This is an optimization exercise on Yosys and OpenROAD, whose aim is small area, not a production implementation.
Where RTL was checked, it was by simulation tests only, not by an equivalence proof against the original.
Some runs may be left out. An edit can pass the tests and still lose a function that they never use.
For runs 3 to 11, only the layout was checked, not whether the RTL still works.
Power and IR drop assume default switching activity.

==> flow/design.v <==
`timescale 1ns/ 1ps
module color_tracker
(
    input   wire        clk         ,
    input   wire        rst_n       ,
    output  wire [15:0] pix_addr    ,
    output  wire        pix_rden    ,
    input   wire [15:0] pix_data    ,
    output  wire [7:0]  vga_r       ,
    output  wire [7:0]  vga_g       ,
    output  wire [7:0]  vga_b       ,
    output  reg         th_hsync    ,
    output  reg         th_vsync    ,
    output  wire [31:0] x_error     ,
    output  wire [31:0] h_error
 ) ;
function rge;
    input [15:0] a;
    input [15:0] b;
    integer i;
    reg c;
    begin
        c = 1'b1;
        for (i = 0; i < 16; i = i + 1)
            c = (a[i] & ~b[i]) | (~(a[i] ^ b[i]) & c);
        rge = c;
    end
endfunction
function [15:0] radd;
    input [15:0] a;
    input [15:0] b;
    integer i;
    reg c;
    begin
        c = 1'b0;
        for (i = 0; i < 16; i = i + 1) begin
            radd[i] = a[i] ^ b[i] ^ c;
            c = (a[i] & b[i]) | (c & (a[i] ^ b[i]));
        end
    end
endfunction
function [4:0] nx5;
    input [4:0] s;
    nx5 = {s[3:0], ~(s[4] ^ s[2])};
endfunction
function [2:0] nx3;
    input [2:0] s;
    nx3 = {s[1:0], ~(s[2] ^ s[1])};
endfunction
function [8:0] nx9;
    input [8:0] s;
    nx9 = {s[7:0], ~(s[8] ^ s[4])};
endfunction
localparam [4:0] C5_0 = 5'd0, C5_15 = 5'd11, C5_16 = 5'd23;
localparam [2:0] C3_0 = 3'd0, C3_4 = 3'd5, C3_5 = 3'd2;
localparam [8:0] C9_0 = 9'd0, C9_500 = 9'd67;
reg [9:0]  h;
reg [9:0]  v;
reg [15:0] addr;
wire       addr_en;
reg [15:0] d1, d2, d3;
reg [7:0]  x0, y0, x1, y1;
wire       wrap = &x1[7:4];                      
wire [8:0] ma;
wire hs_1;
wire hc_2;
wire fs_3;
wire fc_4;
wire fs_5;
wire fc_6;
wire fs_7;
wire fc_8;
wire hs_9;
wire hc_10;
wire hs_11;
wire hc_12;
wire fs_13;
wire fc_14;
wire fs_15;
wire fc_16;
wire fs_17;
wire fc_18;
wire hs_19;
wire hc_20;
wire hs_21;
wire hc_22;
wire hs_23;
wire hc_24;
wire fs_25;
wire fc_26;
wire fs_27;
wire fc_28;
wire fs_29;
wire fc_30;
wire fs_31;
wire fc_32;
wire fs_33;
wire fc_34;
wire fs_35;
wire fc_36;
wire hs_37;
wire hc_38;
wire hs_39;
wire hc_40;
wire hs_41;
wire hc_42;
wire fs_43;
wire fc_44;
wire fs_45;
wire fc_46;
wire fs_47;
wire fc_48;
wire fs_49;
wire fc_50;
wire hs_51;
wire hc_52;
wire hs_53;
wire hc_54;
wire hs_55;
wire hc_56;
wire hs_57;
wire hc_58;
wire [8:0] t_p;
wire [9:0] t_sb;
wire hs_59;
wire hc_60;
wire fs_61;
wire fc_62;
wire fs_63;
wire fc_64;
wire hs_65;
wire hc_66;
wire hs_67;
wire hc_68;
wire hs_69;
wire hc_70;
wire fs_71;
wire fc_72;
wire fs_73;
wire fc_74;
wire fs_75;
wire fc_76;
wire fs_77;
wire fc_78;
wire xs_79;
wire xc_80;
wire fs_81;
wire fc_82;
wire fs_83;
wire fc_84;
wire fs_85;
wire fc_86;
wire fs_87;
wire fc_88;
wire fs_89;
wire fc_90;
wire fs_91;
wire fc_92;
wire fs_93;
wire fc_94;
wire fs_95;
wire fc_96;
wire [10:0] t_e3;
wire hs_97;
wire hc_98;
wire fs_99;
wire fc_100;
wire fs_101;
wire fc_102;
wire fs_103;
wire fc_104;
wire hs_105;
wire hc_106;
wire hs_107;
wire hc_108;
wire hs_109;
wire hc_110;
wire fs_111;
wire fc_112;
wire fs_113;
wire fc_114;
wire fs_115;
wire fc_116;
wire hs_117;
wire hc_118;
wire xs_119;
wire xc_120;
wire fs_121;
wire fc_122;
wire fs_123;
wire fc_124;
wire fs_125;
wire fc_126;
wire fs_127;
wire fc_128;
wire xs_129;
wire xc_130;
wire xs_131;
wire xc_132;
wire xs_133;
wire xc_134;
wire xs_135;
wire xc_136;
wire hs_137;
wire hc_138;
wire fs_139;
wire fc_140;
wire fs_141;
wire fc_142;
wire fs_143;
wire fc_144;
wire fs_145;
wire fc_146;
wire hs_147;
wire hc_148;
wire hs_149;
wire hc_150;
wire hs_151;
wire hc_152;
wire [11:0] t_c19;
wire hs_153;
wire hc_154;
wire fs_155;
wire fc_156;
wire fs_157;
wire fc_158;
wire fs_159;
wire fc_160;
wire fs_161;
wire fc_162;
wire hs_163;
wire hc_164;
wire hs_165;
wire hc_166;
wire hs_167;
wire hc_168;
wire hs_169;
wire hc_170;
wire hs_171;
wire hc_172;
wire fs_173;
wire fc_174;
wire fs_175;
wire fc_176;
wire fs_177;
wire fc_178;
wire hs_179;
wire hc_180;
wire xs_181;
wire xc_182;
wire fs_183;
wire fc_184;
wire fs_185;
wire fc_186;
wire fs_187;
wire fc_188;
wire fs_189;
wire fc_190;
wire fs_191;
wire fc_192;
wire fs_193;
wire fc_194;
wire fs_195;
wire fc_196;
wire fs_197;
wire fc_198;
wire hs_199;
wire hc_200;
wire [10:0] t_c11;
function [8:0] t_h14;   
    input [4:0] r;
    case (r)
        5'd0: t_h14 = 9'd0;
        5'd1: t_h14 = 9'd0;
        5'd2: t_h14 = 9'd0;
        5'd3: t_h14 = 9'd0;
        5'd4: t_h14 = 9'd0;
        5'd5: t_h14 = 9'd0;
        5'd6: t_h14 = 9'd0;
        5'd7: t_h14 = 9'd0;
        5'd8: t_h14 = 9'd11;
        5'd9: t_h14 = 9'd25;
        5'd10: t_h14 = 9'd39;
        5'd11: t_h14 = 9'd53;
        5'd12: t_h14 = 9'd67;
        5'd13: t_h14 = 9'd81;
        5'd14: t_h14 = 9'd95;
        5'd15: t_h14 = 9'd109;
        5'd16: t_h14 = 9'd123;
        5'd17: t_h14 = 9'd137;
        5'd18: t_h14 = 9'd151;
        5'd19: t_h14 = 9'd165;
        5'd20: t_h14 = 9'd179;
        5'd21: t_h14 = 9'd193;
        5'd22: t_h14 = 9'd207;
        5'd23: t_h14 = 9'd221;
        5'd24: t_h14 = 9'd235;
        5'd25: t_h14 = 9'd249;
        5'd26: t_h14 = 9'd263;
        5'd27: t_h14 = 9'd277;
        5'd28: t_h14 = 9'd291;
        5'd29: t_h14 = 9'd305;
        5'd30: t_h14 = 9'd319;
        5'd31: t_h14 = 9'd333;
        default: t_h14 = 9'd0;
    endcase
endfunction
function [4:0] t_b1;    
    input [2:0] r;
    input [2:0] g;
    case ({r, g})
        6'd31: t_b1 = 5'd31;
        6'd24: t_b1 = 5'd31;
        6'd25: t_b1 = 5'd27;
        6'd26: t_b1 = 5'd23;
        6'd27: t_b1 = 5'd18;
        6'd28: t_b1 = 5'd14;
        6'd39: t_b1 = 5'd31;
        6'd32: t_b1 = 5'd29;
        6'd33: t_b1 = 5'd25;
        6'd34: t_b1 = 5'd20;
        6'd35: t_b1 = 5'd16;
        6'd36: t_b1 = 5'd11;
        6'd47: t_b1 = 5'd31;
        6'd40: t_b1 = 5'd27;
        6'd41: t_b1 = 5'd22;
        6'd42: t_b1 = 5'd17;
        6'd43: t_b1 = 5'd13;
        6'd44: t_b1 = 5'd8;
        6'd55: t_b1 = 5'd28;
        6'd48: t_b1 = 5'd24;
        6'd49: t_b1 = 5'd19;
        6'd50: t_b1 = 5'd15;
        6'd51: t_b1 = 5'd10;
        6'd52: t_b1 = 5'd6;
        6'd63: t_b1 = 5'd26;
        6'd56: t_b1 = 5'd21;
        6'd57: t_b1 = 5'd17;
        6'd58: t_b1 = 5'd12;
        6'd59: t_b1 = 5'd7;
        6'd60: t_b1 = 5'd3;
        default: t_b1 = 5'd0;
    endcase
endfunction
wire hs_201;
wire hc_202;
wire hs_203;
wire hc_204;
wire hs_205;
wire hc_206;
wire hs_207;
wire hc_208;
wire hs_209;
wire hc_210;
wire hs_211;
wire hc_212;
wire hs_213;
wire hc_214;
wire hs_215;
wire hc_216;
wire hs_217;
wire hc_218;
wire [9:0] h_inc;
wire hs_219;
wire hc_220;
wire hs_221;
wire hc_222;
wire hs_223;
wire hc_224;
wire hs_225;
wire hc_226;
wire hs_227;
wire hc_228;
wire hs_229;
wire hc_230;
wire hs_231;
wire hc_232;
wire hs_233;
wire hc_234;
wire hs_235;
wire hc_236;
wire [9:0] v_inc;
wire hs_237;
wire hc_238;
wire hs_239;
wire hc_240;
wire hs_241;
wire hc_242;
wire hs_243;
wire hc_244;
wire hs_245;
wire hc_246;
wire hs_247;
wire hc_248;
wire hs_249;
wire hc_250;
wire hs_251;
wire hc_252;
wire hs_253;
wire hc_254;
wire hs_255;
wire hc_256;
wire hs_257;
wire hc_258;
wire hs_259;
wire hc_260;
wire hs_261;
wire hc_262;
wire hs_263;
wire hc_264;
wire hs_265;
wire hc_266;
wire hs_267;
wire hc_268;
wire [15:0] addr_nx;
wire cx_269;
wire fs_270;
wire fc_271;
wire fs_272;
wire fc_273;
wire fs_274;
wire fc_275;
wire fs_276;
wire fc_277;
wire fs_278;
wire fc_279;
wire fs_280;
wire fc_281;
wire fs_282;
wire fc_283;
wire [7:0] midx;
wire cy_284;
wire fs_285;
wire fc_286;
wire fs_287;
wire fc_288;
wire fs_289;
wire fc_290;
wire fs_291;
wire fc_292;
wire fs_293;
wire fc_294;
wire fs_295;
wire fc_296;
wire fs_297;
wire fc_298;
wire [7:0] midy;
wire xs_299;
wire xc_300;
wire fs_301;
wire fc_302;
wire fs_303;
wire fc_304;
wire fs_305;
wire fc_306;
wire fs_307;
wire fc_308;
wire fs_309;
wire fc_310;
wire fs_311;
wire fc_312;
wire fs_313;
wire fc_314;
wire xs_315;
wire xc_316;
wire fs_317;
wire fc_318;
wire fs_319;
wire fc_320;
wire fs_321;
wire fc_322;
wire fs_323;
wire fc_324;
wire fs_325;
wire fc_326;
wire fs_327;
wire fc_328;
wire fs_329;
wire fc_330;
wire [8:0] dxs;
wire [8:0] dys;
wire pp_331;
wire pp_332;
wire pp_333;
wire pp_334;
wire pp_335;
wire pp_336;
wire pp_337;
wire pp_338;
wire pp_339;
wire pp_340;
wire pp_341;
wire pp_342;
wire pp_343;
wire pp_344;
wire pp_345;
wire pp_346;
wire pp_347;
wire pp_348;
wire pp_349;
wire pp_350;
wire pp_351;
wire pp_352;
wire pp_353;
wire pp_354;
wire pp_355;
wire pp_356;
wire pp_357;
wire pp_358;
wire pp_359;
wire pp_360;
wire pp_361;
wire pp_362;
wire pp_363;
wire pp_364;
wire pp_365;
wire pp_366;
wire pp_367;
wire pp_368;
wire pp_369;
wire pp_370;
wire pp_371;
wire pp_372;
wire pp_373;
wire pp_374;
wire pp_375;
wire pp_376;
wire pp_377;
wire pp_378;
wire pp_379;
wire pp_380;
wire pp_381;
wire pp_382;
wire pp_383;
wire pp_384;
wire pp_385;
wire pp_386;
wire pp_387;
wire pp_388;
wire pp_389;
wire pp_390;
wire pp_391;
wire pp_392;
wire pp_393;
wire pp_394;
wire pp_395;
wire pp_396;
wire pp_397;
wire pp_398;
wire pp_399;
wire pp_400;
wire pp_401;
wire pp_402;
wire pp_403;
wire pp_404;
wire pp_405;
wire pp_406;
wire pp_407;
wire pp_408;
wire pp_409;
wire pp_410;
wire pp_411;
wire wr_412;
wire wr_413;
wire wr_414;
wire wr_415;
wire wr_416;
wire wr_417;
wire wr_418;
wire wr_419;
wire wr_420;
wire fs_421;
wire fc_422;
wire fs_423;
wire fc_424;
wire hs_425;
wire hc_426;
wire fs_427;
wire fc_428;
wire fs_429;
wire fc_430;
wire hs_431;
wire hc_432;
wire xs_433;
wire xc_434;
wire fs_435;
wire fc_436;
wire fs_437;
wire fc_438;
wire fs_439;
wire fc_440;
wire fs_441;
wire fc_442;
wire xs_443;
wire xc_444;
wire fs_445;
wire fc_446;
wire xs_447;
wire xc_448;
wire hs_449;
wire hc_450;
wire xs_451;
wire xc_452;
wire xs_453;
wire xc_454;
wire fs_455;
wire fc_456;
wire hs_457;
wire hc_458;
wire fs_459;
wire fc_460;
wire fs_461;
wire fc_462;
wire fs_463;
wire fc_464;
wire fs_465;
wire fc_466;
wire fs_467;
wire fc_468;
wire fs_469;
wire fc_470;
wire fs_471;
wire fc_472;
wire fs_473;
wire fc_474;
wire fs_475;
wire fc_476;
wire fs_477;
wire fc_478;
wire fs_479;
wire fc_480;
wire fs_481;
wire fc_482;
wire fs_483;
wire fc_484;
wire fs_485;
wire fc_486;
wire fs_487;
wire fc_488;
wire fs_489;
wire fc_490;
wire xs_491;
wire xc_492;
wire fs_493;
wire fc_494;
wire xs_495;
wire xc_496;
wire hs_497;
wire hc_498;
wire fs_499;
wire fc_500;
wire fs_501;
wire fc_502;
wire fs_503;
wire fc_504;
wire fs_505;
wire fc_506;
wire fs_507;
wire fc_508;
wire fs_509;
wire fc_510;
wire fs_511;
wire fc_512;
wire fs_513;
wire fc_514;
wire fs_515;
wire fc_516;
wire fs_517;
wire fc_518;
wire fs_519;
wire fc_520;
wire fs_521;
wire fc_522;
wire xs_523;
wire xc_524;
wire hs_525;
wire hc_526;
wire fs_527;
wire fc_528;
wire fs_529;
wire fc_530;
wire fs_531;
wire fc_532;
wire fs_533;
wire fc_534;
wire fs_535;
wire fc_536;
wire fs_537;
wire fc_538;
wire fs_539;
wire fc_540;
wire fs_541;
wire fc_542;
wire fs_543;
wire fc_544;
wire fs_545;
wire fc_546;
wire fs_547;
wire fc_548;
wire fs_549;
wire fc_550;
wire fs_551;
wire fc_552;
wire fs_553;
wire fc_554;
wire hs_555;
wire hc_556;
wire hs_557;
wire hc_558;
wire fs_559;
wire fc_560;
wire fs_561;
wire fc_562;
wire fs_563;
wire fc_564;
wire fs_565;
wire fc_566;
wire fs_567;
wire fc_568;
wire fs_569;
wire fc_570;
wire hs_571;
wire hc_572;
wire fs_573;
wire fc_574;
wire fs_575;
wire fc_576;
wire fs_577;
wire fc_578;
wire fs_579;
wire fc_580;
wire fs_581;
wire fc_582;
wire xs_583;
wire xc_584;
wire fs_585;
wire fc_586;
wire fs_587;
wire fc_588;
wire fs_589;
wire fc_590;
wire fs_591;
wire fc_592;
wire fs_593;
wire fc_594;
wire cs_595;
wire cs_596;
wire cs_597;
wire cs_598;
wire cs_599;
wire cs_600;
wire cc_601;
wire hs_602;
wire hc_603;
wire fs_604;
wire fc_605;
wire fs_606;
wire fc_607;
wire fs_608;
wire fc_609;
wire fs_610;
wire fc_611;
wire fs_612;
wire fc_613;
wire xs_614;
wire xc_615;
wire fs_616;
wire fc_617;
wire fs_618;
wire fc_619;
wire fs_620;
wire fc_621;
wire fs_622;
wire fc_623;
wire fs_624;
wire fc_625;
wire cs_626;
wire cs_627;
wire cs_628;
wire cs_629;
wire cs_630;
wire cs_631;
wire [19:0] hv;
ha u_ha1 (.a(d3[12]), .b(d3[11]), .s(hs_1), .co(hc_2));
fa u_fa1 (.a(d3[13]), .b(d3[12]), .c(hc_2), .s(fs_3), .co(fc_4));
fa u_fa2 (.a(d3[14]), .b(d3[13]), .c(fc_4), .s(fs_5), .co(fc_6));
fa u_fa3 (.a(d3[15]), .b(d3[14]), .c(fc_6), .s(fs_7), .co(fc_8));
ha u_ha2 (.a(d3[15]), .b(fc_8), .s(hs_9), .co(hc_10));
ha u_ha3 (.a(d3[7]), .b(d3[5]), .s(hs_11), .co(hc_12));
fa u_fa4 (.a(d3[8]), .b(d3[6]), .c(hc_12), .s(fs_13), .co(fc_14));
fa u_fa5 (.a(d3[9]), .b(d3[7]), .c(fc_14), .s(fs_15), .co(fc_16));
fa u_fa6 (.a(d3[10]), .b(d3[8]), .c(fc_16), .s(fs_17), .co(fc_18));
ha u_ha4 (.a(d3[9]), .b(fc_18), .s(hs_19), .co(hc_20));
ha u_ha5 (.a(d3[10]), .b(hc_20), .s(hs_21), .co(hc_22));
ha u_ha6 (.a(d3[11]), .b(d3[5]), .s(hs_23), .co(hc_24));
fa u_fa7 (.a(hs_1), .b(d3[6]), .c(hc_24), .s(fs_25), .co(fc_26));
fa u_fa8 (.a(fs_3), .b(hs_11), .c(fc_26), .s(fs_27), .co(fc_28));
fa u_fa9 (.a(fs_5), .b(fs_13), .c(fc_28), .s(fs_29), .co(fc_30));
fa u_fa10 (.a(fs_7), .b(fs_15), .c(fc_30), .s(fs_31), .co(fc_32));
fa u_fa11 (.a(hs_9), .b(fs_17), .c(fc_32), .s(fs_33), .co(fc_34));
fa u_fa12 (.a(hc_10), .b(hs_19), .c(fc_34), .s(fs_35), .co(fc_36));
ha u_ha7 (.a(hs_21), .b(fc_36), .s(hs_37), .co(hc_38));
ha u_ha8 (.a(hc_22), .b(hc_38), .s(hs_39), .co(hc_40));
ha u_ha9 (.a(hs_23), .b(d3[0]), .s(hs_41), .co(hc_42));
fa u_fa13 (.a(fs_25), .b(d3[1]), .c(hc_42), .s(fs_43), .co(fc_44));
fa u_fa14 (.a(fs_27), .b(d3[2]), .c(fc_44), .s(fs_45), .co(fc_46));
fa u_fa15 (.a(fs_29), .b(d3[3]), .c(fc_46), .s(fs_47), .co(fc_48));
fa u_fa16 (.a(fs_31), .b(d3[4]), .c(fc_48), .s(fs_49), .co(fc_50));
ha u_ha10 (.a(fs_33), .b(fc_50), .s(hs_51), .co(hc_52));
ha u_ha11 (.a(fs_35), .b(hc_52), .s(hs_53), .co(hc_54));
ha u_ha12 (.a(hs_37), .b(hc_54), .s(hs_55), .co(hc_56));
ha u_ha13 (.a(hs_39), .b(hc_56), .s(hs_57), .co(hc_58));
assign t_p[0] = hs_23;
assign t_p[1] = fs_25;
assign t_p[2] = fs_27;
assign t_p[3] = fs_29;
assign t_p[4] = fs_31;
assign t_p[5] = fs_33;
assign t_p[6] = fs_35;
assign t_p[7] = hs_37;
assign t_p[8] = hs_39;
assign t_sb[0] = hs_41;
assign t_sb[1] = fs_43;
assign t_sb[2] = fs_45;
assign t_sb[3] = fs_47;
assign t_sb[4] = fs_49;
assign t_sb[5] = hs_51;
assign t_sb[6] = hs_53;
assign t_sb[7] = hs_55;
assign t_sb[8] = hs_57;
assign t_sb[9] = hc_58;
ha u_ha14 (.a(d3[2]), .b(d3[0]), .s(hs_59), .co(hc_60));
fa u_fa17 (.a(d3[3]), .b(d3[1]), .c(hc_60), .s(fs_61), .co(fc_62));
fa u_fa18 (.a(d3[4]), .b(d3[2]), .c(fc_62), .s(fs_63), .co(fc_64));
ha u_ha15 (.a(d3[3]), .b(fc_64), .s(hs_65), .co(hc_66));
ha u_ha16 (.a(d3[4]), .b(hc_66), .s(hs_67), .co(hc_68));
ha u_ha17 (.a(fs_61), .b(d3[0]), .s(hs_69), .co(hc_70));
fa u_fa19 (.a(fs_63), .b(d3[1]), .c(hc_70), .s(fs_71), .co(fc_72));
fa u_fa20 (.a(hs_65), .b(d3[2]), .c(fc_72), .s(fs_73), .co(fc_74));
fa u_fa21 (.a(hs_67), .b(d3[3]), .c(fc_74), .s(fs_75), .co(fc_76));
fa u_fa22 (.a(hc_68), .b(d3[4]), .c(fc_76), .s(fs_77), .co(fc_78));
assign xs_79 = ~(hs_23 ^ ~d3[0]);
assign xc_80 = (hs_23 | ~d3[0]);
fa u_fa23 (.a(fs_25), .b(~d3[1]), .c(xc_80), .s(fs_81), .co(fc_82));
fa u_fa24 (.a(fs_27), .b(~hs_59), .c(fc_82), .s(fs_83), .co(fc_84));
fa u_fa25 (.a(fs_29), .b(~hs_69), .c(fc_84), .s(fs_85), .co(fc_86));
fa u_fa26 (.a(fs_31), .b(~fs_71), .c(fc_86), .s(fs_87), .co(fc_88));
fa u_fa27 (.a(fs_33), .b(~fs_73), .c(fc_88), .s(fs_89), .co(fc_90));
fa u_fa28 (.a(fs_35), .b(~fs_75), .c(fc_90), .s(fs_91), .co(fc_92));
fa u_fa29 (.a(hs_37), .b(~fs_77), .c(fc_92), .s(fs_93), .co(fc_94));
fa u_fa30 (.a(hs_39), .b(~fc_78), .c(fc_94), .s(fs_95), .co(fc_96));
assign t_e3[0] = xs_79;
assign t_e3[1] = fs_81;
assign t_e3[2] = fs_83;
assign t_e3[3] = fs_85;
assign t_e3[4] = fs_87;
assign t_e3[5] = fs_89;
assign t_e3[6] = fs_91;
assign t_e3[7] = fs_93;
assign t_e3[8] = fs_95;
assign t_e3[9] = ~fc_96;
assign t_e3[10] = ~fc_96;
ha u_ha18 (.a(d3[12]), .b(d3[5]), .s(hs_97), .co(hc_98));
fa u_fa31 (.a(d3[13]), .b(d3[6]), .c(hc_98), .s(fs_99), .co(fc_100));
fa u_fa32 (.a(d3[14]), .b(d3[7]), .c(fc_100), .s(fs_101), .co(fc_102));
fa u_fa33 (.a(d3[15]), .b(d3[8]), .c(fc_102), .s(fs_103), .co(fc_104));
ha u_ha19 (.a(d3[9]), .b(fc_104), .s(hs_105), .co(hc_106));
ha u_ha20 (.a(d3[10]), .b(hc_106), .s(hs_107), .co(hc_108));
ha u_ha21 (.a(fs_5), .b(d3[0]), .s(hs_109), .co(hc_110));
fa u_fa34 (.a(fs_7), .b(d3[1]), .c(hc_110), .s(fs_111), .co(fc_112));
fa u_fa35 (.a(hs_9), .b(d3[2]), .c(fc_112), .s(fs_113), .co(fc_114));
fa u_fa36 (.a(hc_10), .b(d3[3]), .c(fc_114), .s(fs_115), .co(fc_116));
ha u_ha22 (.a(d3[4]), .b(fc_116), .s(hs_117), .co(hc_118));
assign xs_119 = ~(d3[11] ^ ~d3[0]);
assign xc_120 = (d3[11] | ~d3[0]);
fa u_fa37 (.a(hs_1), .b(~d3[1]), .c(xc_120), .s(fs_121), .co(fc_122));
fa u_fa38 (.a(fs_3), .b(~d3[2]), .c(fc_122), .s(fs_123), .co(fc_124));
fa u_fa39 (.a(hs_109), .b(~d3[3]), .c(fc_124), .s(fs_125), .co(fc_126));
fa u_fa40 (.a(fs_111), .b(~d3[4]), .c(fc_126), .s(fs_127), .co(fc_128));
assign xs_129 = ~(fs_113 ^ fc_128);
assign xc_130 = (fs_113 | fc_128);
assign xs_131 = ~(fs_115 ^ xc_130);
assign xc_132 = (fs_115 | xc_130);
assign xs_133 = ~(hs_117 ^ xc_132);
assign xc_134 = (hs_117 | xc_132);
assign xs_135 = ~(hc_118 ^ xc_134);
assign xc_136 = (hc_118 | xc_134);
ha u_ha23 (.a(d3[11]), .b(fs_127), .s(hs_137), .co(hc_138));
fa u_fa41 (.a(hs_97), .b(xs_129), .c(hc_138), .s(fs_139), .co(fc_140));
fa u_fa42 (.a(fs_99), .b(xs_131), .c(fc_140), .s(fs_141), .co(fc_142));
fa u_fa43 (.a(fs_101), .b(xs_133), .c(fc_142), .s(fs_143), .co(fc_144));
fa u_fa44 (.a(fs_103), .b(xs_135), .c(fc_144), .s(fs_145), .co(fc_146));
ha u_ha24 (.a(hs_105), .b(fc_146), .s(hs_147), .co(hc_148));
ha u_ha25 (.a(hs_107), .b(hc_148), .s(hs_149), .co(hc_150));
ha u_ha26 (.a(hc_108), .b(hc_150), .s(hs_151), .co(hc_152));
assign t_c19[0] = xs_119;
assign t_c19[1] = fs_121;
assign t_c19[2] = fs_123;
assign t_c19[3] = fs_125;
assign t_c19[4] = hs_137;
assign t_c19[5] = fs_139;
assign t_c19[6] = fs_141;
assign t_c19[7] = fs_143;
assign t_c19[8] = fs_145;
assign t_c19[9] = hs_147;
assign t_c19[10] = hs_149;
assign t_c19[11] = hs_151;
ha u_ha27 (.a(d3[5]), .b(d3[0]), .s(hs_153), .co(hc_154));
fa u_fa45 (.a(d3[6]), .b(d3[1]), .c(hc_154), .s(fs_155), .co(fc_156));
fa u_fa46 (.a(hs_11), .b(d3[2]), .c(fc_156), .s(fs_157), .co(fc_158));
fa u_fa47 (.a(fs_13), .b(d3[3]), .c(fc_158), .s(fs_159), .co(fc_160));
fa u_fa48 (.a(fs_15), .b(d3[4]), .c(fc_160), .s(fs_161), .co(fc_162));
ha u_ha28 (.a(fs_17), .b(fc_162), .s(hs_163), .co(hc_164));
ha u_ha29 (.a(hs_19), .b(hc_164), .s(hs_165), .co(hc_166));
ha u_ha30 (.a(hs_21), .b(hc_166), .s(hs_167), .co(hc_168));
ha u_ha31 (.a(hc_22), .b(hc_168), .s(hs_169), .co(hc_170));
ha u_ha32 (.a(d3[11]), .b(fs_5), .s(hs_171), .co(hc_172));
fa u_fa49 (.a(d3[12]), .b(fs_7), .c(hc_172), .s(fs_173), .co(fc_174));
fa u_fa50 (.a(d3[13]), .b(hs_9), .c(fc_174), .s(fs_175), .co(fc_176));
fa u_fa51 (.a(d3[14]), .b(hc_10), .c(fc_176), .s(fs_177), .co(fc_178));
ha u_ha33 (.a(d3[15]), .b(fc_178), .s(hs_179), .co(hc_180));
assign xs_181 = ~(d3[11] ^ ~hs_153);
assign xc_182 = (d3[11] | ~hs_153);
fa u_fa52 (.a(hs_1), .b(~fs_155), .c(xc_182), .s(fs_183), .co(fc_184));
fa u_fa53 (.a(fs_3), .b(~fs_157), .c(fc_184), .s(fs_185), .co(fc_186));
fa u_fa54 (.a(hs_171), .b(~fs_159), .c(fc_186), .s(fs_187), .co(fc_188));
fa u_fa55 (.a(fs_173), .b(~fs_161), .c(fc_188), .s(fs_189), .co(fc_190));
fa u_fa56 (.a(fs_175), .b(~hs_163), .c(fc_190), .s(fs_191), .co(fc_192));
fa u_fa57 (.a(fs_177), .b(~hs_165), .c(fc_192), .s(fs_193), .co(fc_194));
fa u_fa58 (.a(hs_179), .b(~hs_167), .c(fc_194), .s(fs_195), .co(fc_196));
fa u_fa59 (.a(hc_180), .b(~hs_169), .c(fc_196), .s(fs_197), .co(fc_198));
ha u_ha34 (.a(~hc_170), .b(fc_198), .s(hs_199), .co(hc_200));
assign t_c11[0] = xs_181;
assign t_c11[1] = fs_183;
assign t_c11[2] = fs_185;
assign t_c11[3] = fs_187;
assign t_c11[4] = fs_189;
assign t_c11[5] = fs_191;
assign t_c11[6] = fs_193;
assign t_c11[7] = fs_195;
assign t_c11[8] = fs_197;
assign t_c11[9] = hs_199;
assign t_c11[10] = ~hc_200;
ha u_ha35 (.a(h[1]), .b(h[0]), .s(hs_201), .co(hc_202));
ha u_ha36 (.a(h[2]), .b(hc_202), .s(hs_203), .co(hc_204));
ha u_ha37 (.a(h[3]), .b(hc_204), .s(hs_205), .co(hc_206));
ha u_ha38 (.a(h[4]), .b(hc_206), .s(hs_207), .co(hc_208));
ha u_ha39 (.a(h[5]), .b(hc_208), .s(hs_209), .co(hc_210));
ha u_ha40 (.a(h[6]), .b(hc_210), .s(hs_211), .co(hc_212));
ha u_ha41 (.a(h[7]), .b(hc_212), .s(hs_213), .co(hc_214));
ha u_ha42 (.a(h[8]), .b(hc_214), .s(hs_215), .co(hc_216));
ha u_ha43 (.a(h[9]), .b(hc_216), .s(hs_217), .co(hc_218));
assign h_inc[0] = ~h[0];
assign h_inc[1] = hs_201;
assign h_inc[2] = hs_203;
assign h_inc[3] = hs_205;
assign h_inc[4] = hs_207;
assign h_inc[5] = hs_209;
assign h_inc[6] = hs_211;
assign h_inc[7] = hs_213;
assign h_inc[8] = hs_215;
assign h_inc[9] = hs_217;
ha u_ha44 (.a(v[1]), .b(v[0]), .s(hs_219), .co(hc_220));
ha u_ha45 (.a(v[2]), .b(hc_220), .s(hs_221), .co(hc_222));
ha u_ha46 (.a(v[3]), .b(hc_222), .s(hs_223), .co(hc_224));
ha u_ha47 (.a(v[4]), .b(hc_224), .s(hs_225), .co(hc_226));
ha u_ha48 (.a(v[5]), .b(hc_226), .s(hs_227), .co(hc_228));
ha u_ha49 (.a(v[6]), .b(hc_228), .s(hs_229), .co(hc_230));
ha u_ha50 (.a(v[7]), .b(hc_230), .s(hs_231), .co(hc_232));
ha u_ha51 (.a(v[8]), .b(hc_232), .s(hs_233), .co(hc_234));
ha u_ha52 (.a(v[9]), .b(hc_234), .s(hs_235), .co(hc_236));
assign v_inc[0] = ~v[0];
assign v_inc[1] = hs_219;
assign v_inc[2] = hs_221;
assign v_inc[3] = hs_223;
assign v_inc[4] = hs_225;
assign v_inc[5] = hs_227;
assign v_inc[6] = hs_229;
assign v_inc[7] = hs_231;
assign v_inc[8] = hs_233;
assign v_inc[9] = hs_235;
ha u_ha53 (.a(addr[0]), .b(addr_en), .s(hs_237), .co(hc_238));
ha u_ha54 (.a(addr[1]), .b(hc_238), .s(hs_239), .co(hc_240));
ha u_ha55 (.a(addr[2]), .b(hc_240), .s(hs_241), .co(hc_242));
ha u_ha56 (.a(addr[3]), .b(hc_242), .s(hs_243), .co(hc_244));
ha u_ha57 (.a(addr[4]), .b(hc_244), .s(hs_245), .co(hc_246));
ha u_ha58 (.a(addr[5]), .b(hc_246), .s(hs_247), .co(hc_248));
ha u_ha59 (.a(addr[6]), .b(hc_248), .s(hs_249), .co(hc_250));
ha u_ha60 (.a(addr[7]), .b(hc_250), .s(hs_251), .co(hc_252));
ha u_ha61 (.a(addr[8]), .b(hc_252), .s(hs_253), .co(hc_254));
ha u_ha62 (.a(addr[9]), .b(hc_254), .s(hs_255), .co(hc_256));
ha u_ha63 (.a(addr[10]), .b(hc_256), .s(hs_257), .co(hc_258));
ha u_ha64 (.a(addr[11]), .b(hc_258), .s(hs_259), .co(hc_260));
ha u_ha65 (.a(addr[12]), .b(hc_260), .s(hs_261), .co(hc_262));
ha u_ha66 (.a(addr[13]), .b(hc_262), .s(hs_263), .co(hc_264));
ha u_ha67 (.a(addr[14]), .b(hc_264), .s(hs_265), .co(hc_266));
ha u_ha68 (.a(addr[15]), .b(hc_266), .s(hs_267), .co(hc_268));
assign addr_nx[0] = hs_237;
assign addr_nx[1] = hs_239;
assign addr_nx[2] = hs_241;
assign addr_nx[3] = hs_243;
assign addr_nx[4] = hs_245;
assign addr_nx[5] = hs_247;
assign addr_nx[6] = hs_249;
assign addr_nx[7] = hs_251;
assign addr_nx[8] = hs_253;
assign addr_nx[9] = hs_255;
assign addr_nx[10] = hs_257;
assign addr_nx[11] = hs_259;
assign addr_nx[12] = hs_261;
assign addr_nx[13] = hs_263;
assign addr_nx[14] = hs_265;
assign addr_nx[15] = hs_267;
assign cx_269 = x0[0] & x1[0];
fa u_fa60 (.a(x0[1]), .b(x1[1]), .c(cx_269), .s(fs_270), .co(fc_271));
fa u_fa61 (.a(x0[2]), .b(x1[2]), .c(fc_271), .s(fs_272), .co(fc_273));
fa u_fa62 (.a(x0[3]), .b(x1[3]), .c(fc_273), .s(fs_274), .co(fc_275));
fa u_fa63 (.a(x0[4]), .b(x1[4]), .c(fc_275), .s(fs_276), .co(fc_277));
fa u_fa64 (.a(x0[5]), .b(x1[5]), .c(fc_277), .s(fs_278), .co(fc_279));
fa u_fa65 (.a(x0[6]), .b(x1[6]), .c(fc_279), .s(fs_280), .co(fc_281));
fa u_fa66 (.a(x0[7]), .b(x1[7]), .c(fc_281), .s(fs_282), .co(fc_283));
assign midx[0] = fs_270;
assign midx[1] = fs_272;
assign midx[2] = fs_274;
assign midx[3] = fs_276;
assign midx[4] = fs_278;
assign midx[5] = fs_280;
assign midx[6] = fs_282;
assign midx[7] = fc_283;
assign cy_284 = y0[0] & y1[0];
fa u_fa67 (.a(y0[1]), .b(y1[1]), .c(cy_284), .s(fs_285), .co(fc_286));
fa u_fa68 (.a(y0[2]), .b(y1[2]), .c(fc_286), .s(fs_287), .co(fc_288));
fa u_fa69 (.a(y0[3]), .b(y1[3]), .c(fc_288), .s(fs_289), .co(fc_290));
fa u_fa70 (.a(y0[4]), .b(y1[4]), .c(fc_290), .s(fs_291), .co(fc_292));
fa u_fa71 (.a(y0[5]), .b(y1[5]), .c(fc_292), .s(fs_293), .co(fc_294));
fa u_fa72 (.a(y0[6]), .b(y1[6]), .c(fc_294), .s(fs_295), .co(fc_296));
fa u_fa73 (.a(y0[7]), .b(y1[7]), .c(fc_296), .s(fs_297), .co(fc_298));
assign midy[0] = fs_285;
assign midy[1] = fs_287;
assign midy[2] = fs_289;
assign midy[3] = fs_291;
assign midy[4] = fs_293;
assign midy[5] = fs_295;
assign midy[6] = fs_297;
assign midy[7] = fc_298;
assign xs_299 = ~(x1[0] ^ ~x0[0]);
assign xc_300 = (x1[0] | ~x0[0]);
fa u_fa74 (.a(x1[1]), .b(~x0[1]), .c(xc_300), .s(fs_301), .co(fc_302));
fa u_fa75 (.a(x1[2]), .b(~x0[2]), .c(fc_302), .s(fs_303), .co(fc_304));
fa u_fa76 (.a(x1[3]), .b(~x0[3]), .c(fc_304), .s(fs_305), .co(fc_306));
fa u_fa77 (.a(x1[4]), .b(~x0[4]), .c(fc_306), .s(fs_307), .co(fc_308));
fa u_fa78 (.a(x1[5]), .b(~x0[5]), .c(fc_308), .s(fs_309), .co(fc_310));
fa u_fa79 (.a(x1[6]), .b(~x0[6]), .c(fc_310), .s(fs_311), .co(fc_312));
fa u_fa80 (.a(x1[7]), .b(~x0[7]), .c(fc_312), .s(fs_313), .co(fc_314));
assign xs_315 = ~(y1[0] ^ ~y0[0]);
assign xc_316 = (y1[0] | ~y0[0]);
fa u_fa81 (.a(y1[1]), .b(~y0[1]), .c(xc_316), .s(fs_317), .co(fc_318));
fa u_fa82 (.a(y1[2]), .b(~y0[2]), .c(fc_318), .s(fs_319), .co(fc_320));
fa u_fa83 (.a(y1[3]), .b(~y0[3]), .c(fc_320), .s(fs_321), .co(fc_322));
fa u_fa84 (.a(y1[4]), .b(~y0[4]), .c(fc_322), .s(fs_323), .co(fc_324));
fa u_fa85 (.a(y1[5]), .b(~y0[5]), .c(fc_324), .s(fs_325), .co(fc_326));
fa u_fa86 (.a(y1[6]), .b(~y0[6]), .c(fc_326), .s(fs_327), .co(fc_328));
fa u_fa87 (.a(y1[7]), .b(~y0[7]), .c(fc_328), .s(fs_329), .co(fc_330));
assign dxs[0] = xs_299;
assign dxs[1] = fs_301;
assign dxs[2] = fs_303;
assign dxs[3] = fs_305;
assign dxs[4] = fs_307;
assign dxs[5] = fs_309;
assign dxs[6] = fs_311;
assign dxs[7] = fs_313;
assign dxs[8] = ~fc_314;
assign dys[0] = xs_315;
assign dys[1] = fs_317;
assign dys[2] = fs_319;
assign dys[3] = fs_321;
assign dys[4] = fs_323;
assign dys[5] = fs_325;
assign dys[6] = fs_327;
assign dys[7] = fs_329;
assign dys[8] = ~fc_330;
assign pp_331 = ma[0] & dys[0];
assign pp_332 = ma[1] & dys[0];
assign pp_333 = ma[2] & dys[0];
assign pp_334 = ma[3] & dys[0];
assign pp_335 = ma[4] & dys[0];
assign pp_336 = ma[5] & dys[0];
assign pp_337 = ma[6] & dys[0];
assign pp_338 = ma[7] & dys[0];
assign pp_339 = ~(ma[8] & dys[0]);
assign pp_340 = ma[0] & dys[1];
assign pp_341 = ma[1] & dys[1];
assign pp_342 = ma[2] & dys[1];
assign pp_343 = ma[3] & dys[1];
assign pp_344 = ma[4] & dys[1];
assign pp_345 = ma[5] & dys[1];
assign pp_346 = ma[6] & dys[1];
assign pp_347 = ma[7] & dys[1];
assign pp_348 = ~(ma[8] & dys[1]);
assign pp_349 = ma[0] & dys[2];
assign pp_350 = ma[1] & dys[2];
assign pp_351 = ma[2] & dys[2];
assign pp_352 = ma[3] & dys[2];
assign pp_353 = ma[4] & dys[2];
assign pp_354 = ma[5] & dys[2];
assign pp_355 = ma[6] & dys[2];
assign pp_356 = ma[7] & dys[2];
assign pp_357 = ~(ma[8] & dys[2]);
assign pp_358 = ma[0] & dys[3];
assign pp_359 = ma[1] & dys[3];
assign pp_360 = ma[2] & dys[3];
assign pp_361 = ma[3] & dys[3];
assign pp_362 = ma[4] & dys[3];
assign pp_363 = ma[5] & dys[3];
assign pp_364 = ma[6] & dys[3];
assign pp_365 = ma[7] & dys[3];
assign pp_366 = ~(ma[8] & dys[3]);
assign pp_367 = ma[0] & dys[4];
assign pp_368 = ma[1] & dys[4];
assign pp_369 = ma[2] & dys[4];
assign pp_370 = ma[3] & dys[4];
assign pp_371 = ma[4] & dys[4];
assign pp_372 = ma[5] & dys[4];
assign pp_373 = ma[6] & dys[4];
assign pp_374 = ma[7] & dys[4];
assign pp_375 = ~(ma[8] & dys[4]);
assign pp_376 = ma[0] & dys[5];
assign pp_377 = ma[1] & dys[5];
assign pp_378 = ma[2] & dys[5];
assign pp_379 = ma[3] & dys[5];
assign pp_380 = ma[4] & dys[5];
assign pp_381 = ma[5] & dys[5];
assign pp_382 = ma[6] & dys[5];
assign pp_383 = ma[7] & dys[5];
assign pp_384 = ~(ma[8] & dys[5]);
assign pp_385 = ma[0] & dys[6];
assign pp_386 = ma[1] & dys[6];
assign pp_387 = ma[2] & dys[6];
assign pp_388 = ma[3] & dys[6];
assign pp_389 = ma[4] & dys[6];
assign pp_390 = ma[5] & dys[6];
assign pp_391 = ma[6] & dys[6];
assign pp_392 = ma[7] & dys[6];
assign pp_393 = ~(ma[8] & dys[6]);
assign pp_394 = ma[0] & dys[7];
assign pp_395 = ma[1] & dys[7];
assign pp_396 = ma[2] & dys[7];
assign pp_397 = ma[3] & dys[7];
assign pp_398 = ma[4] & dys[7];
assign pp_399 = ma[5] & dys[7];
assign pp_400 = ma[6] & dys[7];
assign pp_401 = ma[7] & dys[7];
assign pp_402 = ~(ma[8] & dys[7]);
assign pp_403 = ~(ma[0] & dys[8]);
assign pp_404 = ~(ma[1] & dys[8]);
assign pp_405 = ~(ma[2] & dys[8]);
assign pp_406 = ~(ma[3] & dys[8]);
assign pp_407 = ~(ma[4] & dys[8]);
assign pp_408 = ~(ma[5] & dys[8]);
assign pp_409 = ~(ma[6] & dys[8]);
assign pp_410 = ~(ma[7] & dys[8]);
assign pp_411 = ma[8] & dys[8];
assign wr_412 = wrap & dys[0];
assign wr_413 = wrap & dys[1];
assign wr_414 = wrap & dys[2];
assign wr_415 = wrap & dys[3];
assign wr_416 = wrap & dys[4];
assign wr_417 = wrap & dys[5];
assign wr_418 = wrap & dys[6];
assign wr_419 = wrap & dys[7];
assign wr_420 = ~(wrap & dys[8]);
fa u_fa88 (.a(pp_337), .b(pp_345), .c(pp_353), .s(fs_421), .co(fc_422));
fa u_fa89 (.a(pp_338), .b(pp_346), .c(pp_354), .s(fs_423), .co(fc_424));
ha u_ha69 (.a(pp_362), .b(pp_370), .s(hs_425), .co(hc_426));
fa u_fa90 (.a(pp_339), .b(pp_347), .c(pp_355), .s(fs_427), .co(fc_428));
fa u_fa91 (.a(pp_363), .b(pp_371), .c(pp_379), .s(fs_429), .co(fc_430));
ha u_ha70 (.a(pp_387), .b(pp_395), .s(hs_431), .co(hc_432));
assign xs_433 = ~(pp_348 ^ pp_356);
assign xc_434 = (pp_348 | pp_356);
fa u_fa92 (.a(pp_364), .b(pp_372), .c(pp_380), .s(fs_435), .co(fc_436));
fa u_fa93 (.a(pp_388), .b(pp_396), .c(pp_404), .s(fs_437), .co(fc_438));
fa u_fa94 (.a(pp_357), .b(pp_365), .c(pp_373), .s(fs_439), .co(fc_440));
fa u_fa95 (.a(pp_381), .b(pp_389), .c(pp_397), .s(fs_441), .co(fc_442));
assign xs_443 = ~(pp_366 ^ pp_374);
assign xc_444 = (pp_366 | pp_374);
fa u_fa96 (.a(pp_382), .b(pp_390), .c(pp_398), .s(fs_445), .co(fc_446));
assign xs_447 = ~(pp_375 ^ pp_383);
assign xc_448 = (pp_375 | pp_383);
ha u_ha71 (.a(pp_391), .b(pp_399), .s(hs_449), .co(hc_450));
assign xs_451 = ~(pp_384 ^ pp_392);
assign xc_452 = (pp_384 | pp_392);
assign xs_453 = ~(pp_335 ^ pp_343);
assign xc_454 = (pp_335 | pp_343);
fa u_fa97 (.a(~pp_336), .b(pp_344), .c(pp_352), .s(fs_455), .co(fc_456));
ha u_ha72 (.a(pp_360), .b(pp_368), .s(hs_457), .co(hc_458));
fa u_fa98 (.a(fs_421), .b(pp_361), .c(pp_369), .s(fs_459), .co(fc_460));
fa u_fa99 (.a(pp_377), .b(pp_385), .c(pp_336), .s(fs_461), .co(fc_462));
fa u_fa100 (.a(fs_423), .b(hs_425), .c(pp_378), .s(fs_463), .co(fc_464));
fa u_fa101 (.a(pp_386), .b(pp_394), .c(fc_422), .s(fs_465), .co(fc_466));
fa u_fa102 (.a(fs_427), .b(fs_429), .c(hs_431), .s(fs_467), .co(fc_468));
fa u_fa103 (.a(pp_403), .b(fc_424), .c(hc_426), .s(fs_469), .co(fc_470));
fa u_fa104 (.a(xs_433), .b(fs_435), .c(fs_437), .s(fs_471), .co(fc_472));
fa u_fa105 (.a(fc_428), .b(fc_430), .c(hc_432), .s(fs_473), .co(fc_474));
fa u_fa106 (.a(fs_439), .b(fs_441), .c(pp_405), .s(fs_475), .co(fc_476));
fa u_fa107 (.a(xc_434), .b(fc_436), .c(fc_438), .s(fs_477), .co(fc_478));
fa u_fa108 (.a(xs_443), .b(fs_445), .c(pp_406), .s(fs_479), .co(fc_480));
fa u_fa109 (.a(wr_412), .b(fc_440), .c(fc_442), .s(fs_481), .co(fc_482));
fa u_fa110 (.a(xs_447), .b(hs_449), .c(pp_407), .s(fs_483), .co(fc_484));
fa u_fa111 (.a(wr_413), .b(xc_444), .c(fc_446), .s(fs_485), .co(fc_486));
fa u_fa112 (.a(xs_451), .b(pp_400), .c(pp_408), .s(fs_487), .co(fc_488));
fa u_fa113 (.a(wr_414), .b(xc_448), .c(hc_450), .s(fs_489), .co(fc_490));
assign xs_491 = ~(pp_393 ^ pp_401);
assign xc_492 = (pp_393 | pp_401);
fa u_fa114 (.a(pp_409), .b(wr_415), .c(xc_452), .s(fs_493), .co(fc_494));
assign xs_495 = ~(pp_402 ^ pp_410);
assign xc_496 = (pp_402 | pp_410);
ha u_ha73 (.a(pp_334), .b(pp_342), .s(hs_497), .co(hc_498));
fa u_fa115 (.a(xs_453), .b(pp_351), .c(pp_359), .s(fs_499), .co(fc_500));
fa u_fa116 (.a(fs_455), .b(hs_457), .c(pp_376), .s(fs_501), .co(fc_502));
fa u_fa117 (.a(fs_459), .b(fs_461), .c(fc_456), .s(fs_503), .co(fc_504));
fa u_fa118 (.a(fs_463), .b(fs_465), .c(fc_460), .s(fs_505), .co(fc_506));
fa u_fa119 (.a(fs_467), .b(fs_469), .c(fc_464), .s(fs_507), .co(fc_508));
fa u_fa120 (.a(fs_471), .b(fs_473), .c(fc_468), .s(fs_509), .co(fc_510));
fa u_fa121 (.a(fs_475), .b(fs_477), .c(fc_472), .s(fs_511), .co(fc_512));
fa u_fa122 (.a(fs_479), .b(fs_481), .c(fc_476), .s(fs_513), .co(fc_514));
fa u_fa123 (.a(fs_483), .b(fs_485), .c(fc_480), .s(fs_515), .co(fc_516));
fa u_fa124 (.a(fs_487), .b(fs_489), .c(fc_484), .s(fs_517), .co(fc_518));
fa u_fa125 (.a(xs_491), .b(fs_493), .c(fc_488), .s(fs_519), .co(fc_520));
fa u_fa126 (.a(xs_495), .b(wr_416), .c(xc_492), .s(fs_521), .co(fc_522));
assign xs_523 = ~(pp_411 ^ wr_417);
assign xc_524 = (pp_411 | wr_417);
ha u_ha74 (.a(pp_333), .b(pp_341), .s(hs_525), .co(hc_526));
fa u_fa127 (.a(hs_497), .b(pp_350), .c(pp_358), .s(fs_527), .co(fc_528));
fa u_fa128 (.a(fs_499), .b(pp_367), .c(hc_498), .s(fs_529), .co(fc_530));
fa u_fa129 (.a(fs_501), .b(xc_454), .c(fc_500), .s(fs_531), .co(fc_532));
fa u_fa130 (.a(fs_503), .b(hc_458), .c(fc_502), .s(fs_533), .co(fc_534));
fa u_fa131 (.a(fs_505), .b(fc_462), .c(fc_504), .s(fs_535), .co(fc_536));
fa u_fa132 (.a(fs_507), .b(fc_466), .c(fc_506), .s(fs_537), .co(fc_538));
fa u_fa133 (.a(fs_509), .b(fc_470), .c(fc_508), .s(fs_539), .co(fc_540));
fa u_fa134 (.a(fs_511), .b(fc_474), .c(fc_510), .s(fs_541), .co(fc_542));
fa u_fa135 (.a(fs_513), .b(fc_478), .c(fc_512), .s(fs_543), .co(fc_544));
fa u_fa136 (.a(fs_515), .b(fc_482), .c(fc_514), .s(fs_545), .co(fc_546));
fa u_fa137 (.a(fs_517), .b(fc_486), .c(fc_516), .s(fs_547), .co(fc_548));
fa u_fa138 (.a(fs_519), .b(fc_490), .c(fc_518), .s(fs_549), .co(fc_550));
fa u_fa139 (.a(fs_521), .b(fc_494), .c(fc_520), .s(fs_551), .co(fc_552));
fa u_fa140 (.a(xs_523), .b(xc_496), .c(fc_522), .s(fs_553), .co(fc_554));
ha u_ha75 (.a(wr_418), .b(xc_524), .s(hs_555), .co(hc_556));
ha u_ha76 (.a(pp_332), .b(pp_340), .s(hs_557), .co(hc_558));
fa u_fa141 (.a(hs_525), .b(pp_349), .c(hc_558), .s(fs_559), .co(fc_560));
fa u_fa142 (.a(fs_527), .b(hc_526), .c(fc_560), .s(fs_561), .co(fc_562));
fa u_fa143 (.a(fs_529), .b(fc_528), .c(fc_562), .s(fs_563), .co(fc_564));
fa u_fa144 (.a(fs_531), .b(fc_530), .c(fc_564), .s(fs_565), .co(fc_566));
fa u_fa145 (.a(fs_533), .b(fc_532), .c(fc_566), .s(fs_567), .co(fc_568));
fa u_fa146 (.a(fs_535), .b(fc_534), .c(fc_568), .s(fs_569), .co(fc_570));
ha u_ha77 (.a(fs_537), .b(fc_536), .s(hs_571), .co(hc_572));
fa u_fa147 (.a(fs_539), .b(fc_538), .c(hc_572), .s(fs_573), .co(fc_574));
fa u_fa148 (.a(fs_541), .b(fc_540), .c(fc_574), .s(fs_575), .co(fc_576));
fa u_fa149 (.a(fs_543), .b(fc_542), .c(fc_576), .s(fs_577), .co(fc_578));
fa u_fa150 (.a(fs_545), .b(fc_544), .c(fc_578), .s(fs_579), .co(fc_580));
fa u_fa151 (.a(fs_547), .b(fc_546), .c(fc_580), .s(fs_581), .co(fc_582));
assign xs_583 = ~(fs_537 ^ fc_536);
assign xc_584 = (fs_537 | fc_536);
fa u_fa152 (.a(fs_539), .b(fc_538), .c(xc_584), .s(fs_585), .co(fc_586));
fa u_fa153 (.a(fs_541), .b(fc_540), .c(fc_586), .s(fs_587), .co(fc_588));
fa u_fa154 (.a(fs_543), .b(fc_542), .c(fc_588), .s(fs_589), .co(fc_590));
fa u_fa155 (.a(fs_545), .b(fc_544), .c(fc_590), .s(fs_591), .co(fc_592));
fa u_fa156 (.a(fs_547), .b(fc_546), .c(fc_592), .s(fs_593), .co(fc_594));
assign cs_595 = fc_570 ? xs_583 : hs_571;
assign cs_596 = fc_570 ? fs_585 : fs_573;
assign cs_597 = fc_570 ? fs_587 : fs_575;
assign cs_598 = fc_570 ? fs_589 : fs_577;
assign cs_599 = fc_570 ? fs_591 : fs_579;
assign cs_600 = fc_570 ? fs_593 : fs_581;
assign cc_601 = fc_570 ? fc_594 : fc_582;
ha u_ha78 (.a(fs_549), .b(fc_548), .s(hs_602), .co(hc_603));
fa u_fa157 (.a(fs_551), .b(fc_550), .c(hc_603), .s(fs_604), .co(fc_605));
fa u_fa158 (.a(fs_553), .b(fc_552), .c(fc_605), .s(fs_606), .co(fc_607));
fa u_fa159 (.a(hs_555), .b(fc_554), .c(fc_607), .s(fs_608), .co(fc_609));
fa u_fa160 (.a(~wr_419), .b(hc_556), .c(fc_609), .s(fs_610), .co(fc_611));
fa u_fa161 (.a(wr_420), .b(wr_419), .c(fc_611), .s(fs_612), .co(fc_613));
assign xs_614 = ~(fs_549 ^ fc_548);
assign xc_615 = (fs_549 | fc_548);
fa u_fa162 (.a(fs_551), .b(fc_550), .c(xc_615), .s(fs_616), .co(fc_617));
fa u_fa163 (.a(fs_553), .b(fc_552), .c(fc_617), .s(fs_618), .co(fc_619));
fa u_fa164 (.a(hs_555), .b(fc_554), .c(fc_619), .s(fs_620), .co(fc_621));
fa u_fa165 (.a(~wr_419), .b(hc_556), .c(fc_621), .s(fs_622), .co(fc_623));
fa u_fa166 (.a(wr_420), .b(wr_419), .c(fc_623), .s(fs_624), .co(fc_625));
assign cs_626 = cc_601 ? xs_614 : hs_602;
assign cs_627 = cc_601 ? fs_616 : fs_604;
assign cs_628 = cc_601 ? fs_618 : fs_606;
assign cs_629 = cc_601 ? fs_620 : fs_608;
assign cs_630 = cc_601 ? fs_622 : fs_610;
assign cs_631 = cc_601 ? fs_624 : fs_612;
assign hv[0] = pp_331;
assign hv[1] = hs_557;
assign hv[2] = fs_559;
assign hv[3] = fs_561;
assign hv[4] = fs_563;
assign hv[5] = fs_565;
assign hv[6] = fs_567;
assign hv[7] = fs_569;
assign hv[8] = cs_595;
assign hv[9] = cs_596;
assign hv[10] = cs_597;
assign hv[11] = cs_598;
assign hv[12] = cs_599;
assign hv[13] = cs_600;
assign hv[14] = cs_626;
assign hv[15] = cs_627;
assign hv[16] = cs_628;
assign hv[17] = cs_629;
assign hv[18] = cs_630;
assign hv[19] = cs_631;
wire h_end = (h == 10'd800);
wire h_200 = (h == 10'd200);
always @(posedge clk or negedge rst_n) begin
    if (!rst_n)     h <= 10'd636;
    else if (h_end) h <= 10'd0;
    else            h <= h_inc;
end
always @(posedge clk or negedge rst_n) begin
    if (!rst_n)     v <= 10'd480;
    else if (h_200) v <= (v == 10'd525) ? 10'd0 : v_inc;
end
wire h_lt195 = !rge(h, 195);
wire h_lt196 = !rge(h, 196);
wire h_lt198 = !rge(h, 198);
wire h_lt199 = !rge(h, 199);
wire h_lt201 = !rge(h, 201);
wire h_ge796 = rge(h, 796);
wire h_ge797 = rge(h, 797);
wire h_ge799 = rge(h, 799);
wire r1 = !rge(v, 164);                         
wire r2 = rge(v, 200) && !rge(v, 364);          
assign pix_rden = (h_ge796 || h_lt195) && (r1 || r2);
wire de_a = (h_end || h_lt199) && r1;
wire de_b = (h_ge799 || h_lt198) && r2;
wire de_l = (h != 10'd0) && h_lt201 && r1;
assign addr_en = h_ge797 || h_lt196;
always @(posedge clk) begin
    if (!(r1 || r2)) addr <= 16'd0;
    else             addr <= addr_nx;
end
assign pix_addr = (h == 10'd796) ? 16'd0 : addr;
wire h_ge5 = rge(h, 641) || h_lt201;             
always @(posedge clk or negedge rst_n) begin
    if (!rst_n) begin
        th_hsync <= 1'b0;
        th_vsync <= 1'b0;
    end else begin
        th_hsync <= rge(h, 657) && !rge(h, 753);
        th_vsync <= (v == 10'd491) || (h_ge5 ? (v == 10'd490) : (v == 10'd492));
    end
end
always @(posedge clk) begin
    d1 <= pix_data;
    d2 <= d1;
    d3 <= d2;
end
wire [4:0] tR = d3[15:11];
wire [5:0] tG = d3[10:5];
wire [4:0] tB = d3[4:0];
wire t_c0 = rge({6'd0, t_sb}, 16'd49);
wire t_c4 = !t_c11[10] && rge({5'd0, t_c11}, 16'd101);
wire t_c1 = rge(16'd1764, {4'd0, t_c19});
wire t_c23 = rge({5'd0, t_e3 ^ 11'h400}, 16'd920) &&       
             rge(16'd1127, {5'd0, t_e3 ^ 11'h400});        
wire target = t_c0 && t_c1 && t_c23 && t_c4;
reg nb0;         
reg nb1;         
reg nb2;         
always @(posedge clk or negedge rst_n) begin
    if (!rst_n) begin
        nb0 <= 1'b0;
        nb1 <= 1'b1;
        nb2 <= 1'b1;
    end else begin
        nb0 <= !target;
        nb1 <= nb0;
        nb2 <= nb1;
    end
end
reg rq1, rq2;
always @(posedge clk or negedge rst_n) begin
    if (!rst_n) begin
        rq1 <= 1'b0;
        rq2 <= 1'b0;
    end else begin
        rq1 <= 1'b1;
        rq2 <= rq1;
    end
end
wire rst_d = !rq2;
wire       eol  = de_l && h_200;             
wire       v163 = (v == 10'd163);
wire [15:0] v_m4  = radd({8'd0, v[7:0]}, 16'hfffc);
wire [15:0] h_m16 = radd({8'd0, h[7:0]}, 16'hfff0);
wire [7:0] vl4  = v_m4[7:0];                         
wire [7:0] hl15 = de_l ? h_m16[7:0] : 8'd241;         
reg [4:0] hb;    
reg [2:0] vb;    
reg [4:0] he;    
reg [2:0] ve;    
reg [8:0] cnt;   
reg       fd;
wire hb16    = (hb == C5_16);
wire cnt_sat = (cnt == C9_500);
reg [7:0] x0n, y0n, x1n, y1n;
always @(*) begin
    x0n = x0;
    y0n = y0;
    x1n = x1;
    y1n = y1;
    if (rst_d) begin
        x0n = 8'd0;
        y0n = 8'd0;
        x1n = 8'd0;
    end else if (vb == C3_4) begin
        if (hb == C5_15) begin
            x0n = hl15;
            y0n = vl4;
        end else if (he == C5_15) begin
            x1n = hl15;
        end
    end else if (fd) begin
        x0n = 8'd0;
        y0n = 8'd0;
        x1n = 8'd0;
    end
    if (rst_d)            y1n = 8'd0;
    else if (ve == C3_4)  y1n = vl4;
    else if (fd)          y1n = 8'd0;
end
always @(posedge clk or negedge rst_n) begin
    if (!rst_n) begin
        hb  <= C5_0;
        vb  <= C3_0;
        he  <= C5_0;
        ve  <= C3_0;
        cnt <= C9_0;
        fd  <= 1'b0;
        x0  <= 8'd80;
        y0  <= 8'd0;
        x1  <= 8'd120;
        y1  <= 8'd50;
    end else begin
        if (!de_l)     hb <= C5_0;
        else if (hb16) hb <= hb;
        else if (!nb2) hb <= nx5(hb);
        else           hb <= C5_0;
        if (v163)             vb <= C3_0;
        else if (vb == C3_5)  vb <= vb;
        else if (eol)         vb <= hb16 ? nx3(vb) : C3_0;
        if (!hb16)             he <= C5_0;
        else if (he == C5_16)  he <= he;
        else if (nb2)          he <= nx5(he);
        else                   he <= C5_0;
        if (vb != C3_5)       ve <= C3_0;
        else if (ve == C3_5)  ve <= ve;
        else if (eol)         ve <= (hb == C5_0) ? nx3(ve) : C3_0;
        if (v163 && eol)           cnt <= C9_0;
        else if (!nb2 && !cnt_sat) cnt <= nx9(cnt);
        if (de_l && h == 10'd191 && v[7:0] == 8'd159) fd <= !cnt_sat;
        x0 <= x0n;
        y0 <= y0n;
        x1 <= x1n;
        y1 <= y1n;
    end
end
wire [15:0] xe = radd({8'd0, midx}, wrap ? 16'd796 : 16'd924);
assign x_error = {{22{xe[9] & !wrap}}, xe[9:0]};
assign ma = {dxs[8] ^ wrap, dxs[7:0]};
assign h_error = {{12{hv[19]}}, hv};
wire [7:0] hd = h[9] ? 8'd0 : h[7:0];        
wire [7:0] vd = v[7:0];
wire flag0 = !rge({8'd0, x0n}, {8'd0, hd}) && !rge({8'd0, hd}, {8'd0, x1n});
wire flag1 = !rge({8'd0, y0n}, {8'd0, vd}) && !rge({8'd0, vd}, {8'd0, y1n});
wire red   = (flag0 && (vd == y0n || vd == y1n)) ||
             (flag1 && (hd == x0n || hd == x1n)) ||
             (!wrap && vd == midy && hd == midx);
wire white = !red && nb1;
wire rw    = red || white;
reg [4:0] or_r;
reg [5:0] or_g;
reg [4:0] or_b;
reg       or_rl, or_gl;
always @(posedge clk or negedge rst_n) begin
    if (!rst_n) begin
        or_r  <= 5'd0;
        or_g  <= 6'd0;
        or_b  <= 5'd0;
        or_rl <= 1'b0;
        or_gl <= 1'b0;
    end else if (de_a) begin
        or_r  <= {5{rw}};
        or_g  <= {6{white}};
        or_b  <= {5{white}};
        or_rl <= rw;
        or_gl <= white;
    end else if (de_b) begin
        or_r  <= d3[15:11];
        or_g  <= d3[10:5];
        or_b  <= d3[4:0];
        or_rl <= 1'b0;
        or_gl <= 1'b0;
    end else begin
        or_r  <= 5'd0;
        or_g  <= 6'd0;
        or_b  <= 5'd0;
        or_rl <= 1'b0;
        or_gl <= 1'b0;
    end
end
assign vga_r = {or_r, {3{or_rl}}};
assign vga_g = {or_g, {2{or_gl}}};
assign vga_b = {or_b, {3{or_gl}}};
endmodule
module fa (input a, input b, input c, output s, output co);
    assign s  = a ^ b ^ c;
    assign co = (a & b) | (c & (a ^ b));
endmodule
module ha (input a, input b, output s, output co);
    assign s  = a ^ b;
    assign co = a & b;
endmodule
==> flow/flow/run.sh <==
#!/bin/bash
# The standard layout (standard.sh: the ORFS run, unchanged synthesis),
# with one change: the buffers ORFS puts on every input and output port are
# the platform's smallest buffer, sky130_fd_sc_hd__buf_1.
set -euo pipefail
bash standard.sh "BUFFER_PORTS_ARGS=-buffer_cell sky130_fd_sc_hd__buf_1" finish > standard_flow.log 2>&1
==> flow/standard.sh <==
#!/bin/bash
# synth_recipe.tcl (not shown) runs the flow's synth.tcl, then flattens the netlist and writes it again
# the make line also repeats each setting of config.mk as NAME=value (left out here)
make -C /OpenROAD-flow-scripts/flow DESIGN_CONFIG=/design/flow/config.mk WORK_HOME=/design/flow/orfs CLKGATE_MAP_FILE= SYNTH_SCRIPT=/design/flow/synth_recipe.tcl "${@:-finish}"
==> flow/config.mk <==
export PLATFORM = sky130hd
export DESIGN_NAME = color_tracker
export DESIGN_NICKNAME = color_tracker
export VERILOG_FILES = /design/flow/design.v
export SDC_FILE = /design/flow/constraint.sdc
export NUM_CORES = 4
export LEC_CHECK = 0
export CAP_MARGIN = 20
export CORE_MARGIN = 2
export CORE_UTILIZATION = 40
export SLEW_MARGIN = 20
export SYNTH_HIERARCHICAL = 1
==> flow/constraint.sdc <==
create_clock -name core_clock -period 12.0 [get_ports {clk}]
set_input_delay 2.4000 -clock core_clock [delete_from_list [all_inputs] [get_ports {clk}]]
set_output_delay 2.4000 -clock core_clock [all_outputs]
set_load 0.01 [all_outputs]
### Clock routing, run 1

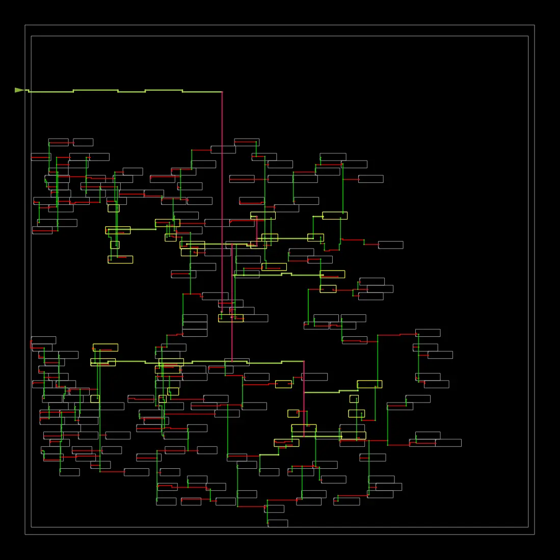
total CTS buffers: 17
Clock Latency Late Sink: 0.44 ns
clock-net power: 0.566 mW

### Cells by drive strength, run 1

(3 px per micron)
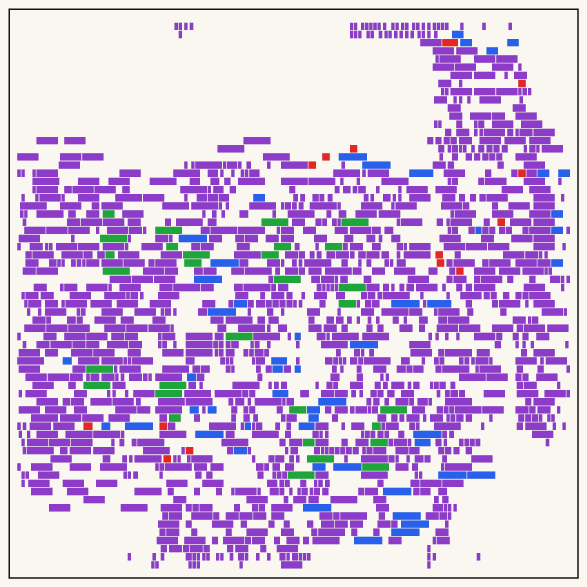
colour	size	cells	share
purple	x1 and smaller	1,234	93%
red	x3 and x4	14	1.1%
blue	x2	52	3.9%
green	x6 and larger	30	2.3%

==> metrics.md, run 1 <==
| Metric | Value |
|---|---|
| Outcome | `no timing/DRC/antenna violations` |
| First-pass GRT wire length | `about 48,000 microns` |
| Detail Placement HPWL | `22,800 microns` |
| Antenna cells | `0` |
| Worst IR Drop VDD | `0.104 mV` |
| Core Region | `0.0336 sq mm` |
| Lkg Pwr | `6.73 nW` |
| Met1 wire length | `12,400 microns` |
| Starting DRT DRC Count | `around 540` |
| Synth cell types | `a little over 70` |
| Wirelength per Cell | `16.2 microns` |
| Final Instance Count excl. Fillers | `between 1,500 and 2,000` |
| Syn Inst Count | `around 1,300` |
| Hold Crit Class | `reg2reg` |
| RSZ-0062 raised after global routing | `false` |
| Post-synth top area share | `0.244` |
| Final GP Congestion | `just over 0.8` |
| Max cap viols | `0` |
| Reg-to-Reg Start | `d3[12]` |
| WHS Path Cells | `0` |
| Syn-to-layout area delta | `7.93%` |
| Fraction of registers with async set/reset | `0.617` |
| Largest family of logic cells by synthesized area | `adder cells` |
| Worst setup startpoint | `x1[0]` |
| Place WS | `between 0.7 and 0.8 ns` |
| Most common cell in the netlist | `fa_1` |
| Top cells by count, synth | `167 x fa_1, 147 x ha_1, 119 x inv_1` |
| CP peak stage delay | `about 0.52 ns` |
| Synth Area in Simple Gates | `0.155` |
| Initial antenna violation count | `0` |
| Mapped Avg Cell Area | `about 11 sq um` |
| M2 GR Usage | `0.306` |
| R2r worst-path depth | `18` |
| Critical Path Stages | `29` |
| Post-Synthesis Cell Area | `0.0137 sq mm` |
| Crit share post-route | `0.964` |
| Gr usage total | `0.171` |
| IO buf count | `between 100 and 150` |
| Die Wd | `around 190 microns` |
| CP max stage cell | `fa_1` |
| R2r endpoint | `nb0` |
| TNS Setup | `0 ns` |
| Grt peak-use layer | `met2` |
| Startpoint Class | `flip-flop` |
| Hold Slack | `around 0.33 ns` |
| Worst Skew | `between 0.01 and 0.015 ns` |
| Mapped Nets | `1,599` |
| Setup violators final | `0` |
| Die height | `around 190 microns` |
| WP buf/inv | `7` |
| CP arrival | `just over 9 ns` |
| WS Path Type | `reg2out` |
| CTS tree | `done` |
| Fraction of layout cells with a size suffix above 1 | `0.0722` |
| I/O pins | `125` |
| Mux cell area share after synthesis | `0.0164` |
| Routed Antenna Nets | `0` |
| CP Capture Type | `output port` |
| Seq/Total Area, Yosys | `0.284` |
| CTS Root Cell | `clkbuf_16` |
| Via density | `between 5 and 6` |
| Syn. warnings | `7` |
| Post-Synth Adder-Cell Area | `0.378` |
| FP Rows | `67` |
| Worst Setup EP | `h_error[23]` |
| Placed Area | `approximately 0.014 sq mm` |
| Final Total Pwr | `about 1.5 mW` |
| Worst setup margin | `between 0.4 and 0.5 ns` |
| DR DRC count | `0` |
| Worst slew pin tran | `approximately 1 ns` |
| GR Util met1 | `0.213` |
| Starting Density | `0.407` |
### Placement by cell class, run 1

(2 px per micron) Fill, decap, tap and diode cells in grey.
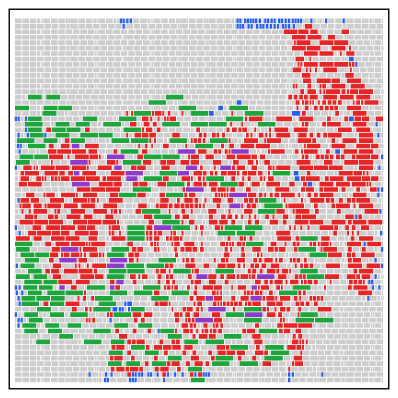
colour	class	cells	share of their area
green	registers	167	27%
blue	remaining buffers and delay cells	135	3.9%
purple	clock drivers and dummy loads	32	4.3%
red	remaining logic cells	996	64%

### Metal 4, run 1

(2 px per micron) Supply wires on this layer in grey.
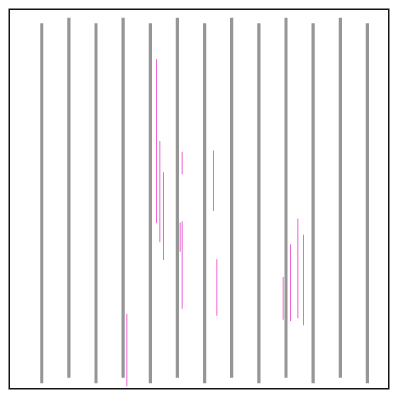
share of all routed wire	1.7%
longest straight run	81.6 microns
wire length on this layer	492 microns
nets with wire on the layer	11
via count: 8,892
drt total wl: 28,900 microns

==> run 1: final cells by class <==
cell class | instances | area [sq um]
fillers | 3214 | 18800
multi-input cells | 877 | 8720
flip-flops and latches | 167 | 3880
well taps | 448 | 561
repair buffers | 135 | 557
inverters | 119 | 447
clock buffers | 17 | 425
clock inverters | 15 | 193
==> run 1: layout by cell type, fill, tap and decap left out, types with 11 or more instances in the layout <==
cell / instances
nand4_1: 15
fa_1: 165
ha_1: 147
dfstp_2: 21
nand2_1: 60
clkbuf_16: 17
nor4_1: 13
nor2_1: 38
and2_1: 78
dfrtp_1: 82
a21o_1: 11
nand2b_1: 26
nor2b_1: 54
buf_1: 123
dfxtp_1: 64
o21ai_0: 42
a21oi_1: 33
nand3_1: 26
inv_1: 119
==> run 1: what timing repair did <==
item | CTS | global route
resized for setup | 0 | 3
buffers inserted | 0 | 5
setup endpoints to repair | 0 | 17
==> run 1: report_power, final <==
group / total [mW] / switching (mW) / internal [mW]
sequential: 0.616 / 0.0258 / 0.590
combinational: 0.315 / 0.171 / 0.144
clock: 0.566 / 0.280 / 0.286
--- run 2 (diff from run 1) ---
--- a/flow/config.mk
+++ b/flow/config.mk
@@ -9,3 +9,4 @@
 export CORE_MARGIN = 2
-export CORE_UTILIZATION = 40
+export CORE_UTILIZATION = 65
+export CTS_BUF_LIST = sky130_fd_sc_hd__clkbuf_8
 export SLEW_MARGIN = 20
### Layout detail, run 2

Region (25, 99) to (50, 124) microns. Cells in grey, sequential cells in the stronger grey; small squares are vias.
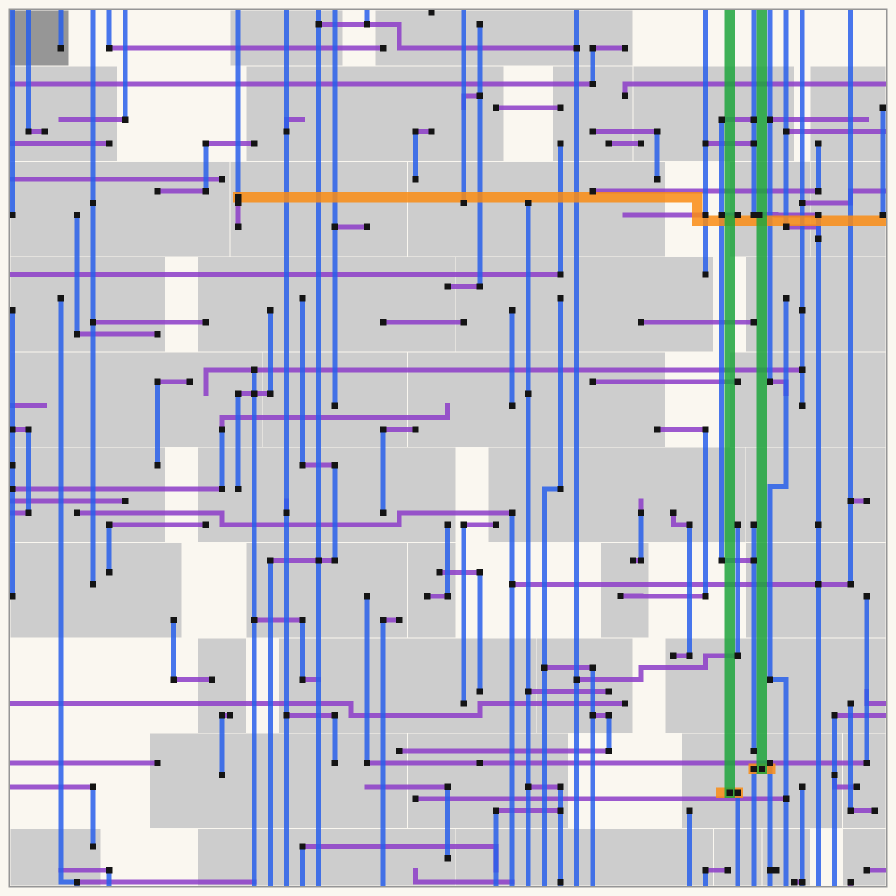
colour	layer
blue	M2
purple	M1
green	M4
orange	M3
sequential cells in the window	0
most frequent	fa_1 (19), ha_1 (7), inv_1 (6)
cells with their middle in the window	39

### Placement by cell class, run 2

(3 px per micron) Fill, decap, tap and diode cells in grey.
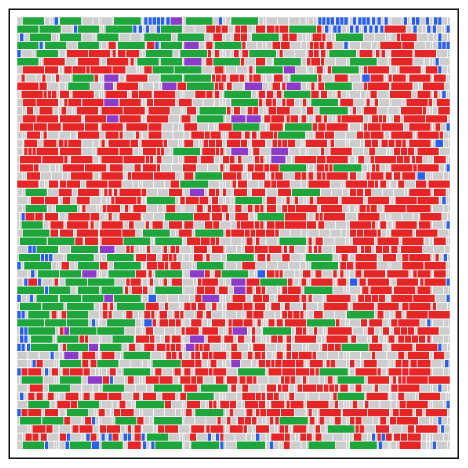
colour	class	cells	share of their area
blue	remaining buffers and delay cells	131	3.7%
green	registers	167	28%
purple	clock drivers and dummy loads	32	2.9%
red	remaining logic cells	996	66%

### Clock routing, run 2

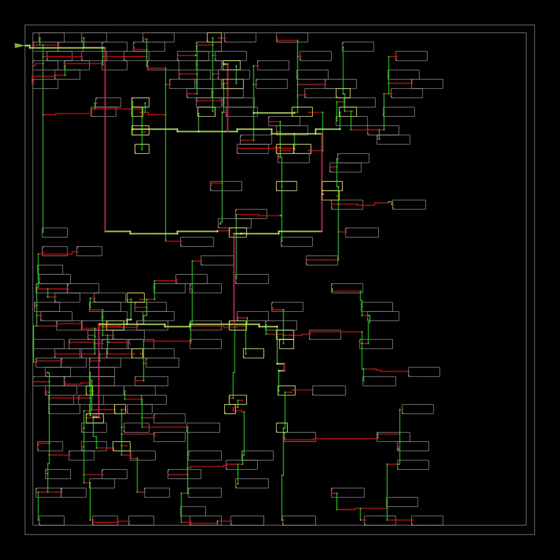
CTS Sinks: 167
layout clock buffer count: 17
clock-net power: 0.411 mW
seq_cells: 167

==> run 2 against run 1 <==
  * Count of clock-buffer cells in the layout stayed put
  * Final area is 3.0% lower
  * Clock power fell by 27%
  * Fmax fell by 0.75%
  * Sequential share of layout area up 0.83 points
  * Non-clock buffer count shrank 4
  * Combinational power about the same
  * First-iteration DRC count fell by 18%
  * Wire length down 3.7%
  * Critical path depth down 5
  * Utilization increased by 25 points
  * Critical path type unchanged
  * Critical endpoint is now h_error[19]
  * Highest routed layer unchanged
==> metrics.md, run 2 <==
| Metric | Value |
|---|---|
| CTS tree | `done` |
| Most used DFF post-synth | `dfrtp_1` |
| Drt total wl | `27,800 microns (-3.7%)` |
| DRT Pass-1 Iters | `7` |
| Commonest non-fill, non-tap cell in the layout | `fa_1` |
| Wirelength per Cell | `17.4 microns (+7.0%)` |
| Hold_buf cts | `0` |
| Register area | `0.00388 sq mm (unchanged)` |
| Antenna cells | `0 (unchanged)` |
| Placed cells | `1,568` |
| Die Wd | `149 microns (-21%)` |
| Worst Skew | `0.0205 ns (+0.00655 ns)` |
| Worst setup margin | `0.350 ns (-0.0873 ns)` |
| CTS resizes | `1 (+1)` |
| Syn Inst Count | `1,267 (unchanged)` |
| Seq/Total Area, Yosys | `0.284 (unchanged)` |
| Top Layer Used | `met4` |
| Worst setup startpoint | `y1[0]` |
| Filler cells | `1,649 (-49%)` |
| R2r worst-path depth | `18 (unchanged)` |
| IO buf count | `124 (unchanged)` |
| Starting Density | `0.658 (+0.250)` |
| Final hold vios | `0` |
| Fraction of registers with async set/reset | `0.617 (unchanged)` |
| CTS Root Cell | `clkbuf_8` |
| Critical Path Stages | `24 (-17%)` |
| Post-Synthesis Cell Area | `0.0137 sq mm (unchanged)` |
| Syn. warnings | `7 (unchanged)` |
| Met1 wire length | `11,600 microns (-7.0%)` |
| Place WS | `0.514 ns (-0.192 ns)` |
| Most frequent cells in the layout | `162 x fa_1, 147 x ha_1, 123 x buf_1` |
| TNS Setup | `0 ns (unchanged)` |
| Post-CTS Setup Inserts | `0 (unchanged)` |
| GR Layer Usage met3 | `0.0394` |
| Number of enable flip-flop cells after synthesis | `0` |
| Core Region | `0.0208 sq mm (-38%)` |
| CP max stage cell | `fa_1` |
| Startpoint Class | `flip-flop` |
| Detail Placement HPWL | `21,900 microns (-3.9%)` |
| WP buf/inv | `4 (-3)` |
| Total gr overflow | `0` |
| Reg clk slew, reported paths | `roughly 0.11 ns` |
| Final Total Pwr | `1.34 mW (-10%)` |
| I/O pins | `125 (unchanged)` |
| Placed Area | `0.0139 sq mm (-1.5%)` |
| Vias in the first global route | `between 9,000 and 10,000` |
| Via count | `8,967 (+0.84%)` |
| Final Instance Count excl. Fillers | `1,601 (-10%)` |
| Starting DRT DRC Count | `445 (-18%)` |
| Hold Slack | `0.331 ns (+0.00394 ns)` |
| M2 GR Usage | `0.463 (+0.157)` |
| Grt peak-use layer | `met2` |
| Die height | `149 microns (-21%)` |
| Worst path required time | `9.60 ns` |
| Outcome | `no timing/DRC/antenna violations` |
| Worst slew pin tran | `1.07 ns (+0.0494 ns)` |
| Top cell family by delay on the critical path | `adder cells` |
| Final GP Congestion | `0.911 (+11%)` |
| Initial antenna violation count | `0 (unchanged)` |
| Most common cell in the netlist | `fa_1` |
| Synth top area cells | `fa_1 24%, dfrtp_1 15%, ha_1 13%` |
| WS Path Type | `reg2out` |
| WHS Path Cells | `0 (unchanged)` |
| Period minus WS final | `approximately 12 ns` |
| Metal2 WL | `around 14,000 microns` |
| Reg-to-Reg Start | `d3[12]` |
| Worst Path Max Fanout | `13` |
| CP Capture Type | `output port` |
| Top cells by count, synth | `167 x fa_1, 147 x ha_1, 119 x inv_1` |
| Mapped Nets | `1,599 (unchanged)` |
| Multi-input gate area | `0.00873 sq mm (+0.11%)` |
| Worst IR Drop VDD | `0.164 mV (+57%)` |
| Syn-to-layout area delta | `4.64%` |
| CP arrival | `9.25 ns (+0.09 ns)` |
| R2r endpoint | `nb0` |
| Hold Crit Class | `reg2reg` |
| Via density | `5.60 (+12%)` |
| RSZ-0062 raised after global routing | `false` |
| Slew Limit Fails | `0` |
| Cell chain of the critical path | `inv_1 > ha_1 > inv_1 > fa_1 > fa_1 > fa_1 > fa_1 > fa_1 > fa_1 > fa_1 > and2_1 > fa_1 > fa_1 > fa_1 > fa_1 > fa_1 > fa_1 > fa_1 > fa_1 > fa_1 > mux2i_1 > buf_4 > mux2_4 > buf_1` |
| Worst Setup EP | `h_error[19]` |
| Setup violators final | `0 (unchanged)` |
| Gr usage total | `0.266 (+0.0954)` |
| FP Rows | `53 (-21%)` |
| CP peak stage delay | `0.72 ns (+0.20 ns)` |
| Synth cell types | `72 (unchanged)` |
| Min-Delay Startpoint | `d2[3]` |
| Crit share post-route | `0.971 (+0.00728)` |
| Rel. slew slack | `0.284` |
| Lkg Pwr | `6.60 nW (-1.9%)` |
| Clock Latency Late Sink | `0.48 ns (+0.04 ns)` |
| First-pass GRT wire length | `46,300 microns (-4.2%)` |
| Metal3 WL | `about 870 microns` |
| Fraction of layout cells with a size suffix above 1 | `0.0732 (+0.000972)` |
| Routed Antenna Nets | `0 (unchanged)` |
| GR Util met1 | `0.338 (+0.125)` |
| Post-synth top area cell | `fa_1` |
| Mapped Avg Cell Area | `10.8 sq um (unchanged)` |
| Max cap viols | `0 (unchanged)` |
| Total CTS buffers | `17 (unchanged)` |
| DR DRC count | `0 (unchanged)` |
| Post-synth top area share | `0.244 (unchanged)` |
## run 2: changes by cell type in the layout (fill, tap and decap cells not counted), sizes merged
cell / delta
buf: -3
clkinv: +1
clkinvlp: -1
dlymetal6s2s: -1
## run 2: power breakdown
group	internal (mW)	switching [mW]
sequential	0.590	0.0255
clock	0.160	0.250
combinational	0.144	0.172
## run 2: cell type report
| class | count | share of cell area |
|---|---|---|
| Clock buffer | 17 | 0.0163 |
| Clock inverter | 15 | 0.0122 |
| Inverter | 119 | 0.0312 |
| Multi-Input combinational cell | 877 | 0.609 |
| Sequential cell | 167 | 0.271 |
| Tap cell | 275 | 0.0240 |
| Timing Repair Buffer | 131 | 0.0364 |
## run 2: cell families (layout without fill, tap and decap cells)
family / count (synthesis) / in the layout / synth area share
muxes: 21 / 21 / 0.0164
other: 1 / 1 / 0.000274
xor gates and xnor gates: 20 / 20 / 0.0128
buffers and inverters: 223 / 282 / 0.0807
DFF: 167 / 167 / 0.284
adders and majority gates: 314 / 314 / 0.378
and+or+nand+nor: 369 / 369 / 0.155
AOI/OAI and AO/OA: 152 / 152 / 0.0733
--- run 3 (changed files replaced; the others as in run 2) ---
==> flow/design.v <==
`timescale 1ns/ 1ps
module color_tracker
(
    input   wire        clk         ,
    input   wire        rst_n       ,
    output  wire [15:0] pix_addr    ,
    output  wire        pix_rden    ,
    input   wire [15:0] pix_data    ,
    output  wire [7:0]  vga_r       ,
    output  wire [7:0]  vga_g       ,
    output  wire [7:0]  vga_b       ,
    output  reg         th_hsync    ,
    output  reg         th_vsync    ,
    output  wire [31:0] x_error     ,
    output  wire [31:0] h_error
 ) ;
function rge;
    input [15:0] a;
    input [15:0] b;
    integer i;
    reg c;
    begin
        c = 1'b1;
        for (i = 0; i < 16; i = i + 1)
            c = (a[i] & ~b[i]) | (~(a[i] ^ b[i]) & c);
        rge = c;
    end
endfunction
function [15:0] radd;
    input [15:0] a;
    input [15:0] b;
    integer i;
    reg c;
    begin
        c = 1'b0;
        for (i = 0; i < 16; i = i + 1) begin
            radd[i] = a[i] ^ b[i] ^ c;
            c = (a[i] & b[i]) | (c & (a[i] ^ b[i]));
        end
    end
endfunction
function [4:0] nx5;
    input [4:0] s;
    nx5 = {s[3:0], ~(s[4] ^ s[2])};
endfunction
function [2:0] nx3;
    input [2:0] s;
    nx3 = {s[1:0], ~(s[2] ^ s[1])};
endfunction
function [8:0] nx9;
    input [8:0] s;
    nx9 = {s[7:0], ~(s[8] ^ s[4])};
endfunction
localparam [4:0] C5_0 = 5'd0, C5_15 = 5'd11, C5_16 = 5'd23;
localparam [2:0] C3_0 = 3'd0, C3_4 = 3'd5, C3_5 = 3'd2;
localparam [8:0] C9_0 = 9'd0, C9_500 = 9'd67;
reg [9:0]  h;
reg [9:0]  v;
reg [15:0] addr;
wire       addr_en;
reg [15:0] d1, d2, d3;
reg [7:0]  x0, y0, x1, y1;
wire       wrap = &x1[7:4];                      
wire [8:0] ma;
wire hs_1;
wire hc_2;
wire fs_3;
wire fc_4;
wire fs_5;
wire fc_6;
wire fs_7;
wire fc_8;
wire hs_9;
wire hc_10;
wire hs_11;
wire hc_12;
wire fs_13;
wire fc_14;
wire fs_15;
wire fc_16;
wire fs_17;
wire fc_18;
wire hs_19;
wire hc_20;
wire hs_21;
wire hc_22;
wire hs_23;
wire hc_24;
wire fs_25;
wire fc_26;
wire fs_27;
wire fc_28;
wire fs_29;
wire fc_30;
wire fs_31;
wire fc_32;
wire fs_33;
wire fc_34;
wire fs_35;
wire fc_36;
wire hs_37;
wire hc_38;
wire hs_39;
wire hc_40;
wire hs_41;
wire hc_42;
wire fs_43;
wire fc_44;
wire fs_45;
wire fc_46;
wire fs_47;
wire fc_48;
wire fs_49;
wire fc_50;
wire hs_51;
wire hc_52;
wire hs_53;
wire hc_54;
wire hs_55;
wire hc_56;
wire hs_57;
wire hc_58;
wire [8:0] t_p;
wire [9:0] t_sb;
wire hs_59;
wire hc_60;
wire fs_61;
wire fc_62;
wire fs_63;
wire fc_64;
wire hs_65;
wire hc_66;
wire hs_67;
wire hc_68;
wire hs_69;
wire hc_70;
wire fs_71;
wire fc_72;
wire fs_73;
wire fc_74;
wire fs_75;
wire fc_76;
wire fs_77;
wire fc_78;
wire xs_79;
wire xc_80;
wire fs_81;
wire fc_82;
wire fs_83;
wire fc_84;
wire fs_85;
wire fc_86;
wire fs_87;
wire fc_88;
wire fs_89;
wire fc_90;
wire fs_91;
wire fc_92;
wire fs_93;
wire fc_94;
wire fs_95;
wire fc_96;
wire [10:0] t_e3;
wire hs_97;
wire hc_98;
wire fs_99;
wire fc_100;
wire fs_101;
wire fc_102;
wire fs_103;
wire fc_104;
wire hs_105;
wire hc_106;
wire hs_107;
wire hc_108;
wire hs_109;
wire hc_110;
wire fs_111;
wire fc_112;
wire fs_113;
wire fc_114;
wire fs_115;
wire fc_116;
wire hs_117;
wire hc_118;
wire xs_119;
wire xc_120;
wire fs_121;
wire fc_122;
wire fs_123;
wire fc_124;
wire fs_125;
wire fc_126;
wire fs_127;
wire fc_128;
wire xs_129;
wire xc_130;
wire xs_131;
wire xc_132;
wire xs_133;
wire xc_134;
wire xs_135;
wire xc_136;
wire hs_137;
wire hc_138;
wire fs_139;
wire fc_140;
wire fs_141;
wire fc_142;
wire fs_143;
wire fc_144;
wire fs_145;
wire fc_146;
wire hs_147;
wire hc_148;
wire hs_149;
wire hc_150;
wire hs_151;
wire hc_152;
wire [11:0] t_c19;
wire hs_153;
wire hc_154;
wire fs_155;
wire fc_156;
wire fs_157;
wire fc_158;
wire fs_159;
wire fc_160;
wire fs_161;
wire fc_162;
wire hs_163;
wire hc_164;
wire hs_165;
wire hc_166;
wire hs_167;
wire hc_168;
wire [8:0] t_k5;
function [8:0] t_h14;   
    input [4:0] r;
    case (r)
        5'd0: t_h14 = 9'd0;
        5'd1: t_h14 = 9'd0;
        5'd2: t_h14 = 9'd0;
        5'd3: t_h14 = 9'd0;
        5'd4: t_h14 = 9'd0;
        5'd5: t_h14 = 9'd0;
        5'd6: t_h14 = 9'd0;
        5'd7: t_h14 = 9'd0;
        5'd8: t_h14 = 9'd11;
        5'd9: t_h14 = 9'd25;
        5'd10: t_h14 = 9'd39;
        5'd11: t_h14 = 9'd53;
        5'd12: t_h14 = 9'd67;
        5'd13: t_h14 = 9'd81;
        5'd14: t_h14 = 9'd95;
        5'd15: t_h14 = 9'd109;
        5'd16: t_h14 = 9'd123;
        5'd17: t_h14 = 9'd137;
        5'd18: t_h14 = 9'd151;
        5'd19: t_h14 = 9'd165;
        5'd20: t_h14 = 9'd179;
        5'd21: t_h14 = 9'd193;
        5'd22: t_h14 = 9'd207;
        5'd23: t_h14 = 9'd221;
        5'd24: t_h14 = 9'd235;
        5'd25: t_h14 = 9'd249;
        5'd26: t_h14 = 9'd263;
        5'd27: t_h14 = 9'd277;
        5'd28: t_h14 = 9'd291;
        5'd29: t_h14 = 9'd305;
        5'd30: t_h14 = 9'd319;
        5'd31: t_h14 = 9'd333;
        default: t_h14 = 9'd0;
    endcase
endfunction
function [4:0] t_b1;    
    input [2:0] r;
    input [2:0] g;
    case ({r, g})
        6'd31: t_b1 = 5'd31;
        6'd24: t_b1 = 5'd31;
        6'd25: t_b1 = 5'd27;
        6'd26: t_b1 = 5'd23;
        6'd27: t_b1 = 5'd18;
        6'd28: t_b1 = 5'd14;
        6'd39: t_b1 = 5'd31;
        6'd32: t_b1 = 5'd29;
        6'd33: t_b1 = 5'd25;
        6'd34: t_b1 = 5'd20;
        6'd35: t_b1 = 5'd16;
        6'd36: t_b1 = 5'd11;
        6'd47: t_b1 = 5'd31;
        6'd40: t_b1 = 5'd27;
        6'd41: t_b1 = 5'd22;
        6'd42: t_b1 = 5'd17;
        6'd43: t_b1 = 5'd13;
        6'd44: t_b1 = 5'd8;
        6'd55: t_b1 = 5'd28;
        6'd48: t_b1 = 5'd24;
        6'd49: t_b1 = 5'd19;
        6'd50: t_b1 = 5'd15;
        6'd51: t_b1 = 5'd10;
        6'd52: t_b1 = 5'd6;
        6'd63: t_b1 = 5'd26;
        6'd56: t_b1 = 5'd21;
        6'd57: t_b1 = 5'd17;
        6'd58: t_b1 = 5'd12;
        6'd59: t_b1 = 5'd7;
        6'd60: t_b1 = 5'd3;
        default: t_b1 = 5'd0;
    endcase
endfunction
wire hs_169;
wire hc_170;
wire hs_171;
wire hc_172;
wire hs_173;
wire hc_174;
wire hs_175;
wire hc_176;
wire hs_177;
wire hc_178;
wire hs_179;
wire hc_180;
wire hs_181;
wire hc_182;
wire hs_183;
wire hc_184;
wire hs_185;
wire hc_186;
wire [9:0] h_inc;
wire hs_187;
wire hc_188;
wire hs_189;
wire hc_190;
wire hs_191;
wire hc_192;
wire hs_193;
wire hc_194;
wire hs_195;
wire hc_196;
wire hs_197;
wire hc_198;
wire hs_199;
wire hc_200;
wire hs_201;
wire hc_202;
wire hs_203;
wire hc_204;
wire [9:0] v_inc;
wire hs_205;
wire hc_206;
wire hs_207;
wire hc_208;
wire hs_209;
wire hc_210;
wire hs_211;
wire hc_212;
wire hs_213;
wire hc_214;
wire hs_215;
wire hc_216;
wire hs_217;
wire hc_218;
wire hs_219;
wire hc_220;
wire hs_221;
wire hc_222;
wire hs_223;
wire hc_224;
wire hs_225;
wire hc_226;
wire hs_227;
wire hc_228;
wire hs_229;
wire hc_230;
wire hs_231;
wire hc_232;
wire hs_233;
wire hc_234;
wire hs_235;
wire hc_236;
wire [15:0] addr_nx;
wire cx_237;
wire fs_238;
wire fc_239;
wire fs_240;
wire fc_241;
wire fs_242;
wire fc_243;
wire fs_244;
wire fc_245;
wire fs_246;
wire fc_247;
wire fs_248;
wire fc_249;
wire fs_250;
wire fc_251;
wire [7:0] midx;
wire cy_252;
wire fs_253;
wire fc_254;
wire fs_255;
wire fc_256;
wire fs_257;
wire fc_258;
wire fs_259;
wire fc_260;
wire fs_261;
wire fc_262;
wire fs_263;
wire fc_264;
wire fs_265;
wire fc_266;
wire [7:0] midy;
wire xs_267;
wire xc_268;
wire fs_269;
wire fc_270;
wire fs_271;
wire fc_272;
wire fs_273;
wire fc_274;
wire fs_275;
wire fc_276;
wire fs_277;
wire fc_278;
wire fs_279;
wire fc_280;
wire fs_281;
wire fc_282;
wire xs_283;
wire xc_284;
wire fs_285;
wire fc_286;
wire fs_287;
wire fc_288;
wire fs_289;
wire fc_290;
wire fs_291;
wire fc_292;
wire fs_293;
wire fc_294;
wire fs_295;
wire fc_296;
wire fs_297;
wire fc_298;
wire [8:0] dxs;
wire [8:0] dys;
wire pp_299;
wire pp_300;
wire pp_301;
wire pp_302;
wire pp_303;
wire pp_304;
wire pp_305;
wire pp_306;
wire pp_307;
wire pp_308;
wire pp_309;
wire pp_310;
wire pp_311;
wire pp_312;
wire pp_313;
wire pp_314;
wire pp_315;
wire pp_316;
wire pp_317;
wire pp_318;
wire pp_319;
wire pp_320;
wire pp_321;
wire pp_322;
wire pp_323;
wire pp_324;
wire pp_325;
wire pp_326;
wire pp_327;
wire pp_328;
wire pp_329;
wire pp_330;
wire pp_331;
wire pp_332;
wire pp_333;
wire pp_334;
wire pp_335;
wire pp_336;
wire pp_337;
wire pp_338;
wire pp_339;
wire pp_340;
wire pp_341;
wire pp_342;
wire pp_343;
wire pp_344;
wire pp_345;
wire pp_346;
wire pp_347;
wire pp_348;
wire pp_349;
wire pp_350;
wire pp_351;
wire pp_352;
wire pp_353;
wire pp_354;
wire pp_355;
wire pp_356;
wire pp_357;
wire pp_358;
wire pp_359;
wire pp_360;
wire pp_361;
wire pp_362;
wire pp_363;
wire pp_364;
wire pp_365;
wire pp_366;
wire pp_367;
wire pp_368;
wire pp_369;
wire pp_370;
wire pp_371;
wire pp_372;
wire pp_373;
wire pp_374;
wire pp_375;
wire pp_376;
wire pp_377;
wire pp_378;
wire pp_379;
wire wr_380;
wire wr_381;
wire wr_382;
wire wr_383;
wire wr_384;
wire wr_385;
wire wr_386;
wire wr_387;
wire wr_388;
wire fs_389;
wire fc_390;
wire fs_391;
wire fc_392;
wire hs_393;
wire hc_394;
wire fs_395;
wire fc_396;
wire fs_397;
wire fc_398;
wire hs_399;
wire hc_400;
wire xs_401;
wire xc_402;
wire fs_403;
wire fc_404;
wire fs_405;
wire fc_406;
wire fs_407;
wire fc_408;
wire fs_409;
wire fc_410;
wire xs_411;
wire xc_412;
wire fs_413;
wire fc_414;
wire xs_415;
wire xc_416;
wire hs_417;
wire hc_418;
wire xs_419;
wire xc_420;
wire xs_421;
wire xc_422;
wire fs_423;
wire fc_424;
wire hs_425;
wire hc_426;
wire fs_427;
wire fc_428;
wire fs_429;
wire fc_430;
wire fs_431;
wire fc_432;
wire fs_433;
wire fc_434;
wire fs_435;
wire fc_436;
wire fs_437;
wire fc_438;
wire fs_439;
wire fc_440;
wire fs_441;
wire fc_442;
wire fs_443;
wire fc_444;
wire fs_445;
wire fc_446;
wire fs_447;
wire fc_448;
wire fs_449;
wire fc_450;
wire fs_451;
wire fc_452;
wire fs_453;
wire fc_454;
wire fs_455;
wire fc_456;
wire fs_457;
wire fc_458;
wire xs_459;
wire xc_460;
wire fs_461;
wire fc_462;
wire xs_463;
wire xc_464;
wire hs_465;
wire hc_466;
wire fs_467;
wire fc_468;
wire fs_469;
wire fc_470;
wire fs_471;
wire fc_472;
wire fs_473;
wire fc_474;
wire fs_475;
wire fc_476;
wire fs_477;
wire fc_478;
wire fs_479;
wire fc_480;
wire fs_481;
wire fc_482;
wire fs_483;
wire fc_484;
wire fs_485;
wire fc_486;
wire fs_487;
wire fc_488;
wire fs_489;
wire fc_490;
wire xs_491;
wire xc_492;
wire hs_493;
wire hc_494;
wire fs_495;
wire fc_496;
wire fs_497;
wire fc_498;
wire fs_499;
wire fc_500;
wire fs_501;
wire fc_502;
wire fs_503;
wire fc_504;
wire fs_505;
wire fc_506;
wire fs_507;
wire fc_508;
wire fs_509;
wire fc_510;
wire fs_511;
wire fc_512;
wire fs_513;
wire fc_514;
wire fs_515;
wire fc_516;
wire fs_517;
wire fc_518;
wire fs_519;
wire fc_520;
wire fs_521;
wire fc_522;
wire hs_523;
wire hc_524;
wire hs_525;
wire hc_526;
wire fs_527;
wire fc_528;
wire fs_529;
wire fc_530;
wire fs_531;
wire fc_532;
wire fs_533;
wire fc_534;
wire fs_535;
wire fc_536;
wire fs_537;
wire fc_538;
wire hs_539;
wire hc_540;
wire fs_541;
wire fc_542;
wire fs_543;
wire fc_544;
wire fs_545;
wire fc_546;
wire fs_547;
wire fc_548;
wire fs_549;
wire fc_550;
wire xs_551;
wire xc_552;
wire fs_553;
wire fc_554;
wire fs_555;
wire fc_556;
wire fs_557;
wire fc_558;
wire fs_559;
wire fc_560;
wire fs_561;
wire fc_562;
wire cs_563;
wire cs_564;
wire cs_565;
wire cs_566;
wire cs_567;
wire cs_568;
wire cc_569;
wire hs_570;
wire hc_571;
wire fs_572;
wire fc_573;
wire fs_574;
wire fc_575;
wire fs_576;
wire fc_577;
wire fs_578;
wire fc_579;
wire fs_580;
wire fc_581;
wire xs_582;
wire xc_583;
wire fs_584;
wire fc_585;
wire fs_586;
wire fc_587;
wire fs_588;
wire fc_589;
wire fs_590;
wire fc_591;
wire fs_592;
wire fc_593;
wire cs_594;
wire cs_595;
wire cs_596;
wire cs_597;
wire cs_598;
wire cs_599;
wire [19:0] hv;
ha u_ha1 (.a(d3[12]), .b(d3[11]), .s(hs_1), .co(hc_2));
fa u_fa1 (.a(d3[13]), .b(d3[12]), .c(hc_2), .s(fs_3), .co(fc_4));
fa u_fa2 (.a(d3[14]), .b(d3[13]), .c(fc_4), .s(fs_5), .co(fc_6));
fa u_fa3 (.a(d3[15]), .b(d3[14]), .c(fc_6), .s(fs_7), .co(fc_8));
ha u_ha2 (.a(d3[15]), .b(fc_8), .s(hs_9), .co(hc_10));
ha u_ha3 (.a(d3[7]), .b(d3[5]), .s(hs_11), .co(hc_12));
fa u_fa4 (.a(d3[8]), .b(d3[6]), .c(hc_12), .s(fs_13), .co(fc_14));
fa u_fa5 (.a(d3[9]), .b(d3[7]), .c(fc_14), .s(fs_15), .co(fc_16));
fa u_fa6 (.a(d3[10]), .b(d3[8]), .c(fc_16), .s(fs_17), .co(fc_18));
ha u_ha4 (.a(d3[9]), .b(fc_18), .s(hs_19), .co(hc_20));
ha u_ha5 (.a(d3[10]), .b(hc_20), .s(hs_21), .co(hc_22));
ha u_ha6 (.a(d3[11]), .b(d3[5]), .s(hs_23), .co(hc_24));
fa u_fa7 (.a(hs_1), .b(d3[6]), .c(hc_24), .s(fs_25), .co(fc_26));
fa u_fa8 (.a(fs_3), .b(hs_11), .c(fc_26), .s(fs_27), .co(fc_28));
fa u_fa9 (.a(fs_5), .b(fs_13), .c(fc_28), .s(fs_29), .co(fc_30));
fa u_fa10 (.a(fs_7), .b(fs_15), .c(fc_30), .s(fs_31), .co(fc_32));
fa u_fa11 (.a(hs_9), .b(fs_17), .c(fc_32), .s(fs_33), .co(fc_34));
fa u_fa12 (.a(hc_10), .b(hs_19), .c(fc_34), .s(fs_35), .co(fc_36));
ha u_ha7 (.a(hs_21), .b(fc_36), .s(hs_37), .co(hc_38));
assign hs_39 = hc_22 ^ hc_38;
ha u_ha9 (.a(hs_23), .b(d3[0]), .s(hs_41), .co(hc_42));
fa u_fa13 (.a(fs_25), .b(d3[1]), .c(hc_42), .s(fs_43), .co(fc_44));
fa u_fa14 (.a(fs_27), .b(d3[2]), .c(fc_44), .s(fs_45), .co(fc_46));
fa u_fa15 (.a(fs_29), .b(d3[3]), .c(fc_46), .s(fs_47), .co(fc_48));
fa u_fa16 (.a(fs_31), .b(d3[4]), .c(fc_48), .s(fs_49), .co(fc_50));
ha u_ha10 (.a(fs_33), .b(fc_50), .s(hs_51), .co(hc_52));
ha u_ha11 (.a(fs_35), .b(hc_52), .s(hs_53), .co(hc_54));
ha u_ha12 (.a(hs_37), .b(hc_54), .s(hs_55), .co(hc_56));
ha u_ha13 (.a(hs_39), .b(hc_56), .s(hs_57), .co(hc_58));
assign t_p[0] = hs_23;
assign t_p[1] = fs_25;
assign t_p[2] = fs_27;
assign t_p[3] = fs_29;
assign t_p[4] = fs_31;
assign t_p[5] = fs_33;
assign t_p[6] = fs_35;
assign t_p[7] = hs_37;
assign t_p[8] = hs_39;
assign t_sb[0] = hs_41;
assign t_sb[1] = fs_43;
assign t_sb[2] = fs_45;
assign t_sb[3] = fs_47;
assign t_sb[4] = fs_49;
assign t_sb[5] = hs_51;
assign t_sb[6] = hs_53;
assign t_sb[7] = hs_55;
assign t_sb[8] = hs_57;
assign t_sb[9] = hc_58;
ha u_ha14 (.a(d3[2]), .b(d3[0]), .s(hs_59), .co(hc_60));
fa u_fa17 (.a(d3[3]), .b(d3[1]), .c(hc_60), .s(fs_61), .co(fc_62));
fa u_fa18 (.a(d3[4]), .b(d3[2]), .c(fc_62), .s(fs_63), .co(fc_64));
ha u_ha15 (.a(d3[3]), .b(fc_64), .s(hs_65), .co(hc_66));
ha u_ha16 (.a(d3[4]), .b(hc_66), .s(hs_67), .co(hc_68));
ha u_ha17 (.a(fs_61), .b(d3[0]), .s(hs_69), .co(hc_70));
fa u_fa19 (.a(fs_63), .b(d3[1]), .c(hc_70), .s(fs_71), .co(fc_72));
fa u_fa20 (.a(hs_65), .b(d3[2]), .c(fc_72), .s(fs_73), .co(fc_74));
fa u_fa21 (.a(hs_67), .b(d3[3]), .c(fc_74), .s(fs_75), .co(fc_76));
fa u_fa22 (.a(hc_68), .b(d3[4]), .c(fc_76), .s(fs_77), .co(fc_78));
assign xs_79 = ~(hs_23 ^ ~d3[0]);
assign xc_80 = (hs_23 | ~d3[0]);
fa u_fa23 (.a(fs_25), .b(~d3[1]), .c(xc_80), .s(fs_81), .co(fc_82));
fa u_fa24 (.a(fs_27), .b(~hs_59), .c(fc_82), .s(fs_83), .co(fc_84));
fa u_fa25 (.a(fs_29), .b(~hs_69), .c(fc_84), .s(fs_85), .co(fc_86));
fa u_fa26 (.a(fs_31), .b(~fs_71), .c(fc_86), .s(fs_87), .co(fc_88));
fa u_fa27 (.a(fs_33), .b(~fs_73), .c(fc_88), .s(fs_89), .co(fc_90));
fa u_fa28 (.a(fs_35), .b(~fs_75), .c(fc_90), .s(fs_91), .co(fc_92));
fa u_fa29 (.a(hs_37), .b(~fs_77), .c(fc_92), .s(fs_93), .co(fc_94));
fa u_fa30 (.a(hs_39), .b(~fc_78), .c(fc_94), .s(fs_95), .co(fc_96));
assign t_e3[0] = xs_79;
assign t_e3[1] = fs_81;
assign t_e3[2] = fs_83;
assign t_e3[3] = fs_85;
assign t_e3[4] = fs_87;
assign t_e3[5] = fs_89;
assign t_e3[6] = fs_91;
assign t_e3[7] = fs_93;
assign t_e3[8] = fs_95;
assign t_e3[9] = ~fc_96;
assign t_e3[10] = ~fc_96;
ha u_ha18 (.a(d3[12]), .b(d3[5]), .s(hs_97), .co(hc_98));
fa u_fa31 (.a(d3[13]), .b(d3[6]), .c(hc_98), .s(fs_99), .co(fc_100));
fa u_fa32 (.a(d3[14]), .b(d3[7]), .c(fc_100), .s(fs_101), .co(fc_102));
fa u_fa33 (.a(d3[15]), .b(d3[8]), .c(fc_102), .s(fs_103), .co(fc_104));
ha u_ha19 (.a(d3[9]), .b(fc_104), .s(hs_105), .co(hc_106));
ha u_ha20 (.a(d3[10]), .b(hc_106), .s(hs_107), .co(hc_108));
ha u_ha21 (.a(fs_5), .b(d3[0]), .s(hs_109), .co(hc_110));
fa u_fa34 (.a(fs_7), .b(d3[1]), .c(hc_110), .s(fs_111), .co(fc_112));
fa u_fa35 (.a(hs_9), .b(d3[2]), .c(fc_112), .s(fs_113), .co(fc_114));
fa u_fa36 (.a(hc_10), .b(d3[3]), .c(fc_114), .s(fs_115), .co(fc_116));
ha u_ha22 (.a(d3[4]), .b(fc_116), .s(hs_117), .co(hc_118));
assign xs_119 = ~(d3[11] ^ ~d3[0]);
assign xc_120 = (d3[11] | ~d3[0]);
fa u_fa37 (.a(hs_1), .b(~d3[1]), .c(xc_120), .s(fs_121), .co(fc_122));
fa u_fa38 (.a(fs_3), .b(~d3[2]), .c(fc_122), .s(fs_123), .co(fc_124));
fa u_fa39 (.a(hs_109), .b(~d3[3]), .c(fc_124), .s(fs_125), .co(fc_126));
fa u_fa40 (.a(fs_111), .b(~d3[4]), .c(fc_126), .s(fs_127), .co(fc_128));
assign xs_129 = ~(fs_113 ^ fc_128);
assign xc_130 = (fs_113 | fc_128);
assign xs_131 = ~(fs_115 ^ xc_130);
assign xc_132 = (fs_115 | xc_130);
assign xs_133 = ~(hs_117 ^ xc_132);
assign xc_134 = (hs_117 | xc_132);
assign xs_135 = ~(hc_118 ^ xc_134);
assign xc_136 = (hc_118 | xc_134);
ha u_ha23 (.a(d3[11]), .b(fs_127), .s(hs_137), .co(hc_138));
fa u_fa41 (.a(hs_97), .b(xs_129), .c(hc_138), .s(fs_139), .co(fc_140));
fa u_fa42 (.a(fs_99), .b(xs_131), .c(fc_140), .s(fs_141), .co(fc_142));
fa u_fa43 (.a(fs_101), .b(xs_133), .c(fc_142), .s(fs_143), .co(fc_144));
fa u_fa44 (.a(fs_103), .b(xs_135), .c(fc_144), .s(fs_145), .co(fc_146));
ha u_ha24 (.a(hs_105), .b(fc_146), .s(hs_147), .co(hc_148));
ha u_ha25 (.a(hs_107), .b(hc_148), .s(hs_149), .co(hc_150));
assign hs_151 = hc_108 ^ hc_150;
assign t_c19[0] = xs_119;
assign t_c19[1] = fs_121;
assign t_c19[2] = fs_123;
assign t_c19[3] = fs_125;
assign t_c19[4] = hs_137;
assign t_c19[5] = fs_139;
assign t_c19[6] = fs_141;
assign t_c19[7] = fs_143;
assign t_c19[8] = fs_145;
assign t_c19[9] = hs_147;
assign t_c19[10] = hs_149;
assign t_c19[11] = hs_151;
ha u_ha27 (.a(fs_43), .b(d3[11]), .s(hs_153), .co(hc_154));
fa u_fa45 (.a(fs_45), .b(d3[12]), .c(hc_154), .s(fs_155), .co(fc_156));
fa u_fa46 (.a(fs_47), .b(d3[13]), .c(fc_156), .s(fs_157), .co(fc_158));
fa u_fa47 (.a(fs_49), .b(d3[14]), .c(fc_158), .s(fs_159), .co(fc_160));
fa u_fa48 (.a(hs_51), .b(d3[15]), .c(fc_160), .s(fs_161), .co(fc_162));
ha u_ha28 (.a(hs_53), .b(fc_162), .s(hs_163), .co(hc_164));
ha u_ha29 (.a(hs_55), .b(hc_164), .s(hs_165), .co(hc_166));
assign hs_167 = hs_57 ^ hc_166;
assign t_k5[0] = hs_41;
assign t_k5[1] = hs_153;
assign t_k5[2] = fs_155;
assign t_k5[3] = fs_157;
assign t_k5[4] = fs_159;
assign t_k5[5] = fs_161;
assign t_k5[6] = hs_163;
assign t_k5[7] = hs_165;
assign t_k5[8] = hs_167;
ha u_ha31 (.a(h[1]), .b(h[0]), .s(hs_169), .co(hc_170));
ha u_ha32 (.a(h[2]), .b(hc_170), .s(hs_171), .co(hc_172));
ha u_ha33 (.a(h[3]), .b(hc_172), .s(hs_173), .co(hc_174));
ha u_ha34 (.a(h[4]), .b(hc_174), .s(hs_175), .co(hc_176));
ha u_ha35 (.a(h[5]), .b(hc_176), .s(hs_177), .co(hc_178));
ha u_ha36 (.a(h[6]), .b(hc_178), .s(hs_179), .co(hc_180));
ha u_ha37 (.a(h[7]), .b(hc_180), .s(hs_181), .co(hc_182));
ha u_ha38 (.a(h[8]), .b(hc_182), .s(hs_183), .co(hc_184));
assign hs_185 = h[9] ^ hc_184;
assign h_inc[0] = ~h[0];
assign h_inc[1] = hs_169;
assign h_inc[2] = hs_171;
assign h_inc[3] = hs_173;
assign h_inc[4] = hs_175;
assign h_inc[5] = hs_177;
assign h_inc[6] = hs_179;
assign h_inc[7] = hs_181;
assign h_inc[8] = hs_183;
assign h_inc[9] = hs_185;
ha u_ha40 (.a(v[1]), .b(v[0]), .s(hs_187), .co(hc_188));
ha u_ha41 (.a(v[2]), .b(hc_188), .s(hs_189), .co(hc_190));
ha u_ha42 (.a(v[3]), .b(hc_190), .s(hs_191), .co(hc_192));
ha u_ha43 (.a(v[4]), .b(hc_192), .s(hs_193), .co(hc_194));
ha u_ha44 (.a(v[5]), .b(hc_194), .s(hs_195), .co(hc_196));
ha u_ha45 (.a(v[6]), .b(hc_196), .s(hs_197), .co(hc_198));
ha u_ha46 (.a(v[7]), .b(hc_198), .s(hs_199), .co(hc_200));
ha u_ha47 (.a(v[8]), .b(hc_200), .s(hs_201), .co(hc_202));
assign hs_203 = v[9] ^ hc_202;
assign v_inc[0] = ~v[0];
assign v_inc[1] = hs_187;
assign v_inc[2] = hs_189;
assign v_inc[3] = hs_191;
assign v_inc[4] = hs_193;
assign v_inc[5] = hs_195;
assign v_inc[6] = hs_197;
assign v_inc[7] = hs_199;
assign v_inc[8] = hs_201;
assign v_inc[9] = hs_203;
ha u_ha49 (.a(addr[0]), .b(addr_en), .s(hs_205), .co(hc_206));
ha u_ha50 (.a(addr[1]), .b(hc_206), .s(hs_207), .co(hc_208));
ha u_ha51 (.a(addr[2]), .b(hc_208), .s(hs_209), .co(hc_210));
ha u_ha52 (.a(addr[3]), .b(hc_210), .s(hs_211), .co(hc_212));
ha u_ha53 (.a(addr[4]), .b(hc_212), .s(hs_213), .co(hc_214));
ha u_ha54 (.a(addr[5]), .b(hc_214), .s(hs_215), .co(hc_216));
ha u_ha55 (.a(addr[6]), .b(hc_216), .s(hs_217), .co(hc_218));
ha u_ha56 (.a(addr[7]), .b(hc_218), .s(hs_219), .co(hc_220));
ha u_ha57 (.a(addr[8]), .b(hc_220), .s(hs_221), .co(hc_222));
ha u_ha58 (.a(addr[9]), .b(hc_222), .s(hs_223), .co(hc_224));
ha u_ha59 (.a(addr[10]), .b(hc_224), .s(hs_225), .co(hc_226));
ha u_ha60 (.a(addr[11]), .b(hc_226), .s(hs_227), .co(hc_228));
ha u_ha61 (.a(addr[12]), .b(hc_228), .s(hs_229), .co(hc_230));
ha u_ha62 (.a(addr[13]), .b(hc_230), .s(hs_231), .co(hc_232));
ha u_ha63 (.a(addr[14]), .b(hc_232), .s(hs_233), .co(hc_234));
assign hs_235 = addr[15] ^ hc_234;
assign addr_nx[0] = hs_205;
assign addr_nx[1] = hs_207;
assign addr_nx[2] = hs_209;
assign addr_nx[3] = hs_211;
assign addr_nx[4] = hs_213;
assign addr_nx[5] = hs_215;
assign addr_nx[6] = hs_217;
assign addr_nx[7] = hs_219;
assign addr_nx[8] = hs_221;
assign addr_nx[9] = hs_223;
assign addr_nx[10] = hs_225;
assign addr_nx[11] = hs_227;
assign addr_nx[12] = hs_229;
assign addr_nx[13] = hs_231;
assign addr_nx[14] = hs_233;
assign addr_nx[15] = hs_235;
assign cx_237 = x0[0] & x1[0];
fa u_fa49 (.a(x0[1]), .b(x1[1]), .c(cx_237), .s(fs_238), .co(fc_239));
fa u_fa50 (.a(x0[2]), .b(x1[2]), .c(fc_239), .s(fs_240), .co(fc_241));
fa u_fa51 (.a(x0[3]), .b(x1[3]), .c(fc_241), .s(fs_242), .co(fc_243));
fa u_fa52 (.a(x0[4]), .b(x1[4]), .c(fc_243), .s(fs_244), .co(fc_245));
fa u_fa53 (.a(x0[5]), .b(x1[5]), .c(fc_245), .s(fs_246), .co(fc_247));
fa u_fa54 (.a(x0[6]), .b(x1[6]), .c(fc_247), .s(fs_248), .co(fc_249));
fa u_fa55 (.a(x0[7]), .b(x1[7]), .c(fc_249), .s(fs_250), .co(fc_251));
assign midx[0] = fs_238;
assign midx[1] = fs_240;
assign midx[2] = fs_242;
assign midx[3] = fs_244;
assign midx[4] = fs_246;
assign midx[5] = fs_248;
assign midx[6] = fs_250;
assign midx[7] = fc_251;
assign cy_252 = y0[0] & y1[0];
fa u_fa56 (.a(y0[1]), .b(y1[1]), .c(cy_252), .s(fs_253), .co(fc_254));
fa u_fa57 (.a(y0[2]), .b(y1[2]), .c(fc_254), .s(fs_255), .co(fc_256));
fa u_fa58 (.a(y0[3]), .b(y1[3]), .c(fc_256), .s(fs_257), .co(fc_258));
fa u_fa59 (.a(y0[4]), .b(y1[4]), .c(fc_258), .s(fs_259), .co(fc_260));
fa u_fa60 (.a(y0[5]), .b(y1[5]), .c(fc_260), .s(fs_261), .co(fc_262));
fa u_fa61 (.a(y0[6]), .b(y1[6]), .c(fc_262), .s(fs_263), .co(fc_264));
fa u_fa62 (.a(y0[7]), .b(y1[7]), .c(fc_264), .s(fs_265), .co(fc_266));
assign midy[0] = fs_253;
assign midy[1] = fs_255;
assign midy[2] = fs_257;
assign midy[3] = fs_259;
assign midy[4] = fs_261;
assign midy[5] = fs_263;
assign midy[6] = fs_265;
assign midy[7] = fc_266;
assign xs_267 = ~(x1[0] ^ ~x0[0]);
assign xc_268 = (x1[0] | ~x0[0]);
fa u_fa63 (.a(x1[1]), .b(~x0[1]), .c(xc_268), .s(fs_269), .co(fc_270));
fa u_fa64 (.a(x1[2]), .b(~x0[2]), .c(fc_270), .s(fs_271), .co(fc_272));
fa u_fa65 (.a(x1[3]), .b(~x0[3]), .c(fc_272), .s(fs_273), .co(fc_274));
fa u_fa66 (.a(x1[4]), .b(~x0[4]), .c(fc_274), .s(fs_275), .co(fc_276));
fa u_fa67 (.a(x1[5]), .b(~x0[5]), .c(fc_276), .s(fs_277), .co(fc_278));
fa u_fa68 (.a(x1[6]), .b(~x0[6]), .c(fc_278), .s(fs_279), .co(fc_280));
fa u_fa69 (.a(x1[7]), .b(~x0[7]), .c(fc_280), .s(fs_281), .co(fc_282));
assign xs_283 = ~(y1[0] ^ ~y0[0]);
assign xc_284 = (y1[0] | ~y0[0]);
fa u_fa70 (.a(y1[1]), .b(~y0[1]), .c(xc_284), .s(fs_285), .co(fc_286));
fa u_fa71 (.a(y1[2]), .b(~y0[2]), .c(fc_286), .s(fs_287), .co(fc_288));
fa u_fa72 (.a(y1[3]), .b(~y0[3]), .c(fc_288), .s(fs_289), .co(fc_290));
fa u_fa73 (.a(y1[4]), .b(~y0[4]), .c(fc_290), .s(fs_291), .co(fc_292));
fa u_fa74 (.a(y1[5]), .b(~y0[5]), .c(fc_292), .s(fs_293), .co(fc_294));
fa u_fa75 (.a(y1[6]), .b(~y0[6]), .c(fc_294), .s(fs_295), .co(fc_296));
fa u_fa76 (.a(y1[7]), .b(~y0[7]), .c(fc_296), .s(fs_297), .co(fc_298));
assign dxs[0] = xs_267;
assign dxs[1] = fs_269;
assign dxs[2] = fs_271;
assign dxs[3] = fs_273;
assign dxs[4] = fs_275;
assign dxs[5] = fs_277;
assign dxs[6] = fs_279;
assign dxs[7] = fs_281;
assign dxs[8] = ~fc_282;
assign dys[0] = xs_283;
assign dys[1] = fs_285;
assign dys[2] = fs_287;
assign dys[3] = fs_289;
assign dys[4] = fs_291;
assign dys[5] = fs_293;
assign dys[6] = fs_295;
assign dys[7] = fs_297;
assign dys[8] = ~fc_298;
assign pp_299 = ma[0] & dys[0];
assign pp_300 = ma[1] & dys[0];
assign pp_301 = ma[2] & dys[0];
assign pp_302 = ma[3] & dys[0];
assign pp_303 = ma[4] & dys[0];
assign pp_304 = ma[5] & dys[0];
assign pp_305 = ma[6] & dys[0];
assign pp_306 = ma[7] & dys[0];
assign pp_307 = ~(ma[8] & dys[0]);
assign pp_308 = ma[0] & dys[1];
assign pp_309 = ma[1] & dys[1];
assign pp_310 = ma[2] & dys[1];
assign pp_311 = ma[3] & dys[1];
assign pp_312 = ma[4] & dys[1];
assign pp_313 = ma[5] & dys[1];
assign pp_314 = ma[6] & dys[1];
assign pp_315 = ma[7] & dys[1];
assign pp_316 = ~(ma[8] & dys[1]);
assign pp_317 = ma[0] & dys[2];
assign pp_318 = ma[1] & dys[2];
assign pp_319 = ma[2] & dys[2];
assign pp_320 = ma[3] & dys[2];
assign pp_321 = ma[4] & dys[2];
assign pp_322 = ma[5] & dys[2];
assign pp_323 = ma[6] & dys[2];
assign pp_324 = ma[7] & dys[2];
assign pp_325 = ~(ma[8] & dys[2]);
assign pp_326 = ma[0] & dys[3];
assign pp_327 = ma[1] & dys[3];
assign pp_328 = ma[2] & dys[3];
assign pp_329 = ma[3] & dys[3];
assign pp_330 = ma[4] & dys[3];
assign pp_331 = ma[5] & dys[3];
assign pp_332 = ma[6] & dys[3];
assign pp_333 = ma[7] & dys[3];
assign pp_334 = ~(ma[8] & dys[3]);
assign pp_335 = ma[0] & dys[4];
assign pp_336 = ma[1] & dys[4];
assign pp_337 = ma[2] & dys[4];
assign pp_338 = ma[3] & dys[4];
assign pp_339 = ma[4] & dys[4];
assign pp_340 = ma[5] & dys[4];
assign pp_341 = ma[6] & dys[4];
assign pp_342 = ma[7] & dys[4];
assign pp_343 = ~(ma[8] & dys[4]);
assign pp_344 = ma[0] & dys[5];
assign pp_345 = ma[1] & dys[5];
assign pp_346 = ma[2] & dys[5];
assign pp_347 = ma[3] & dys[5];
assign pp_348 = ma[4] & dys[5];
assign pp_349 = ma[5] & dys[5];
assign pp_350 = ma[6] & dys[5];
assign pp_351 = ma[7] & dys[5];
assign pp_352 = ~(ma[8] & dys[5]);
assign pp_353 = ma[0] & dys[6];
assign pp_354 = ma[1] & dys[6];
assign pp_355 = ma[2] & dys[6];
assign pp_356 = ma[3] & dys[6];
assign pp_357 = ma[4] & dys[6];
assign pp_358 = ma[5] & dys[6];
assign pp_359 = ma[6] & dys[6];
assign pp_360 = ma[7] & dys[6];
assign pp_361 = ~(ma[8] & dys[6]);
assign pp_362 = ma[0] & dys[7];
assign pp_363 = ma[1] & dys[7];
assign pp_364 = ma[2] & dys[7];
assign pp_365 = ma[3] & dys[7];
assign pp_366 = ma[4] & dys[7];
assign pp_367 = ma[5] & dys[7];
assign pp_368 = ma[6] & dys[7];
assign pp_369 = ma[7] & dys[7];
assign pp_370 = ~(ma[8] & dys[7]);
assign pp_371 = ~(ma[0] & dys[8]);
assign pp_372 = ~(ma[1] & dys[8]);
assign pp_373 = ~(ma[2] & dys[8]);
assign pp_374 = ~(ma[3] & dys[8]);
assign pp_375 = ~(ma[4] & dys[8]);
assign pp_376 = ~(ma[5] & dys[8]);
assign pp_377 = ~(ma[6] & dys[8]);
assign pp_378 = ~(ma[7] & dys[8]);
assign pp_379 = ma[8] & dys[8];
assign wr_380 = wrap & dys[0];
assign wr_381 = wrap & dys[1];
assign wr_382 = wrap & dys[2];
assign wr_383 = wrap & dys[3];
assign wr_384 = wrap & dys[4];
assign wr_385 = wrap & dys[5];
assign wr_386 = wrap & dys[6];
assign wr_387 = wrap & dys[7];
assign wr_388 = ~(wrap & dys[8]);
fa u_fa77 (.a(pp_305), .b(pp_313), .c(pp_321), .s(fs_389), .co(fc_390));
fa u_fa78 (.a(pp_306), .b(pp_314), .c(pp_322), .s(fs_391), .co(fc_392));
ha u_ha65 (.a(pp_330), .b(pp_338), .s(hs_393), .co(hc_394));
fa u_fa79 (.a(pp_307), .b(pp_315), .c(pp_323), .s(fs_395), .co(fc_396));
fa u_fa80 (.a(pp_331), .b(pp_339), .c(pp_347), .s(fs_397), .co(fc_398));
ha u_ha66 (.a(pp_355), .b(pp_363), .s(hs_399), .co(hc_400));
assign xs_401 = ~(pp_316 ^ pp_324);
assign xc_402 = (pp_316 | pp_324);
fa u_fa81 (.a(pp_332), .b(pp_340), .c(pp_348), .s(fs_403), .co(fc_404));
fa u_fa82 (.a(pp_356), .b(pp_364), .c(pp_372), .s(fs_405), .co(fc_406));
fa u_fa83 (.a(pp_325), .b(pp_333), .c(pp_341), .s(fs_407), .co(fc_408));
fa u_fa84 (.a(pp_349), .b(pp_357), .c(pp_365), .s(fs_409), .co(fc_410));
assign xs_411 = ~(pp_334 ^ pp_342);
assign xc_412 = (pp_334 | pp_342);
fa u_fa85 (.a(pp_350), .b(pp_358), .c(pp_366), .s(fs_413), .co(fc_414));
assign xs_415 = ~(pp_343 ^ pp_351);
assign xc_416 = (pp_343 | pp_351);
ha u_ha67 (.a(pp_359), .b(pp_367), .s(hs_417), .co(hc_418));
assign xs_419 = ~(pp_352 ^ pp_360);
assign xc_420 = (pp_352 | pp_360);
assign xs_421 = ~(pp_303 ^ pp_311);
assign xc_422 = (pp_303 | pp_311);
fa u_fa86 (.a(~pp_304), .b(pp_312), .c(pp_320), .s(fs_423), .co(fc_424));
ha u_ha68 (.a(pp_328), .b(pp_336), .s(hs_425), .co(hc_426));
fa u_fa87 (.a(fs_389), .b(pp_329), .c(pp_337), .s(fs_427), .co(fc_428));
fa u_fa88 (.a(pp_345), .b(pp_353), .c(pp_304), .s(fs_429), .co(fc_430));
fa u_fa89 (.a(fs_391), .b(hs_393), .c(pp_346), .s(fs_431), .co(fc_432));
fa u_fa90 (.a(pp_354), .b(pp_362), .c(fc_390), .s(fs_433), .co(fc_434));
fa u_fa91 (.a(fs_395), .b(fs_397), .c(hs_399), .s(fs_435), .co(fc_436));
fa u_fa92 (.a(pp_371), .b(fc_392), .c(hc_394), .s(fs_437), .co(fc_438));
fa u_fa93 (.a(xs_401), .b(fs_403), .c(fs_405), .s(fs_439), .co(fc_440));
fa u_fa94 (.a(fc_396), .b(fc_398), .c(hc_400), .s(fs_441), .co(fc_442));
fa u_fa95 (.a(fs_407), .b(fs_409), .c(pp_373), .s(fs_443), .co(fc_444));
fa u_fa96 (.a(xc_402), .b(fc_404), .c(fc_406), .s(fs_445), .co(fc_446));
fa u_fa97 (.a(xs_411), .b(fs_413), .c(pp_374), .s(fs_447), .co(fc_448));
fa u_fa98 (.a(wr_380), .b(fc_408), .c(fc_410), .s(fs_449), .co(fc_450));
fa u_fa99 (.a(xs_415), .b(hs_417), .c(pp_375), .s(fs_451), .co(fc_452));
fa u_fa100 (.a(wr_381), .b(xc_412), .c(fc_414), .s(fs_453), .co(fc_454));
fa u_fa101 (.a(xs_419), .b(pp_368), .c(pp_376), .s(fs_455), .co(fc_456));
fa u_fa102 (.a(wr_382), .b(xc_416), .c(hc_418), .s(fs_457), .co(fc_458));
assign xs_459 = ~(pp_361 ^ pp_369);
assign xc_460 = (pp_361 | pp_369);
fa u_fa103 (.a(pp_377), .b(wr_383), .c(xc_420), .s(fs_461), .co(fc_462));
assign xs_463 = ~(pp_370 ^ pp_378);
assign xc_464 = (pp_370 | pp_378);
ha u_ha69 (.a(pp_302), .b(pp_310), .s(hs_465), .co(hc_466));
fa u_fa104 (.a(xs_421), .b(pp_319), .c(pp_327), .s(fs_467), .co(fc_468));
fa u_fa105 (.a(fs_423), .b(hs_425), .c(pp_344), .s(fs_469), .co(fc_470));
fa u_fa106 (.a(fs_427), .b(fs_429), .c(fc_424), .s(fs_471), .co(fc_472));
fa u_fa107 (.a(fs_431), .b(fs_433), .c(fc_428), .s(fs_473), .co(fc_474));
fa u_fa108 (.a(fs_435), .b(fs_437), .c(fc_432), .s(fs_475), .co(fc_476));
fa u_fa109 (.a(fs_439), .b(fs_441), .c(fc_436), .s(fs_477), .co(fc_478));
fa u_fa110 (.a(fs_443), .b(fs_445), .c(fc_440), .s(fs_479), .co(fc_480));
fa u_fa111 (.a(fs_447), .b(fs_449), .c(fc_444), .s(fs_481), .co(fc_482));
fa u_fa112 (.a(fs_451), .b(fs_453), .c(fc_448), .s(fs_483), .co(fc_484));
fa u_fa113 (.a(fs_455), .b(fs_457), .c(fc_452), .s(fs_485), .co(fc_486));
fa u_fa114 (.a(xs_459), .b(fs_461), .c(fc_456), .s(fs_487), .co(fc_488));
fa u_fa115 (.a(xs_463), .b(wr_384), .c(xc_460), .s(fs_489), .co(fc_490));
assign xs_491 = ~(pp_379 ^ wr_385);
assign xc_492 = (pp_379 | wr_385);
ha u_ha70 (.a(pp_301), .b(pp_309), .s(hs_493), .co(hc_494));
fa u_fa116 (.a(hs_465), .b(pp_318), .c(pp_326), .s(fs_495), .co(fc_496));
fa u_fa117 (.a(fs_467), .b(pp_335), .c(hc_466), .s(fs_497), .co(fc_498));
fa u_fa118 (.a(fs_469), .b(xc_422), .c(fc_468), .s(fs_499), .co(fc_500));
fa u_fa119 (.a(fs_471), .b(hc_426), .c(fc_470), .s(fs_501), .co(fc_502));
fa u_fa120 (.a(fs_473), .b(fc_430), .c(fc_472), .s(fs_503), .co(fc_504));
fa u_fa121 (.a(fs_475), .b(fc_434), .c(fc_474), .s(fs_505), .co(fc_506));
fa u_fa122 (.a(fs_477), .b(fc_438), .c(fc_476), .s(fs_507), .co(fc_508));
fa u_fa123 (.a(fs_479), .b(fc_442), .c(fc_478), .s(fs_509), .co(fc_510));
fa u_fa124 (.a(fs_481), .b(fc_446), .c(fc_480), .s(fs_511), .co(fc_512));
fa u_fa125 (.a(fs_483), .b(fc_450), .c(fc_482), .s(fs_513), .co(fc_514));
fa u_fa126 (.a(fs_485), .b(fc_454), .c(fc_484), .s(fs_515), .co(fc_516));
fa u_fa127 (.a(fs_487), .b(fc_458), .c(fc_486), .s(fs_517), .co(fc_518));
fa u_fa128 (.a(fs_489), .b(fc_462), .c(fc_488), .s(fs_519), .co(fc_520));
fa u_fa129 (.a(xs_491), .b(xc_464), .c(fc_490), .s(fs_521), .co(fc_522));
ha u_ha71 (.a(wr_386), .b(xc_492), .s(hs_523), .co(hc_524));
ha u_ha72 (.a(pp_300), .b(pp_308), .s(hs_525), .co(hc_526));
fa u_fa130 (.a(hs_493), .b(pp_317), .c(hc_526), .s(fs_527), .co(fc_528));
fa u_fa131 (.a(fs_495), .b(hc_494), .c(fc_528), .s(fs_529), .co(fc_530));
fa u_fa132 (.a(fs_497), .b(fc_496), .c(fc_530), .s(fs_531), .co(fc_532));
fa u_fa133 (.a(fs_499), .b(fc_498), .c(fc_532), .s(fs_533), .co(fc_534));
fa u_fa134 (.a(fs_501), .b(fc_500), .c(fc_534), .s(fs_535), .co(fc_536));
fa u_fa135 (.a(fs_503), .b(fc_502), .c(fc_536), .s(fs_537), .co(fc_538));
ha u_ha73 (.a(fs_505), .b(fc_504), .s(hs_539), .co(hc_540));
fa u_fa136 (.a(fs_507), .b(fc_506), .c(hc_540), .s(fs_541), .co(fc_542));
fa u_fa137 (.a(fs_509), .b(fc_508), .c(fc_542), .s(fs_543), .co(fc_544));
fa u_fa138 (.a(fs_511), .b(fc_510), .c(fc_544), .s(fs_545), .co(fc_546));
fa u_fa139 (.a(fs_513), .b(fc_512), .c(fc_546), .s(fs_547), .co(fc_548));
fa u_fa140 (.a(fs_515), .b(fc_514), .c(fc_548), .s(fs_549), .co(fc_550));
assign xs_551 = ~(fs_505 ^ fc_504);
assign xc_552 = (fs_505 | fc_504);
fa u_fa141 (.a(fs_507), .b(fc_506), .c(xc_552), .s(fs_553), .co(fc_554));
fa u_fa142 (.a(fs_509), .b(fc_508), .c(fc_554), .s(fs_555), .co(fc_556));
fa u_fa143 (.a(fs_511), .b(fc_510), .c(fc_556), .s(fs_557), .co(fc_558));
fa u_fa144 (.a(fs_513), .b(fc_512), .c(fc_558), .s(fs_559), .co(fc_560));
fa u_fa145 (.a(fs_515), .b(fc_514), .c(fc_560), .s(fs_561), .co(fc_562));
assign cs_563 = fc_538 ? xs_551 : hs_539;
assign cs_564 = fc_538 ? fs_553 : fs_541;
assign cs_565 = fc_538 ? fs_555 : fs_543;
assign cs_566 = fc_538 ? fs_557 : fs_545;
assign cs_567 = fc_538 ? fs_559 : fs_547;
assign cs_568 = fc_538 ? fs_561 : fs_549;
assign cc_569 = fc_538 ? fc_562 : fc_550;
ha u_ha74 (.a(fs_517), .b(fc_516), .s(hs_570), .co(hc_571));
fa u_fa146 (.a(fs_519), .b(fc_518), .c(hc_571), .s(fs_572), .co(fc_573));
fa u_fa147 (.a(fs_521), .b(fc_520), .c(fc_573), .s(fs_574), .co(fc_575));
fa u_fa148 (.a(hs_523), .b(fc_522), .c(fc_575), .s(fs_576), .co(fc_577));
fa u_fa149 (.a(~wr_387), .b(hc_524), .c(fc_577), .s(fs_578), .co(fc_579));
assign fs_580 = wr_388 ^ wr_387 ^ fc_579;
assign xs_582 = ~(fs_517 ^ fc_516);
assign xc_583 = (fs_517 | fc_516);
fa u_fa151 (.a(fs_519), .b(fc_518), .c(xc_583), .s(fs_584), .co(fc_585));
fa u_fa152 (.a(fs_521), .b(fc_520), .c(fc_585), .s(fs_586), .co(fc_587));
fa u_fa153 (.a(hs_523), .b(fc_522), .c(fc_587), .s(fs_588), .co(fc_589));
fa u_fa154 (.a(~wr_387), .b(hc_524), .c(fc_589), .s(fs_590), .co(fc_591));
assign fs_592 = wr_388 ^ wr_387 ^ fc_591;
assign cs_594 = cc_569 ? xs_582 : hs_570;
assign cs_595 = cc_569 ? fs_584 : fs_572;
assign cs_596 = cc_569 ? fs_586 : fs_574;
assign cs_597 = cc_569 ? fs_588 : fs_576;
assign cs_598 = cc_569 ? fs_590 : fs_578;
assign cs_599 = cc_569 ? fs_592 : fs_580;
assign hv[0] = pp_299;
assign hv[1] = hs_525;
assign hv[2] = fs_527;
assign hv[3] = fs_529;
assign hv[4] = fs_531;
assign hv[5] = fs_533;
assign hv[6] = fs_535;
assign hv[7] = fs_537;
assign hv[8] = cs_563;
assign hv[9] = cs_564;
assign hv[10] = cs_565;
assign hv[11] = cs_566;
assign hv[12] = cs_567;
assign hv[13] = cs_568;
assign hv[14] = cs_594;
assign hv[15] = cs_595;
assign hv[16] = cs_596;
assign hv[17] = cs_597;
assign hv[18] = cs_598;
assign hv[19] = cs_599;
wire h_end = (h == 10'd800);
wire h_200 = (h == 10'd200);
always @(posedge clk or negedge rst_n) begin
    if (!rst_n)     h <= 10'd636;
    else if (h_end) h <= 10'd0;
    else            h <= h_inc;
end
always @(posedge clk or negedge rst_n) begin
    if (!rst_n)     v <= 10'd480;
    else if (h_200) v <= (v == 10'd525) ? 10'd0 : v_inc;
end
wire h_lt195 = !rge(h, 195);
wire h_lt196 = !rge(h, 196);
wire h_lt198 = !rge(h, 198);
wire h_lt199 = !rge(h, 199);
wire h_lt201 = !rge(h, 201);
wire h_ge796 = rge(h, 796);
wire h_ge797 = rge(h, 797);
wire h_ge799 = rge(h, 799);
wire r1 = !rge(v, 164);                         
wire r2 = rge(v, 200) && !rge(v, 364);          
assign pix_rden = (h_ge796 || h_lt195) && (r1 || r2);
wire de_a = (h_end || h_lt199) && r1;
wire de_b = (h_ge799 || h_lt198) && r2;
wire de_l = (h != 10'd0) && h_lt201 && r1;
assign addr_en = h_ge797 || h_lt196;
always @(posedge clk) begin
    if (!(r1 || r2)) addr <= 16'd0;
    else             addr <= addr_nx;
end
assign pix_addr = (h == 10'd796) ? 16'd0 : addr;
wire h_ge5 = rge(h, 641) || h_lt201;             
always @(posedge clk or negedge rst_n) begin
    if (!rst_n) begin
        th_hsync <= 1'b0;
        th_vsync <= 1'b0;
    end else begin
        th_hsync <= rge(h, 657) && !rge(h, 753);
        th_vsync <= (v == 10'd491) || (h_ge5 ? (v == 10'd490) : (v == 10'd492));
    end
end
always @(posedge clk) begin
    d1 <= pix_data;
    d2 <= d1;
    d3 <= d2;
end
wire [4:0] tR = d3[15:11];
wire [5:0] tG = d3[10:5];
wire [4:0] tB = d3[4:0];
wire t_c0 = rge({6'd0, t_sb}, 16'd49);
wire [15:0] t_r7 = radd({11'd0, tR}, 16'hfff9);           
wire t_c4 = rge({11'd0, tR}, 16'd7) && rge({7'd0, t_r7[4:0], 4'b1011}, {7'd0, t_k5});
wire t_c1 = rge(16'd1764, {4'd0, t_c19});
wire t_c23 = rge({5'd0, t_e3 ^ 11'h400}, 16'd920) &&       
             rge(16'd1127, {5'd0, t_e3 ^ 11'h400});        
wire target = t_c0 && t_c1 && t_c23 && t_c4;
reg nb0;         
reg nb1;         
reg nb2;         
always @(posedge clk or negedge rst_n) begin
    if (!rst_n) begin
        nb0 <= 1'b0;
        nb1 <= 1'b1;
        nb2 <= 1'b1;
    end else begin
        nb0 <= !target;
        nb1 <= nb0;
        nb2 <= nb1;
    end
end
reg rq1, rq2;
always @(posedge clk or negedge rst_n) begin
    if (!rst_n) begin
        rq1 <= 1'b0;
        rq2 <= 1'b0;
    end else begin
        rq1 <= 1'b1;
        rq2 <= rq1;
    end
end
wire rst_d = !rq2;
wire       eol  = de_l && h_200;             
wire       v163 = (v == 10'd163);
wire [15:0] v_m4  = radd({8'd0, v[7:0]}, 16'hfffc);
wire [15:0] h_m16 = radd({8'd0, h[7:0]}, 16'hfff0);
wire [7:0] vl4  = v_m4[7:0];                         
wire [7:0] hl15 = de_l ? h_m16[7:0] : 8'd241;         
reg [4:0] hb;    
reg [2:0] vb;    
reg [4:0] he;    
reg [2:0] ve;    
reg [8:0] cnt;   
reg       fd;
wire hb16    = (hb == C5_16);
wire cnt_sat = (cnt == C9_500);
reg [7:0] x0n, y0n, x1n, y1n;
always @(*) begin
    x0n = x0;
    y0n = y0;
    x1n = x1;
    y1n = y1;
    if (rst_d) begin
        x0n = 8'd0;
        y0n = 8'd0;
        x1n = 8'd0;
    end else if (vb == C3_4) begin
        if (hb == C5_15) begin
            x0n = hl15;
            y0n = vl4;
        end else if (he == C5_15) begin
            x1n = hl15;
        end
    end else if (fd) begin
        x0n = 8'd0;
        y0n = 8'd0;
        x1n = 8'd0;
    end
    if (rst_d)            y1n = 8'd0;
    else if (ve == C3_4)  y1n = vl4;
    else if (fd)          y1n = 8'd0;
end
always @(posedge clk) begin
    if (!de_l)     hb <= C5_0;
    else if (hb16) hb <= hb;
    else if (!nb2) hb <= nx5(hb);
    else           hb <= C5_0;
    if (!hb16)             he <= C5_0;
    else if (he == C5_16)  he <= he;
    else if (nb2)          he <= nx5(he);
    else                   he <= C5_0;
end
always @(posedge clk or negedge rst_n) begin
    if (!rst_n) begin
        vb  <= C3_0;
        ve  <= C3_0;
        cnt <= C9_0;
        fd  <= 1'b0;
        x0  <= 8'd80;
        y0  <= 8'd0;
        x1  <= 8'd120;
        y1  <= 8'd50;
    end else begin
        if (v163)             vb <= C3_0;
        else if (vb == C3_5)  vb <= vb;
        else if (eol)         vb <= hb16 ? nx3(vb) : C3_0;
        if (vb != C3_5)       ve <= C3_0;
        else if (ve == C3_5)  ve <= ve;
        else if (eol)         ve <= (hb == C5_0) ? nx3(ve) : C3_0;
        if (v163 && eol)           cnt <= C9_0;
        else if (!nb2 && !cnt_sat) cnt <= nx9(cnt);
        if (de_l && h == 10'd191 && v[7:0] == 8'd159) fd <= !cnt_sat;
        x0 <= x0n;
        y0 <= y0n;
        x1 <= x1n;
        y1 <= y1n;
    end
end
wire [15:0] xe = radd({8'd0, midx}, wrap ? 16'd796 : 16'd924);
assign x_error = {{22{xe[9] & !wrap}}, xe[9:0]};
assign ma = {dxs[8] ^ wrap, dxs[7:0]};
assign h_error = {{12{hv[19]}}, hv};
wire [7:0] hd = h[9] ? 8'd0 : h[7:0];        
wire [7:0] vd = v[7:0];
wire flag0 = !rge({8'd0, x0n}, {8'd0, hd}) && !rge({8'd0, hd}, {8'd0, x1n});
wire flag1 = !rge({8'd0, y0n}, {8'd0, vd}) && !rge({8'd0, vd}, {8'd0, y1n});
wire red   = (flag0 && (vd == y0n || vd == y1n)) ||
             (flag1 && (hd == x0n || hd == x1n)) ||
             (!wrap && vd == midy && hd == midx);
wire white = !red && nb1;
wire rw    = red || white;
reg [4:0] or_r;
reg [5:0] or_g;
reg [4:0] or_b;
reg       or_rl, or_gl;
always @(posedge clk or negedge rst_n) begin
    if (!rst_n) begin
        or_r  <= 5'd0;
        or_g  <= 6'd0;
        or_b  <= 5'd0;
        or_rl <= 1'b0;
        or_gl <= 1'b0;
    end else if (de_a) begin
        or_r  <= {5{rw}};
        or_g  <= {6{white}};
        or_b  <= {5{white}};
        or_rl <= rw;
        or_gl <= white;
    end else if (de_b) begin
        or_r  <= d3[15:11];
        or_g  <= d3[10:5];
        or_b  <= d3[4:0];
        or_rl <= 1'b0;
        or_gl <= 1'b0;
    end else begin
        or_r  <= 5'd0;
        or_g  <= 6'd0;
        or_b  <= 5'd0;
        or_rl <= 1'b0;
        or_gl <= 1'b0;
    end
end
assign vga_r = {or_r, {3{or_rl}}};
assign vga_g = {or_g, {2{or_gl}}};
assign vga_b = {or_b, {3{or_gl}}};
endmodule
module fa (input a, input b, input c, output s, output co);
    assign s  = a ^ b ^ c;
    assign co = (a & b) | (c & (a ^ b));
endmodule
module ha (input a, input b, output s, output co);
    assign s  = a ^ b;
    assign co = a & b;
endmodule
==> flow/flow/run.sh <==
#!/bin/bash
# The standard layout (standard.sh: the ORFS run, unchanged synthesis),
# with two changes: the buffers ORFS puts on every input and output port are
# the platform's smallest buffer, sky130_fd_sc_hd__buf_1, and clock tree
# synthesis uses clkbuf_8 and inserts no dummy loads.
set -euo pipefail
bash standard.sh "BUFFER_PORTS_ARGS=-buffer_cell sky130_fd_sc_hd__buf_1" \
  "CTS_ARGS=-sink_clustering_enable -repair_clock_nets -buf_list sky130_fd_sc_hd__clkbuf_8 -dont_use_dummy_load" \
  finish > standard_flow.log 2>&1
### Layout detail, run 3

Region (24, 98) to (49, 123) microns. Cells in grey, sequential cells in the stronger grey; small squares are vias.
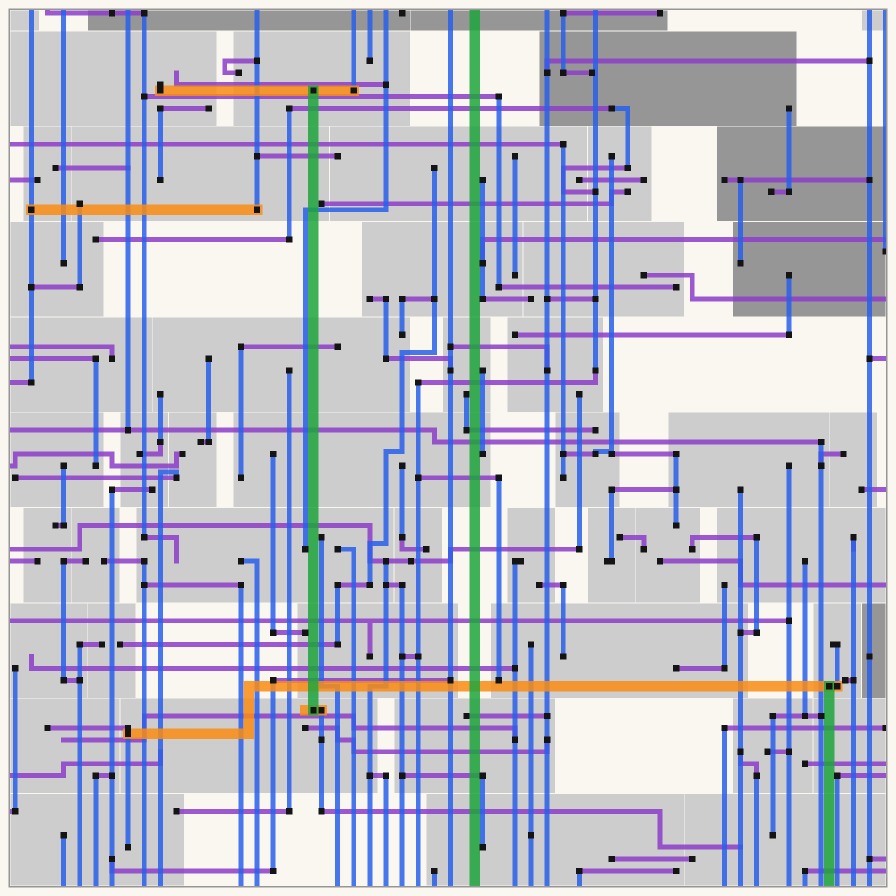
colour	layer
orange	M3
blue	M2
green	M4
purple	M1
most frequent	fa_1 (12), inv_1 (11), ha_1 (6)
netlist names of flops here include	d2 (1), d3 (1)
sequential cells in the window	2
cells with their middle in the window	39

### Cells by drive strength, run 3

(4 px per micron)
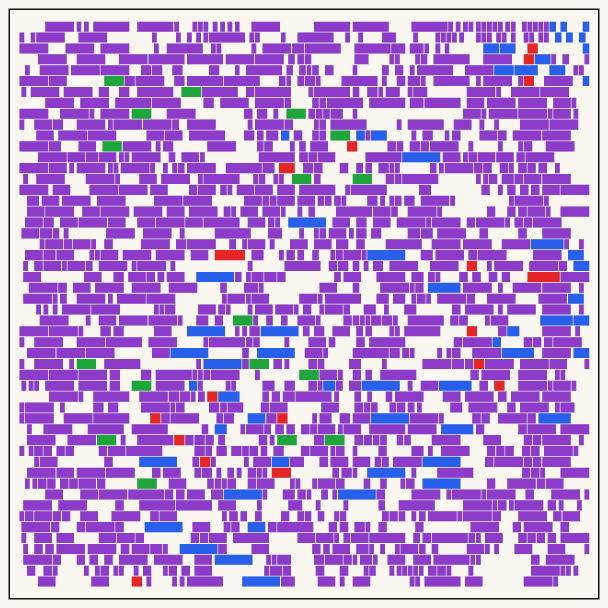
colour	size	cells	share
green	x6 and larger	17	1.3%
blue	x2	59	4.5%
red	x3 and x4	18	1.4%
purple	x1 and smaller	1,214	93%
design area: 0.0139 sq mm
worst setup margin: 0.380 ns
Syn-to-layout area delta: 4.26%

### Clock routing, run 3

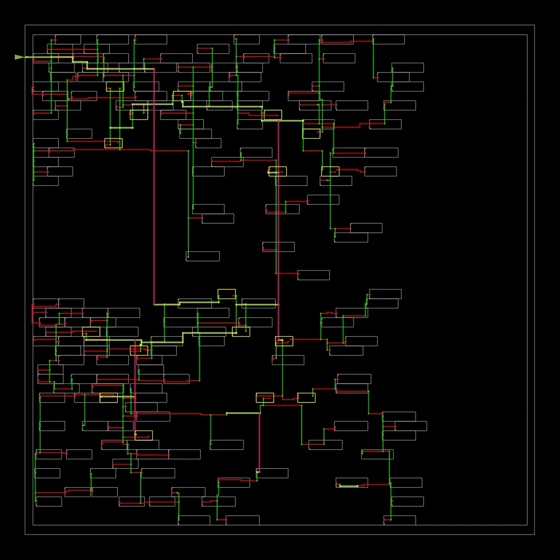
clock-net power: 0.303 mW
Clock Latency Late Sink: 0.45 ns
Worst Skew: 0.0257 ns

==> run 3 against run 2 <==
  * Critical path depth up 2
  * Wire length decreased by 2.1%
  * Non-clock buffer count grew 6
==> metrics.md, run 3 <==
| Metric | Value |
|---|---|
| Outcome | `no timing/DRC/antenna violations` |
| Commonest non-fill, non-tap cell in the layout | `fa_1` |
| WS Path Type | `reg2out` |
| FP Rows | `52 (-1.9%)` |
| Top Layer Used | `met4` |
| Wirelength per Cell | `17.2 microns (-0.69%)` |
| Worst setup startpoint | `x1[0]` |
| DR DRC count | `0 (unchanged)` |
| Multi-input gate area | `0.00843 sq mm (-3.4%)` |
| Period minus WS final | `11.62 ns (-0.0303 ns)` |
| Total CTS buffers | `17 (unchanged)` |
| Die height | `147 microns (-1.5%)` |
| Starting Density | `0.659 (+0.000893)` |
| Sw Ratio | `0.313 (-0.0202)` |
| Reg-to-Reg Start | `d3[12]` |
| WHS Path Cells | `0 (unchanged)` |
| Layout clock buffer count | `17 (unchanged)` |
| Initial antenna violation count | `0 (unchanged)` |
| Sequential power | `0.612 mW (-0.6%)` |
| Place WS | `0.205 ns (-0.309 ns)` |
| CP peak stage delay | `0.59 ns (-0.13 ns)` |
| First-pass GRT wire length | `45,900 microns (-1.0%)` |
| Clock buffers and inverters, area share | `0.0169 (-0.0117)` |
| Routed Antenna Nets | `0 (unchanged)` |
| Multi-input combinational area share | `0.609 (about the same)` |
| Synth cell types | `58 (-19%)` |
| Hold_buf cts | `0 (unchanged)` |
| Drt total wl | `27,200 microns (-2.1%)` |
| Detail Placement HPWL | `21,600 microns (-1.5%)` |
| Met1 wire length | `11,600 microns (+0.31%)` |
| Grt peak-use layer | `met2` |
| P_int | `0.886 mW (-0.98%)` |
| Most frequent cells in the layout | `147 x fa_1, 145 x ha_1, 117 x inv_1` |
| RSZ-0062 raised after global routing | `false` |
| Antenna cells | `0 (unchanged)` |
| Clk pwr share | `0.235 (-0.071)` |
| Most common cell in the netlist | `fa_1` |
| Worst IR Drop VDD | `0.154 mV (-6.2%)` |
| Slew Limit Fails | `0 (unchanged)` |
| P_sw | `0.404 mW (-9.7%)` |
| CTS Sinks | `167 (unchanged)` |
| Post-synth top area share | `0.232 (-0.0120)` |
| Mapped Avg Cell Area | `10.6 sq um (-2.1%)` |
| Vias in the first global route | `9,247 (+0.22%)` |
| GR Layer Usage met3 | `0.0329 (-0.00653)` |
| Starting DRT DRC Count | `497 (+12%)` |
| Mapped Nets | `1,572 (-1.7%)` |
| Die Wd | `147 microns (-1.5%)` |
| Worst Path Max Fanout | `9 (-4)` |
| M2 GR Usage | `0.473 (+0.0101)` |
| Gate power share | `0.291 (+0.055)` |
| Metal3 WL | `930 microns (+7.0%)` |
| Rel. slew slack | `0.363 (+0.0789)` |
| Gr usage total | `0.269 (+0.00296)` |
| Filler cells | `1,614 (-2.1%)` |
| CTS Root Cell | `clkbuf_8` |
| Signal buffers | `137 (+4.6%)` |
| Seq_cells | `167 (unchanged)` |
| Buffer share of cell area | `0.0416 (+0.00524)` |
| Crit share post-route | `0.968 (-0.00252)` |
| Reg clk slew, reported paths | `0.08 ns (-0.03 ns)` |
| Final GP Congestion | `0.894 (-2.0%)` |
| Final Instance Count excl. Fillers | `1,578 (-1.4%)` |
| Fraction of layout cells with a size suffix above 1 | `0.0719 (-0.00129)` |
| Most used DFF post-synth | `dfxtp_1` |
| Final Total Pwr | `1.29 mW (-3.9%)` |
| Register area | `0.00383 sq mm (-1.3%)` |
| Syn Inst Count | `1,255 (-0.95%)` |
| Top cell family by delay on the critical path | `adder cells` |
| GR Util met1 | `0.349 (+0.0112)` |
==> run 3: cell types whose count changed in the layout (fill, tap and decap cells not counted), moves of 6 or more <==
cell,before,now
nor2b_1,54,32
and2_1,78,94
fa_1,162,147
dfrtp_1,82,72
dfxtp_1,64,74
a21oi_1,33,42
a22o_1,9,1
buf_1,123,115
clkbuf_2,0,8
a21o_1,11,18
nor3_1,10,17
xnor2_1,10,17
buf_4,7,13
nor2_1,37,43
==> run 3: logic make-up after synthesis <==
group / Yosys count / share of synthesized area
simple gates: 367 / 0.155
buf+inv: 218 / 0.0807
compound gates: 153 / 0.0714
other cells: 1 / 0.000282
mux: 21 / 0.0168
fa+ha+maj: 299 / 0.369
flops: 167 / 0.289
xor+xnor: 29 / 0.0191
==> run 3: worst max path at each step <==
stage | cells past startpoint | slack (ns) | to
finish | 26 | 0.38 | h_error[29]
global route | 29 | 0.003 | h_error[29]
CTS | 28 | 0.04 | h_error[30]
detailed placement | 27 | 0.20 | h_error[27]
global placement | 27 | 0.32 | h_error[21]
floorplan | 28 | 0.32 | h_error[19]
==> run 3: repair_timing <==
action,4_1_cts,5_1_grt
setup buffers,2,3
pin swaps,1,4
endpoints found under the setup margin,13,18
resized for setup,3,17
--- run 4 (diff from run 3) ---
==> flow/flow/run.sh (replaced) <==
#!/bin/bash
# The standard layout (standard.sh: the ORFS run, unchanged synthesis),
# with two changes: the buffers ORFS puts on every input and output port are
# the platform's smallest buffer, sky130_fd_sc_hd__buf_1, and clock tree
# synthesis uses clkbuf_8, larger sink clusters and no dummy loads.
set -euo pipefail
bash standard.sh "BUFFER_PORTS_ARGS=-buffer_cell sky130_fd_sc_hd__buf_1" \
  "CTS_ARGS=-sink_clustering_enable -repair_clock_nets -buf_list sky130_fd_sc_hd__clkbuf_8 -dont_use_dummy_load -sink_clustering_size 30 -sink_clustering_max_diameter 150" \
  finish > standard_flow.log 2>&1
### Metal 4, run 4

(2 px per micron) Supply wires on this layer in grey.
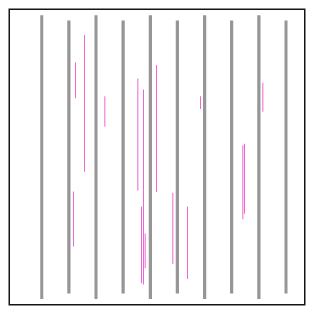
wire length on this layer	562 microns
main direction	vertical
via count: 8,733
drt total wl: 27,200 microns

### Placement by cell class, run 4

(3 px per micron) Fill, decap, tap and diode cells in grey.
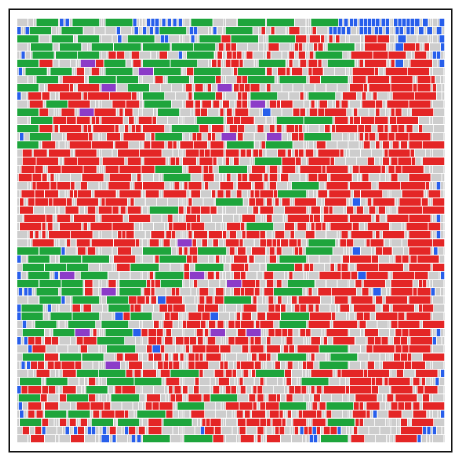
colour	class	cells	share of their area
red	remaining logic cells	987	66%
purple	clock-net drivers	17	1.7%
green	registers	167	28%
blue	remaining buffers and delay cells	137	4.3%

==> run 4 against run 3 <==
  * Still clean
  * Register-to-register slack barely moved
  * Die area unchanged
  * Utilization stayed put
  * Hold slack did not move
  * Synthesized cell count unchanged
  * Total power unchanged
  * Combinational power about the same
  * Final area is the same
==> metrics.md, run 4 <==
| Metric | Value |
|---|---|
| Syn Inst Count | `1,255 (unchanged)` |
| Worst setup startpoint | `x1[0]` |
| Synth Area in Simple Gates | `0.155 (unchanged)` |
| Post-Synth Adder-Cell Area | `0.369 (unchanged)` |
| DR DRC count | `0 (unchanged)` |
| WHS Path Cells | `0 (unchanged)` |
| Wirelength per Cell | `17.2 microns (unchanged)` |
| Max cap viols | `0` |
| Synth top area cells | `fa_1 23%, ha_1 14%, dfrtp_1 14%` |
| Most used DFF post-synth | `dfxtp_1` |
| Slew Limit Fails | `0 (unchanged)` |
| FP Rows | `52 (unchanged)` |
| Outcome | `no timing/DRC/antenna violations` |
| Mux cell area share after synthesis | `0.0168 (unchanged)` |
| Rel. slew slack | `0.363 (unchanged)` |
| First-pass GRT wire length | `45,900 microns (unchanged)` |
| Period minus WS final | `11.62 ns (unchanged)` |
| Critical Path Stages | `26 (unchanged)` |
| Place WS | `0.205 ns (unchanged)` |
| Die height | `147 microns (unchanged)` |
| Reg-to-Reg Start | `d3[12]` |
| Final Instance Count excl. Fillers | `1,578 (unchanged)` |
| Mapped Nets | `1,572 (unchanged)` |
| Synth cell types | `58 (unchanged)` |
| Most common cell in the netlist | `fa_1` |
| Gr usage total | `0.269 (unchanged)` |
| Initial antenna violation count | `0 (unchanged)` |
| Hold_buf cts | `0 (unchanged)` |
| Fraction of layout cells with a size suffix above 1 | `0.0719 (unchanged)` |
| Worst Path Max Fanout | `9 (unchanged)` |
| Starting Density | `0.659 (unchanged)` |
| Worst IR Drop VDD | `0.154 mV (unchanged)` |
| Largest family of logic cells by synthesized area | `adder cells` |
| Worst Setup EP | `h_error[29]` |
| Vias in the first global route | `9,247 (unchanged)` |
| Complex-gate fraction of the synthesized area | `0.0714 (unchanged)` |
| Worst Skew | `0.0257 ns (unchanged)` |
| CTS Root Cell | `clkbuf_8` |
| Top cell family by delay on the critical path | `adder cells` |
| TNS Setup | `0 ns` |
| RSZ-0062 raised after global routing | `false` |
| CP peak stage delay | `0.59 ns (about the same)` |
| Crit share post-route | `0.968 (unchanged)` |
| Starting DRT DRC Count | `497 (unchanged)` |
| Fraction of registers with async set/reset | `0.557` |
| Antenna cells | `0 (unchanged)` |
| Die Wd | `147 microns (unchanged)` |
| CTS Sinks | `167 (unchanged)` |
| Commonest non-fill, non-tap cell in the layout | `fa_1` |
| Routed Antenna Nets | `0 (unchanged)` |
| Reg clk slew, reported paths | `0.08 ns (about the same)` |
| Worst setup margin | `0.380 ns (unchanged)` |
| Detail Placement HPWL | `21,600 microns (unchanged)` |
| Mapped Avg Cell Area | `10.6 sq um (unchanged)` |
| Most frequent cells in the layout | `147 x fa_1, 145 x ha_1, 117 x inv_1` |
| Syn-to-layout area delta | `4.26% (unchanged)` |
| Clock Latency Late Sink | `0.45 ns (about the same)` |
| Total CTS buffers | `17 (unchanged)` |
| Post-synth top area share | `0.232 (unchanged)` |
| Final Total Pwr | `1.29 mW (unchanged)` |
| Design area | `0.0139 sq mm (unchanged)` |
| Final GP Congestion | `0.894 (unchanged)` |
| XOR/XNOR Fraction of Synth Area | `0.0191 (unchanged)` |
[run 4: cell counts after synthesis]
Identical to the previous run, type by type.
[run 4: repair_timing]
| action | 4_1_cts | 5_1_grt |
|---|---|---|
| hold endpoints to repair | 0 | 0 |
| setup buffers | 2 | 3 |
| gates resized for setup | 3 | 17 |
| setup endpoints to repair | 13 | 18 |
| pin swaps | 1 | 4 |
[run 4: per-layer routing]
layer / part of all wire / track usage
met4: 0.021 / 0.0889
met3: 0.034 / 0.0329
met2: 0.52 / 0.473
met1: 0.43 / 0.349
met5: 0 / 0
[run 4: area by class of cell]
cell class	instances	area, sq um
flip-flops and latches	167	3830
repair buffers	137	577
well taps	270	338
fillers	1614	6320
multi-input cells	870	8430
inverters	117	439
clock buffers	17	234
[run 4: power breakdown]
part	internal, mW	total, mW	switching [mW]
registers	0.588	0.612	0.0246
clock network	0.125	0.303	0.178
logic	0.173	0.375	0.202
total	0.886	1.29	0.404
[run 4: per-module statistics from Yosys (local to each module, per instance)]
module | cells inside | times used
fa | 1 | 153
color_tracker | 1034 | 1
ha | 1 | 68
--- run 5 (diff from run 4) ---
--- a/flow/design.v
+++ b/flow/design.v
@@ -770,3 +770,3 @@
 ha u_ha7 (.a(hs_21), .b(fc_36), .s(hs_37), .co(hc_38));
-assign hs_39 = hc_22 ^ hc_38;
+ha u_ha8 (.a(hc_22), .b(hc_38), .s(hs_39), .co(hc_40));
 ha u_ha9 (.a(hs_23), .b(d3[0]), .s(hs_41), .co(hc_42));
@@ -862,3 +862,3 @@
 ha u_ha25 (.a(hs_107), .b(hc_148), .s(hs_149), .co(hc_150));
-assign hs_151 = hc_108 ^ hc_150;
+ha u_ha26 (.a(hc_108), .b(hc_150), .s(hs_151), .co(hc_152));
 assign t_c19[0] = xs_119;
@@ -882,3 +882,3 @@
 ha u_ha29 (.a(hs_55), .b(hc_164), .s(hs_165), .co(hc_166));
-assign hs_167 = hs_57 ^ hc_166;
+ha u_ha30 (.a(hs_57), .b(hc_166), .s(hs_167), .co(hc_168));
 assign t_k5[0] = hs_41;
@@ -900,3 +900,3 @@
 ha u_ha38 (.a(h[8]), .b(hc_182), .s(hs_183), .co(hc_184));
-assign hs_185 = h[9] ^ hc_184;
+ha u_ha39 (.a(h[9]), .b(hc_184), .s(hs_185), .co(hc_186));
 assign h_inc[0] = ~h[0];
@@ -919,3 +919,3 @@
 ha u_ha47 (.a(v[8]), .b(hc_200), .s(hs_201), .co(hc_202));
-assign hs_203 = v[9] ^ hc_202;
+ha u_ha48 (.a(v[9]), .b(hc_202), .s(hs_203), .co(hc_204));
 assign v_inc[0] = ~v[0];
@@ -945,3 +945,3 @@
 ha u_ha63 (.a(addr[14]), .b(hc_232), .s(hs_233), .co(hc_234));
-assign hs_235 = addr[15] ^ hc_234;
+ha u_ha64 (.a(addr[15]), .b(hc_234), .s(hs_235), .co(hc_236));
 assign addr_nx[0] = hs_205;
@@ -1228,3 +1228,3 @@
 fa u_fa149 (.a(~wr_387), .b(hc_524), .c(fc_577), .s(fs_578), .co(fc_579));
-assign fs_580 = wr_388 ^ wr_387 ^ fc_579;
+fa u_fa150 (.a(wr_388), .b(wr_387), .c(fc_579), .s(fs_580), .co(fc_581));
 assign xs_582 = ~(fs_517 ^ fc_516);
@@ -1235,3 +1235,3 @@
 fa u_fa154 (.a(~wr_387), .b(hc_524), .c(fc_589), .s(fs_590), .co(fc_591));
-assign fs_592 = wr_388 ^ wr_387 ^ fc_591;
+fa u_fa155 (.a(wr_388), .b(wr_387), .c(fc_591), .s(fs_592), .co(fc_593));
 assign cs_594 = cc_569 ? xs_582 : hs_570;
==> flow/flow/run.sh (replaced) <==
#!/bin/bash
# The standard layout (standard.sh: the ORFS run, unchanged synthesis),
# with one change: the buffers ORFS puts on every input and output port are
# the platform's smallest buffer, sky130_fd_sc_hd__buf_1.
set -euo pipefail
bash standard.sh "BUFFER_PORTS_ARGS=-buffer_cell sky130_fd_sc_hd__buf_1" finish > standard_flow.log 2>&1
### Placement by cell class, run 5

(3 px per micron) Fill, decap, tap and diode cells in grey.
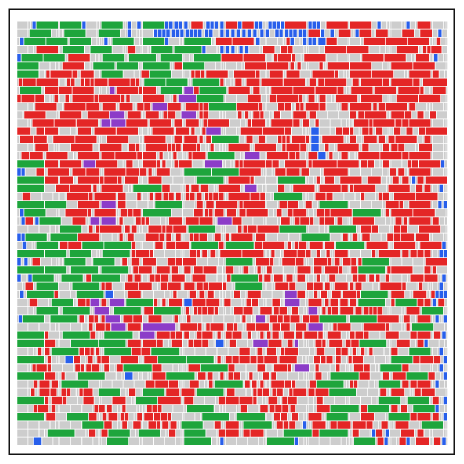
colour	class	cells	share of their area
purple	clock drivers and dummy loads	32	2.9%
green	registers	167	28%
red	remaining logic cells	984	65%
blue	remaining buffers and delay cells	134	3.9%

### Clock routing, run 5

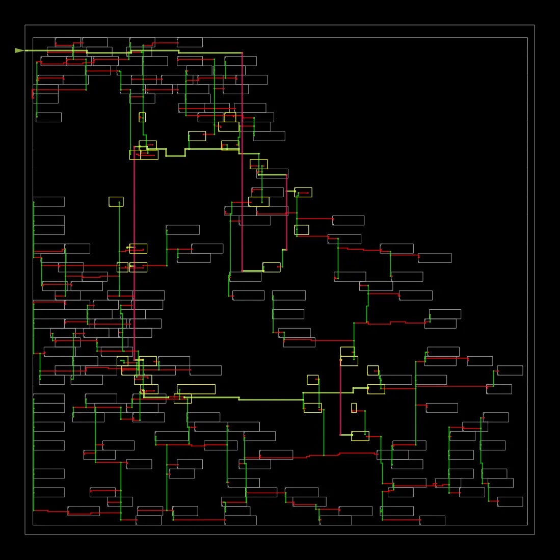
Worst Skew: 0.0215 ns
clock-net power: 0.415 mW
Clock Latency Late Sink: 0.46 ns
layout clock buffer count: 18

### Metal 4, run 5

(2 px per micron) Supply wires on this layer in grey.
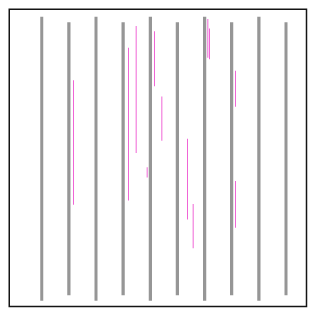
wire length on this layer	392 microns
nets with wire on the layer	10
longest straight run	76.2 microns
share of all routed wire	1.4%
main direction	vertical
drt total wl: 27,600 microns
via count: 8,917

==> run 5 against run 4 <==
  * Wire length increased by 1.5%
  * Sequential power about the same
  * Final area increased by 2.0%
  * Utilization increased by 0.95 points
  * Global-route usage decreased by 0.39 points
  * Die area increased by 1.2%
  * Non-clock buffer count decreased by 3
  * Combinational power decreased by 2%
  * Count of clock-buffer cells in the layout increased by 1
  * Largest power group unchanged
  * Clock power increased by 37%
  * Via count increased by 2.1%
  * Sequential cell count unchanged
==> metrics.md, run 5 <==
| Metric | Value |
|---|---|
| Max power group | `registers` |
| Startpoint Class | `flip-flop` |
| Seq/total area | `0.271 (-0.00552)` |
| Total CTS buffers | `17 (unchanged)` |
| Dominant kind of cell | `multi-input combinational cells` |
| #FFs+latches synth | `167` |
| Routed Antenna Nets | `0 (unchanged)` |
| Slew Limit Fails | `0 (unchanged)` |
| Final Total Pwr | `1.40 mW (+8.1%)` |
| Critical path's most frequent cell | `fa_1` |
| M2 GR Usage | `0.453 (-0.0207)` |
| Seq_cells | `167 (unchanged)` |
| Wirelength per Cell | `17.4 microns (+0.91%)` |
| Crit share post-route | `0.968 (about the same)` |
| GR Layer Usage met3 | `0.0404 (+0.00751)` |
| Syn Inst Count | `1,255 (unchanged)` |
| Post-synth top area cell | `fa_1` |
| IO buf count | `between 100 and 150` |
| Post-synth top area share | `0.232 (about the same)` |
| Well tap count | `270 (unchanged)` |
| Most used DFF post-synth | `dfxtp_1` |
| CP Capture Type | `output port` |
| Clock buffers and inverters, area share | `0.0287 (+0.0118)` |
| Buffer share of cell area | `0.0385 (-0.00313)` |
| Grt peak-use layer | `met2` |
| Antenna cells | `0 (unchanged)` |
| Top Layer Used | `met4` |
| CTS tree | `done` |
| Period minus WS final | `11.61 ns (-0.00899 ns)` |
| Met1 wire length | `12,000 microns (+3.8%)` |
| Hold Crit Class | `reg2reg` |
| Worst path required time | `between 9 and 10 ns` |
| Design area | `0.0141 sq mm (+2.0%)` |
| Clk buf depth | `2` |
| Starting Density | `0.662 (+0.00373)` |
| WP buf/inv | `4` |
| Reg clk slew, reported paths | `0.10 ns (+0.02 ns)` |
| CTS Sinks | `167 (unchanged)` |
| Multi-input combinational area share | `0.606 (-0.00230)` |
| I/O pins | `about 130` |
| Synth cell types | `66 (+14%)` |
| Multi-input gate area | `0.00857 sq mm (+1.6%)` |
| Non-clk invs | `118 (+0.85%)` |
| Most common cell in the netlist | `fa_1` |
| Max cap viols | `0 (unchanged)` |
| Worst setup margin | `0.389 ns (+0.00899 ns)` |
| Hold_buf cts | `0 (unchanged)` |
| Signal buffers | `134 (-2.2%)` |
| Mapped Avg Cell Area | `10.7 sq um (+1.2%)` |
| Detail Placement HPWL | `21,300 microns (-1.3%)` |
| GR Util met1 | `0.363 (+0.0137)` |
| Mapped Nets | `1,580 (+0.51%)` |
| Initial antenna violation count | `0 (unchanged)` |
| Multi-input comb cells | `866 (-0.46%)` |
| Power density cells | `98.7 mW/mm^2` |
| CTS Root Cell | `clkbuf_8` |
| Starting DRT DRC Count | `451 (-9.3%)` |
| Final Instance Count excl. Fillers | `1,587 (+0.57%)` |
| Core Region | `between 0.02 and 0.025 sq mm` |
| Top cell family by delay on the critical path | `adder cells` |
| P_int | `0.939 mW (+6.0%)` |
| Share of power burned in registers | `0.438 (-0.037)` |
| Worst slew pin tran | `just over 0.9 ns` |
| Die area | `0.0219 sq mm` |
| RSZ-0062 raised after global routing | `false` |
| Top cells by count, synth | `156 x fa_1, 151 x ha_1, 118 x inv_1` |
| Die height | `148 microns (+0.59%)` |
| Final GP Congestion | `0.886 (-0.84%)` |
| Metal3 WL | `1270 microns (+37%)` |
| Place WS | `0.616 ns (+0.412 ns)` |
| Vias in the first global route | `8,907 (-3.7%)` |
| Commonest non-fill, non-tap cell in the layout | `fa_1` |
| Die Wd | `148 microns (+0.59%)` |
| Sw Ratio | `0.327 (+0.0136)` |
| Most frequent cells in the layout | `153 x fa_1, 151 x ha_1, 123 x buf_1` |
| Lkg Pwr | `between 6 and 7 nW` |
| Largest net degree at the start of global routing | `62` |
| # H-tree levels | `4` |
| Sequential power | `0.611 mW (about the same)` |
| TNS Setup | `0 ns (unchanged)` |
| FP Rows | `52 (unchanged)` |
| P_sw | `0.456 mW (+13%)` |
| CP peak stage delay | `0.73 ns (+0.14 ns)` |
| Outcome | `no timing/DRC/antenna violations` |
| Worst Path Max Fanout | `10 (+1)` |
| First-pass GRT wire length | `45,800 microns (-0.12%)` |
| P_comb | `0.369 mW (-2%)` |
| Syn-to-layout area delta | `5.10%` |
| Nets | `1,629` |
| Fraction of layout cells with a size suffix above 1 | `0.0706 (-0.00125)` |
| Synth top area cells | `fa_1 23%, ha_1 14%, dfrtp_1 13%` |
| Fraction of registers with async set/reset | `0.557 (unchanged)` |
| Metal2 WL | `13,900 microns (-1.5%)` |
| Post-layout util | `0.696` |
| Filler cells | `1,593 (-1.3%)` |
| Worst IR Drop VDD | `0.0921 mV (-40%)` |
| Gr usage total | `0.265 (-0.00388)` |
| DR DRC count | `0 (unchanged)` |
| Via density | `roughly 5.6` |
| Gate power share | `0.265 (-0.026)` |
| Register area | `0.00383 sq mm (unchanged)` |
| Seq/Total Area, Yosys | `0.285` |
| Rel. slew slack | `0.375 (+0.0120)` |
| Clk pwr share | `0.297 (+0.062)` |
[run 5: timing repair]
item / 4_1_cts / 5_1_grt
setup endpoints to repair: 0 / 18
resized for setup: 0 / 6
buffers inserted: 0 / 3
[run 5: final timing paths]
| check | cells past startpoint | start | slack (ns) | to |
|---|---|---|---|---|
| max | 24 | y1[0] | 0.39 | h_error[19] |
| min | 0 | d2[5] | 0.33 | d3[5] |
| max reg2reg | 18 | d3[12] | 5.89 | nb0 |
| min reg2reg | 0 | d2[5] | 0.33 | d3[5] |
| max in group asynchronous | 2 | rst_n | 8.90 | or_b[0] |
| min in group asynchronous | 1 | rst_n | 1.89 | cnt[6] |
[run 5: kinds of logic (layout without fill, tap and decap cells)]
kind of cell,Yosys count,in the layout,share of synthesized area
xor gates and xnor gates,18,18,0.0117
other,1,1,0.000279
adders and majority gates,307,307,0.373
DFF,167,167,0.285
muxes,20,21,0.0159
AOI/OAI and AO/OA,151,151,0.0778
and+or+nand+nor,368,368,0.155
buffers and inverters,223,284,0.0817
[run 5: per-module statistics from Yosys (local to each module, per instance)]
module | cells | times used | area [sq um]
ha | 1 | 74 | 12.5
color_tracker | 1026 | 1 | 9420
fa | 1 | 155 | 20.0
## Run 6: large edit since run 5, in outline
flow/design.v: 1475 -> 1457 lines; modules unchanged: 2
  color_tracker: edited, 1466 -> 1448 lines
==> flow/flow/run.sh (replaced) <==
#!/bin/bash
# The standard layout (standard.sh: the ORFS run, unchanged synthesis),
# with two changes: the buffers ORFS puts on every input and output port are
# the platform's smallest buffer, sky130_fd_sc_hd__buf_1, and clock tree
# synthesis uses clkbuf_8 and inserts no dummy loads.
set -euo pipefail
bash standard.sh "BUFFER_PORTS_ARGS=-buffer_cell sky130_fd_sc_hd__buf_1" \
  "CTS_ARGS=-sink_clustering_enable -repair_clock_nets -buf_list sky130_fd_sc_hd__clkbuf_8 -dont_use_dummy_load" \
  finish > standard_flow.log 2>&1
### Cells by drive strength, run 6

(4 px per micron)
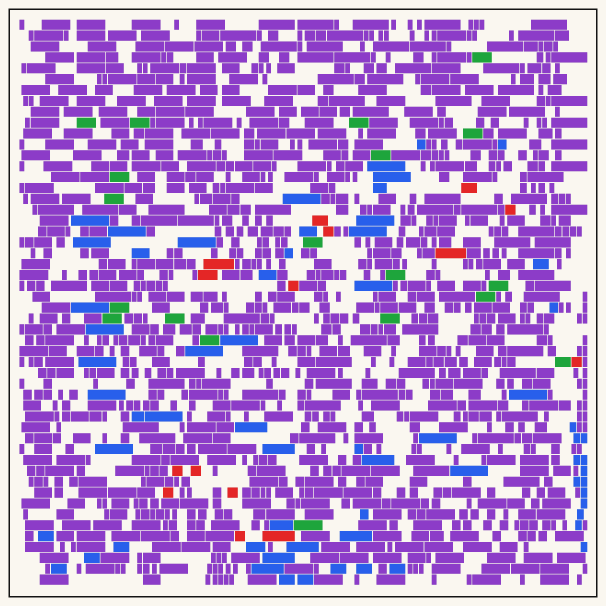
colour	size	cells	share
green	x6 and larger	19	1.5%
red	x3 and x4	15	1.2%
purple	x1 and smaller	1,200	92%
blue	x2	64	4.9%

### Placement by cell class, run 6

(3 px per micron) Fill, decap, tap and diode cells in grey.
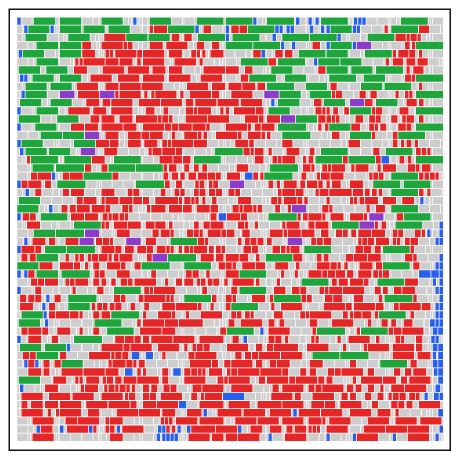
colour	class	cells	share of their area
purple	clock-net drivers	17	1.7%
red	remaining logic cells	980	65%
blue	remaining buffers and delay cells	134	4.3%
green	registers	167	29%
FP Rows: 52
post-layout util: 0.684
design area: 0.0137 sq mm
Core Region: 0.0201 sq mm
Seq/total area: 0.279

### Metal 4, run 6

(2 px per micron) Supply wires on this layer in grey.
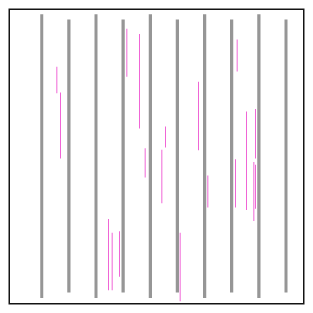
share of all routed wire	1.9%
main direction	vertical
longest straight run	49.0 microns
via count: 8,794
drt total wl: 26,900 microns

==> run 6 against run 5 <==
  * Die area decreased by 1.8%
  * Sequential power about the same
  * Final area decreased by 2.8%
  * Combinational power increased by 25%
  * Synthesized cell count decreased by 0.32%
  * Sequential cell count unchanged
  * Non-clock buffer count unchanged
  * Sequential share of layout area increased by 0.77 points
  * Cell count decreased by 1.2%
  * Hold slack got worse by 0.022 ns
  * Total power decreased by 1.2%
  * Critical path type unchanged
  * Largest cell class unchanged
  * Highest routed layer unchanged
==> metrics.md, run 6 <==
| Metric | Value |
|---|---|
| Non-clk invs | `113 (-4.2%)` |
| Worst Path Max Fanout | `13 (+3)` |
| Register area | `0.00383 sq mm (unchanged)` |
| Hold Crit Class | `reg2reg` |
| Starting Density | `0.656 (-0.00602)` |
| Worst Setup EP | `h_error[20]` |
| Synth top area cells | `fa_1 22%, ha_1 14%, dfrtp_1 14%` |
| Buffer share of cell area | `0.0420 (+0.00346)` |
| P_int | `0.927 mW (-1.3%)` |
| Well tap count | `270 (unchanged)` |
| Dominant kind of cell | `multi-input combinational cells` |
| Gr usage total | `0.267 (+0.00149)` |
| Top cell family by delay on the critical path | `adder cells` |
| Layout clock buffer count | `17 (-1)` |
| Initial antenna violation count | `0 (unchanged)` |
| First-pass GRT wire length | `45,200 microns (-1.3%)` |
| P_comb | `0.463 mW (+25%)` |
| Worst setup margin | `0.360 ns (-0.0291 ns)` |
| Slew Limit Fails | `0 (unchanged)` |
| CTS Sinks | `167 (unchanged)` |
| WP buf/inv | `7 (+3)` |
| Gate power share | `0.336 (+0.071)` |
| Critical Path Stages | `30 (+25%)` |
| Via density | `5.61 (-0.18%)` |
| Routed Antenna Nets | `0 (unchanged)` |
| CTS tree | `done` |
| Syn Inst Count | `1,251 (-0.32%)` |
| Fraction of registers with async set/reset | `0.557 (unchanged)` |
| Die area | `0.0215 sq mm (-1.8%)` |
| Crit share post-route | `0.970 (+0.00243)` |
| R2r worst-path depth | `17 (-1)` |
| Multi-input gate area | `0.00834 sq mm (-2.7%)` |
| Mapped Nets | `1,562 (-1.1%)` |
| Signal buffers | `134 (unchanged)` |
| Reg clk slew, reported paths | `0.10 ns (about the same)` |
| CTS Root Cell | `clkbuf_8` |
| Worst IR Drop VDD | `0.116 mV (+26%)` |
| Commonest non-fill, non-tap cell in the layout | `ha_1` |
| Mapped Avg Cell Area | `10.5 sq um (-1.5%)` |
| Outcome | `no timing/DRC/antenna violations` |
| Most used DFF post-synth | `dfxtp_1` |
| # H-tree levels | `4 (unchanged)` |
| Final GP Congestion | `0.893 (+0.77%)` |
| P_sw | `0.451 mW (-1.1%)` |
| Clock Latency Late Sink | `0.46 ns (about the same)` |
| Critical path's most frequent cell | `fa_1` |
| Post-synth top area share | `0.224 (-0.00773)` |
| TNS Setup | `0 ns (unchanged)` |
| Reg-to-Reg Start | `d3[11]` |
| Place WS | `0.0968 ns (-0.519 ns)` |
| Vias in the first global route | `9,047 (+1.6%)` |
| Worst setup startpoint | `x1[0]` |
| Antenna cells | `0 (unchanged)` |
| Post-synth top area cell | `fa_1` |
| Total CTS buffers | `17 (unchanged)` |
| Multi-input combinational area share | `0.607 (about the same)` |
| Hold_buf cts | `0 (unchanged)` |
| Final Instance Count excl. Fillers | `1,568 (-1.2%)` |
| Seq_cells | `167 (unchanged)` |
| WHS Path Cells | `0 (unchanged)` |
| Final Total Pwr | `1.38 mW (-1.2%)` |
| Seq/Total Area, Yosys | `0.291 (+0.00541)` |
| Filler cells | `1,586 (-0.44%)` |
| CP peak stage delay | `0.57 ns (-0.16 ns)` |
| Fraction of layout cells with a size suffix above 1 | `0.0755 (+0.00489)` |
| Clk pwr share | `0.222 (-0.075)` |
| Wirelength per Cell | `17.1 microns (-1.5%)` |
| DR DRC count | `0 (unchanged)` |
| Die height | `146 microns (-0.91%)` |
| Sw Ratio | `0.327 (+0.000376)` |
| Largest net degree at the start of global routing | `85 (+37%)` |
| Top cells by count, synth | `148 x fa_1, 145 x ha_1, 113 x inv_1` |
| Clk buf depth | `2 (unchanged)` |
| Detail Placement HPWL | `21,200 microns (-0.29%)` |
| Power density cells | `100 mW/mm^2 (+1.6%)` |
| Share of power burned in registers | `0.442 (+0.004)` |
| Post-CTS Setup Inserts | `1 (+1)` |
| #FFs+latches synth | `167 (unchanged)` |
| Lkg Pwr | `6.30 nW (-2.6%)` |
[run 6: cell count changes in the layout (fill, tap and decap cells not counted), sizes merged, moves of 7 or more]
cell and delta:
o21ai +16, buf -13, inv -13, a21oi +12, clkbuf +12, nand2 +9, fa -8, a22o -7
nor4 -7, xnor2 +7
[run 6: worst min-delay path by stage]
stage	start	slack, ns	to
after global placement	d2[14]	0.31	d3[14]
after global routing	d1[0]	0.31	d2[0]
after detailed placement	d1[7]	0.31	d2[7]
final	d1[0]	0.31	d2[0]
after CTS	d1[0]	0.31	d2[0]
after floorplan	d1[0]	0.31	d2[0]
[run 6: cells by family after synthesis]
logic type	after synthesis	synth area share
and+or+nand+nor	371	0.158
adders and majority gates	293	0.362
buffers and inverters	217	0.0815
DFF	167	0.291
AOI/OAI and AO/OA	153	0.0721
xor gates and xnor gates	28	0.0186
muxes	21	0.0169
other	1	0.000284
[run 6: routing by layer]
| metal | global-route usage | share of wire | vias to the layer above |
|---|---|---|---|
| met2 | 0.418 | 0.47 | 236 |
| met3 | 0.0516 | 0.050 | 39 |
| met4 | 0.0699 | 0.019 | 0 |
| met1 | 0.386 | 0.46 | 4352 |
| met5 | 0 | 0 | - |
| li1 | - | - | 4167 |
--- run 7 (diff from run 6) ---
==> flow/flow/run.sh (replaced) <==
#!/bin/bash
set -euo pipefail
bash standard.sh "BUFFER_PORTS_ARGS=-buffer_cell sky130_fd_sc_hd__buf_1" \
  "CTS_ARGS=-sink_clustering_enable -repair_clock_nets -buf_list sky130_fd_sc_hd__clkbuf_8 -dont_use_dummy_load -sink_clustering_size 40 -sink_clustering_max_diameter 300 -distance_between_buffers 200" \
  finish > standard_flow.log 2>&1
### Layout detail, run 7

Region (24, 97) to (49, 122) microns. Cells in grey, sequential cells in the stronger grey; small squares are vias.
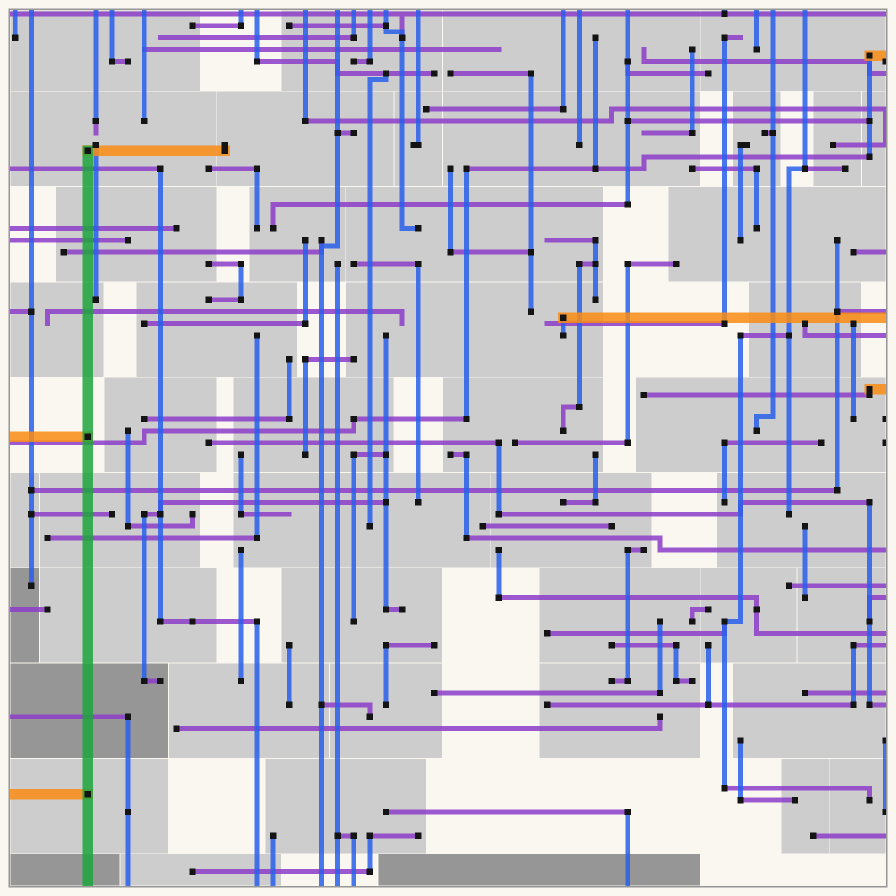
colour	layer
purple	M1
orange	M3
green	M4
blue	M2
sequential cells in the window	1
most frequent	ha_1 (14), fa_1 (11), inv_1 (4)
cells with their middle in the window	39
netlist names of flops here include	d3 (1)

### Placement by cell class, run 7

(3 px per micron) Fill, decap, tap and diode cells in grey.
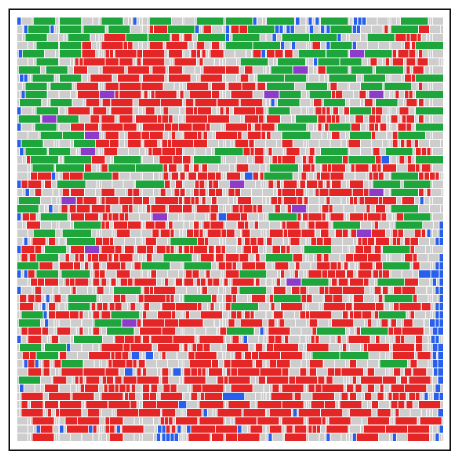
colour	class	cells	share of their area
red	remaining logic cells	980	65%
purple	clock-net drivers	17	1.7%
blue	remaining buffers and delay cells	134	4.3%
green	registers	167	29%

### Cells by drive strength, run 7

(4 px per micron)
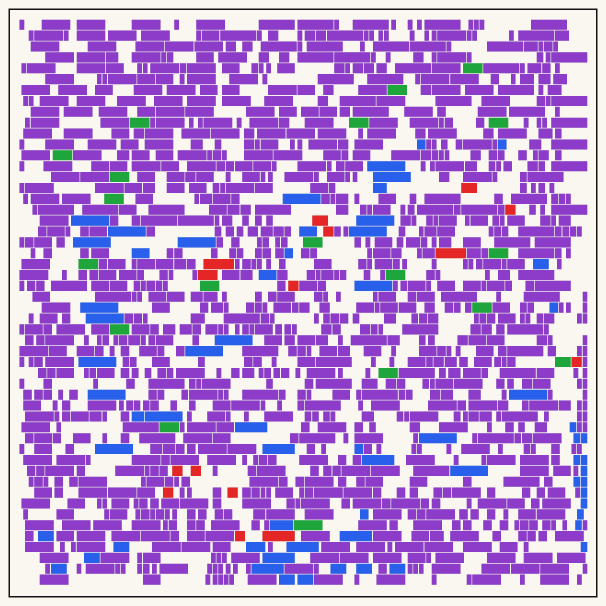
colour	size	cells	share
green	x6 and larger	19	1.5%
purple	x1 and smaller	1,200	92%
blue	x2	64	4.9%
red	x3 and x4	15	1.2%
Signal buffers: 134
Syn-to-layout area delta: 4.14%
worst setup margin: 0.348 ns

==> run 7 against run 6 <==
  * Clock skew shrank 0.00076 ns
  * Critical path depth is the same
  * Synthesized cell count is the same
  * Fmax is essentially flat
==> metrics.md, run 7 <==
| Metric | Value |
|---|---|
| Largest net degree at the start of global routing | `85 (unchanged)` |
| Post-CTS Setup Inserts | `1 (unchanged)` |
| # H-tree levels | `4 (unchanged)` |
| Synth top area cells | `fa_1 22%, ha_1 14%, dfrtp_1 14%` |
| Top cells by count, synth | `148 x fa_1, 145 x ha_1, 113 x inv_1` |
| Mux cell area share after synthesis | `0.0169 (unchanged)` |
| Metal2 WL | `12,500 microns (-0.45%)` |
| WP buf/inv | `7 (unchanged)` |
| #FFs+latches synth | `167 (unchanged)` |
| Gr usage total | `0.268 (+0.00146)` |
| Multi-input combinational area share | `0.607 (unchanged)` |
| Grt peak-use layer | `met2` |
| Clock Latency Late Sink | `0.47 ns (about the same)` |
| Final hold vios | `0` |
| Core Region | `0.0201 sq mm (unchanged)` |
| Met1 wire length | `12,300 microns (-1.6%)` |
| Register area | `0.00383 sq mm (unchanged)` |
| Post-Synthesis Cell Area | `0.0132 sq mm` |
| GR Util met1 | `0.385 (about the same)` |
| Critical path's most frequent cell | `fa_1` |
| Seq/total area | `0.279 (unchanged)` |
| Drt total wl | `26,900 microns (+0.13%)` |
| Post-synth top area share | `0.224 (unchanged)` |
| CTS Sinks | `167 (unchanged)` |
| Largest family of logic cells by synthesized area | `adder cells` |
| Top Layer Used | `met4` |
| Crit share post-route | `0.971 (about the same)` |
| GR Layer Usage met3 | `0.0553 (+0.00375)` |
| CP peak stage delay | `0.57 ns (about the same)` |
| Worst Skew | `approximately 0.035 ns` |
| Buffer share of cell area | `0.0420 (unchanged)` |
| Metal3 WL | `1600 microns (+19%)` |
| Slew Limit Fails | `0 (unchanged)` |
| Commonest non-fill, non-tap cell in the layout | `ha_1` |
| Outcome | `no timing/DRC/antenna violations` |
| Die area | `0.0215 sq mm (unchanged)` |
| CTS tree | `done` |
| Top cell family by delay on the critical path | `adder cells` |
| Mapped Nets | `1,562 (unchanged)` |
| First-pass GRT wire length | `45,300 microns (+0.12%)` |
| Vias in the first global route | `9,063 (+0.18%)` |
| Total CTS buffers | `17 (unchanged)` |
| Lkg Pwr | `6.30 nW (unchanged)` |
| M2 GR Usage | `0.418 (about the same)` |
| Fraction of registers with async set/reset | `0.557 (unchanged)` |
| Period minus WS final | `about 12 ns` |
| Post-layout util | `0.684 (unchanged)` |
| Filler cells | `1,582 (-0.25%)` |
| DR DRC count | `0 (unchanged)` |
| Most used DFF post-synth | `dfxtp_1` |
| Non-clk invs | `113 (unchanged)` |
| Reg clk slew, reported paths | `0.10 ns (about the same)` |
| Hold Crit Class | `reg2reg` |
| Antenna cells | `0 (unchanged)` |
| Final GP Congestion | `0.893 (unchanged)` |
| Clock buffers and inverters, area share | `0.0170` |
| Via count | `8,786 (-0.091%)` |
| FP Rows | `52 (unchanged)` |
| Complex-gate fraction of the synthesized area | `0.0721 (unchanged)` |
| Clk buf depth | `2 (unchanged)` |
| Layout clock buffer count | `17 (unchanged)` |
| DRT Pass-1 Iters | `5` |
| Seq/Total Area, Yosys | `0.291 (unchanged)` |
| Well tap count | `270 (unchanged)` |
| Initial antenna violation count | `0 (unchanged)` |
| Power density cells | `100 mW/mm^2 (-0.12%)` |
| Worst Path Max Fanout | `13 (unchanged)` |
| Routed Antenna Nets | `0 (unchanged)` |
| Post-Synth Adder-Cell Area | `0.362 (unchanged)` |
| XOR/XNOR Fraction of Synth Area | `0.0186 (unchanged)` |
| Wirelength per Cell | `17.2 microns (+0.13%)` |
| Dominant kind of cell | `multi-input combinational cells` |
| Worst IR Drop VDD | `0.131 mV (+13%)` |
| Detail Placement HPWL | `21,200 microns (unchanged)` |
| Fraction of layout cells with a size suffix above 1 | `0.0755 (unchanged)` |
| Seq_cells | `167 (unchanged)` |
| Via density | `5.60 (about the same)` |
| Synth Area in Simple Gates | `0.158 (unchanged)` |
| Post-synth top area cell | `fa_1` |
| Starting Density | `0.656 (unchanged)` |
| Mapped Avg Cell Area | `10.5 sq um (unchanged)` |
| Die height | `146 microns (unchanged)` |
| Multi-input gate area | `0.00834 sq mm (unchanged)` |
| CTS Root Cell | `clkbuf_8` |
| Syn Inst Count | `1,251 (unchanged)` |
run 7: cell counts after synthesis:
Identical to the previous run, type by type.
run 7: through the flow:
| step | setup WS (ns) | cells | setup TNS (ns) | power (mW) | area, sq um |
|---|---|---|---|---|---|
| floorplan | 0.318 | 1251 | 0 | 0.978 | 13200 |
| global placement | 0.337 | 1548 | 0 | 1.07 | 13400 |
| detailed placement | 0.0968 | 1548 | 0 | 1.08 | 13400 |
| CTS | 0.000152 | 1566 | 0 | 1.39 | 13700 |
| global route | -0.0227 | 1568 | -0.222 | 1.50 | 13700 |
| finish | 0.348 | 1568 | 0 | 1.38 | 13700 |
run 7: path summary, 6_finish.rpt:
check	slack (ns)	endpoint	start	cells past startpoint
setup / recovery	0.35	h_error[20]	x1[0]	30
hold / removal	0.31	d2[0]	d1[0]	0
setup reg to reg	5.13	nb0	d3[11]	17
hold reg to reg	0.31	d2[0]	d1[0]	0
max in group asynchronous	9.19	y0[5]	rst_n	2
min in group asynchronous	1.80	y0[0]	rst_n	1
run 7: power by group:
part	leakage, nW	switching [mW]	internal (mW)
registers	1.71	0.0231	0.586
logic	4.47	0.248	0.215
clock network	0.122	0.179	0.125
total	6.30	0.450	0.926
--- run 8 (diff from run 7) ---
--- a/flow/design.v
+++ b/flow/design.v
@@ -677,4 +677,4 @@
 wire fc_526;
-wire hs_527;
-wire hc_528;
+wire fs_527;
+wire fc_528;
 wire fs_529;
@@ -685,8 +685,8 @@
 wire fc_534;
-wire fs_535;
-wire fc_536;
+wire hs_535;
+wire hc_536;
 wire fs_537;
 wire fc_538;
-wire xs_539;
-wire xc_540;
+wire fs_539;
+wire fc_540;
 wire fs_541;
@@ -701,39 +701,26 @@
 wire fc_550;
-wire cs_551;
-wire cs_552;
-wire cs_553;
-wire cs_554;
-wire cs_555;
-wire cs_556;
-wire cc_557;
-wire hs_558;
-wire hc_559;
-wire fs_560;
-wire fc_561;
-wire fs_562;
-wire fc_563;
-wire fs_564;
-wire fc_565;
-wire fs_566;
-wire fc_567;
-wire fs_568;
-wire fc_569;
-wire xs_570;
-wire xc_571;
-wire fs_572;
-wire fc_573;
-wire fs_574;
-wire fc_575;
-wire fs_576;
-wire fc_577;
-wire fs_578;
-wire fc_579;
-wire fs_580;
-wire fc_581;
-wire cs_582;
-wire cs_583;
-wire cs_584;
-wire cs_585;
-wire cs_586;
-wire cs_587;
+wire xs_551;
+wire xc_552;
+wire fs_553;
+wire fc_554;
+wire fs_555;
+wire fc_556;
+wire fs_557;
+wire fc_558;
+wire fs_559;
+wire fc_560;
+wire fs_561;
+wire fc_562;
+wire fs_563;
+wire fc_564;
+wire fs_565;
+wire fc_566;
+wire cs_567;
+wire cs_568;
+wire cs_569;
+wire cs_570;
+wire cs_571;
+wire cs_572;
+wire cs_573;
+wire cs_574;
 wire [19:0] hv;
@@ -1102,77 +1089,77 @@
 assign wr_376 = ~(wrap & dys[8]);
-fa u_fa71 (.a(pp_293), .b(pp_301), .c(pp_309), .s(fs_377), .co(fc_378));
-fa u_fa72 (.a(pp_294), .b(pp_302), .c(pp_310), .s(fs_379), .co(fc_380));
-ha u_ha65 (.a(pp_318), .b(pp_326), .s(hs_381), .co(hc_382));
-fa u_fa73 (.a(pp_295), .b(pp_303), .c(pp_311), .s(fs_383), .co(fc_384));
-fa u_fa74 (.a(pp_319), .b(pp_327), .c(pp_335), .s(fs_385), .co(fc_386));
-ha u_ha66 (.a(pp_343), .b(pp_351), .s(hs_387), .co(hc_388));
-assign xs_389 = ~(pp_304 ^ pp_312);
-assign xc_390 = (pp_304 | pp_312);
-fa u_fa75 (.a(pp_320), .b(pp_328), .c(pp_336), .s(fs_391), .co(fc_392));
-fa u_fa76 (.a(pp_344), .b(pp_352), .c(pp_360), .s(fs_393), .co(fc_394));
-fa u_fa77 (.a(pp_313), .b(pp_321), .c(pp_329), .s(fs_395), .co(fc_396));
-fa u_fa78 (.a(pp_337), .b(pp_345), .c(pp_353), .s(fs_397), .co(fc_398));
-assign xs_399 = ~(pp_322 ^ pp_330);
-assign xc_400 = (pp_322 | pp_330);
-fa u_fa79 (.a(pp_338), .b(pp_346), .c(pp_354), .s(fs_401), .co(fc_402));
-assign xs_403 = ~(pp_331 ^ pp_339);
-assign xc_404 = (pp_331 | pp_339);
-ha u_ha67 (.a(pp_347), .b(pp_355), .s(hs_405), .co(hc_406));
-assign xs_407 = ~(pp_340 ^ pp_348);
-assign xc_408 = (pp_340 | pp_348);
-assign xs_409 = ~(pp_291 ^ pp_299);
-assign xc_410 = (pp_291 | pp_299);
-fa u_fa80 (.a(~pp_292), .b(pp_300), .c(pp_308), .s(fs_411), .co(fc_412));
-ha u_ha68 (.a(pp_316), .b(pp_324), .s(hs_413), .co(hc_414));
-fa u_fa81 (.a(fs_377), .b(pp_317), .c(pp_325), .s(fs_415), .co(fc_416));
-fa u_fa82 (.a(pp_333), .b(pp_341), .c(pp_292), .s(fs_417), .co(fc_418));
-fa u_fa83 (.a(fs_379), .b(hs_381), .c(pp_334), .s(fs_419), .co(fc_420));
-fa u_fa84 (.a(pp_342), .b(pp_350), .c(fc_378), .s(fs_421), .co(fc_422));
-fa u_fa85 (.a(fs_383), .b(fs_385), .c(hs_387), .s(fs_423), .co(fc_424));
-fa u_fa86 (.a(pp_359), .b(fc_380), .c(hc_382), .s(fs_425), .co(fc_426));
-fa u_fa87 (.a(xs_389), .b(fs_391), .c(fs_393), .s(fs_427), .co(fc_428));
-fa u_fa88 (.a(fc_384), .b(fc_386), .c(hc_388), .s(fs_429), .co(fc_430));
-fa u_fa89 (.a(fs_395), .b(fs_397), .c(pp_361), .s(fs_431), .co(fc_432));
-fa u_fa90 (.a(xc_390), .b(fc_392), .c(fc_394), .s(fs_433), .co(fc_434));
-fa u_fa91 (.a(xs_399), .b(fs_401), .c(pp_362), .s(fs_435), .co(fc_436));
-fa u_fa92 (.a(wr_368), .b(fc_396), .c(fc_398), .s(fs_437), .co(fc_438));
-fa u_fa93 (.a(xs_403), .b(hs_405), .c(pp_363), .s(fs_439), .co(fc_440));
-fa u_fa94 (.a(wr_369), .b(xc_400), .c(fc_402), .s(fs_441), .co(fc_442));
-fa u_fa95 (.a(xs_407), .b(pp_356), .c(pp_364), .s(fs_443), .co(fc_444));
-fa u_fa96 (.a(wr_370), .b(xc_404), .c(hc_406), .s(fs_445), .co(fc_446));
-assign xs_447 = ~(pp_349 ^ pp_357);
-assign xc_448 = (pp_349 | pp_357);
-fa u_fa97 (.a(pp_365), .b(wr_371), .c(xc_408), .s(fs_449), .co(fc_450));
-assign xs_451 = ~(pp_358 ^ pp_366);
-assign xc_452 = (pp_358 | pp_366);
-ha u_ha69 (.a(pp_290), .b(pp_298), .s(hs_453), .co(hc_454));
-fa u_fa98 (.a(xs_409), .b(pp_307), .c(pp_315), .s(fs_455), .co(fc_456));
-fa u_fa99 (.a(fs_411), .b(hs_413), .c(pp_332), .s(fs_457), .co(fc_458));
-fa u_fa100 (.a(fs_415), .b(fs_417), .c(fc_412), .s(fs_459), .co(fc_460));
-fa u_fa101 (.a(fs_419), .b(fs_421), .c(fc_416), .s(fs_461), .co(fc_462));
-fa u_fa102 (.a(fs_423), .b(fs_425), .c(fc_420), .s(fs_463), .co(fc_464));
-fa u_fa103 (.a(fs_427), .b(fs_429), .c(fc_424), .s(fs_465), .co(fc_466));
-fa u_fa104 (.a(fs_431), .b(fs_433), .c(fc_428), .s(fs_467), .co(fc_468));
-fa u_fa105 (.a(fs_435), .b(fs_437), .c(fc_432), .s(fs_469), .co(fc_470));
-fa u_fa106 (.a(fs_439), .b(fs_441), .c(fc_436), .s(fs_471), .co(fc_472));
-fa u_fa107 (.a(fs_443), .b(fs_445), .c(fc_440), .s(fs_473), .co(fc_474));
-fa u_fa108 (.a(xs_447), .b(fs_449), .c(fc_444), .s(fs_475), .co(fc_476));
-fa u_fa109 (.a(xs_451), .b(wr_372), .c(xc_448), .s(fs_477), .co(fc_478));
-assign xs_479 = ~(pp_367 ^ wr_373);
-assign xc_480 = (pp_367 | wr_373);
-ha u_ha70 (.a(pp_289), .b(pp_297), .s(hs_481), .co(hc_482));
-fa u_fa110 (.a(hs_453), .b(pp_306), .c(pp_314), .s(fs_483), .co(fc_484));
-fa u_fa111 (.a(fs_455), .b(pp_323), .c(hc_454), .s(fs_485), .co(fc_486));
-fa u_fa112 (.a(fs_457), .b(xc_410), .c(fc_456), .s(fs_487), .co(fc_488));
-fa u_fa113 (.a(fs_459), .b(hc_414), .c(fc_458), .s(fs_489), .co(fc_490));
-fa u_fa114 (.a(fs_461), .b(fc_418), .c(fc_460), .s(fs_491), .co(fc_492));
-fa u_fa115 (.a(fs_463), .b(fc_422), .c(fc_462), .s(fs_493), .co(fc_494));
-fa u_fa116 (.a(fs_465), .b(fc_426), .c(fc_464), .s(fs_495), .co(fc_496));
-fa u_fa117 (.a(fs_467), .b(fc_430), .c(fc_466), .s(fs_497), .co(fc_498));
-fa u_fa118 (.a(fs_469), .b(fc_434), .c(fc_468), .s(fs_499), .co(fc_500));
-fa u_fa119 (.a(fs_471), .b(fc_438), .c(fc_470), .s(fs_501), .co(fc_502));
-fa u_fa120 (.a(fs_473), .b(fc_442), .c(fc_472), .s(fs_503), .co(fc_504));
-fa u_fa121 (.a(fs_475), .b(fc_446), .c(fc_474), .s(fs_505), .co(fc_506));
-fa u_fa122 (.a(fs_477), .b(fc_450), .c(fc_476), .s(fs_507), .co(fc_508));
-fa u_fa123 (.a(xs_479), .b(xc_452), .c(fc_478), .s(fs_509), .co(fc_510));
+fa u_fa71 (.a(pp_317), .b(pp_309), .c(pp_325), .s(fs_377), .co(fc_378));
+fa u_fa72 (.a(pp_318), .b(pp_326), .c(pp_310), .s(fs_379), .co(fc_380));
+ha u_ha65 (.a(pp_334), .b(pp_302), .s(hs_381), .co(hc_382));
+fa u_fa73 (.a(pp_327), .b(pp_319), .c(pp_335), .s(fs_383), .co(fc_384));
+fa u_fa74 (.a(pp_311), .b(pp_343), .c(pp_359), .s(fs_385), .co(fc_386));
+ha u_ha66 (.a(pp_303), .b(pp_351), .s(hs_387), .co(hc_388));
+assign xs_389 = ~(pp_328 ^ pp_336);
+assign xc_390 = (pp_328 | pp_336);
+fa u_fa75 (.a(pp_320), .b(pp_344), .c(pp_360), .s(fs_391), .co(fc_392));
+fa u_fa76 (.a(pp_312), .b(pp_352), .c(pp_304), .s(fs_393), .co(fc_394));
+fa u_fa77 (.a(pp_337), .b(pp_329), .c(pp_345), .s(fs_395), .co(fc_396));
+fa u_fa78 (.a(pp_361), .b(pp_321), .c(pp_353), .s(fs_397), .co(fc_398));
+assign xs_399 = ~(wr_368 ^ pp_338);
+assign xc_400 = (wr_368 | pp_338);
+fa u_fa79 (.a(pp_346), .b(pp_362), .c(pp_330), .s(fs_401), .co(fc_402));
+assign xs_403 = ~(wr_369 ^ pp_347);
+assign xc_404 = (wr_369 | pp_347);
+ha u_ha67 (.a(pp_363), .b(pp_339), .s(hs_405), .co(hc_406));
+assign xs_407 = ~(wr_370 ^ pp_364);
+assign xc_408 = (wr_370 | pp_364);
+assign xs_409 = ~(pp_307 ^ pp_299);
+assign xc_410 = (pp_307 | pp_299);
+fa u_fa80 (.a(~pp_308), .b(pp_316), .c(pp_300), .s(fs_411), .co(fc_412));
+ha u_ha68 (.a(pp_324), .b(pp_292), .s(hs_413), .co(hc_414));
+fa u_fa81 (.a(pp_308), .b(pp_301), .c(pp_333), .s(fs_415), .co(fc_416));
+fa u_fa82 (.a(fs_377), .b(pp_293), .c(pp_341), .s(fs_417), .co(fc_418));
+fa u_fa83 (.a(fc_378), .b(pp_342), .c(fs_379), .s(fs_419), .co(fc_420));
+fa u_fa84 (.a(hs_381), .b(pp_294), .c(pp_350), .s(fs_421), .co(fc_422));
+fa u_fa85 (.a(fc_380), .b(fs_383), .c(hc_382), .s(fs_423), .co(fc_424));
+fa u_fa86 (.a(pp_295), .b(hs_387), .c(fs_385), .s(fs_425), .co(fc_426));
+fa u_fa87 (.a(xs_389), .b(fc_384), .c(hc_388), .s(fs_427), .co(fc_428));
+fa u_fa88 (.a(fc_386), .b(fs_391), .c(fs_393), .s(fs_429), .co(fc_430));
+fa u_fa89 (.a(xc_390), .b(fs_395), .c(pp_313), .s(fs_431), .co(fc_432));
+fa u_fa90 (.a(fc_392), .b(fs_397), .c(fc_394), .s(fs_433), .co(fc_434));
+fa u_fa91 (.a(xs_399), .b(pp_354), .c(fc_396), .s(fs_435), .co(fc_436));
+fa u_fa92 (.a(pp_322), .b(fc_398), .c(fs_401), .s(fs_437), .co(fc_438));
+fa u_fa93 (.a(xc_400), .b(xs_403), .c(pp_355), .s(fs_439), .co(fc_440));
+fa u_fa94 (.a(pp_331), .b(hs_405), .c(fc_402), .s(fs_441), .co(fc_442));
+fa u_fa95 (.a(xc_404), .b(pp_348), .c(pp_356), .s(fs_443), .co(fc_444));
+fa u_fa96 (.a(pp_340), .b(hc_406), .c(xs_407), .s(fs_445), .co(fc_446));
+assign xs_447 = ~(wr_371 ^ pp_365);
+assign xc_448 = (wr_371 | pp_365);
+fa u_fa97 (.a(pp_357), .b(pp_349), .c(xc_408), .s(fs_449), .co(fc_450));
+assign xs_451 = ~(wr_372 ^ pp_366);
+assign xc_452 = (wr_372 | pp_366);
+ha u_ha69 (.a(pp_298), .b(pp_306), .s(hs_453), .co(hc_454));
+fa u_fa98 (.a(pp_315), .b(xs_409), .c(pp_291), .s(fs_455), .co(fc_456));
+fa u_fa99 (.a(xc_410), .b(pp_332), .c(fs_411), .s(fs_457), .co(fc_458));
+fa u_fa100 (.a(fc_412), .b(hc_414), .c(fs_415), .s(fs_459), .co(fc_460));
+fa u_fa101 (.a(fc_416), .b(fc_418), .c(fs_419), .s(fs_461), .co(fc_462));
+fa u_fa102 (.a(fc_420), .b(fs_423), .c(fc_422), .s(fs_463), .co(fc_464));
+fa u_fa103 (.a(fc_424), .b(fs_427), .c(fc_426), .s(fs_465), .co(fc_466));
+fa u_fa104 (.a(fc_428), .b(fs_431), .c(fs_433), .s(fs_467), .co(fc_468));
+fa u_fa105 (.a(fs_435), .b(fc_432), .c(fc_434), .s(fs_469), .co(fc_470));
+fa u_fa106 (.a(fc_436), .b(fs_439), .c(fs_441), .s(fs_471), .co(fc_472));
+fa u_fa107 (.a(fc_440), .b(fs_443), .c(fs_445), .s(fs_473), .co(fc_474));
+fa u_fa108 (.a(xs_447), .b(fc_444), .c(fc_446), .s(fs_475), .co(fc_476));
+fa u_fa109 (.a(pp_358), .b(xc_448), .c(xs_451), .s(fs_477), .co(fc_478));
+assign xs_479 = ~(wr_373 ^ pp_367);
+assign xc_480 = (wr_373 | pp_367);
+ha u_ha70 (.a(pp_297), .b(pp_289), .s(hs_481), .co(hc_482));
+fa u_fa110 (.a(hs_453), .b(pp_290), .c(pp_314), .s(fs_483), .co(fc_484));
+fa u_fa111 (.a(hc_454), .b(pp_323), .c(fs_455), .s(fs_485), .co(fc_486));
+fa u_fa112 (.a(fc_456), .b(hs_413), .c(fs_457), .s(fs_487), .co(fc_488));
+fa u_fa113 (.a(fc_458), .b(fs_417), .c(fs_459), .s(fs_489), .co(fc_490));
+fa u_fa114 (.a(fc_460), .b(fs_421), .c(fs_461), .s(fs_491), .co(fc_492));
+fa u_fa115 (.a(fc_462), .b(fs_463), .c(fs_425), .s(fs_493), .co(fc_494));
+fa u_fa116 (.a(fc_464), .b(fs_429), .c(fs_465), .s(fs_495), .co(fc_496));
+fa u_fa117 (.a(fc_430), .b(fc_466), .c(fs_467), .s(fs_497), .co(fc_498));
+fa u_fa118 (.a(fs_437), .b(fs_469), .c(fc_468), .s(fs_499), .co(fc_500));
+fa u_fa119 (.a(fc_438), .b(fc_470), .c(fs_471), .s(fs_501), .co(fc_502));
+fa u_fa120 (.a(fc_442), .b(fs_473), .c(fc_472), .s(fs_503), .co(fc_504));
+fa u_fa121 (.a(fs_449), .b(fs_475), .c(fc_474), .s(fs_505), .co(fc_506));
+fa u_fa122 (.a(fc_450), .b(fs_477), .c(fc_476), .s(fs_507), .co(fc_508));
+fa u_fa123 (.a(xc_452), .b(xs_479), .c(fc_478), .s(fs_509), .co(fc_510));
 ha u_ha71 (.a(wr_374), .b(xc_480), .s(hs_511), .co(hc_512));
@@ -1185,41 +1172,31 @@
 fa u_fa129 (.a(fs_491), .b(fc_490), .c(fc_524), .s(fs_525), .co(fc_526));
-ha u_ha73 (.a(fs_493), .b(fc_492), .s(hs_527), .co(hc_528));
-fa u_fa130 (.a(fs_495), .b(fc_494), .c(hc_528), .s(fs_529), .co(fc_530));
-fa u_fa131 (.a(fs_497), .b(fc_496), .c(fc_530), .s(fs_531), .co(fc_532));
-fa u_fa132 (.a(fs_499), .b(fc_498), .c(fc_532), .s(fs_533), .co(fc_534));
-fa u_fa133 (.a(fs_501), .b(fc_500), .c(fc_534), .s(fs_535), .co(fc_536));
-fa u_fa134 (.a(fs_503), .b(fc_502), .c(fc_536), .s(fs_537), .co(fc_538));
-assign xs_539 = ~(fs_493 ^ fc_492);
-assign xc_540 = (fs_493 | fc_492);
-fa u_fa135 (.a(fs_495), .b(fc_494), .c(xc_540), .s(fs_541), .co(fc_542));
-fa u_fa136 (.a(fs_497), .b(fc_496), .c(fc_542), .s(fs_543), .co(fc_544));
-fa u_fa137 (.a(fs_499), .b(fc_498), .c(fc_544), .s(fs_545), .co(fc_546));
-fa u_fa138 (.a(fs_501), .b(fc_500), .c(fc_546), .s(fs_547), .co(fc_548));
-fa u_fa139 (.a(fs_503), .b(fc_502), .c(fc_548), .s(fs_549), .co(fc_550));
-assign cs_551 = fc_526 ? xs_539 : hs_527;
-assign cs_552 = fc_526 ? fs_541 : fs_529;
-assign cs_553 = fc_526 ? fs_543 : fs_531;
-assign cs_554 = fc_526 ? fs_545 : fs_533;
-assign cs_555 = fc_526 ? fs_547 : fs_535;
-assign cs_556 = fc_526 ? fs_549 : fs_537;
-assign cc_557 = fc_526 ? fc_550 : fc_538;
-ha u_ha74 (.a(fs_505), .b(fc_504), .s(hs_558), .co(hc_559));
-fa u_fa140 (.a(fs_507), .b(fc_506), .c(hc_559), .s(fs_560), .co(fc_561));
-fa u_fa141 (.a(fs_509), .b(fc_508), .c(fc_561), .s(fs_562), .co(fc_563));
-fa u_fa142 (.a(hs_511), .b(fc_510), .c(fc_563), .s(fs_564), .co(fc_565));
-fa u_fa143 (.a(~wr_375), .b(hc_512), .c(fc_565), .s(fs_566), .co(fc_567));
-assign fs_568 = wr_376 ^ wr_375 ^ fc_567;
-assign xs_570 = ~(fs_505 ^ fc_504);
-assign xc_571 = (fs_505 | fc_504);
-fa u_fa145 (.a(fs_507), .b(fc_506), .c(xc_571), .s(fs_572), .co(fc_573));
-fa u_fa146 (.a(fs_509), .b(fc_508), .c(fc_573), .s(fs_574), .co(fc_575));
-fa u_fa147 (.a(hs_511), .b(fc_510), .c(fc_575), .s(fs_576), .co(fc_577));
-fa u_fa148 (.a(~wr_375), .b(hc_512), .c(fc_577), .s(fs_578), .co(fc_579));
-assign fs_580 = wr_376 ^ wr_375 ^ fc_579;
-assign cs_582 = cc_557 ? xs_570 : hs_558;
-assign cs_583 = cc_557 ? fs_572 : fs_560;
-assign cs_584 = cc_557 ? fs_574 : fs_562;
-assign cs_585 = cc_557 ? fs_576 : fs_564;
-assign cs_586 = cc_557 ? fs_578 : fs_566;
-assign cs_587 = cc_557 ? fs_580 : fs_568;
+fa u_fa130 (.a(fs_493), .b(fc_492), .c(fc_526), .s(fs_527), .co(fc_528));
+fa u_fa131 (.a(fs_495), .b(fc_494), .c(fc_528), .s(fs_529), .co(fc_530));
+fa u_fa132 (.a(fs_497), .b(fc_496), .c(fc_530), .s(fs_531), .co(fc_532));
+fa u_fa133 (.a(fs_499), .b(fc_498), .c(fc_532), .s(fs_533), .co(fc_534));
+ha u_ha73 (.a(fs_501), .b(fc_500), .s(hs_535), .co(hc_536));
+fa u_fa134 (.a(fs_503), .b(fc_502), .c(hc_536), .s(fs_537), .co(fc_538));
+fa u_fa135 (.a(fs_505), .b(fc_504), .c(fc_538), .s(fs_539), .co(fc_540));
+fa u_fa136 (.a(fs_507), .b(fc_506), .c(fc_540), .s(fs_541), .co(fc_542));
+fa u_fa137 (.a(fs_509), .b(fc_508), .c(fc_542), .s(fs_543), .co(fc_544));
+fa u_fa138 (.a(hs_511), .b(fc_510), .c(fc_544), .s(fs_545), .co(fc_546));
+fa u_fa139 (.a(~wr_375), .b(hc_512), .c(fc_546), .s(fs_547), .co(fc_548));
+assign fs_549 = wr_376 ^ wr_375 ^ fc_548;
+assign xs_551 = ~(fs_501 ^ fc_500);
+assign xc_552 = (fs_501 | fc_500);
+fa u_fa141 (.a(fs_503), .b(fc_502), .c(xc_552), .s(fs_553), .co(fc_554));
+fa u_fa142 (.a(fs_505), .b(fc_504), .c(fc_554), .s(fs_555), .co(fc_556));
+fa u_fa143 (.a(fs_507), .b(fc_506), .c(fc_556), .s(fs_557), .co(fc_558));
+fa u_fa144 (.a(fs_509), .b(fc_508), .c(fc_558), .s(fs_559), .co(fc_560));
+fa u_fa145 (.a(hs_511), .b(fc_510), .c(fc_560), .s(fs_561), .co(fc_562));
+fa u_fa146 (.a(~wr_375), .b(hc_512), .c(fc_562), .s(fs_563), .co(fc_564));
+assign fs_565 = wr_376 ^ wr_375 ^ fc_564;
+assign cs_567 = fc_534 ? xs_551 : hs_535;
+assign cs_568 = fc_534 ? fs_553 : fs_537;
+assign cs_569 = fc_534 ? fs_555 : fs_539;
+assign cs_570 = fc_534 ? fs_557 : fs_541;
+assign cs_571 = fc_534 ? fs_559 : fs_543;
+assign cs_572 = fc_534 ? fs_561 : fs_545;
+assign cs_573 = fc_534 ? fs_563 : fs_547;
+assign cs_574 = fc_534 ? fs_565 : fs_549;
 assign hv[0] = pp_287;
@@ -1232,14 +1209,14 @@
 assign hv[7] = fs_525;
-assign hv[8] = cs_551;
-assign hv[9] = cs_552;
-assign hv[10] = cs_553;
-assign hv[11] = cs_554;
-assign hv[12] = cs_555;
-assign hv[13] = cs_556;
-assign hv[14] = cs_582;
-assign hv[15] = cs_583;
-assign hv[16] = cs_584;
-assign hv[17] = cs_585;
-assign hv[18] = cs_586;
-assign hv[19] = cs_587;
+assign hv[8] = fs_527;
+assign hv[9] = fs_529;
+assign hv[10] = fs_531;
+assign hv[11] = fs_533;
+assign hv[12] = cs_567;
+assign hv[13] = cs_568;
+assign hv[14] = cs_569;
+assign hv[15] = cs_570;
+assign hv[16] = cs_571;
+assign hv[17] = cs_572;
+assign hv[18] = cs_573;
+assign hv[19] = cs_574;
 wire h_end = (h == 10'd800);
==> flow/flow/run.sh (replaced) <==
#!/bin/bash
# The standard layout (standard.sh: the ORFS run, unchanged synthesis),
# with two changes: the buffers ORFS puts on every input and output port are
# the platform's smallest buffer, sky130_fd_sc_hd__buf_1, and clock tree
# synthesis uses clkbuf_8 and inserts no dummy loads.
set -euo pipefail
bash standard.sh "BUFFER_PORTS_ARGS=-buffer_cell sky130_fd_sc_hd__buf_1" \
  "CTS_ARGS=-sink_clustering_enable -repair_clock_nets -buf_list sky130_fd_sc_hd__clkbuf_8 -dont_use_dummy_load" \
  finish > standard_flow.log 2>&1
### Metal 4, run 8

(2 px per micron) Supply wires on this layer in grey.
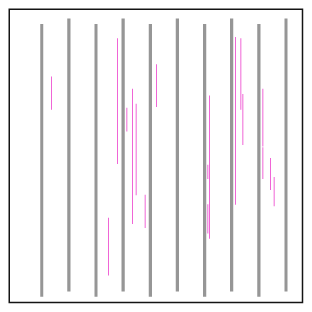
main direction	vertical
longest straight run	83.6 microns
nets with wire on the layer	16

### Clock routing, run 8

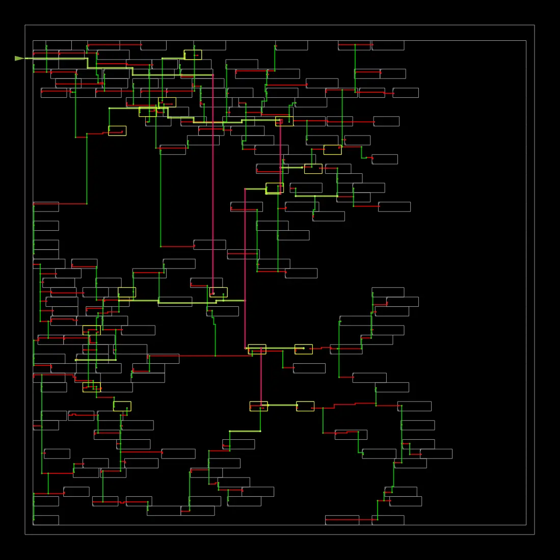
Worst Skew: 0.0290 ns
clock-net power: 0.300 mW
Clock Latency Late Sink: 0.45 ns
layout clock buffer count: 17

### Cells by drive strength, run 8

(4 px per micron)
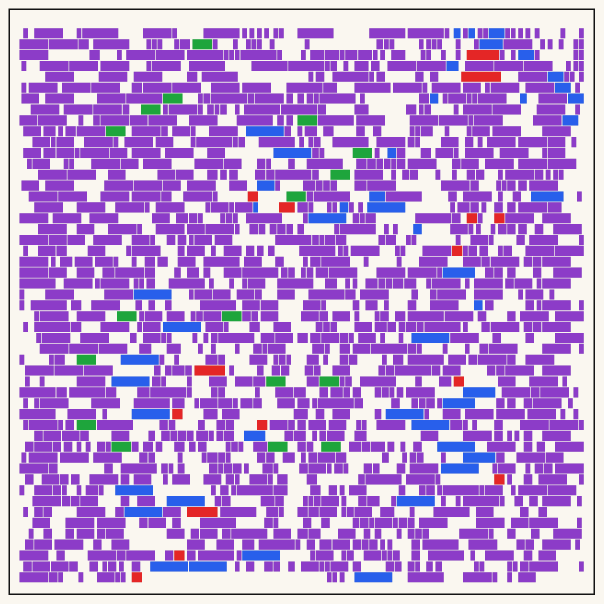
colour	size	cells	share
red	x3 and x4	15	1.2%
purple	x1 and smaller	1,218	94%
blue	x2	47	3.6%
green	x6 and larger	17	1.3%
worst setup margin: 0.392 ns
design area: 0.0136 sq mm
Syn-to-layout area delta: 4.09%

==> run 8 against run 7 <==
  * Setup slack better by 0.044 ns
  * Clock skew shrank 0.0059 ns
  * Fmax is 0.38% higher
  * Clock power decreased by 1%
  * Largest power group unchanged
  * Final area fell by 0.87%
  * Largest cell class unchanged
  * Critical path depth fell by 5
  * Still clean on timing, DRC and antenna
==> metrics.md, run 8 <==
| Metric | Value |
|---|---|
| Detail Placement HPWL | `21,400 microns (+0.59%)` |
| Total CTS buffers | `17 (unchanged)` |
| Routed Antenna Nets | `0 (unchanged)` |
| R2r worst-path depth | `17 (unchanged)` |
| Top Layer Used | `met4` |
| Initial antenna violation count | `0 (unchanged)` |
| Power density cells | `100 mW/mm^2 (+0.29%)` |
| Die area | `0.0213 sq mm (-0.80%)` |
| Clk pwr share | `0.219 (-0.002)` |
| CTS Sinks | `167 (unchanged)` |
| Worst Setup EP | `h_error[26]` |
| #FFs+latches synth | `167 (unchanged)` |
| Largest net degree at the start of global routing | `64 (-25%)` |
| Post-Synthesis Cell Area | `0.0131 sq mm (-0.82%)` |
| First-pass GRT wire length | `46,100 microns (+2.0%)` |
| Final Total Pwr | `1.37 mW (-0.59%)` |
| Slack of the worst reg-to-reg path | `5.29 ns (+0.16 ns)` |
| Complex-gate fraction of the synthesized area | `0.0707 (-0.00141)` |
| Post-layout util | `0.695 (+0.0118)` |
| Hold Crit Class | `reg2reg` |
| Placed Area | `0.0133 sq mm (-0.98%)` |
| Mapped Avg Cell Area | `10.5 sq um (-0.67%)` |
| Top cells by count, synth | `146 x fa_1, 143 x ha_1, 112 x inv_1` |
| Fraction of registers with async set/reset | `0.557 (unchanged)` |
| Commonest non-fill, non-tap cell in the layout | `ha_1` |
| Hold Path End | `d2[11]` |
| Final GP Congestion | `0.877 (-1.8%)` |
| Gate power share | `0.336 (about the same)` |
| Post-synth top area share | `0.223 (-0.00119)` |
| Max power group | `registers` |
| Vias in the first global route | `9,069 (+0.066%)` |
| GR Layer Usage met3 | `0.0389 (-0.0164)` |
| CTS Root Cell | `clkbuf_8` |
| Starting Density | `0.668 (+0.0117)` |
| DR DRC count | `0 (unchanged)` |
| CTS tree | `done` |
| Syn Inst Count | `1,249 (-0.16%)` |
| Critical path's most frequent cell | `fa_1` |
| TNS Setup | `0 ns (unchanged)` |
| Fraction of layout cells with a size suffix above 1 | `0.0609 (-0.0146)` |
| Place WS | `0.559 ns (+0.463 ns)` |
| Most used DFF post-synth | `dfxtp_1` |
| XOR/XNOR Fraction of Synth Area | `0.0181 (-0.000515)` |
| Worst setup startpoint | `y1[0]` |
| P_comb | `0.459 mW (-0.9%)` |
| Share of power burned in registers | `0.445 (+0.002)` |
| Synth Area in Simple Gates | `0.162 (+0.00437)` |
| # H-tree levels | `4 (unchanged)` |
| Met1 wire length | `11,800 microns (-3.6%)` |
| CP peak stage delay | `0.51 ns (-0.06 ns)` |
| Via density | `5.66 (+0.96%)` |
| Reg-to-Reg Start | `d3[12]` |
| Min-Delay Startpoint | `d1[11]` |
| Post-Synth Adder-Cell Area | `0.360 (-0.00196)` |
| P_int | `0.924 mW (-0.18%)` |
| M2 GR Usage | `0.459 (+0.0408)` |
| FP Rows | `51 (-1.9%)` |
| Die height | `146 microns (-0.40%)` |
| Outcome | `no timing/DRC/antenna violations` |
| Metal3 WL | `1280 microns (-20%)` |
| DRT Pass-1 Iters | `5 (unchanged)` |
| Sequential power | `0.609 mW (about the same)` |
| Final hold vios | `0 (unchanged)` |
| Period minus WS final | `11.61 ns (-0.0436 ns)` |
| Placed cells | `1,539 (-0.58%)` |
| Seq/Total Area, Yosys | `0.293 (+0.00242)` |
| Grt peak-use layer | `met2` |
| Starting DRT DRC Count | `between 500 and 600` |
| Crit share post-route | `0.967 (-0.00363)` |
| P_sw | `0.444 mW (-1.4%)` |
| Post-synth top area cell | `fa_1` |
| Reg clk slew, reported paths | `0.09 ns (about the same)` |
| GR Util met1 | `0.363 (-0.0226)` |
| Via count | `8,836 (+0.57%)` |
| Clk buf depth | `2 (unchanged)` |
| Metal2 WL | `13,500 microns (+8.0%)` |
| Largest family of logic cells by synthesized area | `adder cells` |
| Sw Ratio | `0.324 (-0.00275)` |
| Core Region | `0.0196 sq mm (-2.6%)` |
| Mux cell area share after synthesis | `0.0137 (-0.00321)` |
| R2r endpoint | `nb0` |
| Total gr overflow | `0` |
| Gr usage total | `0.270 (+0.00171)` |
| Final Instance Count excl. Fillers | `1,562 (-0.38%)` |
| Slew Limit Fails | `0 (unchanged)` |
| Drt total wl | `27,200 microns (+1.1%)` |
| WHS Path Cells | `0 (unchanged)` |
| Antenna cells | `0 (unchanged)` |
| CP max stage cell | `fa_1` |
| Lkg Pwr | `6.22 nW (-1.3%)` |
| Worst IR Drop VDD | `0.118 mV (-10%)` |
| Worst Path Max Fanout | `10 (-3)` |
| Filler cells | `1,567 (-0.95%)` |
| Synth top area cells | `fa_1 22%, dfrtp_1 14%, ha_1 14%` |
-- run 8: area by class of cell --
class	count	area, sq um	share of cell area
tap	265	332	0.0243
multi-input combinational	866	8250	0.605
inverter	113	424	0.0311
sequential	167	3840	0.282
clock buffer	17	234	0.0172
timing repair buffer	134	553	0.0406
-- run 8: critical path: cells and delay by family, from the launching register on --
kind | cells | cell delay [ns]
adder cells (fa/ha/maj) | 19 | 7.41
AND/OR/NAND/NOR | 1 | 0.20
buffers and inverters | 3 | 0.30
flip-flops | 1 | 0.38
XOR/XNOR | 1 | 0.19
multiplexers | 1 | 0.28
-- run 8: what timing repair did --
item,CTS,global route
setup buffers,0,5
gates resized for setup,0,14
setup endpoints to repair,0,13
-- run 8: logic make-up after synthesis --
family / Yosys count
AND/OR/NAND/NOR: 384
adder cells (fa/ha/maj): 289
buffers and inverters: 217
flip-flops: 167
AO/OA/AOI/OAI: 147
XOR/XNOR: 27
multiplexers: 17
other: 1
-- run 8: modules after synthesis, one instance, submodules excluded --
module,flops+latches,cells inside,copies in the design,cell area [sq um]
ha,0,1,66,12.5
color_tracker,167,1038,1,9360
fa,0,1,145,20.0
--- run 9 (diff from run 8) ---
==> flow/flow/run.sh (replaced) <==
#!/bin/bash
set -euo pipefail
bash standard.sh "BUFFER_PORTS_ARGS=-buffer_cell sky130_fd_sc_hd__buf_1" \
  "CTS_ARGS=-sink_clustering_enable -repair_clock_nets -buf_list sky130_fd_sc_hd__clkbuf_8 -dont_use_dummy_load -sink_buffer_max_cap_derate 0.5" \
  finish > standard_flow.log 2>&1
### Layout detail, run 9

Region (24, 97) to (49, 122) microns. Cells in grey, sequential cells in the stronger grey; small squares are vias.
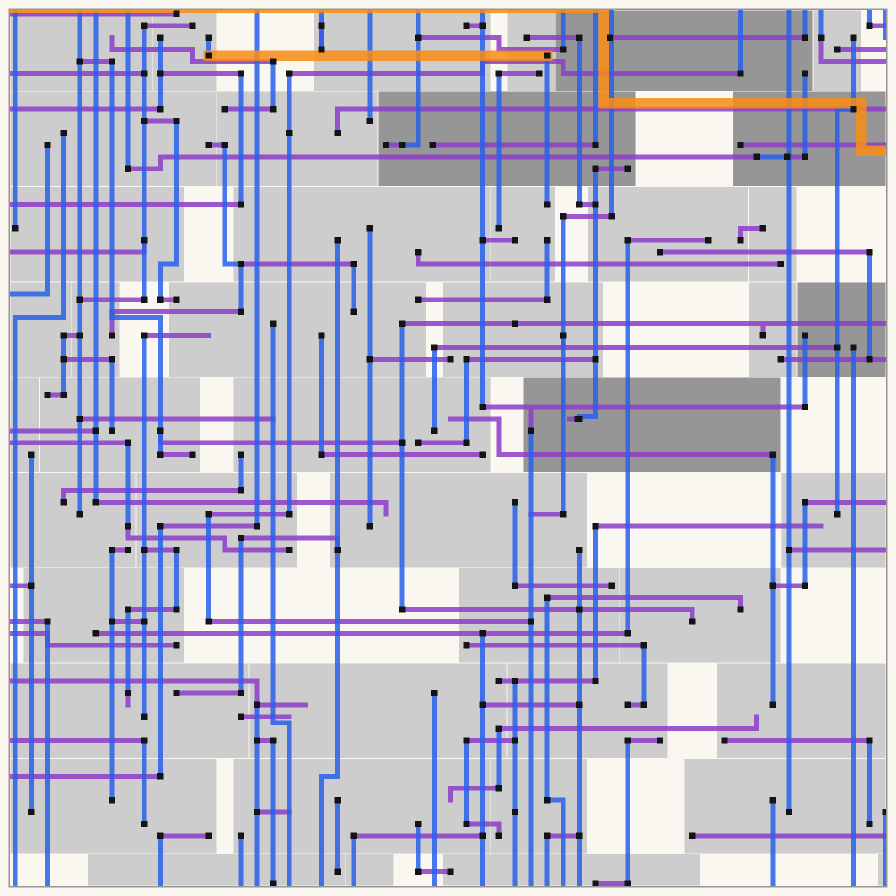
colour	layer
blue	M2
purple	M1
orange	M3
sequential cells in the window	4
most frequent	fa_1 (12), ha_1 (9), dfxtp_1 (4)
netlist names of flops here include	d2 (2)
cells with their middle in the window	35

### Placement by cell class, run 9

(3 px per micron) Fill, decap, tap and diode cells in grey.
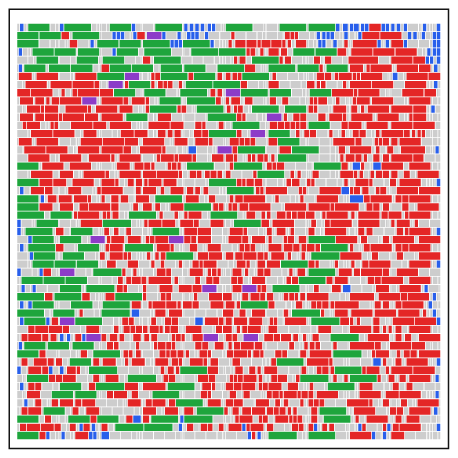
colour	class	cells	share of their area
red	remaining logic cells	979	65%
blue	remaining buffers and delay cells	134	4.2%
purple	clock-net drivers	17	1.8%
green	registers	167	29%
Core Region: 0.0196 sq mm
FP Rows: 51
Seq/total area: 0.282
post-layout util: 0.695

==> run 9 against run 8 <==
  * Global-route usage unchanged
  * Largest power group unchanged
  * Fmax stayed put
  * Highest routed layer unchanged
  * Critical path type unchanged
  * First-iteration DRC count unchanged
  * Critical path depth stayed put
==> metrics.md, run 9 <==
| Metric | Value |
|---|---|
| Mapped Avg Cell Area | `10.5 sq um (unchanged)` |
| Final hold vios | `0 (unchanged)` |
| Syn Inst Count | `1,249 (unchanged)` |
| Die area | `0.0213 sq mm (unchanged)` |
| Top Layer Used | `met4` |
| Grt peak-use layer | `met2` |
| Worst setup margin | `0.392 ns (unchanged)` |
| Final Total Pwr | `1.37 mW (unchanged)` |
| Design area | `0.0136 sq mm (unchanged)` |
| Critical path's most frequent cell | `fa_1` |
| Hold Crit Class | `reg2reg` |
| Fraction of registers with async set/reset | `0.557 (unchanged)` |
| CTS Sinks | `167 (unchanged)` |
| Routed Antenna Nets | `0 (unchanged)` |
| Most used DFF post-synth | `dfxtp_1` |
| Signal buffers | `134 (unchanged)` |
| Metal3 WL | `1280 microns (unchanged)` |
| Buffer share of cell area | `0.0406 (unchanged)` |
| Gr usage total | `0.270 (unchanged)` |
| Top cell family by delay on the critical path | `adder cells` |
| Via count | `8,836 (unchanged)` |
| GR Layer Usage met3 | `0.0389 (unchanged)` |
| Clock buffers and inverters, area share | `0.0172 (unchanged)` |
| Multi-input combinational area share | `0.605 (unchanged)` |
| Outcome | `no timing/DRC/antenna violations` |
| Period minus WS final | `11.61 ns (unchanged)` |
| Worst Path Max Fanout | `10 (unchanged)` |
| Reg-to-Reg Start | `d3[12]` |
| Final Instance Count excl. Fillers | `1,562 (unchanged)` |
| CP peak stage delay | `0.51 ns (about the same)` |
| Non-clk invs | `113 (unchanged)` |
| Multi-input comb cells | `866 (unchanged)` |
| DRT Pass-1 Iters | `5 (unchanged)` |
| CTS tree | `done` |
| CTS Root Cell | `clkbuf_8` |
| M2 GR Usage | `0.459 (unchanged)` |
| Reg clk slew, reported paths | `0.09 ns (about the same)` |
| Seq/Total Area, Yosys | `0.293 (unchanged)` |
| Seq_cells | `167 (unchanged)` |
| Commonest non-fill, non-tap cell in the layout | `ha_1` |
| Well tap count | `265 (unchanged)` |
| Detail Placement HPWL | `21,400 microns (unchanged)` |
| Worst IR Drop VDD | `0.118 mV (unchanged)` |
| Place WS | `0.559 ns (unchanged)` |
| Slew Limit Fails | `0 (unchanged)` |
| #FFs+latches synth | `167 (unchanged)` |
## run 9: cell counts in the layout (fill, tap and decap cells not counted)
No cell type changed its count.
## run 9: worst paths after layout
check                              endpoint  slack, ns  depth (start not counted)
worst max-delay path            h_error[26]       0.39                         25
worst min-delay path                 d2[11]       0.32                          0
worst max register to register          nb0       5.29                         17
worst min register to register       d2[11]       0.32                          0
max in group asynchronous               rq2       8.89                          2
min in group asynchronous             x0[2]       1.91                          1
## run 9: what timing repair did
action	4_1_cts	5_1_grt
setup buffers	0	5
resized for setup	0	14
endpoints found under the setup margin	0	13
## run 9: where the power goes
group | internal, mW | switching (mW)
Combinational | 0.213 | 0.246
Clock | 0.125 | 0.175
Sequential | 0.586 | 0.0229
## run 9: logic make-up after synthesis
kind of cell | share of synthesized area
xor gates and xnor gates | 0.0181
and+or+nand+nor | 0.162
DFF | 0.293
buffers and inverters | 0.0818
other | 0.000287
adders and majority gates | 0.360
AOI/OAI and AO/OA | 0.0707
muxes | 0.0137
## run 9: per-module statistics from Yosys, one instance, submodules excluded
module         copies in the design  cell area, sq um  flops+latches
color_tracker                     1              9360            167
fa                              145              20.0              0
ha                               66              12.5              0
--- run 10 (diff from run 9) ---
--- a/flow/design.v
+++ b/flow/design.v
@@ -685,4 +685,4 @@
 wire fc_534;
-wire hs_535;
-wire hc_536;
+wire fs_535;
+wire fc_536;
 wire fs_537;
@@ -693,4 +693,4 @@
 wire fc_542;
-wire fs_543;
-wire fc_544;
+wire hs_543;
+wire hc_544;
 wire fs_545;
@@ -709,18 +709,6 @@
 wire fc_558;
-wire fs_559;
-wire fc_560;
-wire fs_561;
-wire fc_562;
-wire fs_563;
-wire fc_564;
-wire fs_565;
-wire fc_566;
-wire cs_567;
-wire cs_568;
-wire cs_569;
-wire cs_570;
-wire cs_571;
-wire cs_572;
-wire cs_573;
-wire cs_574;
+wire cs_559;
+wire cs_560;
+wire cs_561;
+wire cs_562;
 wire [19:0] hv;
@@ -1176,27 +1164,19 @@
 fa u_fa133 (.a(fs_499), .b(fc_498), .c(fc_532), .s(fs_533), .co(fc_534));
-ha u_ha73 (.a(fs_501), .b(fc_500), .s(hs_535), .co(hc_536));
-fa u_fa134 (.a(fs_503), .b(fc_502), .c(hc_536), .s(fs_537), .co(fc_538));
-fa u_fa135 (.a(fs_505), .b(fc_504), .c(fc_538), .s(fs_539), .co(fc_540));
-fa u_fa136 (.a(fs_507), .b(fc_506), .c(fc_540), .s(fs_541), .co(fc_542));
-fa u_fa137 (.a(fs_509), .b(fc_508), .c(fc_542), .s(fs_543), .co(fc_544));
-fa u_fa138 (.a(hs_511), .b(fc_510), .c(fc_544), .s(fs_545), .co(fc_546));
+fa u_fa134 (.a(fs_501), .b(fc_500), .c(fc_534), .s(fs_535), .co(fc_536));
+fa u_fa135 (.a(fs_503), .b(fc_502), .c(fc_536), .s(fs_537), .co(fc_538));
+fa u_fa136 (.a(fs_505), .b(fc_504), .c(fc_538), .s(fs_539), .co(fc_540));
+fa u_fa137 (.a(fs_507), .b(fc_506), .c(fc_540), .s(fs_541), .co(fc_542));
+ha u_ha73 (.a(fs_509), .b(fc_508), .s(hs_543), .co(hc_544));
+fa u_fa138 (.a(hs_511), .b(fc_510), .c(hc_544), .s(fs_545), .co(fc_546));
 fa u_fa139 (.a(~wr_375), .b(hc_512), .c(fc_546), .s(fs_547), .co(fc_548));
 assign fs_549 = wr_376 ^ wr_375 ^ fc_548;
-assign xs_551 = ~(fs_501 ^ fc_500);
-assign xc_552 = (fs_501 | fc_500);
-fa u_fa141 (.a(fs_503), .b(fc_502), .c(xc_552), .s(fs_553), .co(fc_554));
-fa u_fa142 (.a(fs_505), .b(fc_504), .c(fc_554), .s(fs_555), .co(fc_556));
-fa u_fa143 (.a(fs_507), .b(fc_506), .c(fc_556), .s(fs_557), .co(fc_558));
-fa u_fa144 (.a(fs_509), .b(fc_508), .c(fc_558), .s(fs_559), .co(fc_560));
-fa u_fa145 (.a(hs_511), .b(fc_510), .c(fc_560), .s(fs_561), .co(fc_562));
-fa u_fa146 (.a(~wr_375), .b(hc_512), .c(fc_562), .s(fs_563), .co(fc_564));
-assign fs_565 = wr_376 ^ wr_375 ^ fc_564;
-assign cs_567 = fc_534 ? xs_551 : hs_535;
-assign cs_568 = fc_534 ? fs_553 : fs_537;
-assign cs_569 = fc_534 ? fs_555 : fs_539;
-assign cs_570 = fc_534 ? fs_557 : fs_541;
-assign cs_571 = fc_534 ? fs_559 : fs_543;
-assign cs_572 = fc_534 ? fs_561 : fs_545;
-assign cs_573 = fc_534 ? fs_563 : fs_547;
-assign cs_574 = fc_534 ? fs_565 : fs_549;
+assign xs_551 = ~(fs_509 ^ fc_508);
+assign xc_552 = (fs_509 | fc_508);
+fa u_fa141 (.a(hs_511), .b(fc_510), .c(xc_552), .s(fs_553), .co(fc_554));
+fa u_fa142 (.a(~wr_375), .b(hc_512), .c(fc_554), .s(fs_555), .co(fc_556));
+assign fs_557 = wr_376 ^ wr_375 ^ fc_556;
+assign cs_559 = fc_542 ? xs_551 : hs_543;
+assign cs_560 = fc_542 ? fs_553 : fs_545;
+assign cs_561 = fc_542 ? fs_555 : fs_547;
+assign cs_562 = fc_542 ? fs_557 : fs_549;
 assign hv[0] = pp_287;
@@ -1213,10 +1193,10 @@
 assign hv[11] = fs_533;
-assign hv[12] = cs_567;
-assign hv[13] = cs_568;
-assign hv[14] = cs_569;
-assign hv[15] = cs_570;
-assign hv[16] = cs_571;
-assign hv[17] = cs_572;
-assign hv[18] = cs_573;
-assign hv[19] = cs_574;
+assign hv[12] = fs_535;
+assign hv[13] = fs_537;
+assign hv[14] = fs_539;
+assign hv[15] = fs_541;
+assign hv[16] = cs_559;
+assign hv[17] = cs_560;
+assign hv[18] = cs_561;
+assign hv[19] = cs_562;
 wire h_end = (h == 10'd800);
==> flow/flow/run.sh (replaced) <==
#!/bin/bash
# The standard layout (standard.sh: the ORFS run, unchanged synthesis),
# with two changes: the buffers ORFS puts on every input and output port are
# the platform's smallest buffer, sky130_fd_sc_hd__buf_1, and clock tree
# synthesis uses clkbuf_8 and inserts no dummy loads.
set -euo pipefail
bash standard.sh "BUFFER_PORTS_ARGS=-buffer_cell sky130_fd_sc_hd__buf_1" \
  "CTS_ARGS=-sink_clustering_enable -repair_clock_nets -buf_list sky130_fd_sc_hd__clkbuf_8 -dont_use_dummy_load" \
  finish > standard_flow.log 2>&1
### Clock routing, run 10

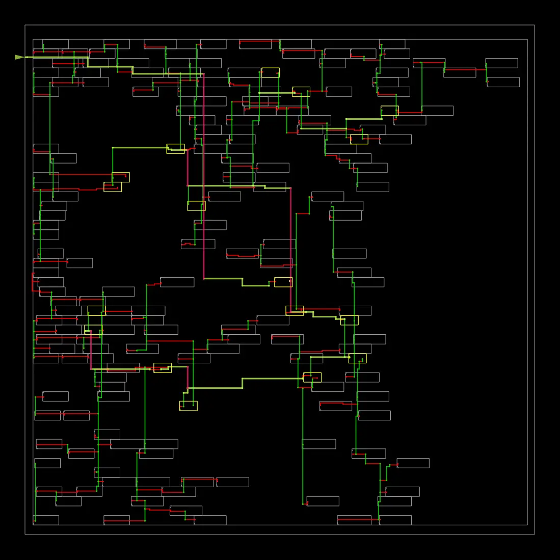
Worst Skew: 0.0413 ns
clock-net power: 0.303 mW
Clock Latency Late Sink: 0.48 ns

### Placement by cell class, run 10

(3 px per micron) Fill, decap, tap and diode cells in grey.
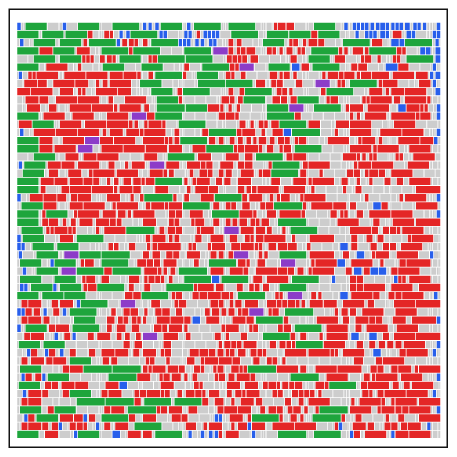
colour	class	cells	share of their area
red	remaining logic cells	983	65%
blue	remaining buffers and delay cells	143	4.7%
green	registers	167	29%
purple	clock-net drivers	17	1.8%
design area: 0.0136 sq mm
post-layout util: 0.696
Seq/total area: 0.281

### Layout detail, run 10

Region (24, 97) to (49, 122) microns. Cells in grey, sequential cells in the stronger grey; small squares are vias.
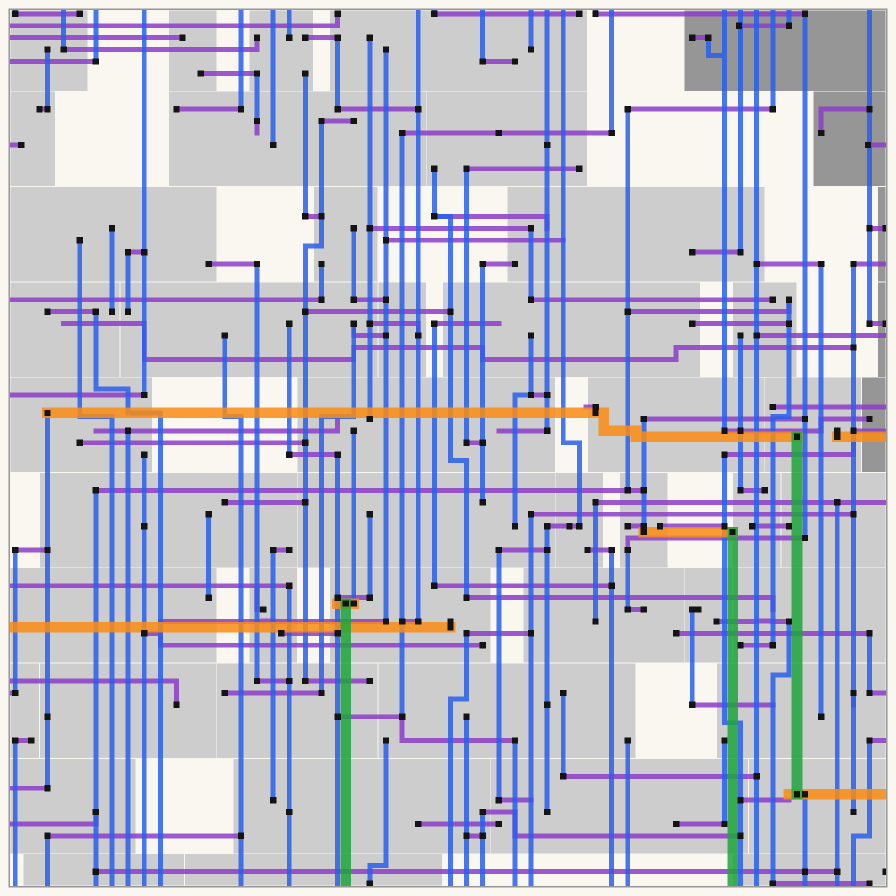
colour	layer
blue	M2
purple	M1
orange	M3
green	M4
sequential cells in the window	1
most frequent	fa_1 (17), inv_1 (6), ha_1 (5)
netlist names of flops here include	d1 (1)
cells with their middle in the window	38

==> run 10 against run 9 <==
  * Die area decreased by 0.51%
  * Critical path depth increased by 1
  * Still clean
  * Synthesized cell count increased by 0.40%
  * Total power increased by 2.2%
  * Critical endpoint is now h_error[22]
  * Area after synthesis decreased by 0.52%
  * Via count increased by 0.46%
  * Combinational power increased by 5.4%
  * Cell count increased by 0.83%
==> metrics.md, run 10 <==
| Metric | Value |
|---|---|
| Outcome | `no timing/DRC/antenna violations` |
| Power density cells | `roughly 100 mW/mm^2` |
| Core Region | `0.0196 sq mm (unchanged)` |
| Lkg Pwr | `6.19 nW` |
| Most used DFF post-synth | `dfxtp_1` |
| Critical path's most frequent cell | `fa_1` |
| Top cell family by delay on the critical path | `adder cells` |
| R2r endpoint | `nb0` |
| Synth Area in Simple Gates | `0.163 (+0.000843)` |
| #FFs+latches synth | `167 (unchanged)` |
| Seq_cells | `167 (unchanged)` |
| Nets | `~1,600` |
| Crit share post-route | `0.970` |
| Mapped Nets | `1,557` |
| Achievable frequency | `85.9 MHz` |
| Signal buffers | `143 (+6.7%)` |
| Seq/Total Area, Yosys | `0.295 (+0.00152)` |
| Rel. slew slack | `0.282` |
| Via density | `about 5.6` |
| Complex-gate fraction of the synthesized area | `0.0766 (+0.00584)` |
| Detail Placement HPWL | `22,100 microns (+3.5%)` |
| Metal3 WL | `1110 microns (-13%)` |
| Max cap viols | `0` |
| Total gr overflow | `0` |
| Die height | `146 microns` |
| Gate power share | `0.346 (+0.010)` |
| Setup violators final | `0` |
| Clk buf depth | `2` |
| Worst path required time | `~9.6 ns` |
| Buffer share of cell area | `0.0462 (+0.00556)` |
| Clock buffers and inverters, area share | `0.0172 (about the same)` |
| P_comb | `0.484 mW (+5.4%)` |
| Register area | `approximately 0.0038 sq mm` |
| Final Total Pwr | `1.40 mW (+2.2%)` |
| Well tap count | `265 (unchanged)` |
| Hold Crit Class | `reg2reg` |
| Top Layer Used | `met4` |
| Layout clock buffer count | `17` |
| Slack of the worst reg-to-reg path | `5.22 ns (-0.07 ns)` |
| Clk pwr share | `0.217 (-0.002)` |
| Most frequent cells in the layout | `143 x ha_1, 132 x fa_1, 115 x inv_1` |
| TNS Setup | `0 ns` |
| Largest family of logic cells by synthesized area | `adder cells` |
| Die area | `0.0212 sq mm (-0.51%)` |
| Sequential power | `0.612 mW (about the same)` |
| Syn. warnings | `7` |
| XOR/XNOR Fraction of Synth Area | `0.0182 (+0.0000937)` |
| # H-tree levels | `4` |
| Wirelength per Cell | `~18 microns` |
| Reg clk slew, reported paths | `0.10 ns (about the same)` |
| Post-synth top area share | `0.218` |
| Die Wd | `146 microns` |
| P_sw | `0.464 mW (+4.5%)` |
| Startpoint Class | `flip-flop` |
| Mux cell area share after synthesis | `0.00951 (-0.00416)` |
| Multi-input comb cells | `868 (+0.23%)` |
| Share of power burned in registers | `0.437 (-0.008)` |
| Via count | `8,877 (+0.46%)` |
| Largest net degree at the start of global routing | `55` |
| Synth cell types | `58` |
| CP peak stage delay | `0.51 ns (about the same)` |
| FP Rows | `51 (unchanged)` |
| Max power group | `registers` |
| Fraction of registers with async set/reset | `0.557 (unchanged)` |
| Final Instance Count excl. Fillers | `1,575 (+0.83%)` |
| CTS Root Cell | `clkbuf_8` |
| Final hold vios | `0 (unchanged)` |
| Worst IR Drop VDD | `0.156 mV (+32%)` |
| Worst Path Max Fanout | `8 (-2)` |
| First-pass GRT wire length | `around 46,000 microns` |
| Mapped Avg Cell Area | `10.4 sq um (-0.91%)` |
| DRT Pass-1 Iters | `5 (unchanged)` |
| Period minus WS final | `11.64 ns (+0.0363 ns)` |
| Hold Path End | `d3[12]` |
| Sw Ratio | `0.332 (+0.00710)` |
| Reg-to-Reg Start | `d3[11]` |
| Routed Antenna Nets | `0 (unchanged)` |
| CTS tree | `done` |
| Non-clk invs | `115 (+1.8%)` |
| R2r worst-path depth | `17 (unchanged)` |
| Slew Limit Fails | `0 (unchanged)` |
| WHS Path Cells | `0 (unchanged)` |
| Starting DRT DRC Count | `around 550` |
| CTS Sinks | `167 (unchanged)` |
| Multi-input combinational area share | `0.600 (-0.00569)` |
| P_int | `0.935 mW (+1.2%)` |
| Worst setup margin | `0.356 ns (-0.0363 ns)` |
| Syn Inst Count | `1,254 (+0.40%)` |
| Gr usage total | `0.275 (+0.00497)` |
| Post-Synth Adder-Cell Area | `0.356 (-0.00428)` |
| Post-synth top area cell | `fa_1` |
| Commonest non-fill, non-tap cell in the layout | `ha_1` |
| Post-Synthesis Cell Area | `~0.013 sq mm` |
| Place WS | `0.0229 ns (-0.536 ns)` |
| Starting Density | `0.665` |
[run 10: what timing repair did]
item	4_1_cts	5_1_grt
pin swaps	2	1
setup buffers	3	0
gates resized for setup	4	20
endpoints found under the setup margin	13	16
hold buffers	0	0
[run 10: routing by layer]
layer  vias to the layer above  global-route usage
li1                       4222                   -
met1                      4379               0.349
met2                       227               0.472
met3                        49              0.0489
met4                         0               0.107
met5                         -                   0
[run 10: worst max-delay path by stage]
| stage | depth (start not counted) | to | slack (ns) |
|---|---|---|---|
| 2_1_floorplan | 26 | h_error[19] | 0.39 |
| 3_3_place_gp | 25 | h_error[31] | 0.15 |
| 3_5_place_dp | 25 | h_error[29] | 0.02 |
| 4_1_cts | 26 | h_error[21] | 0.02 |
| 5_1_grt | 26 | h_error[28] | 0.06 |
| 6_report | 26 | h_error[22] | 0.36 |
[run 10: modules after synthesis (local to each module, per instance)]
module         area, sq um  flip-flops and latches  times used
fa                    20.0                       0         141
color_tracker         9370                     167           1
ha                    12.5                       0          66
[run 10: cell families after synthesis]
logic type / after synthesis
compound gates: 159
xor+xnor: 27
fa+ha+maj: 285
buf+inv: 219
flops: 167
mux: 12
other cells: 1
simple gates: 384
--- run 11 (diff from run 10) ---
--- a/flow/design.v
+++ b/flow/design.v
@@ -693,4 +693,4 @@
 wire fc_542;
-wire hs_543;
-wire hc_544;
+wire fs_543;
+wire fc_544;
 wire fs_545;
@@ -701,14 +701,2 @@
 wire fc_550;
-wire xs_551;
-wire xc_552;
-wire fs_553;
-wire fc_554;
-wire fs_555;
-wire fc_556;
-wire fs_557;
-wire fc_558;
-wire cs_559;
-wire cs_560;
-wire cs_561;
-wire cs_562;
 wire [19:0] hv;
@@ -1168,15 +1156,6 @@
 fa u_fa137 (.a(fs_507), .b(fc_506), .c(fc_540), .s(fs_541), .co(fc_542));
-ha u_ha73 (.a(fs_509), .b(fc_508), .s(hs_543), .co(hc_544));
-fa u_fa138 (.a(hs_511), .b(fc_510), .c(hc_544), .s(fs_545), .co(fc_546));
-fa u_fa139 (.a(~wr_375), .b(hc_512), .c(fc_546), .s(fs_547), .co(fc_548));
+fa u_fa138 (.a(fs_509), .b(fc_508), .c(fc_542), .s(fs_543), .co(fc_544));
+fa u_fa139 (.a(hs_511), .b(fc_510), .c(fc_544), .s(fs_545), .co(fc_546));
+fa u_fa140 (.a(~wr_375), .b(hc_512), .c(fc_546), .s(fs_547), .co(fc_548));
 assign fs_549 = wr_376 ^ wr_375 ^ fc_548;
-assign xs_551 = ~(fs_509 ^ fc_508);
-assign xc_552 = (fs_509 | fc_508);
-fa u_fa141 (.a(hs_511), .b(fc_510), .c(xc_552), .s(fs_553), .co(fc_554));
-fa u_fa142 (.a(~wr_375), .b(hc_512), .c(fc_554), .s(fs_555), .co(fc_556));
-assign fs_557 = wr_376 ^ wr_375 ^ fc_556;
-assign cs_559 = fc_542 ? xs_551 : hs_543;
-assign cs_560 = fc_542 ? fs_553 : fs_545;
-assign cs_561 = fc_542 ? fs_555 : fs_547;
-assign cs_562 = fc_542 ? fs_557 : fs_549;
 assign hv[0] = pp_287;
@@ -1197,6 +1176,6 @@
 assign hv[15] = fs_541;
-assign hv[16] = cs_559;
-assign hv[17] = cs_560;
-assign hv[18] = cs_561;
-assign hv[19] = cs_562;
+assign hv[16] = fs_543;
+assign hv[17] = fs_545;
+assign hv[18] = fs_547;
+assign hv[19] = fs_549;
 wire h_end = (h == 10'd800);
### Placement by cell class, run 11

(3 px per micron) Fill, decap, tap and diode cells in grey.
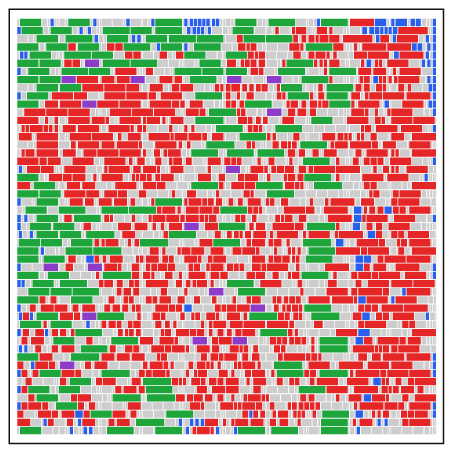
colour	class	cells	share of their area
purple	clock-net drivers	17	1.8%
red	remaining logic cells	948	64%
blue	remaining buffers and delay cells	142	4.8%
green	registers	167	29%
post-layout util: 0.695
design area: 0.0135 sq mm
Seq/total area: 0.284
Core Region: 0.0194 sq mm

### Cells by drive strength, run 11

(4 px per micron)
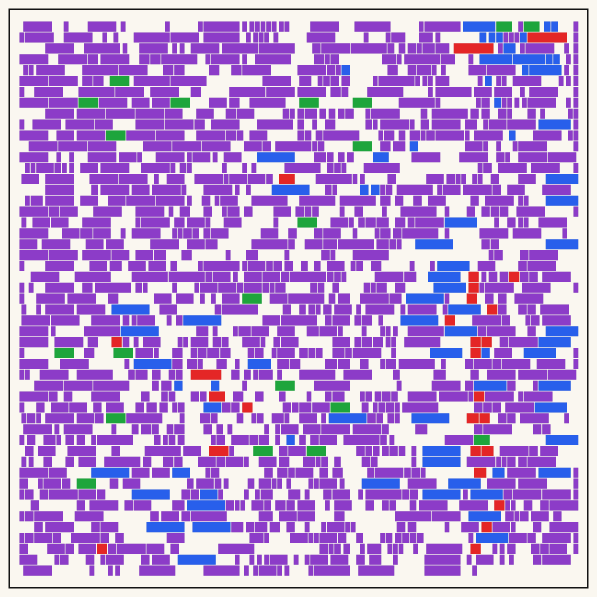
colour	size	cells	share
blue	x2	75	5.9%
red	x3 and x4	27	2.1%
green	x6 and larger	20	1.6%
purple	x1 and smaller	1,152	90%

### Metal 4, run 11

(2 px per micron) Supply wires on this layer in grey.
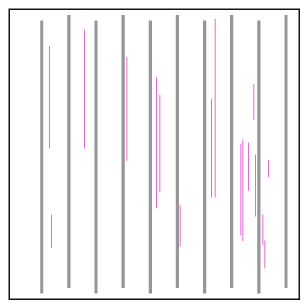
wire length on this layer	655 microns
longest straight run	89.1 microns

==> run 11 against run 10 <==
  * The layout now fails its checks (setup timing)
  * Register-to-register slack better by 0.14 ns
  * Fmax is 4.6% lower
  * Sequential cell count stayed put
  * First-iteration DRC count is 4.2% lower
  * Critical path depth is 2 higher
  * Hold slack better by 0.0049 ns
==> metrics.md, run 11 <==
| Metric | Value |
|---|---|
| Clock Latency Late Sink | `0.46 ns (-0.02 ns)` |
| Hold Crit Class | `reg2reg` |
| Seq/Total Area, Yosys | `0.300 (+0.00548)` |
| Critical path's most frequent cell | `fa_2` |
| Multi-input comb cells | `840 (-3.2%)` |
| Well tap count | `265 (unchanged)` |
| Mapped Nets | `1,514 (-2.8%)` |
| R2r worst-path depth | `17 (unchanged)` |
| Setup violators final | `13 (+13)` |
| DRT Pass-1 Iters | `5 (unchanged)` |
| Die height | `144 microns (-0.89%)` |
| Post-CTS Setup Inserts | `2 (-1)` |
| Via count | `8,543 (-3.8%)` |
| Grt peak-use layer | `met2` |
| Syn. warnings | `7 (unchanged)` |
| CTS resizes | `37 (+33)` |
| CP peak stage delay | `0.55 ns (+0.04 ns)` |
| Most used DFF post-synth | `dfxtp_1` |
| Commonest non-fill, non-tap cell in the layout | `ha_1` |
| Layout clock buffer count | `17 (unchanged)` |
| M2 GR Usage | `0.453 (-0.0184)` |
| Post-synth top area cell | `fa_1` |
| Violated checks | `setup timing` |
| Hold_buf cts | `0 (unchanged)` |
| Achievable frequency | `81.9 MHz (-4.6%)` |
| Slew Limit Fails | `0 (unchanged)` |
| Worst setup margin | `-0.212 ns (-0.568 ns)` |
| CTS Sinks | `167 (unchanged)` |
| Power density cells | `102 mW/mm^2 (-0.76%)` |
| XOR/XNOR Fraction of Synth Area | `0.0185 (+0.000338)` |
| WHS Path Cells | `0 (unchanged)` |
| Via density | `5.55 (-1.5%)` |
| Post-synth top area share | `0.221 (+0.00249)` |
| Mux cell area share after synthesis | `0.00636 (-0.00315)` |
| Mapped Avg Cell Area | `10.5 sq um (+1.4%)` |
| Worst path required time | `9.60 ns (about the same)` |
| Starting Density | `0.659 (-0.00570)` |
| Non-clk invs | `108 (-6.1%)` |
| Wirelength per Cell | `17.0 microns (-3.6%)` |
| Outcome | `failed layout checks` |
| Starting DRT DRC Count | `522 (-4.2%)` |
| Most frequent cells in the layout | `141 x ha_1, 114 x fa_1, 109 x buf_1` |
| Signal buffers | `142 (-0.70%)` |
| Final Instance Count excl. Fillers | `1,539 (-2.3%)` |
| Die Wd | `144 microns (-0.89%)` |
| Syn Inst Count | `1,214 (-3.2%)` |
| CTS Root Cell | `clkbuf_8` |
| Fraction of registers with async set/reset | `0.557 (unchanged)` |
| TNS Setup | `-2.49 ns (-2.49 ns)` |
| Crit share post-route | `1.02 (+0.0473)` |
| Max cap viols | `0 (unchanged)` |
| First-pass GRT wire length | `43,600 microns (-5.7%)` |
| Register area | `0.00383 sq mm (unchanged)` |
| Complex-gate fraction of the synthesized area | `0.0761 (-0.000435)` |
| Worst IR Drop VDD | `0.110 mV (-29%)` |
| Clk buf depth | `2 (unchanged)` |
| Metal3 WL | `1110 microns (-0.54%)` |
| Total gr overflow | `0 (unchanged)` |
| Place WS | `-0.0753 ns (-0.0982 ns)` |
| Routed Antenna Nets | `0 (unchanged)` |
| Synth cell types | `67 (+16%)` |
[run 11: where the power goes]
part | internal (mW) | switching, mW | total, mW
clock network | 0.125 | 0.174 | 0.299
registers | 0.588 | 0.0246 | 0.613
logic | 0.216 | 0.245 | 0.462
total | 0.929 | 0.444 | 1.37
[run 11: Yosys stat by module (local to each module, per instance)]
module | times used | cells inside
color_tracker | 1 | 1009
fa | 140 | 1
ha | 65 | 1
[run 11: final timing paths]
kind,from,to,slack [ns]
max in group asynchronous,rst_n,y0[5],8.92
max reg2reg,d3[12],nb0,5.36
max,x1[0],h_error[30],-0.21
min in group asynchronous,rst_n,x0[2],1.93
min reg2reg,d1[0],d2[0],0.32
min,d1[0],d2[0],0.32
[run 11: per-stage QoR]
stage,power [mW],hold WS [ns],utilization
final,1.37,0.316,0.695
after global routing,1.50,0.327,0.695
after CTS,1.39,0.318,0.694
after detailed placement,1.09,0.312,0.676
after global placement,1.07,0.310,0.676
after floorplan,0.985,0.310,-
[run 11: worst max-delay path, delay by kind of cell (launching register included)]
family                     cells  cell delay, ns
and+or+nand+nor                1            0.13
xor gates and xnor gates       1            0.24
DFF                            1            0.38
adders and majority gates     22            8.17
buffers and inverters          4            0.43
--- run 12 (diff from run 11) ---
--- a/flow/design.v
+++ b/flow/design.v
@@ -689,4 +689,4 @@
 wire fc_538;
-wire fs_539;
-wire fc_540;
+wire hs_539;
+wire hc_540;
 wire fs_541;
@@ -701,2 +701,20 @@
 wire fc_550;
+wire xs_551;
+wire xc_552;
+wire fs_553;
+wire fc_554;
+wire fs_555;
+wire fc_556;
+wire fs_557;
+wire fc_558;
+wire fs_559;
+wire fc_560;
+wire fs_561;
+wire fc_562;
+wire cs_563;
+wire cs_564;
+wire cs_565;
+wire cs_566;
+wire cs_567;
+wire cs_568;
 wire [19:0] hv;
@@ -1154,8 +1172,21 @@
 fa u_fa135 (.a(fs_503), .b(fc_502), .c(fc_536), .s(fs_537), .co(fc_538));
-fa u_fa136 (.a(fs_505), .b(fc_504), .c(fc_538), .s(fs_539), .co(fc_540));
-fa u_fa137 (.a(fs_507), .b(fc_506), .c(fc_540), .s(fs_541), .co(fc_542));
-fa u_fa138 (.a(fs_509), .b(fc_508), .c(fc_542), .s(fs_543), .co(fc_544));
-fa u_fa139 (.a(hs_511), .b(fc_510), .c(fc_544), .s(fs_545), .co(fc_546));
-fa u_fa140 (.a(~wr_375), .b(hc_512), .c(fc_546), .s(fs_547), .co(fc_548));
+ha u_ha73 (.a(fs_505), .b(fc_504), .s(hs_539), .co(hc_540));
+fa u_fa136 (.a(fs_507), .b(fc_506), .c(hc_540), .s(fs_541), .co(fc_542));
+fa u_fa137 (.a(fs_509), .b(fc_508), .c(fc_542), .s(fs_543), .co(fc_544));
+fa u_fa138 (.a(hs_511), .b(fc_510), .c(fc_544), .s(fs_545), .co(fc_546));
+fa u_fa139 (.a(~wr_375), .b(hc_512), .c(fc_546), .s(fs_547), .co(fc_548));
 assign fs_549 = wr_376 ^ wr_375 ^ fc_548;
+assign xs_551 = ~(fs_505 ^ fc_504);
+assign xc_552 = (fs_505 | fc_504);
+fa u_fa141 (.a(fs_507), .b(fc_506), .c(xc_552), .s(fs_553), .co(fc_554));
+fa u_fa142 (.a(fs_509), .b(fc_508), .c(fc_554), .s(fs_555), .co(fc_556));
+fa u_fa143 (.a(hs_511), .b(fc_510), .c(fc_556), .s(fs_557), .co(fc_558));
+fa u_fa144 (.a(~wr_375), .b(hc_512), .c(fc_558), .s(fs_559), .co(fc_560));
+assign fs_561 = wr_376 ^ wr_375 ^ fc_560;
+assign cs_563 = fc_538 ? xs_551 : hs_539;
+assign cs_564 = fc_538 ? fs_553 : fs_541;
+assign cs_565 = fc_538 ? fs_555 : fs_543;
+assign cs_566 = fc_538 ? fs_557 : fs_545;
+assign cs_567 = fc_538 ? fs_559 : fs_547;
+assign cs_568 = fc_538 ? fs_561 : fs_549;
 assign hv[0] = pp_287;
@@ -1174,8 +1205,8 @@
 assign hv[13] = fs_537;
-assign hv[14] = fs_539;
-assign hv[15] = fs_541;
-assign hv[16] = fs_543;
-assign hv[17] = fs_545;
-assign hv[18] = fs_547;
-assign hv[19] = fs_549;
+assign hv[14] = cs_563;
+assign hv[15] = cs_564;
+assign hv[16] = cs_565;
+assign hv[17] = cs_566;
+assign hv[18] = cs_567;
+assign hv[19] = cs_568;
 wire h_end = (h == 10'd800);
--- a/flow/config.mk
+++ b/flow/config.mk
@@ -7,3 +7,3 @@
 export LEC_CHECK = 0
-export CAP_MARGIN = 20
+export CAP_MARGIN = 0
 export CORE_MARGIN = 2
@@ -11,3 +11,3 @@
 export CTS_BUF_LIST = sky130_fd_sc_hd__clkbuf_8
-export SLEW_MARGIN = 20
+export SLEW_MARGIN = 0
 export SYNTH_HIERARCHICAL = 1
### Clock routing, run 12

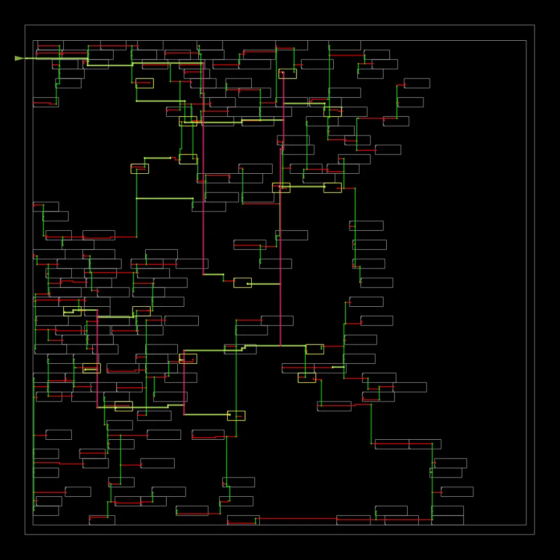
Worst Skew: 0.0367 ns
Clock Latency Late Sink: 0.47 ns
clock-net power: 0.300 mW

### Metal 4, run 12

(2 px per micron) Supply wires on this layer in grey.
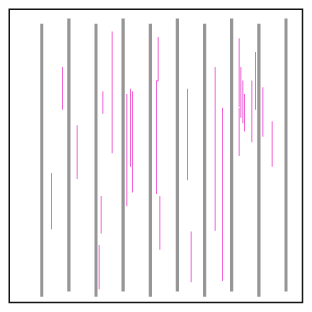
main direction	vertical
wire length on this layer	905 microns
share of all routed wire	3.3%
nets with wire on the layer	23

### Layout detail, run 12

Region (24, 97) to (49, 122) microns. Cells in grey, sequential cells in the stronger grey; small squares are vias.
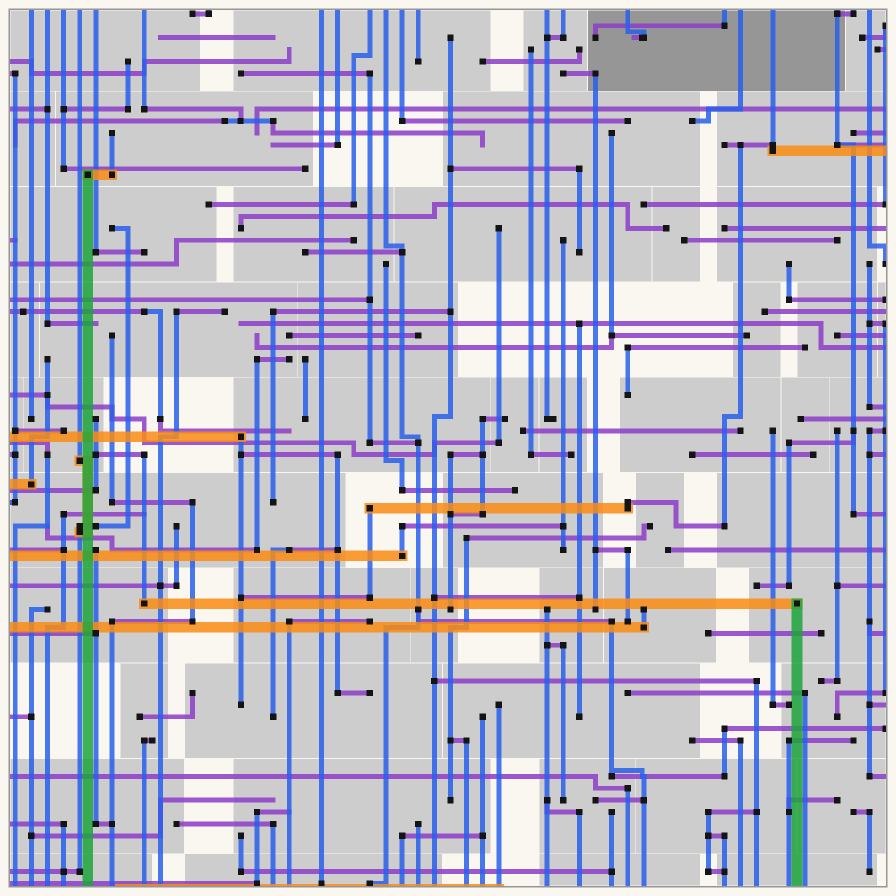
colour	layer
purple	M1
orange	M3
blue	M2
green	M4
netlist names of flops here include	d2 (1)
most frequent	fa_1 (14), inv_1 (9), ha_1 (7)
cells with their middle in the window	44
sequential cells in the window	1

==> run 12 against run 11 <==
  * Now clean on timing, DRC and antenna
  * Sequential share of layout area barely moved
  * Clock power about the same
  * Hold slack got worse by 0.0030 ns
  * Critical path type unchanged
  * Largest cell class unchanged
  * Largest power group unchanged
==> metrics.md, run 12 <==
| Metric | Value |
|---|---|
| Worst IR Drop VDD | `0.279 mV (+150%)` |
| Antenna cells | `0` |
| DRT Pass-1 Iters | `5 (unchanged)` |
| Place WS | `0.697 ns (+0.772 ns)` |
| Metal3 WL | `1240 microns (+12%)` |
| Starting DRT DRC Count | `509 (-2.5%)` |
| TNS Setup | `0 ns (+2.49 ns)` |
| Post-synth top area cell | `fa_1` |
| Most used DFF post-synth | `dfxtp_1` |
| Post-Synthesis Cell Area | `0.0131 sq mm` |
| CP max stage cell | `fa_1` |
| Power density cells | `104 mW/mm^2 (+1.9%)` |
| Post-CTS Setup Inserts | `0 (-2)` |
| Slew Limit Fails | `0 (unchanged)` |
| Max cap viols | `0 (unchanged)` |
| Most common cell in the netlist | `fa_1` |
| Total gr overflow | `0 (unchanged)` |
| Mapped Nets | `1,551 (+2.4%)` |
| Worst Path Max Fanout | `13` |
| CTS Sinks | `167 (unchanged)` |
| Most frequent cells in the layout | `144 x fa_1, 143 x ha_1, 123 x buf_1` |
| Fraction of registers with async set/reset | `0.557 (unchanged)` |
| Design area | `0.0135 sq mm (about the same)` |
| Vias in the first global route | `9,269` |
| P_sw | `0.466 mW (+5.0%)` |
| Worst Setup EP | `h_error[21]` |
| Critical path's most frequent cell | `fa_1` |
| Worst setup margin | `0.410 ns (+0.622 ns)` |
| CTS resizes | `0 (-100%)` |
| Starting Density | `0.668 (+0.00902)` |
| R2r worst-path depth | `17 (unchanged)` |
| Synth cell types | `74 (+10%)` |
| Sw Ratio | `0.333 (+0.00932)` |
| Core Region | `0.0196 sq mm (+0.99%)` |
| Max power group | `registers` |
| Worst path required time | `9.60 ns (about the same)` |
| Post-synth top area share | `0.220 (-0.000520)` |
| Hold_buf cts | `0 (unchanged)` |
| P_int | `0.935 mW (+0.61%)` |
| Clk buf depth | `2 (unchanged)` |
| Syn Inst Count | `1,246 (+2.6%)` |
| Seq/Total Area, Yosys | `0.293 (-0.00694)` |
| Post-layout util | `0.689 (-0.00616)` |
| Hold Crit Class | `reg2reg` |
| Die height | `146 microns (+1.1%)` |
| CTS Root Cell | `clkbuf_8` |
| Syn. warnings | `7 (unchanged)` |
| Wirelength per Cell | `17.9 microns (+5.3%)` |
| Hold Slack | `0.313 ns (-0.00297 ns)` |
| Hold Path End | `d2[5]` |
| Met1 wire length | `roughly 12,000 microns` |
| Achievable frequency | `86.3 MHz (+5.4%)` |
| WHS Path Cells | `0 (unchanged)` |
| Sequential power | `0.614 mW (about the same)` |
| Via density | `5.66 (+1.9%)` |
| Mapped Avg Cell Area | `10.5 sq um (-0.26%)` |
| Slack of the worst reg-to-reg path | `5.25 ns (-0.11 ns)` |
| CP peak stage delay | `0.69 ns (+0.14 ns)` |
| Gate power share | `0.348 (+0.012)` |
| Crit share post-route | `0.966 (-0.0519)` |
| Share of power burned in registers | `0.438 (-0.008)` |
| Worst setup startpoint | `x1[0]` |
| Grt peak-use layer | `met2` |
| Die Wd | `146 microns (+1.1%)` |
| Setup violators final | `0 (-13)` |
| Commonest non-fill, non-tap cell in the layout | `fa_1` |
| Min-Delay Startpoint | `d1[5]` |
| Reg clk slew, reported paths | `0.09 ns` |
| Routed Antenna Nets | `0 (unchanged)` |
| R2r endpoint | `nb0` |
| Outcome | `no timing/DRC/antenna violations` |
| First-pass GRT wire length | `46,700 microns (+7.0%)` |
| Clk pwr share | `0.214 (-0.004)` |
| Final Instance Count excl. Fillers | `1,553 (+0.91%)` |
| Via count | `8,786 (+2.8%)` |
| Final Total Pwr | `1.40 mW (+2.0%)` |
| Startpoint Class | `flip-flop` |
| Filler cells | `approximately 1,600` |
| Total CTS buffers | `17` |
| Reg-to-Reg Start | `d3[12]` |
| M2 GR Usage | `0.467 (+0.0136)` |
| Nets | `about 1,600` |
| P_comb | `0.487 mW (+5.4%)` |
==> run 12: cell types whose count changed in the layout (fill, tap and decap cells not counted), sizes merged, moves of 4 or more <==
cell | previous run | this run
nor2 | 31 | 36
buf | 141 | 128
nor2b | 41 | 54
and2 | 84 | 65
mux2 | 1 | 5
a21o | 17 | 11
or4 | 6 | 2
inv | 107 | 113
==> run 12: worst max-delay path, delay by kind of cell (launching register included) <==
kind	cells	cell delay (ns)
xor gates and xnor gates	1	0.41
adders and majority gates	17	7.14
buffers and inverters	3	0.32
DFF	1	0.41
muxes	1	0.21
and+or+nand+nor	1	0.23
==> run 12: final cells by class <==
type	count	area, sq um	area share
clock buffers	17	234	0.0173
multi-input cells	861	8170	0.605
well taps	265	332	0.0246
repair buffers	129	507	0.0375
flip-flops and latches	167	3830	0.284
inverters	114	428	0.0317
==> run 12: cell families (layout without fill, tap and decap cells) <==
group	count (synthesis)	after routing	synth area share
other	1	1	0.000287
adder cells (fa/ha/maj)	287	287	0.357
AND/OR/NAND/NOR	374	374	0.159
AO/OA/AOI/OAI	157	157	0.0771
multiplexers	15	15	0.0120
buffers and inverters	218	260	0.0838
flip-flops	167	167	0.293
XOR/XNOR	27	27	0.0181

==> layout pictures side by side <==
Layout detail.
Plate I
Region (24, 96) to (49, 121) microns. Cells in grey, sequential cells in the stronger grey; small squares are vias.
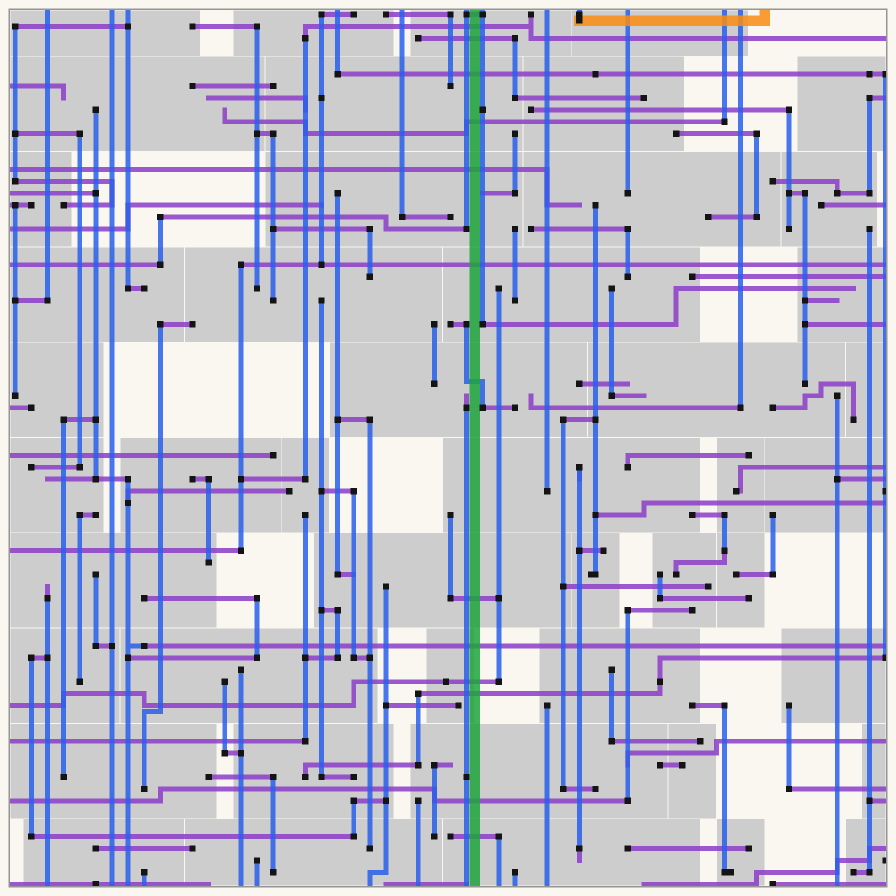
Plate II
Region (24, 97) to (49, 122) microns. Cells in grey, sequential cells in the stronger grey; small squares are vias.
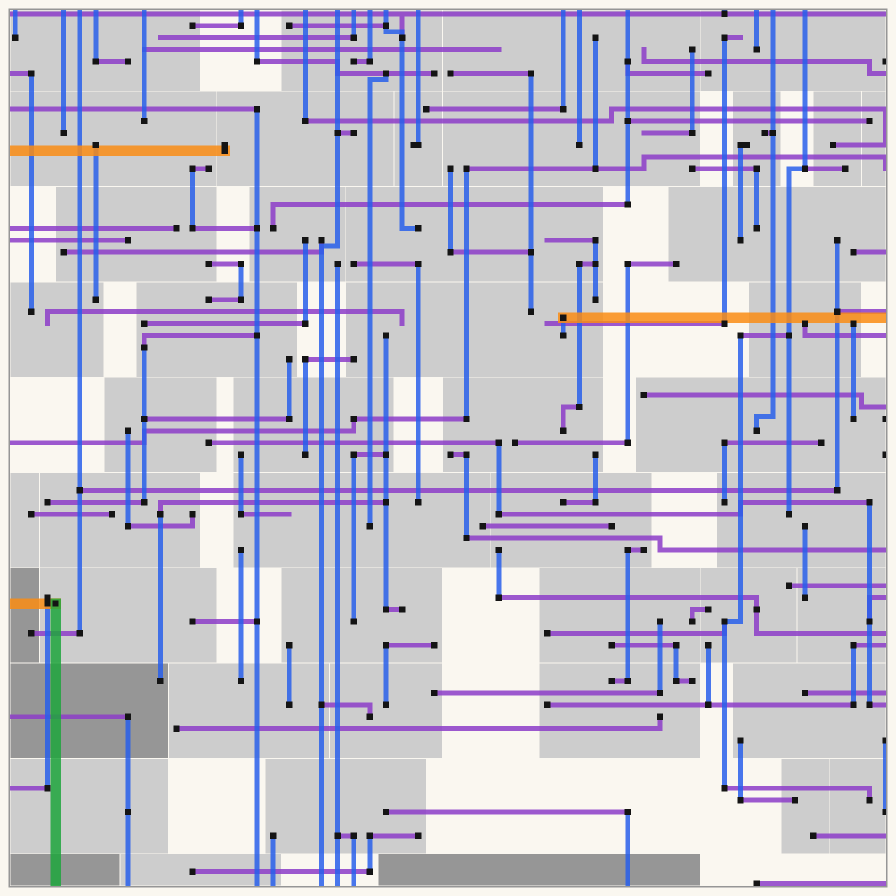
Plate III
Region (35, 129) to (60, 154) microns. Cells in grey, sequential cells in the stronger grey; small squares are vias.
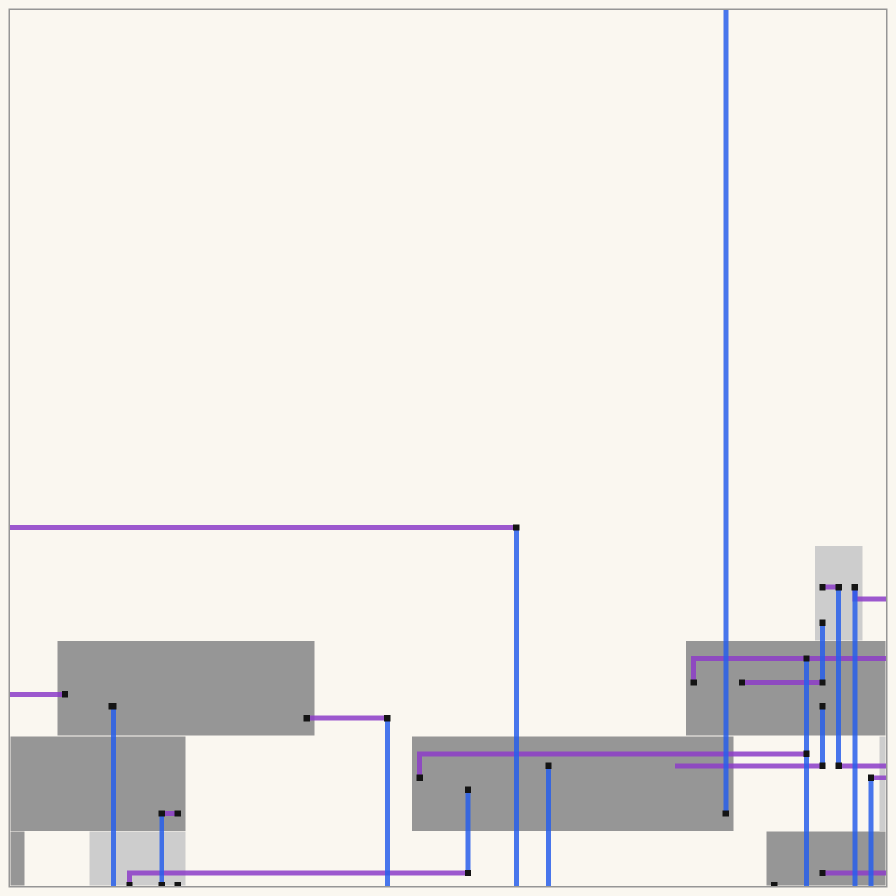
Plate IV
Region (24, 98) to (49, 123) microns. Cells in grey, sequential cells in the stronger grey; small squares are vias.
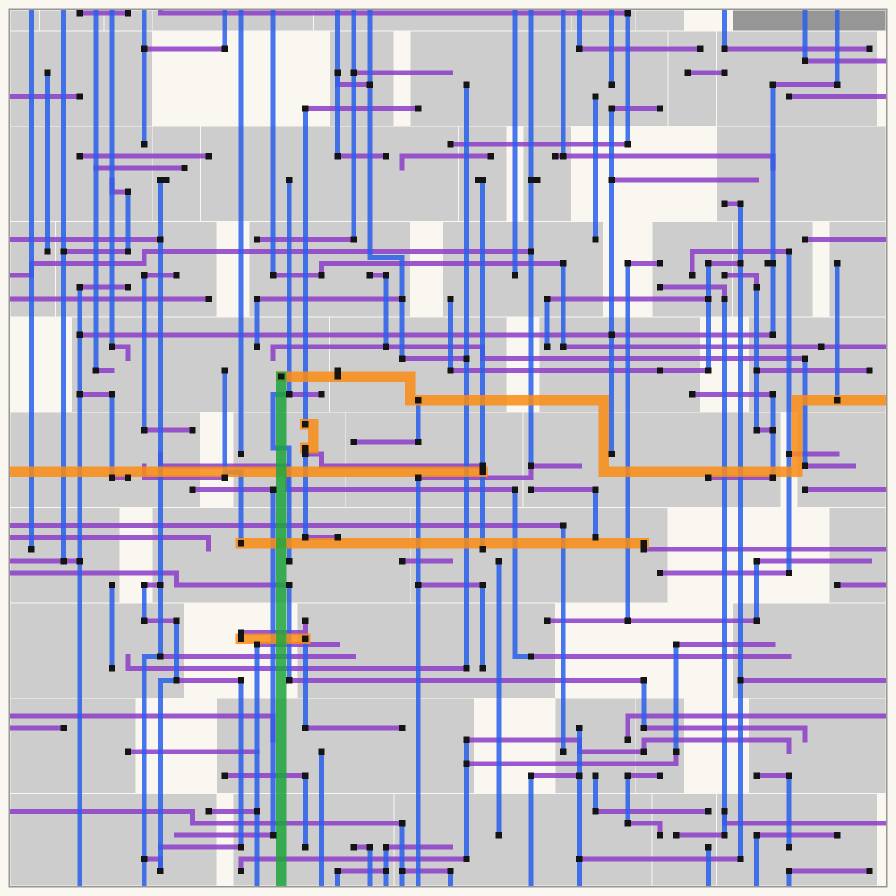
- run 1 = Plate III
- run 6 = Plate II
- run 5 = Plate IV
- run 11 = Plate I

Key to Plate III:
colour	layer
purple	M1
blue	M2
cells with their middle in the window	6
sequential cells in the window	4
most frequent	dfrtp_1 (2), dfxtp_1 (2)

Re-timed with assumed drivers on the ports (clkbuf_16 on the clock, buf_2 on other inputs), run 12 has 0.370 ns of setup slack against 0.410 ns with ideal ports, and 0.860 ns once port delays also move by the mid clock arrival of 0.489 ns.
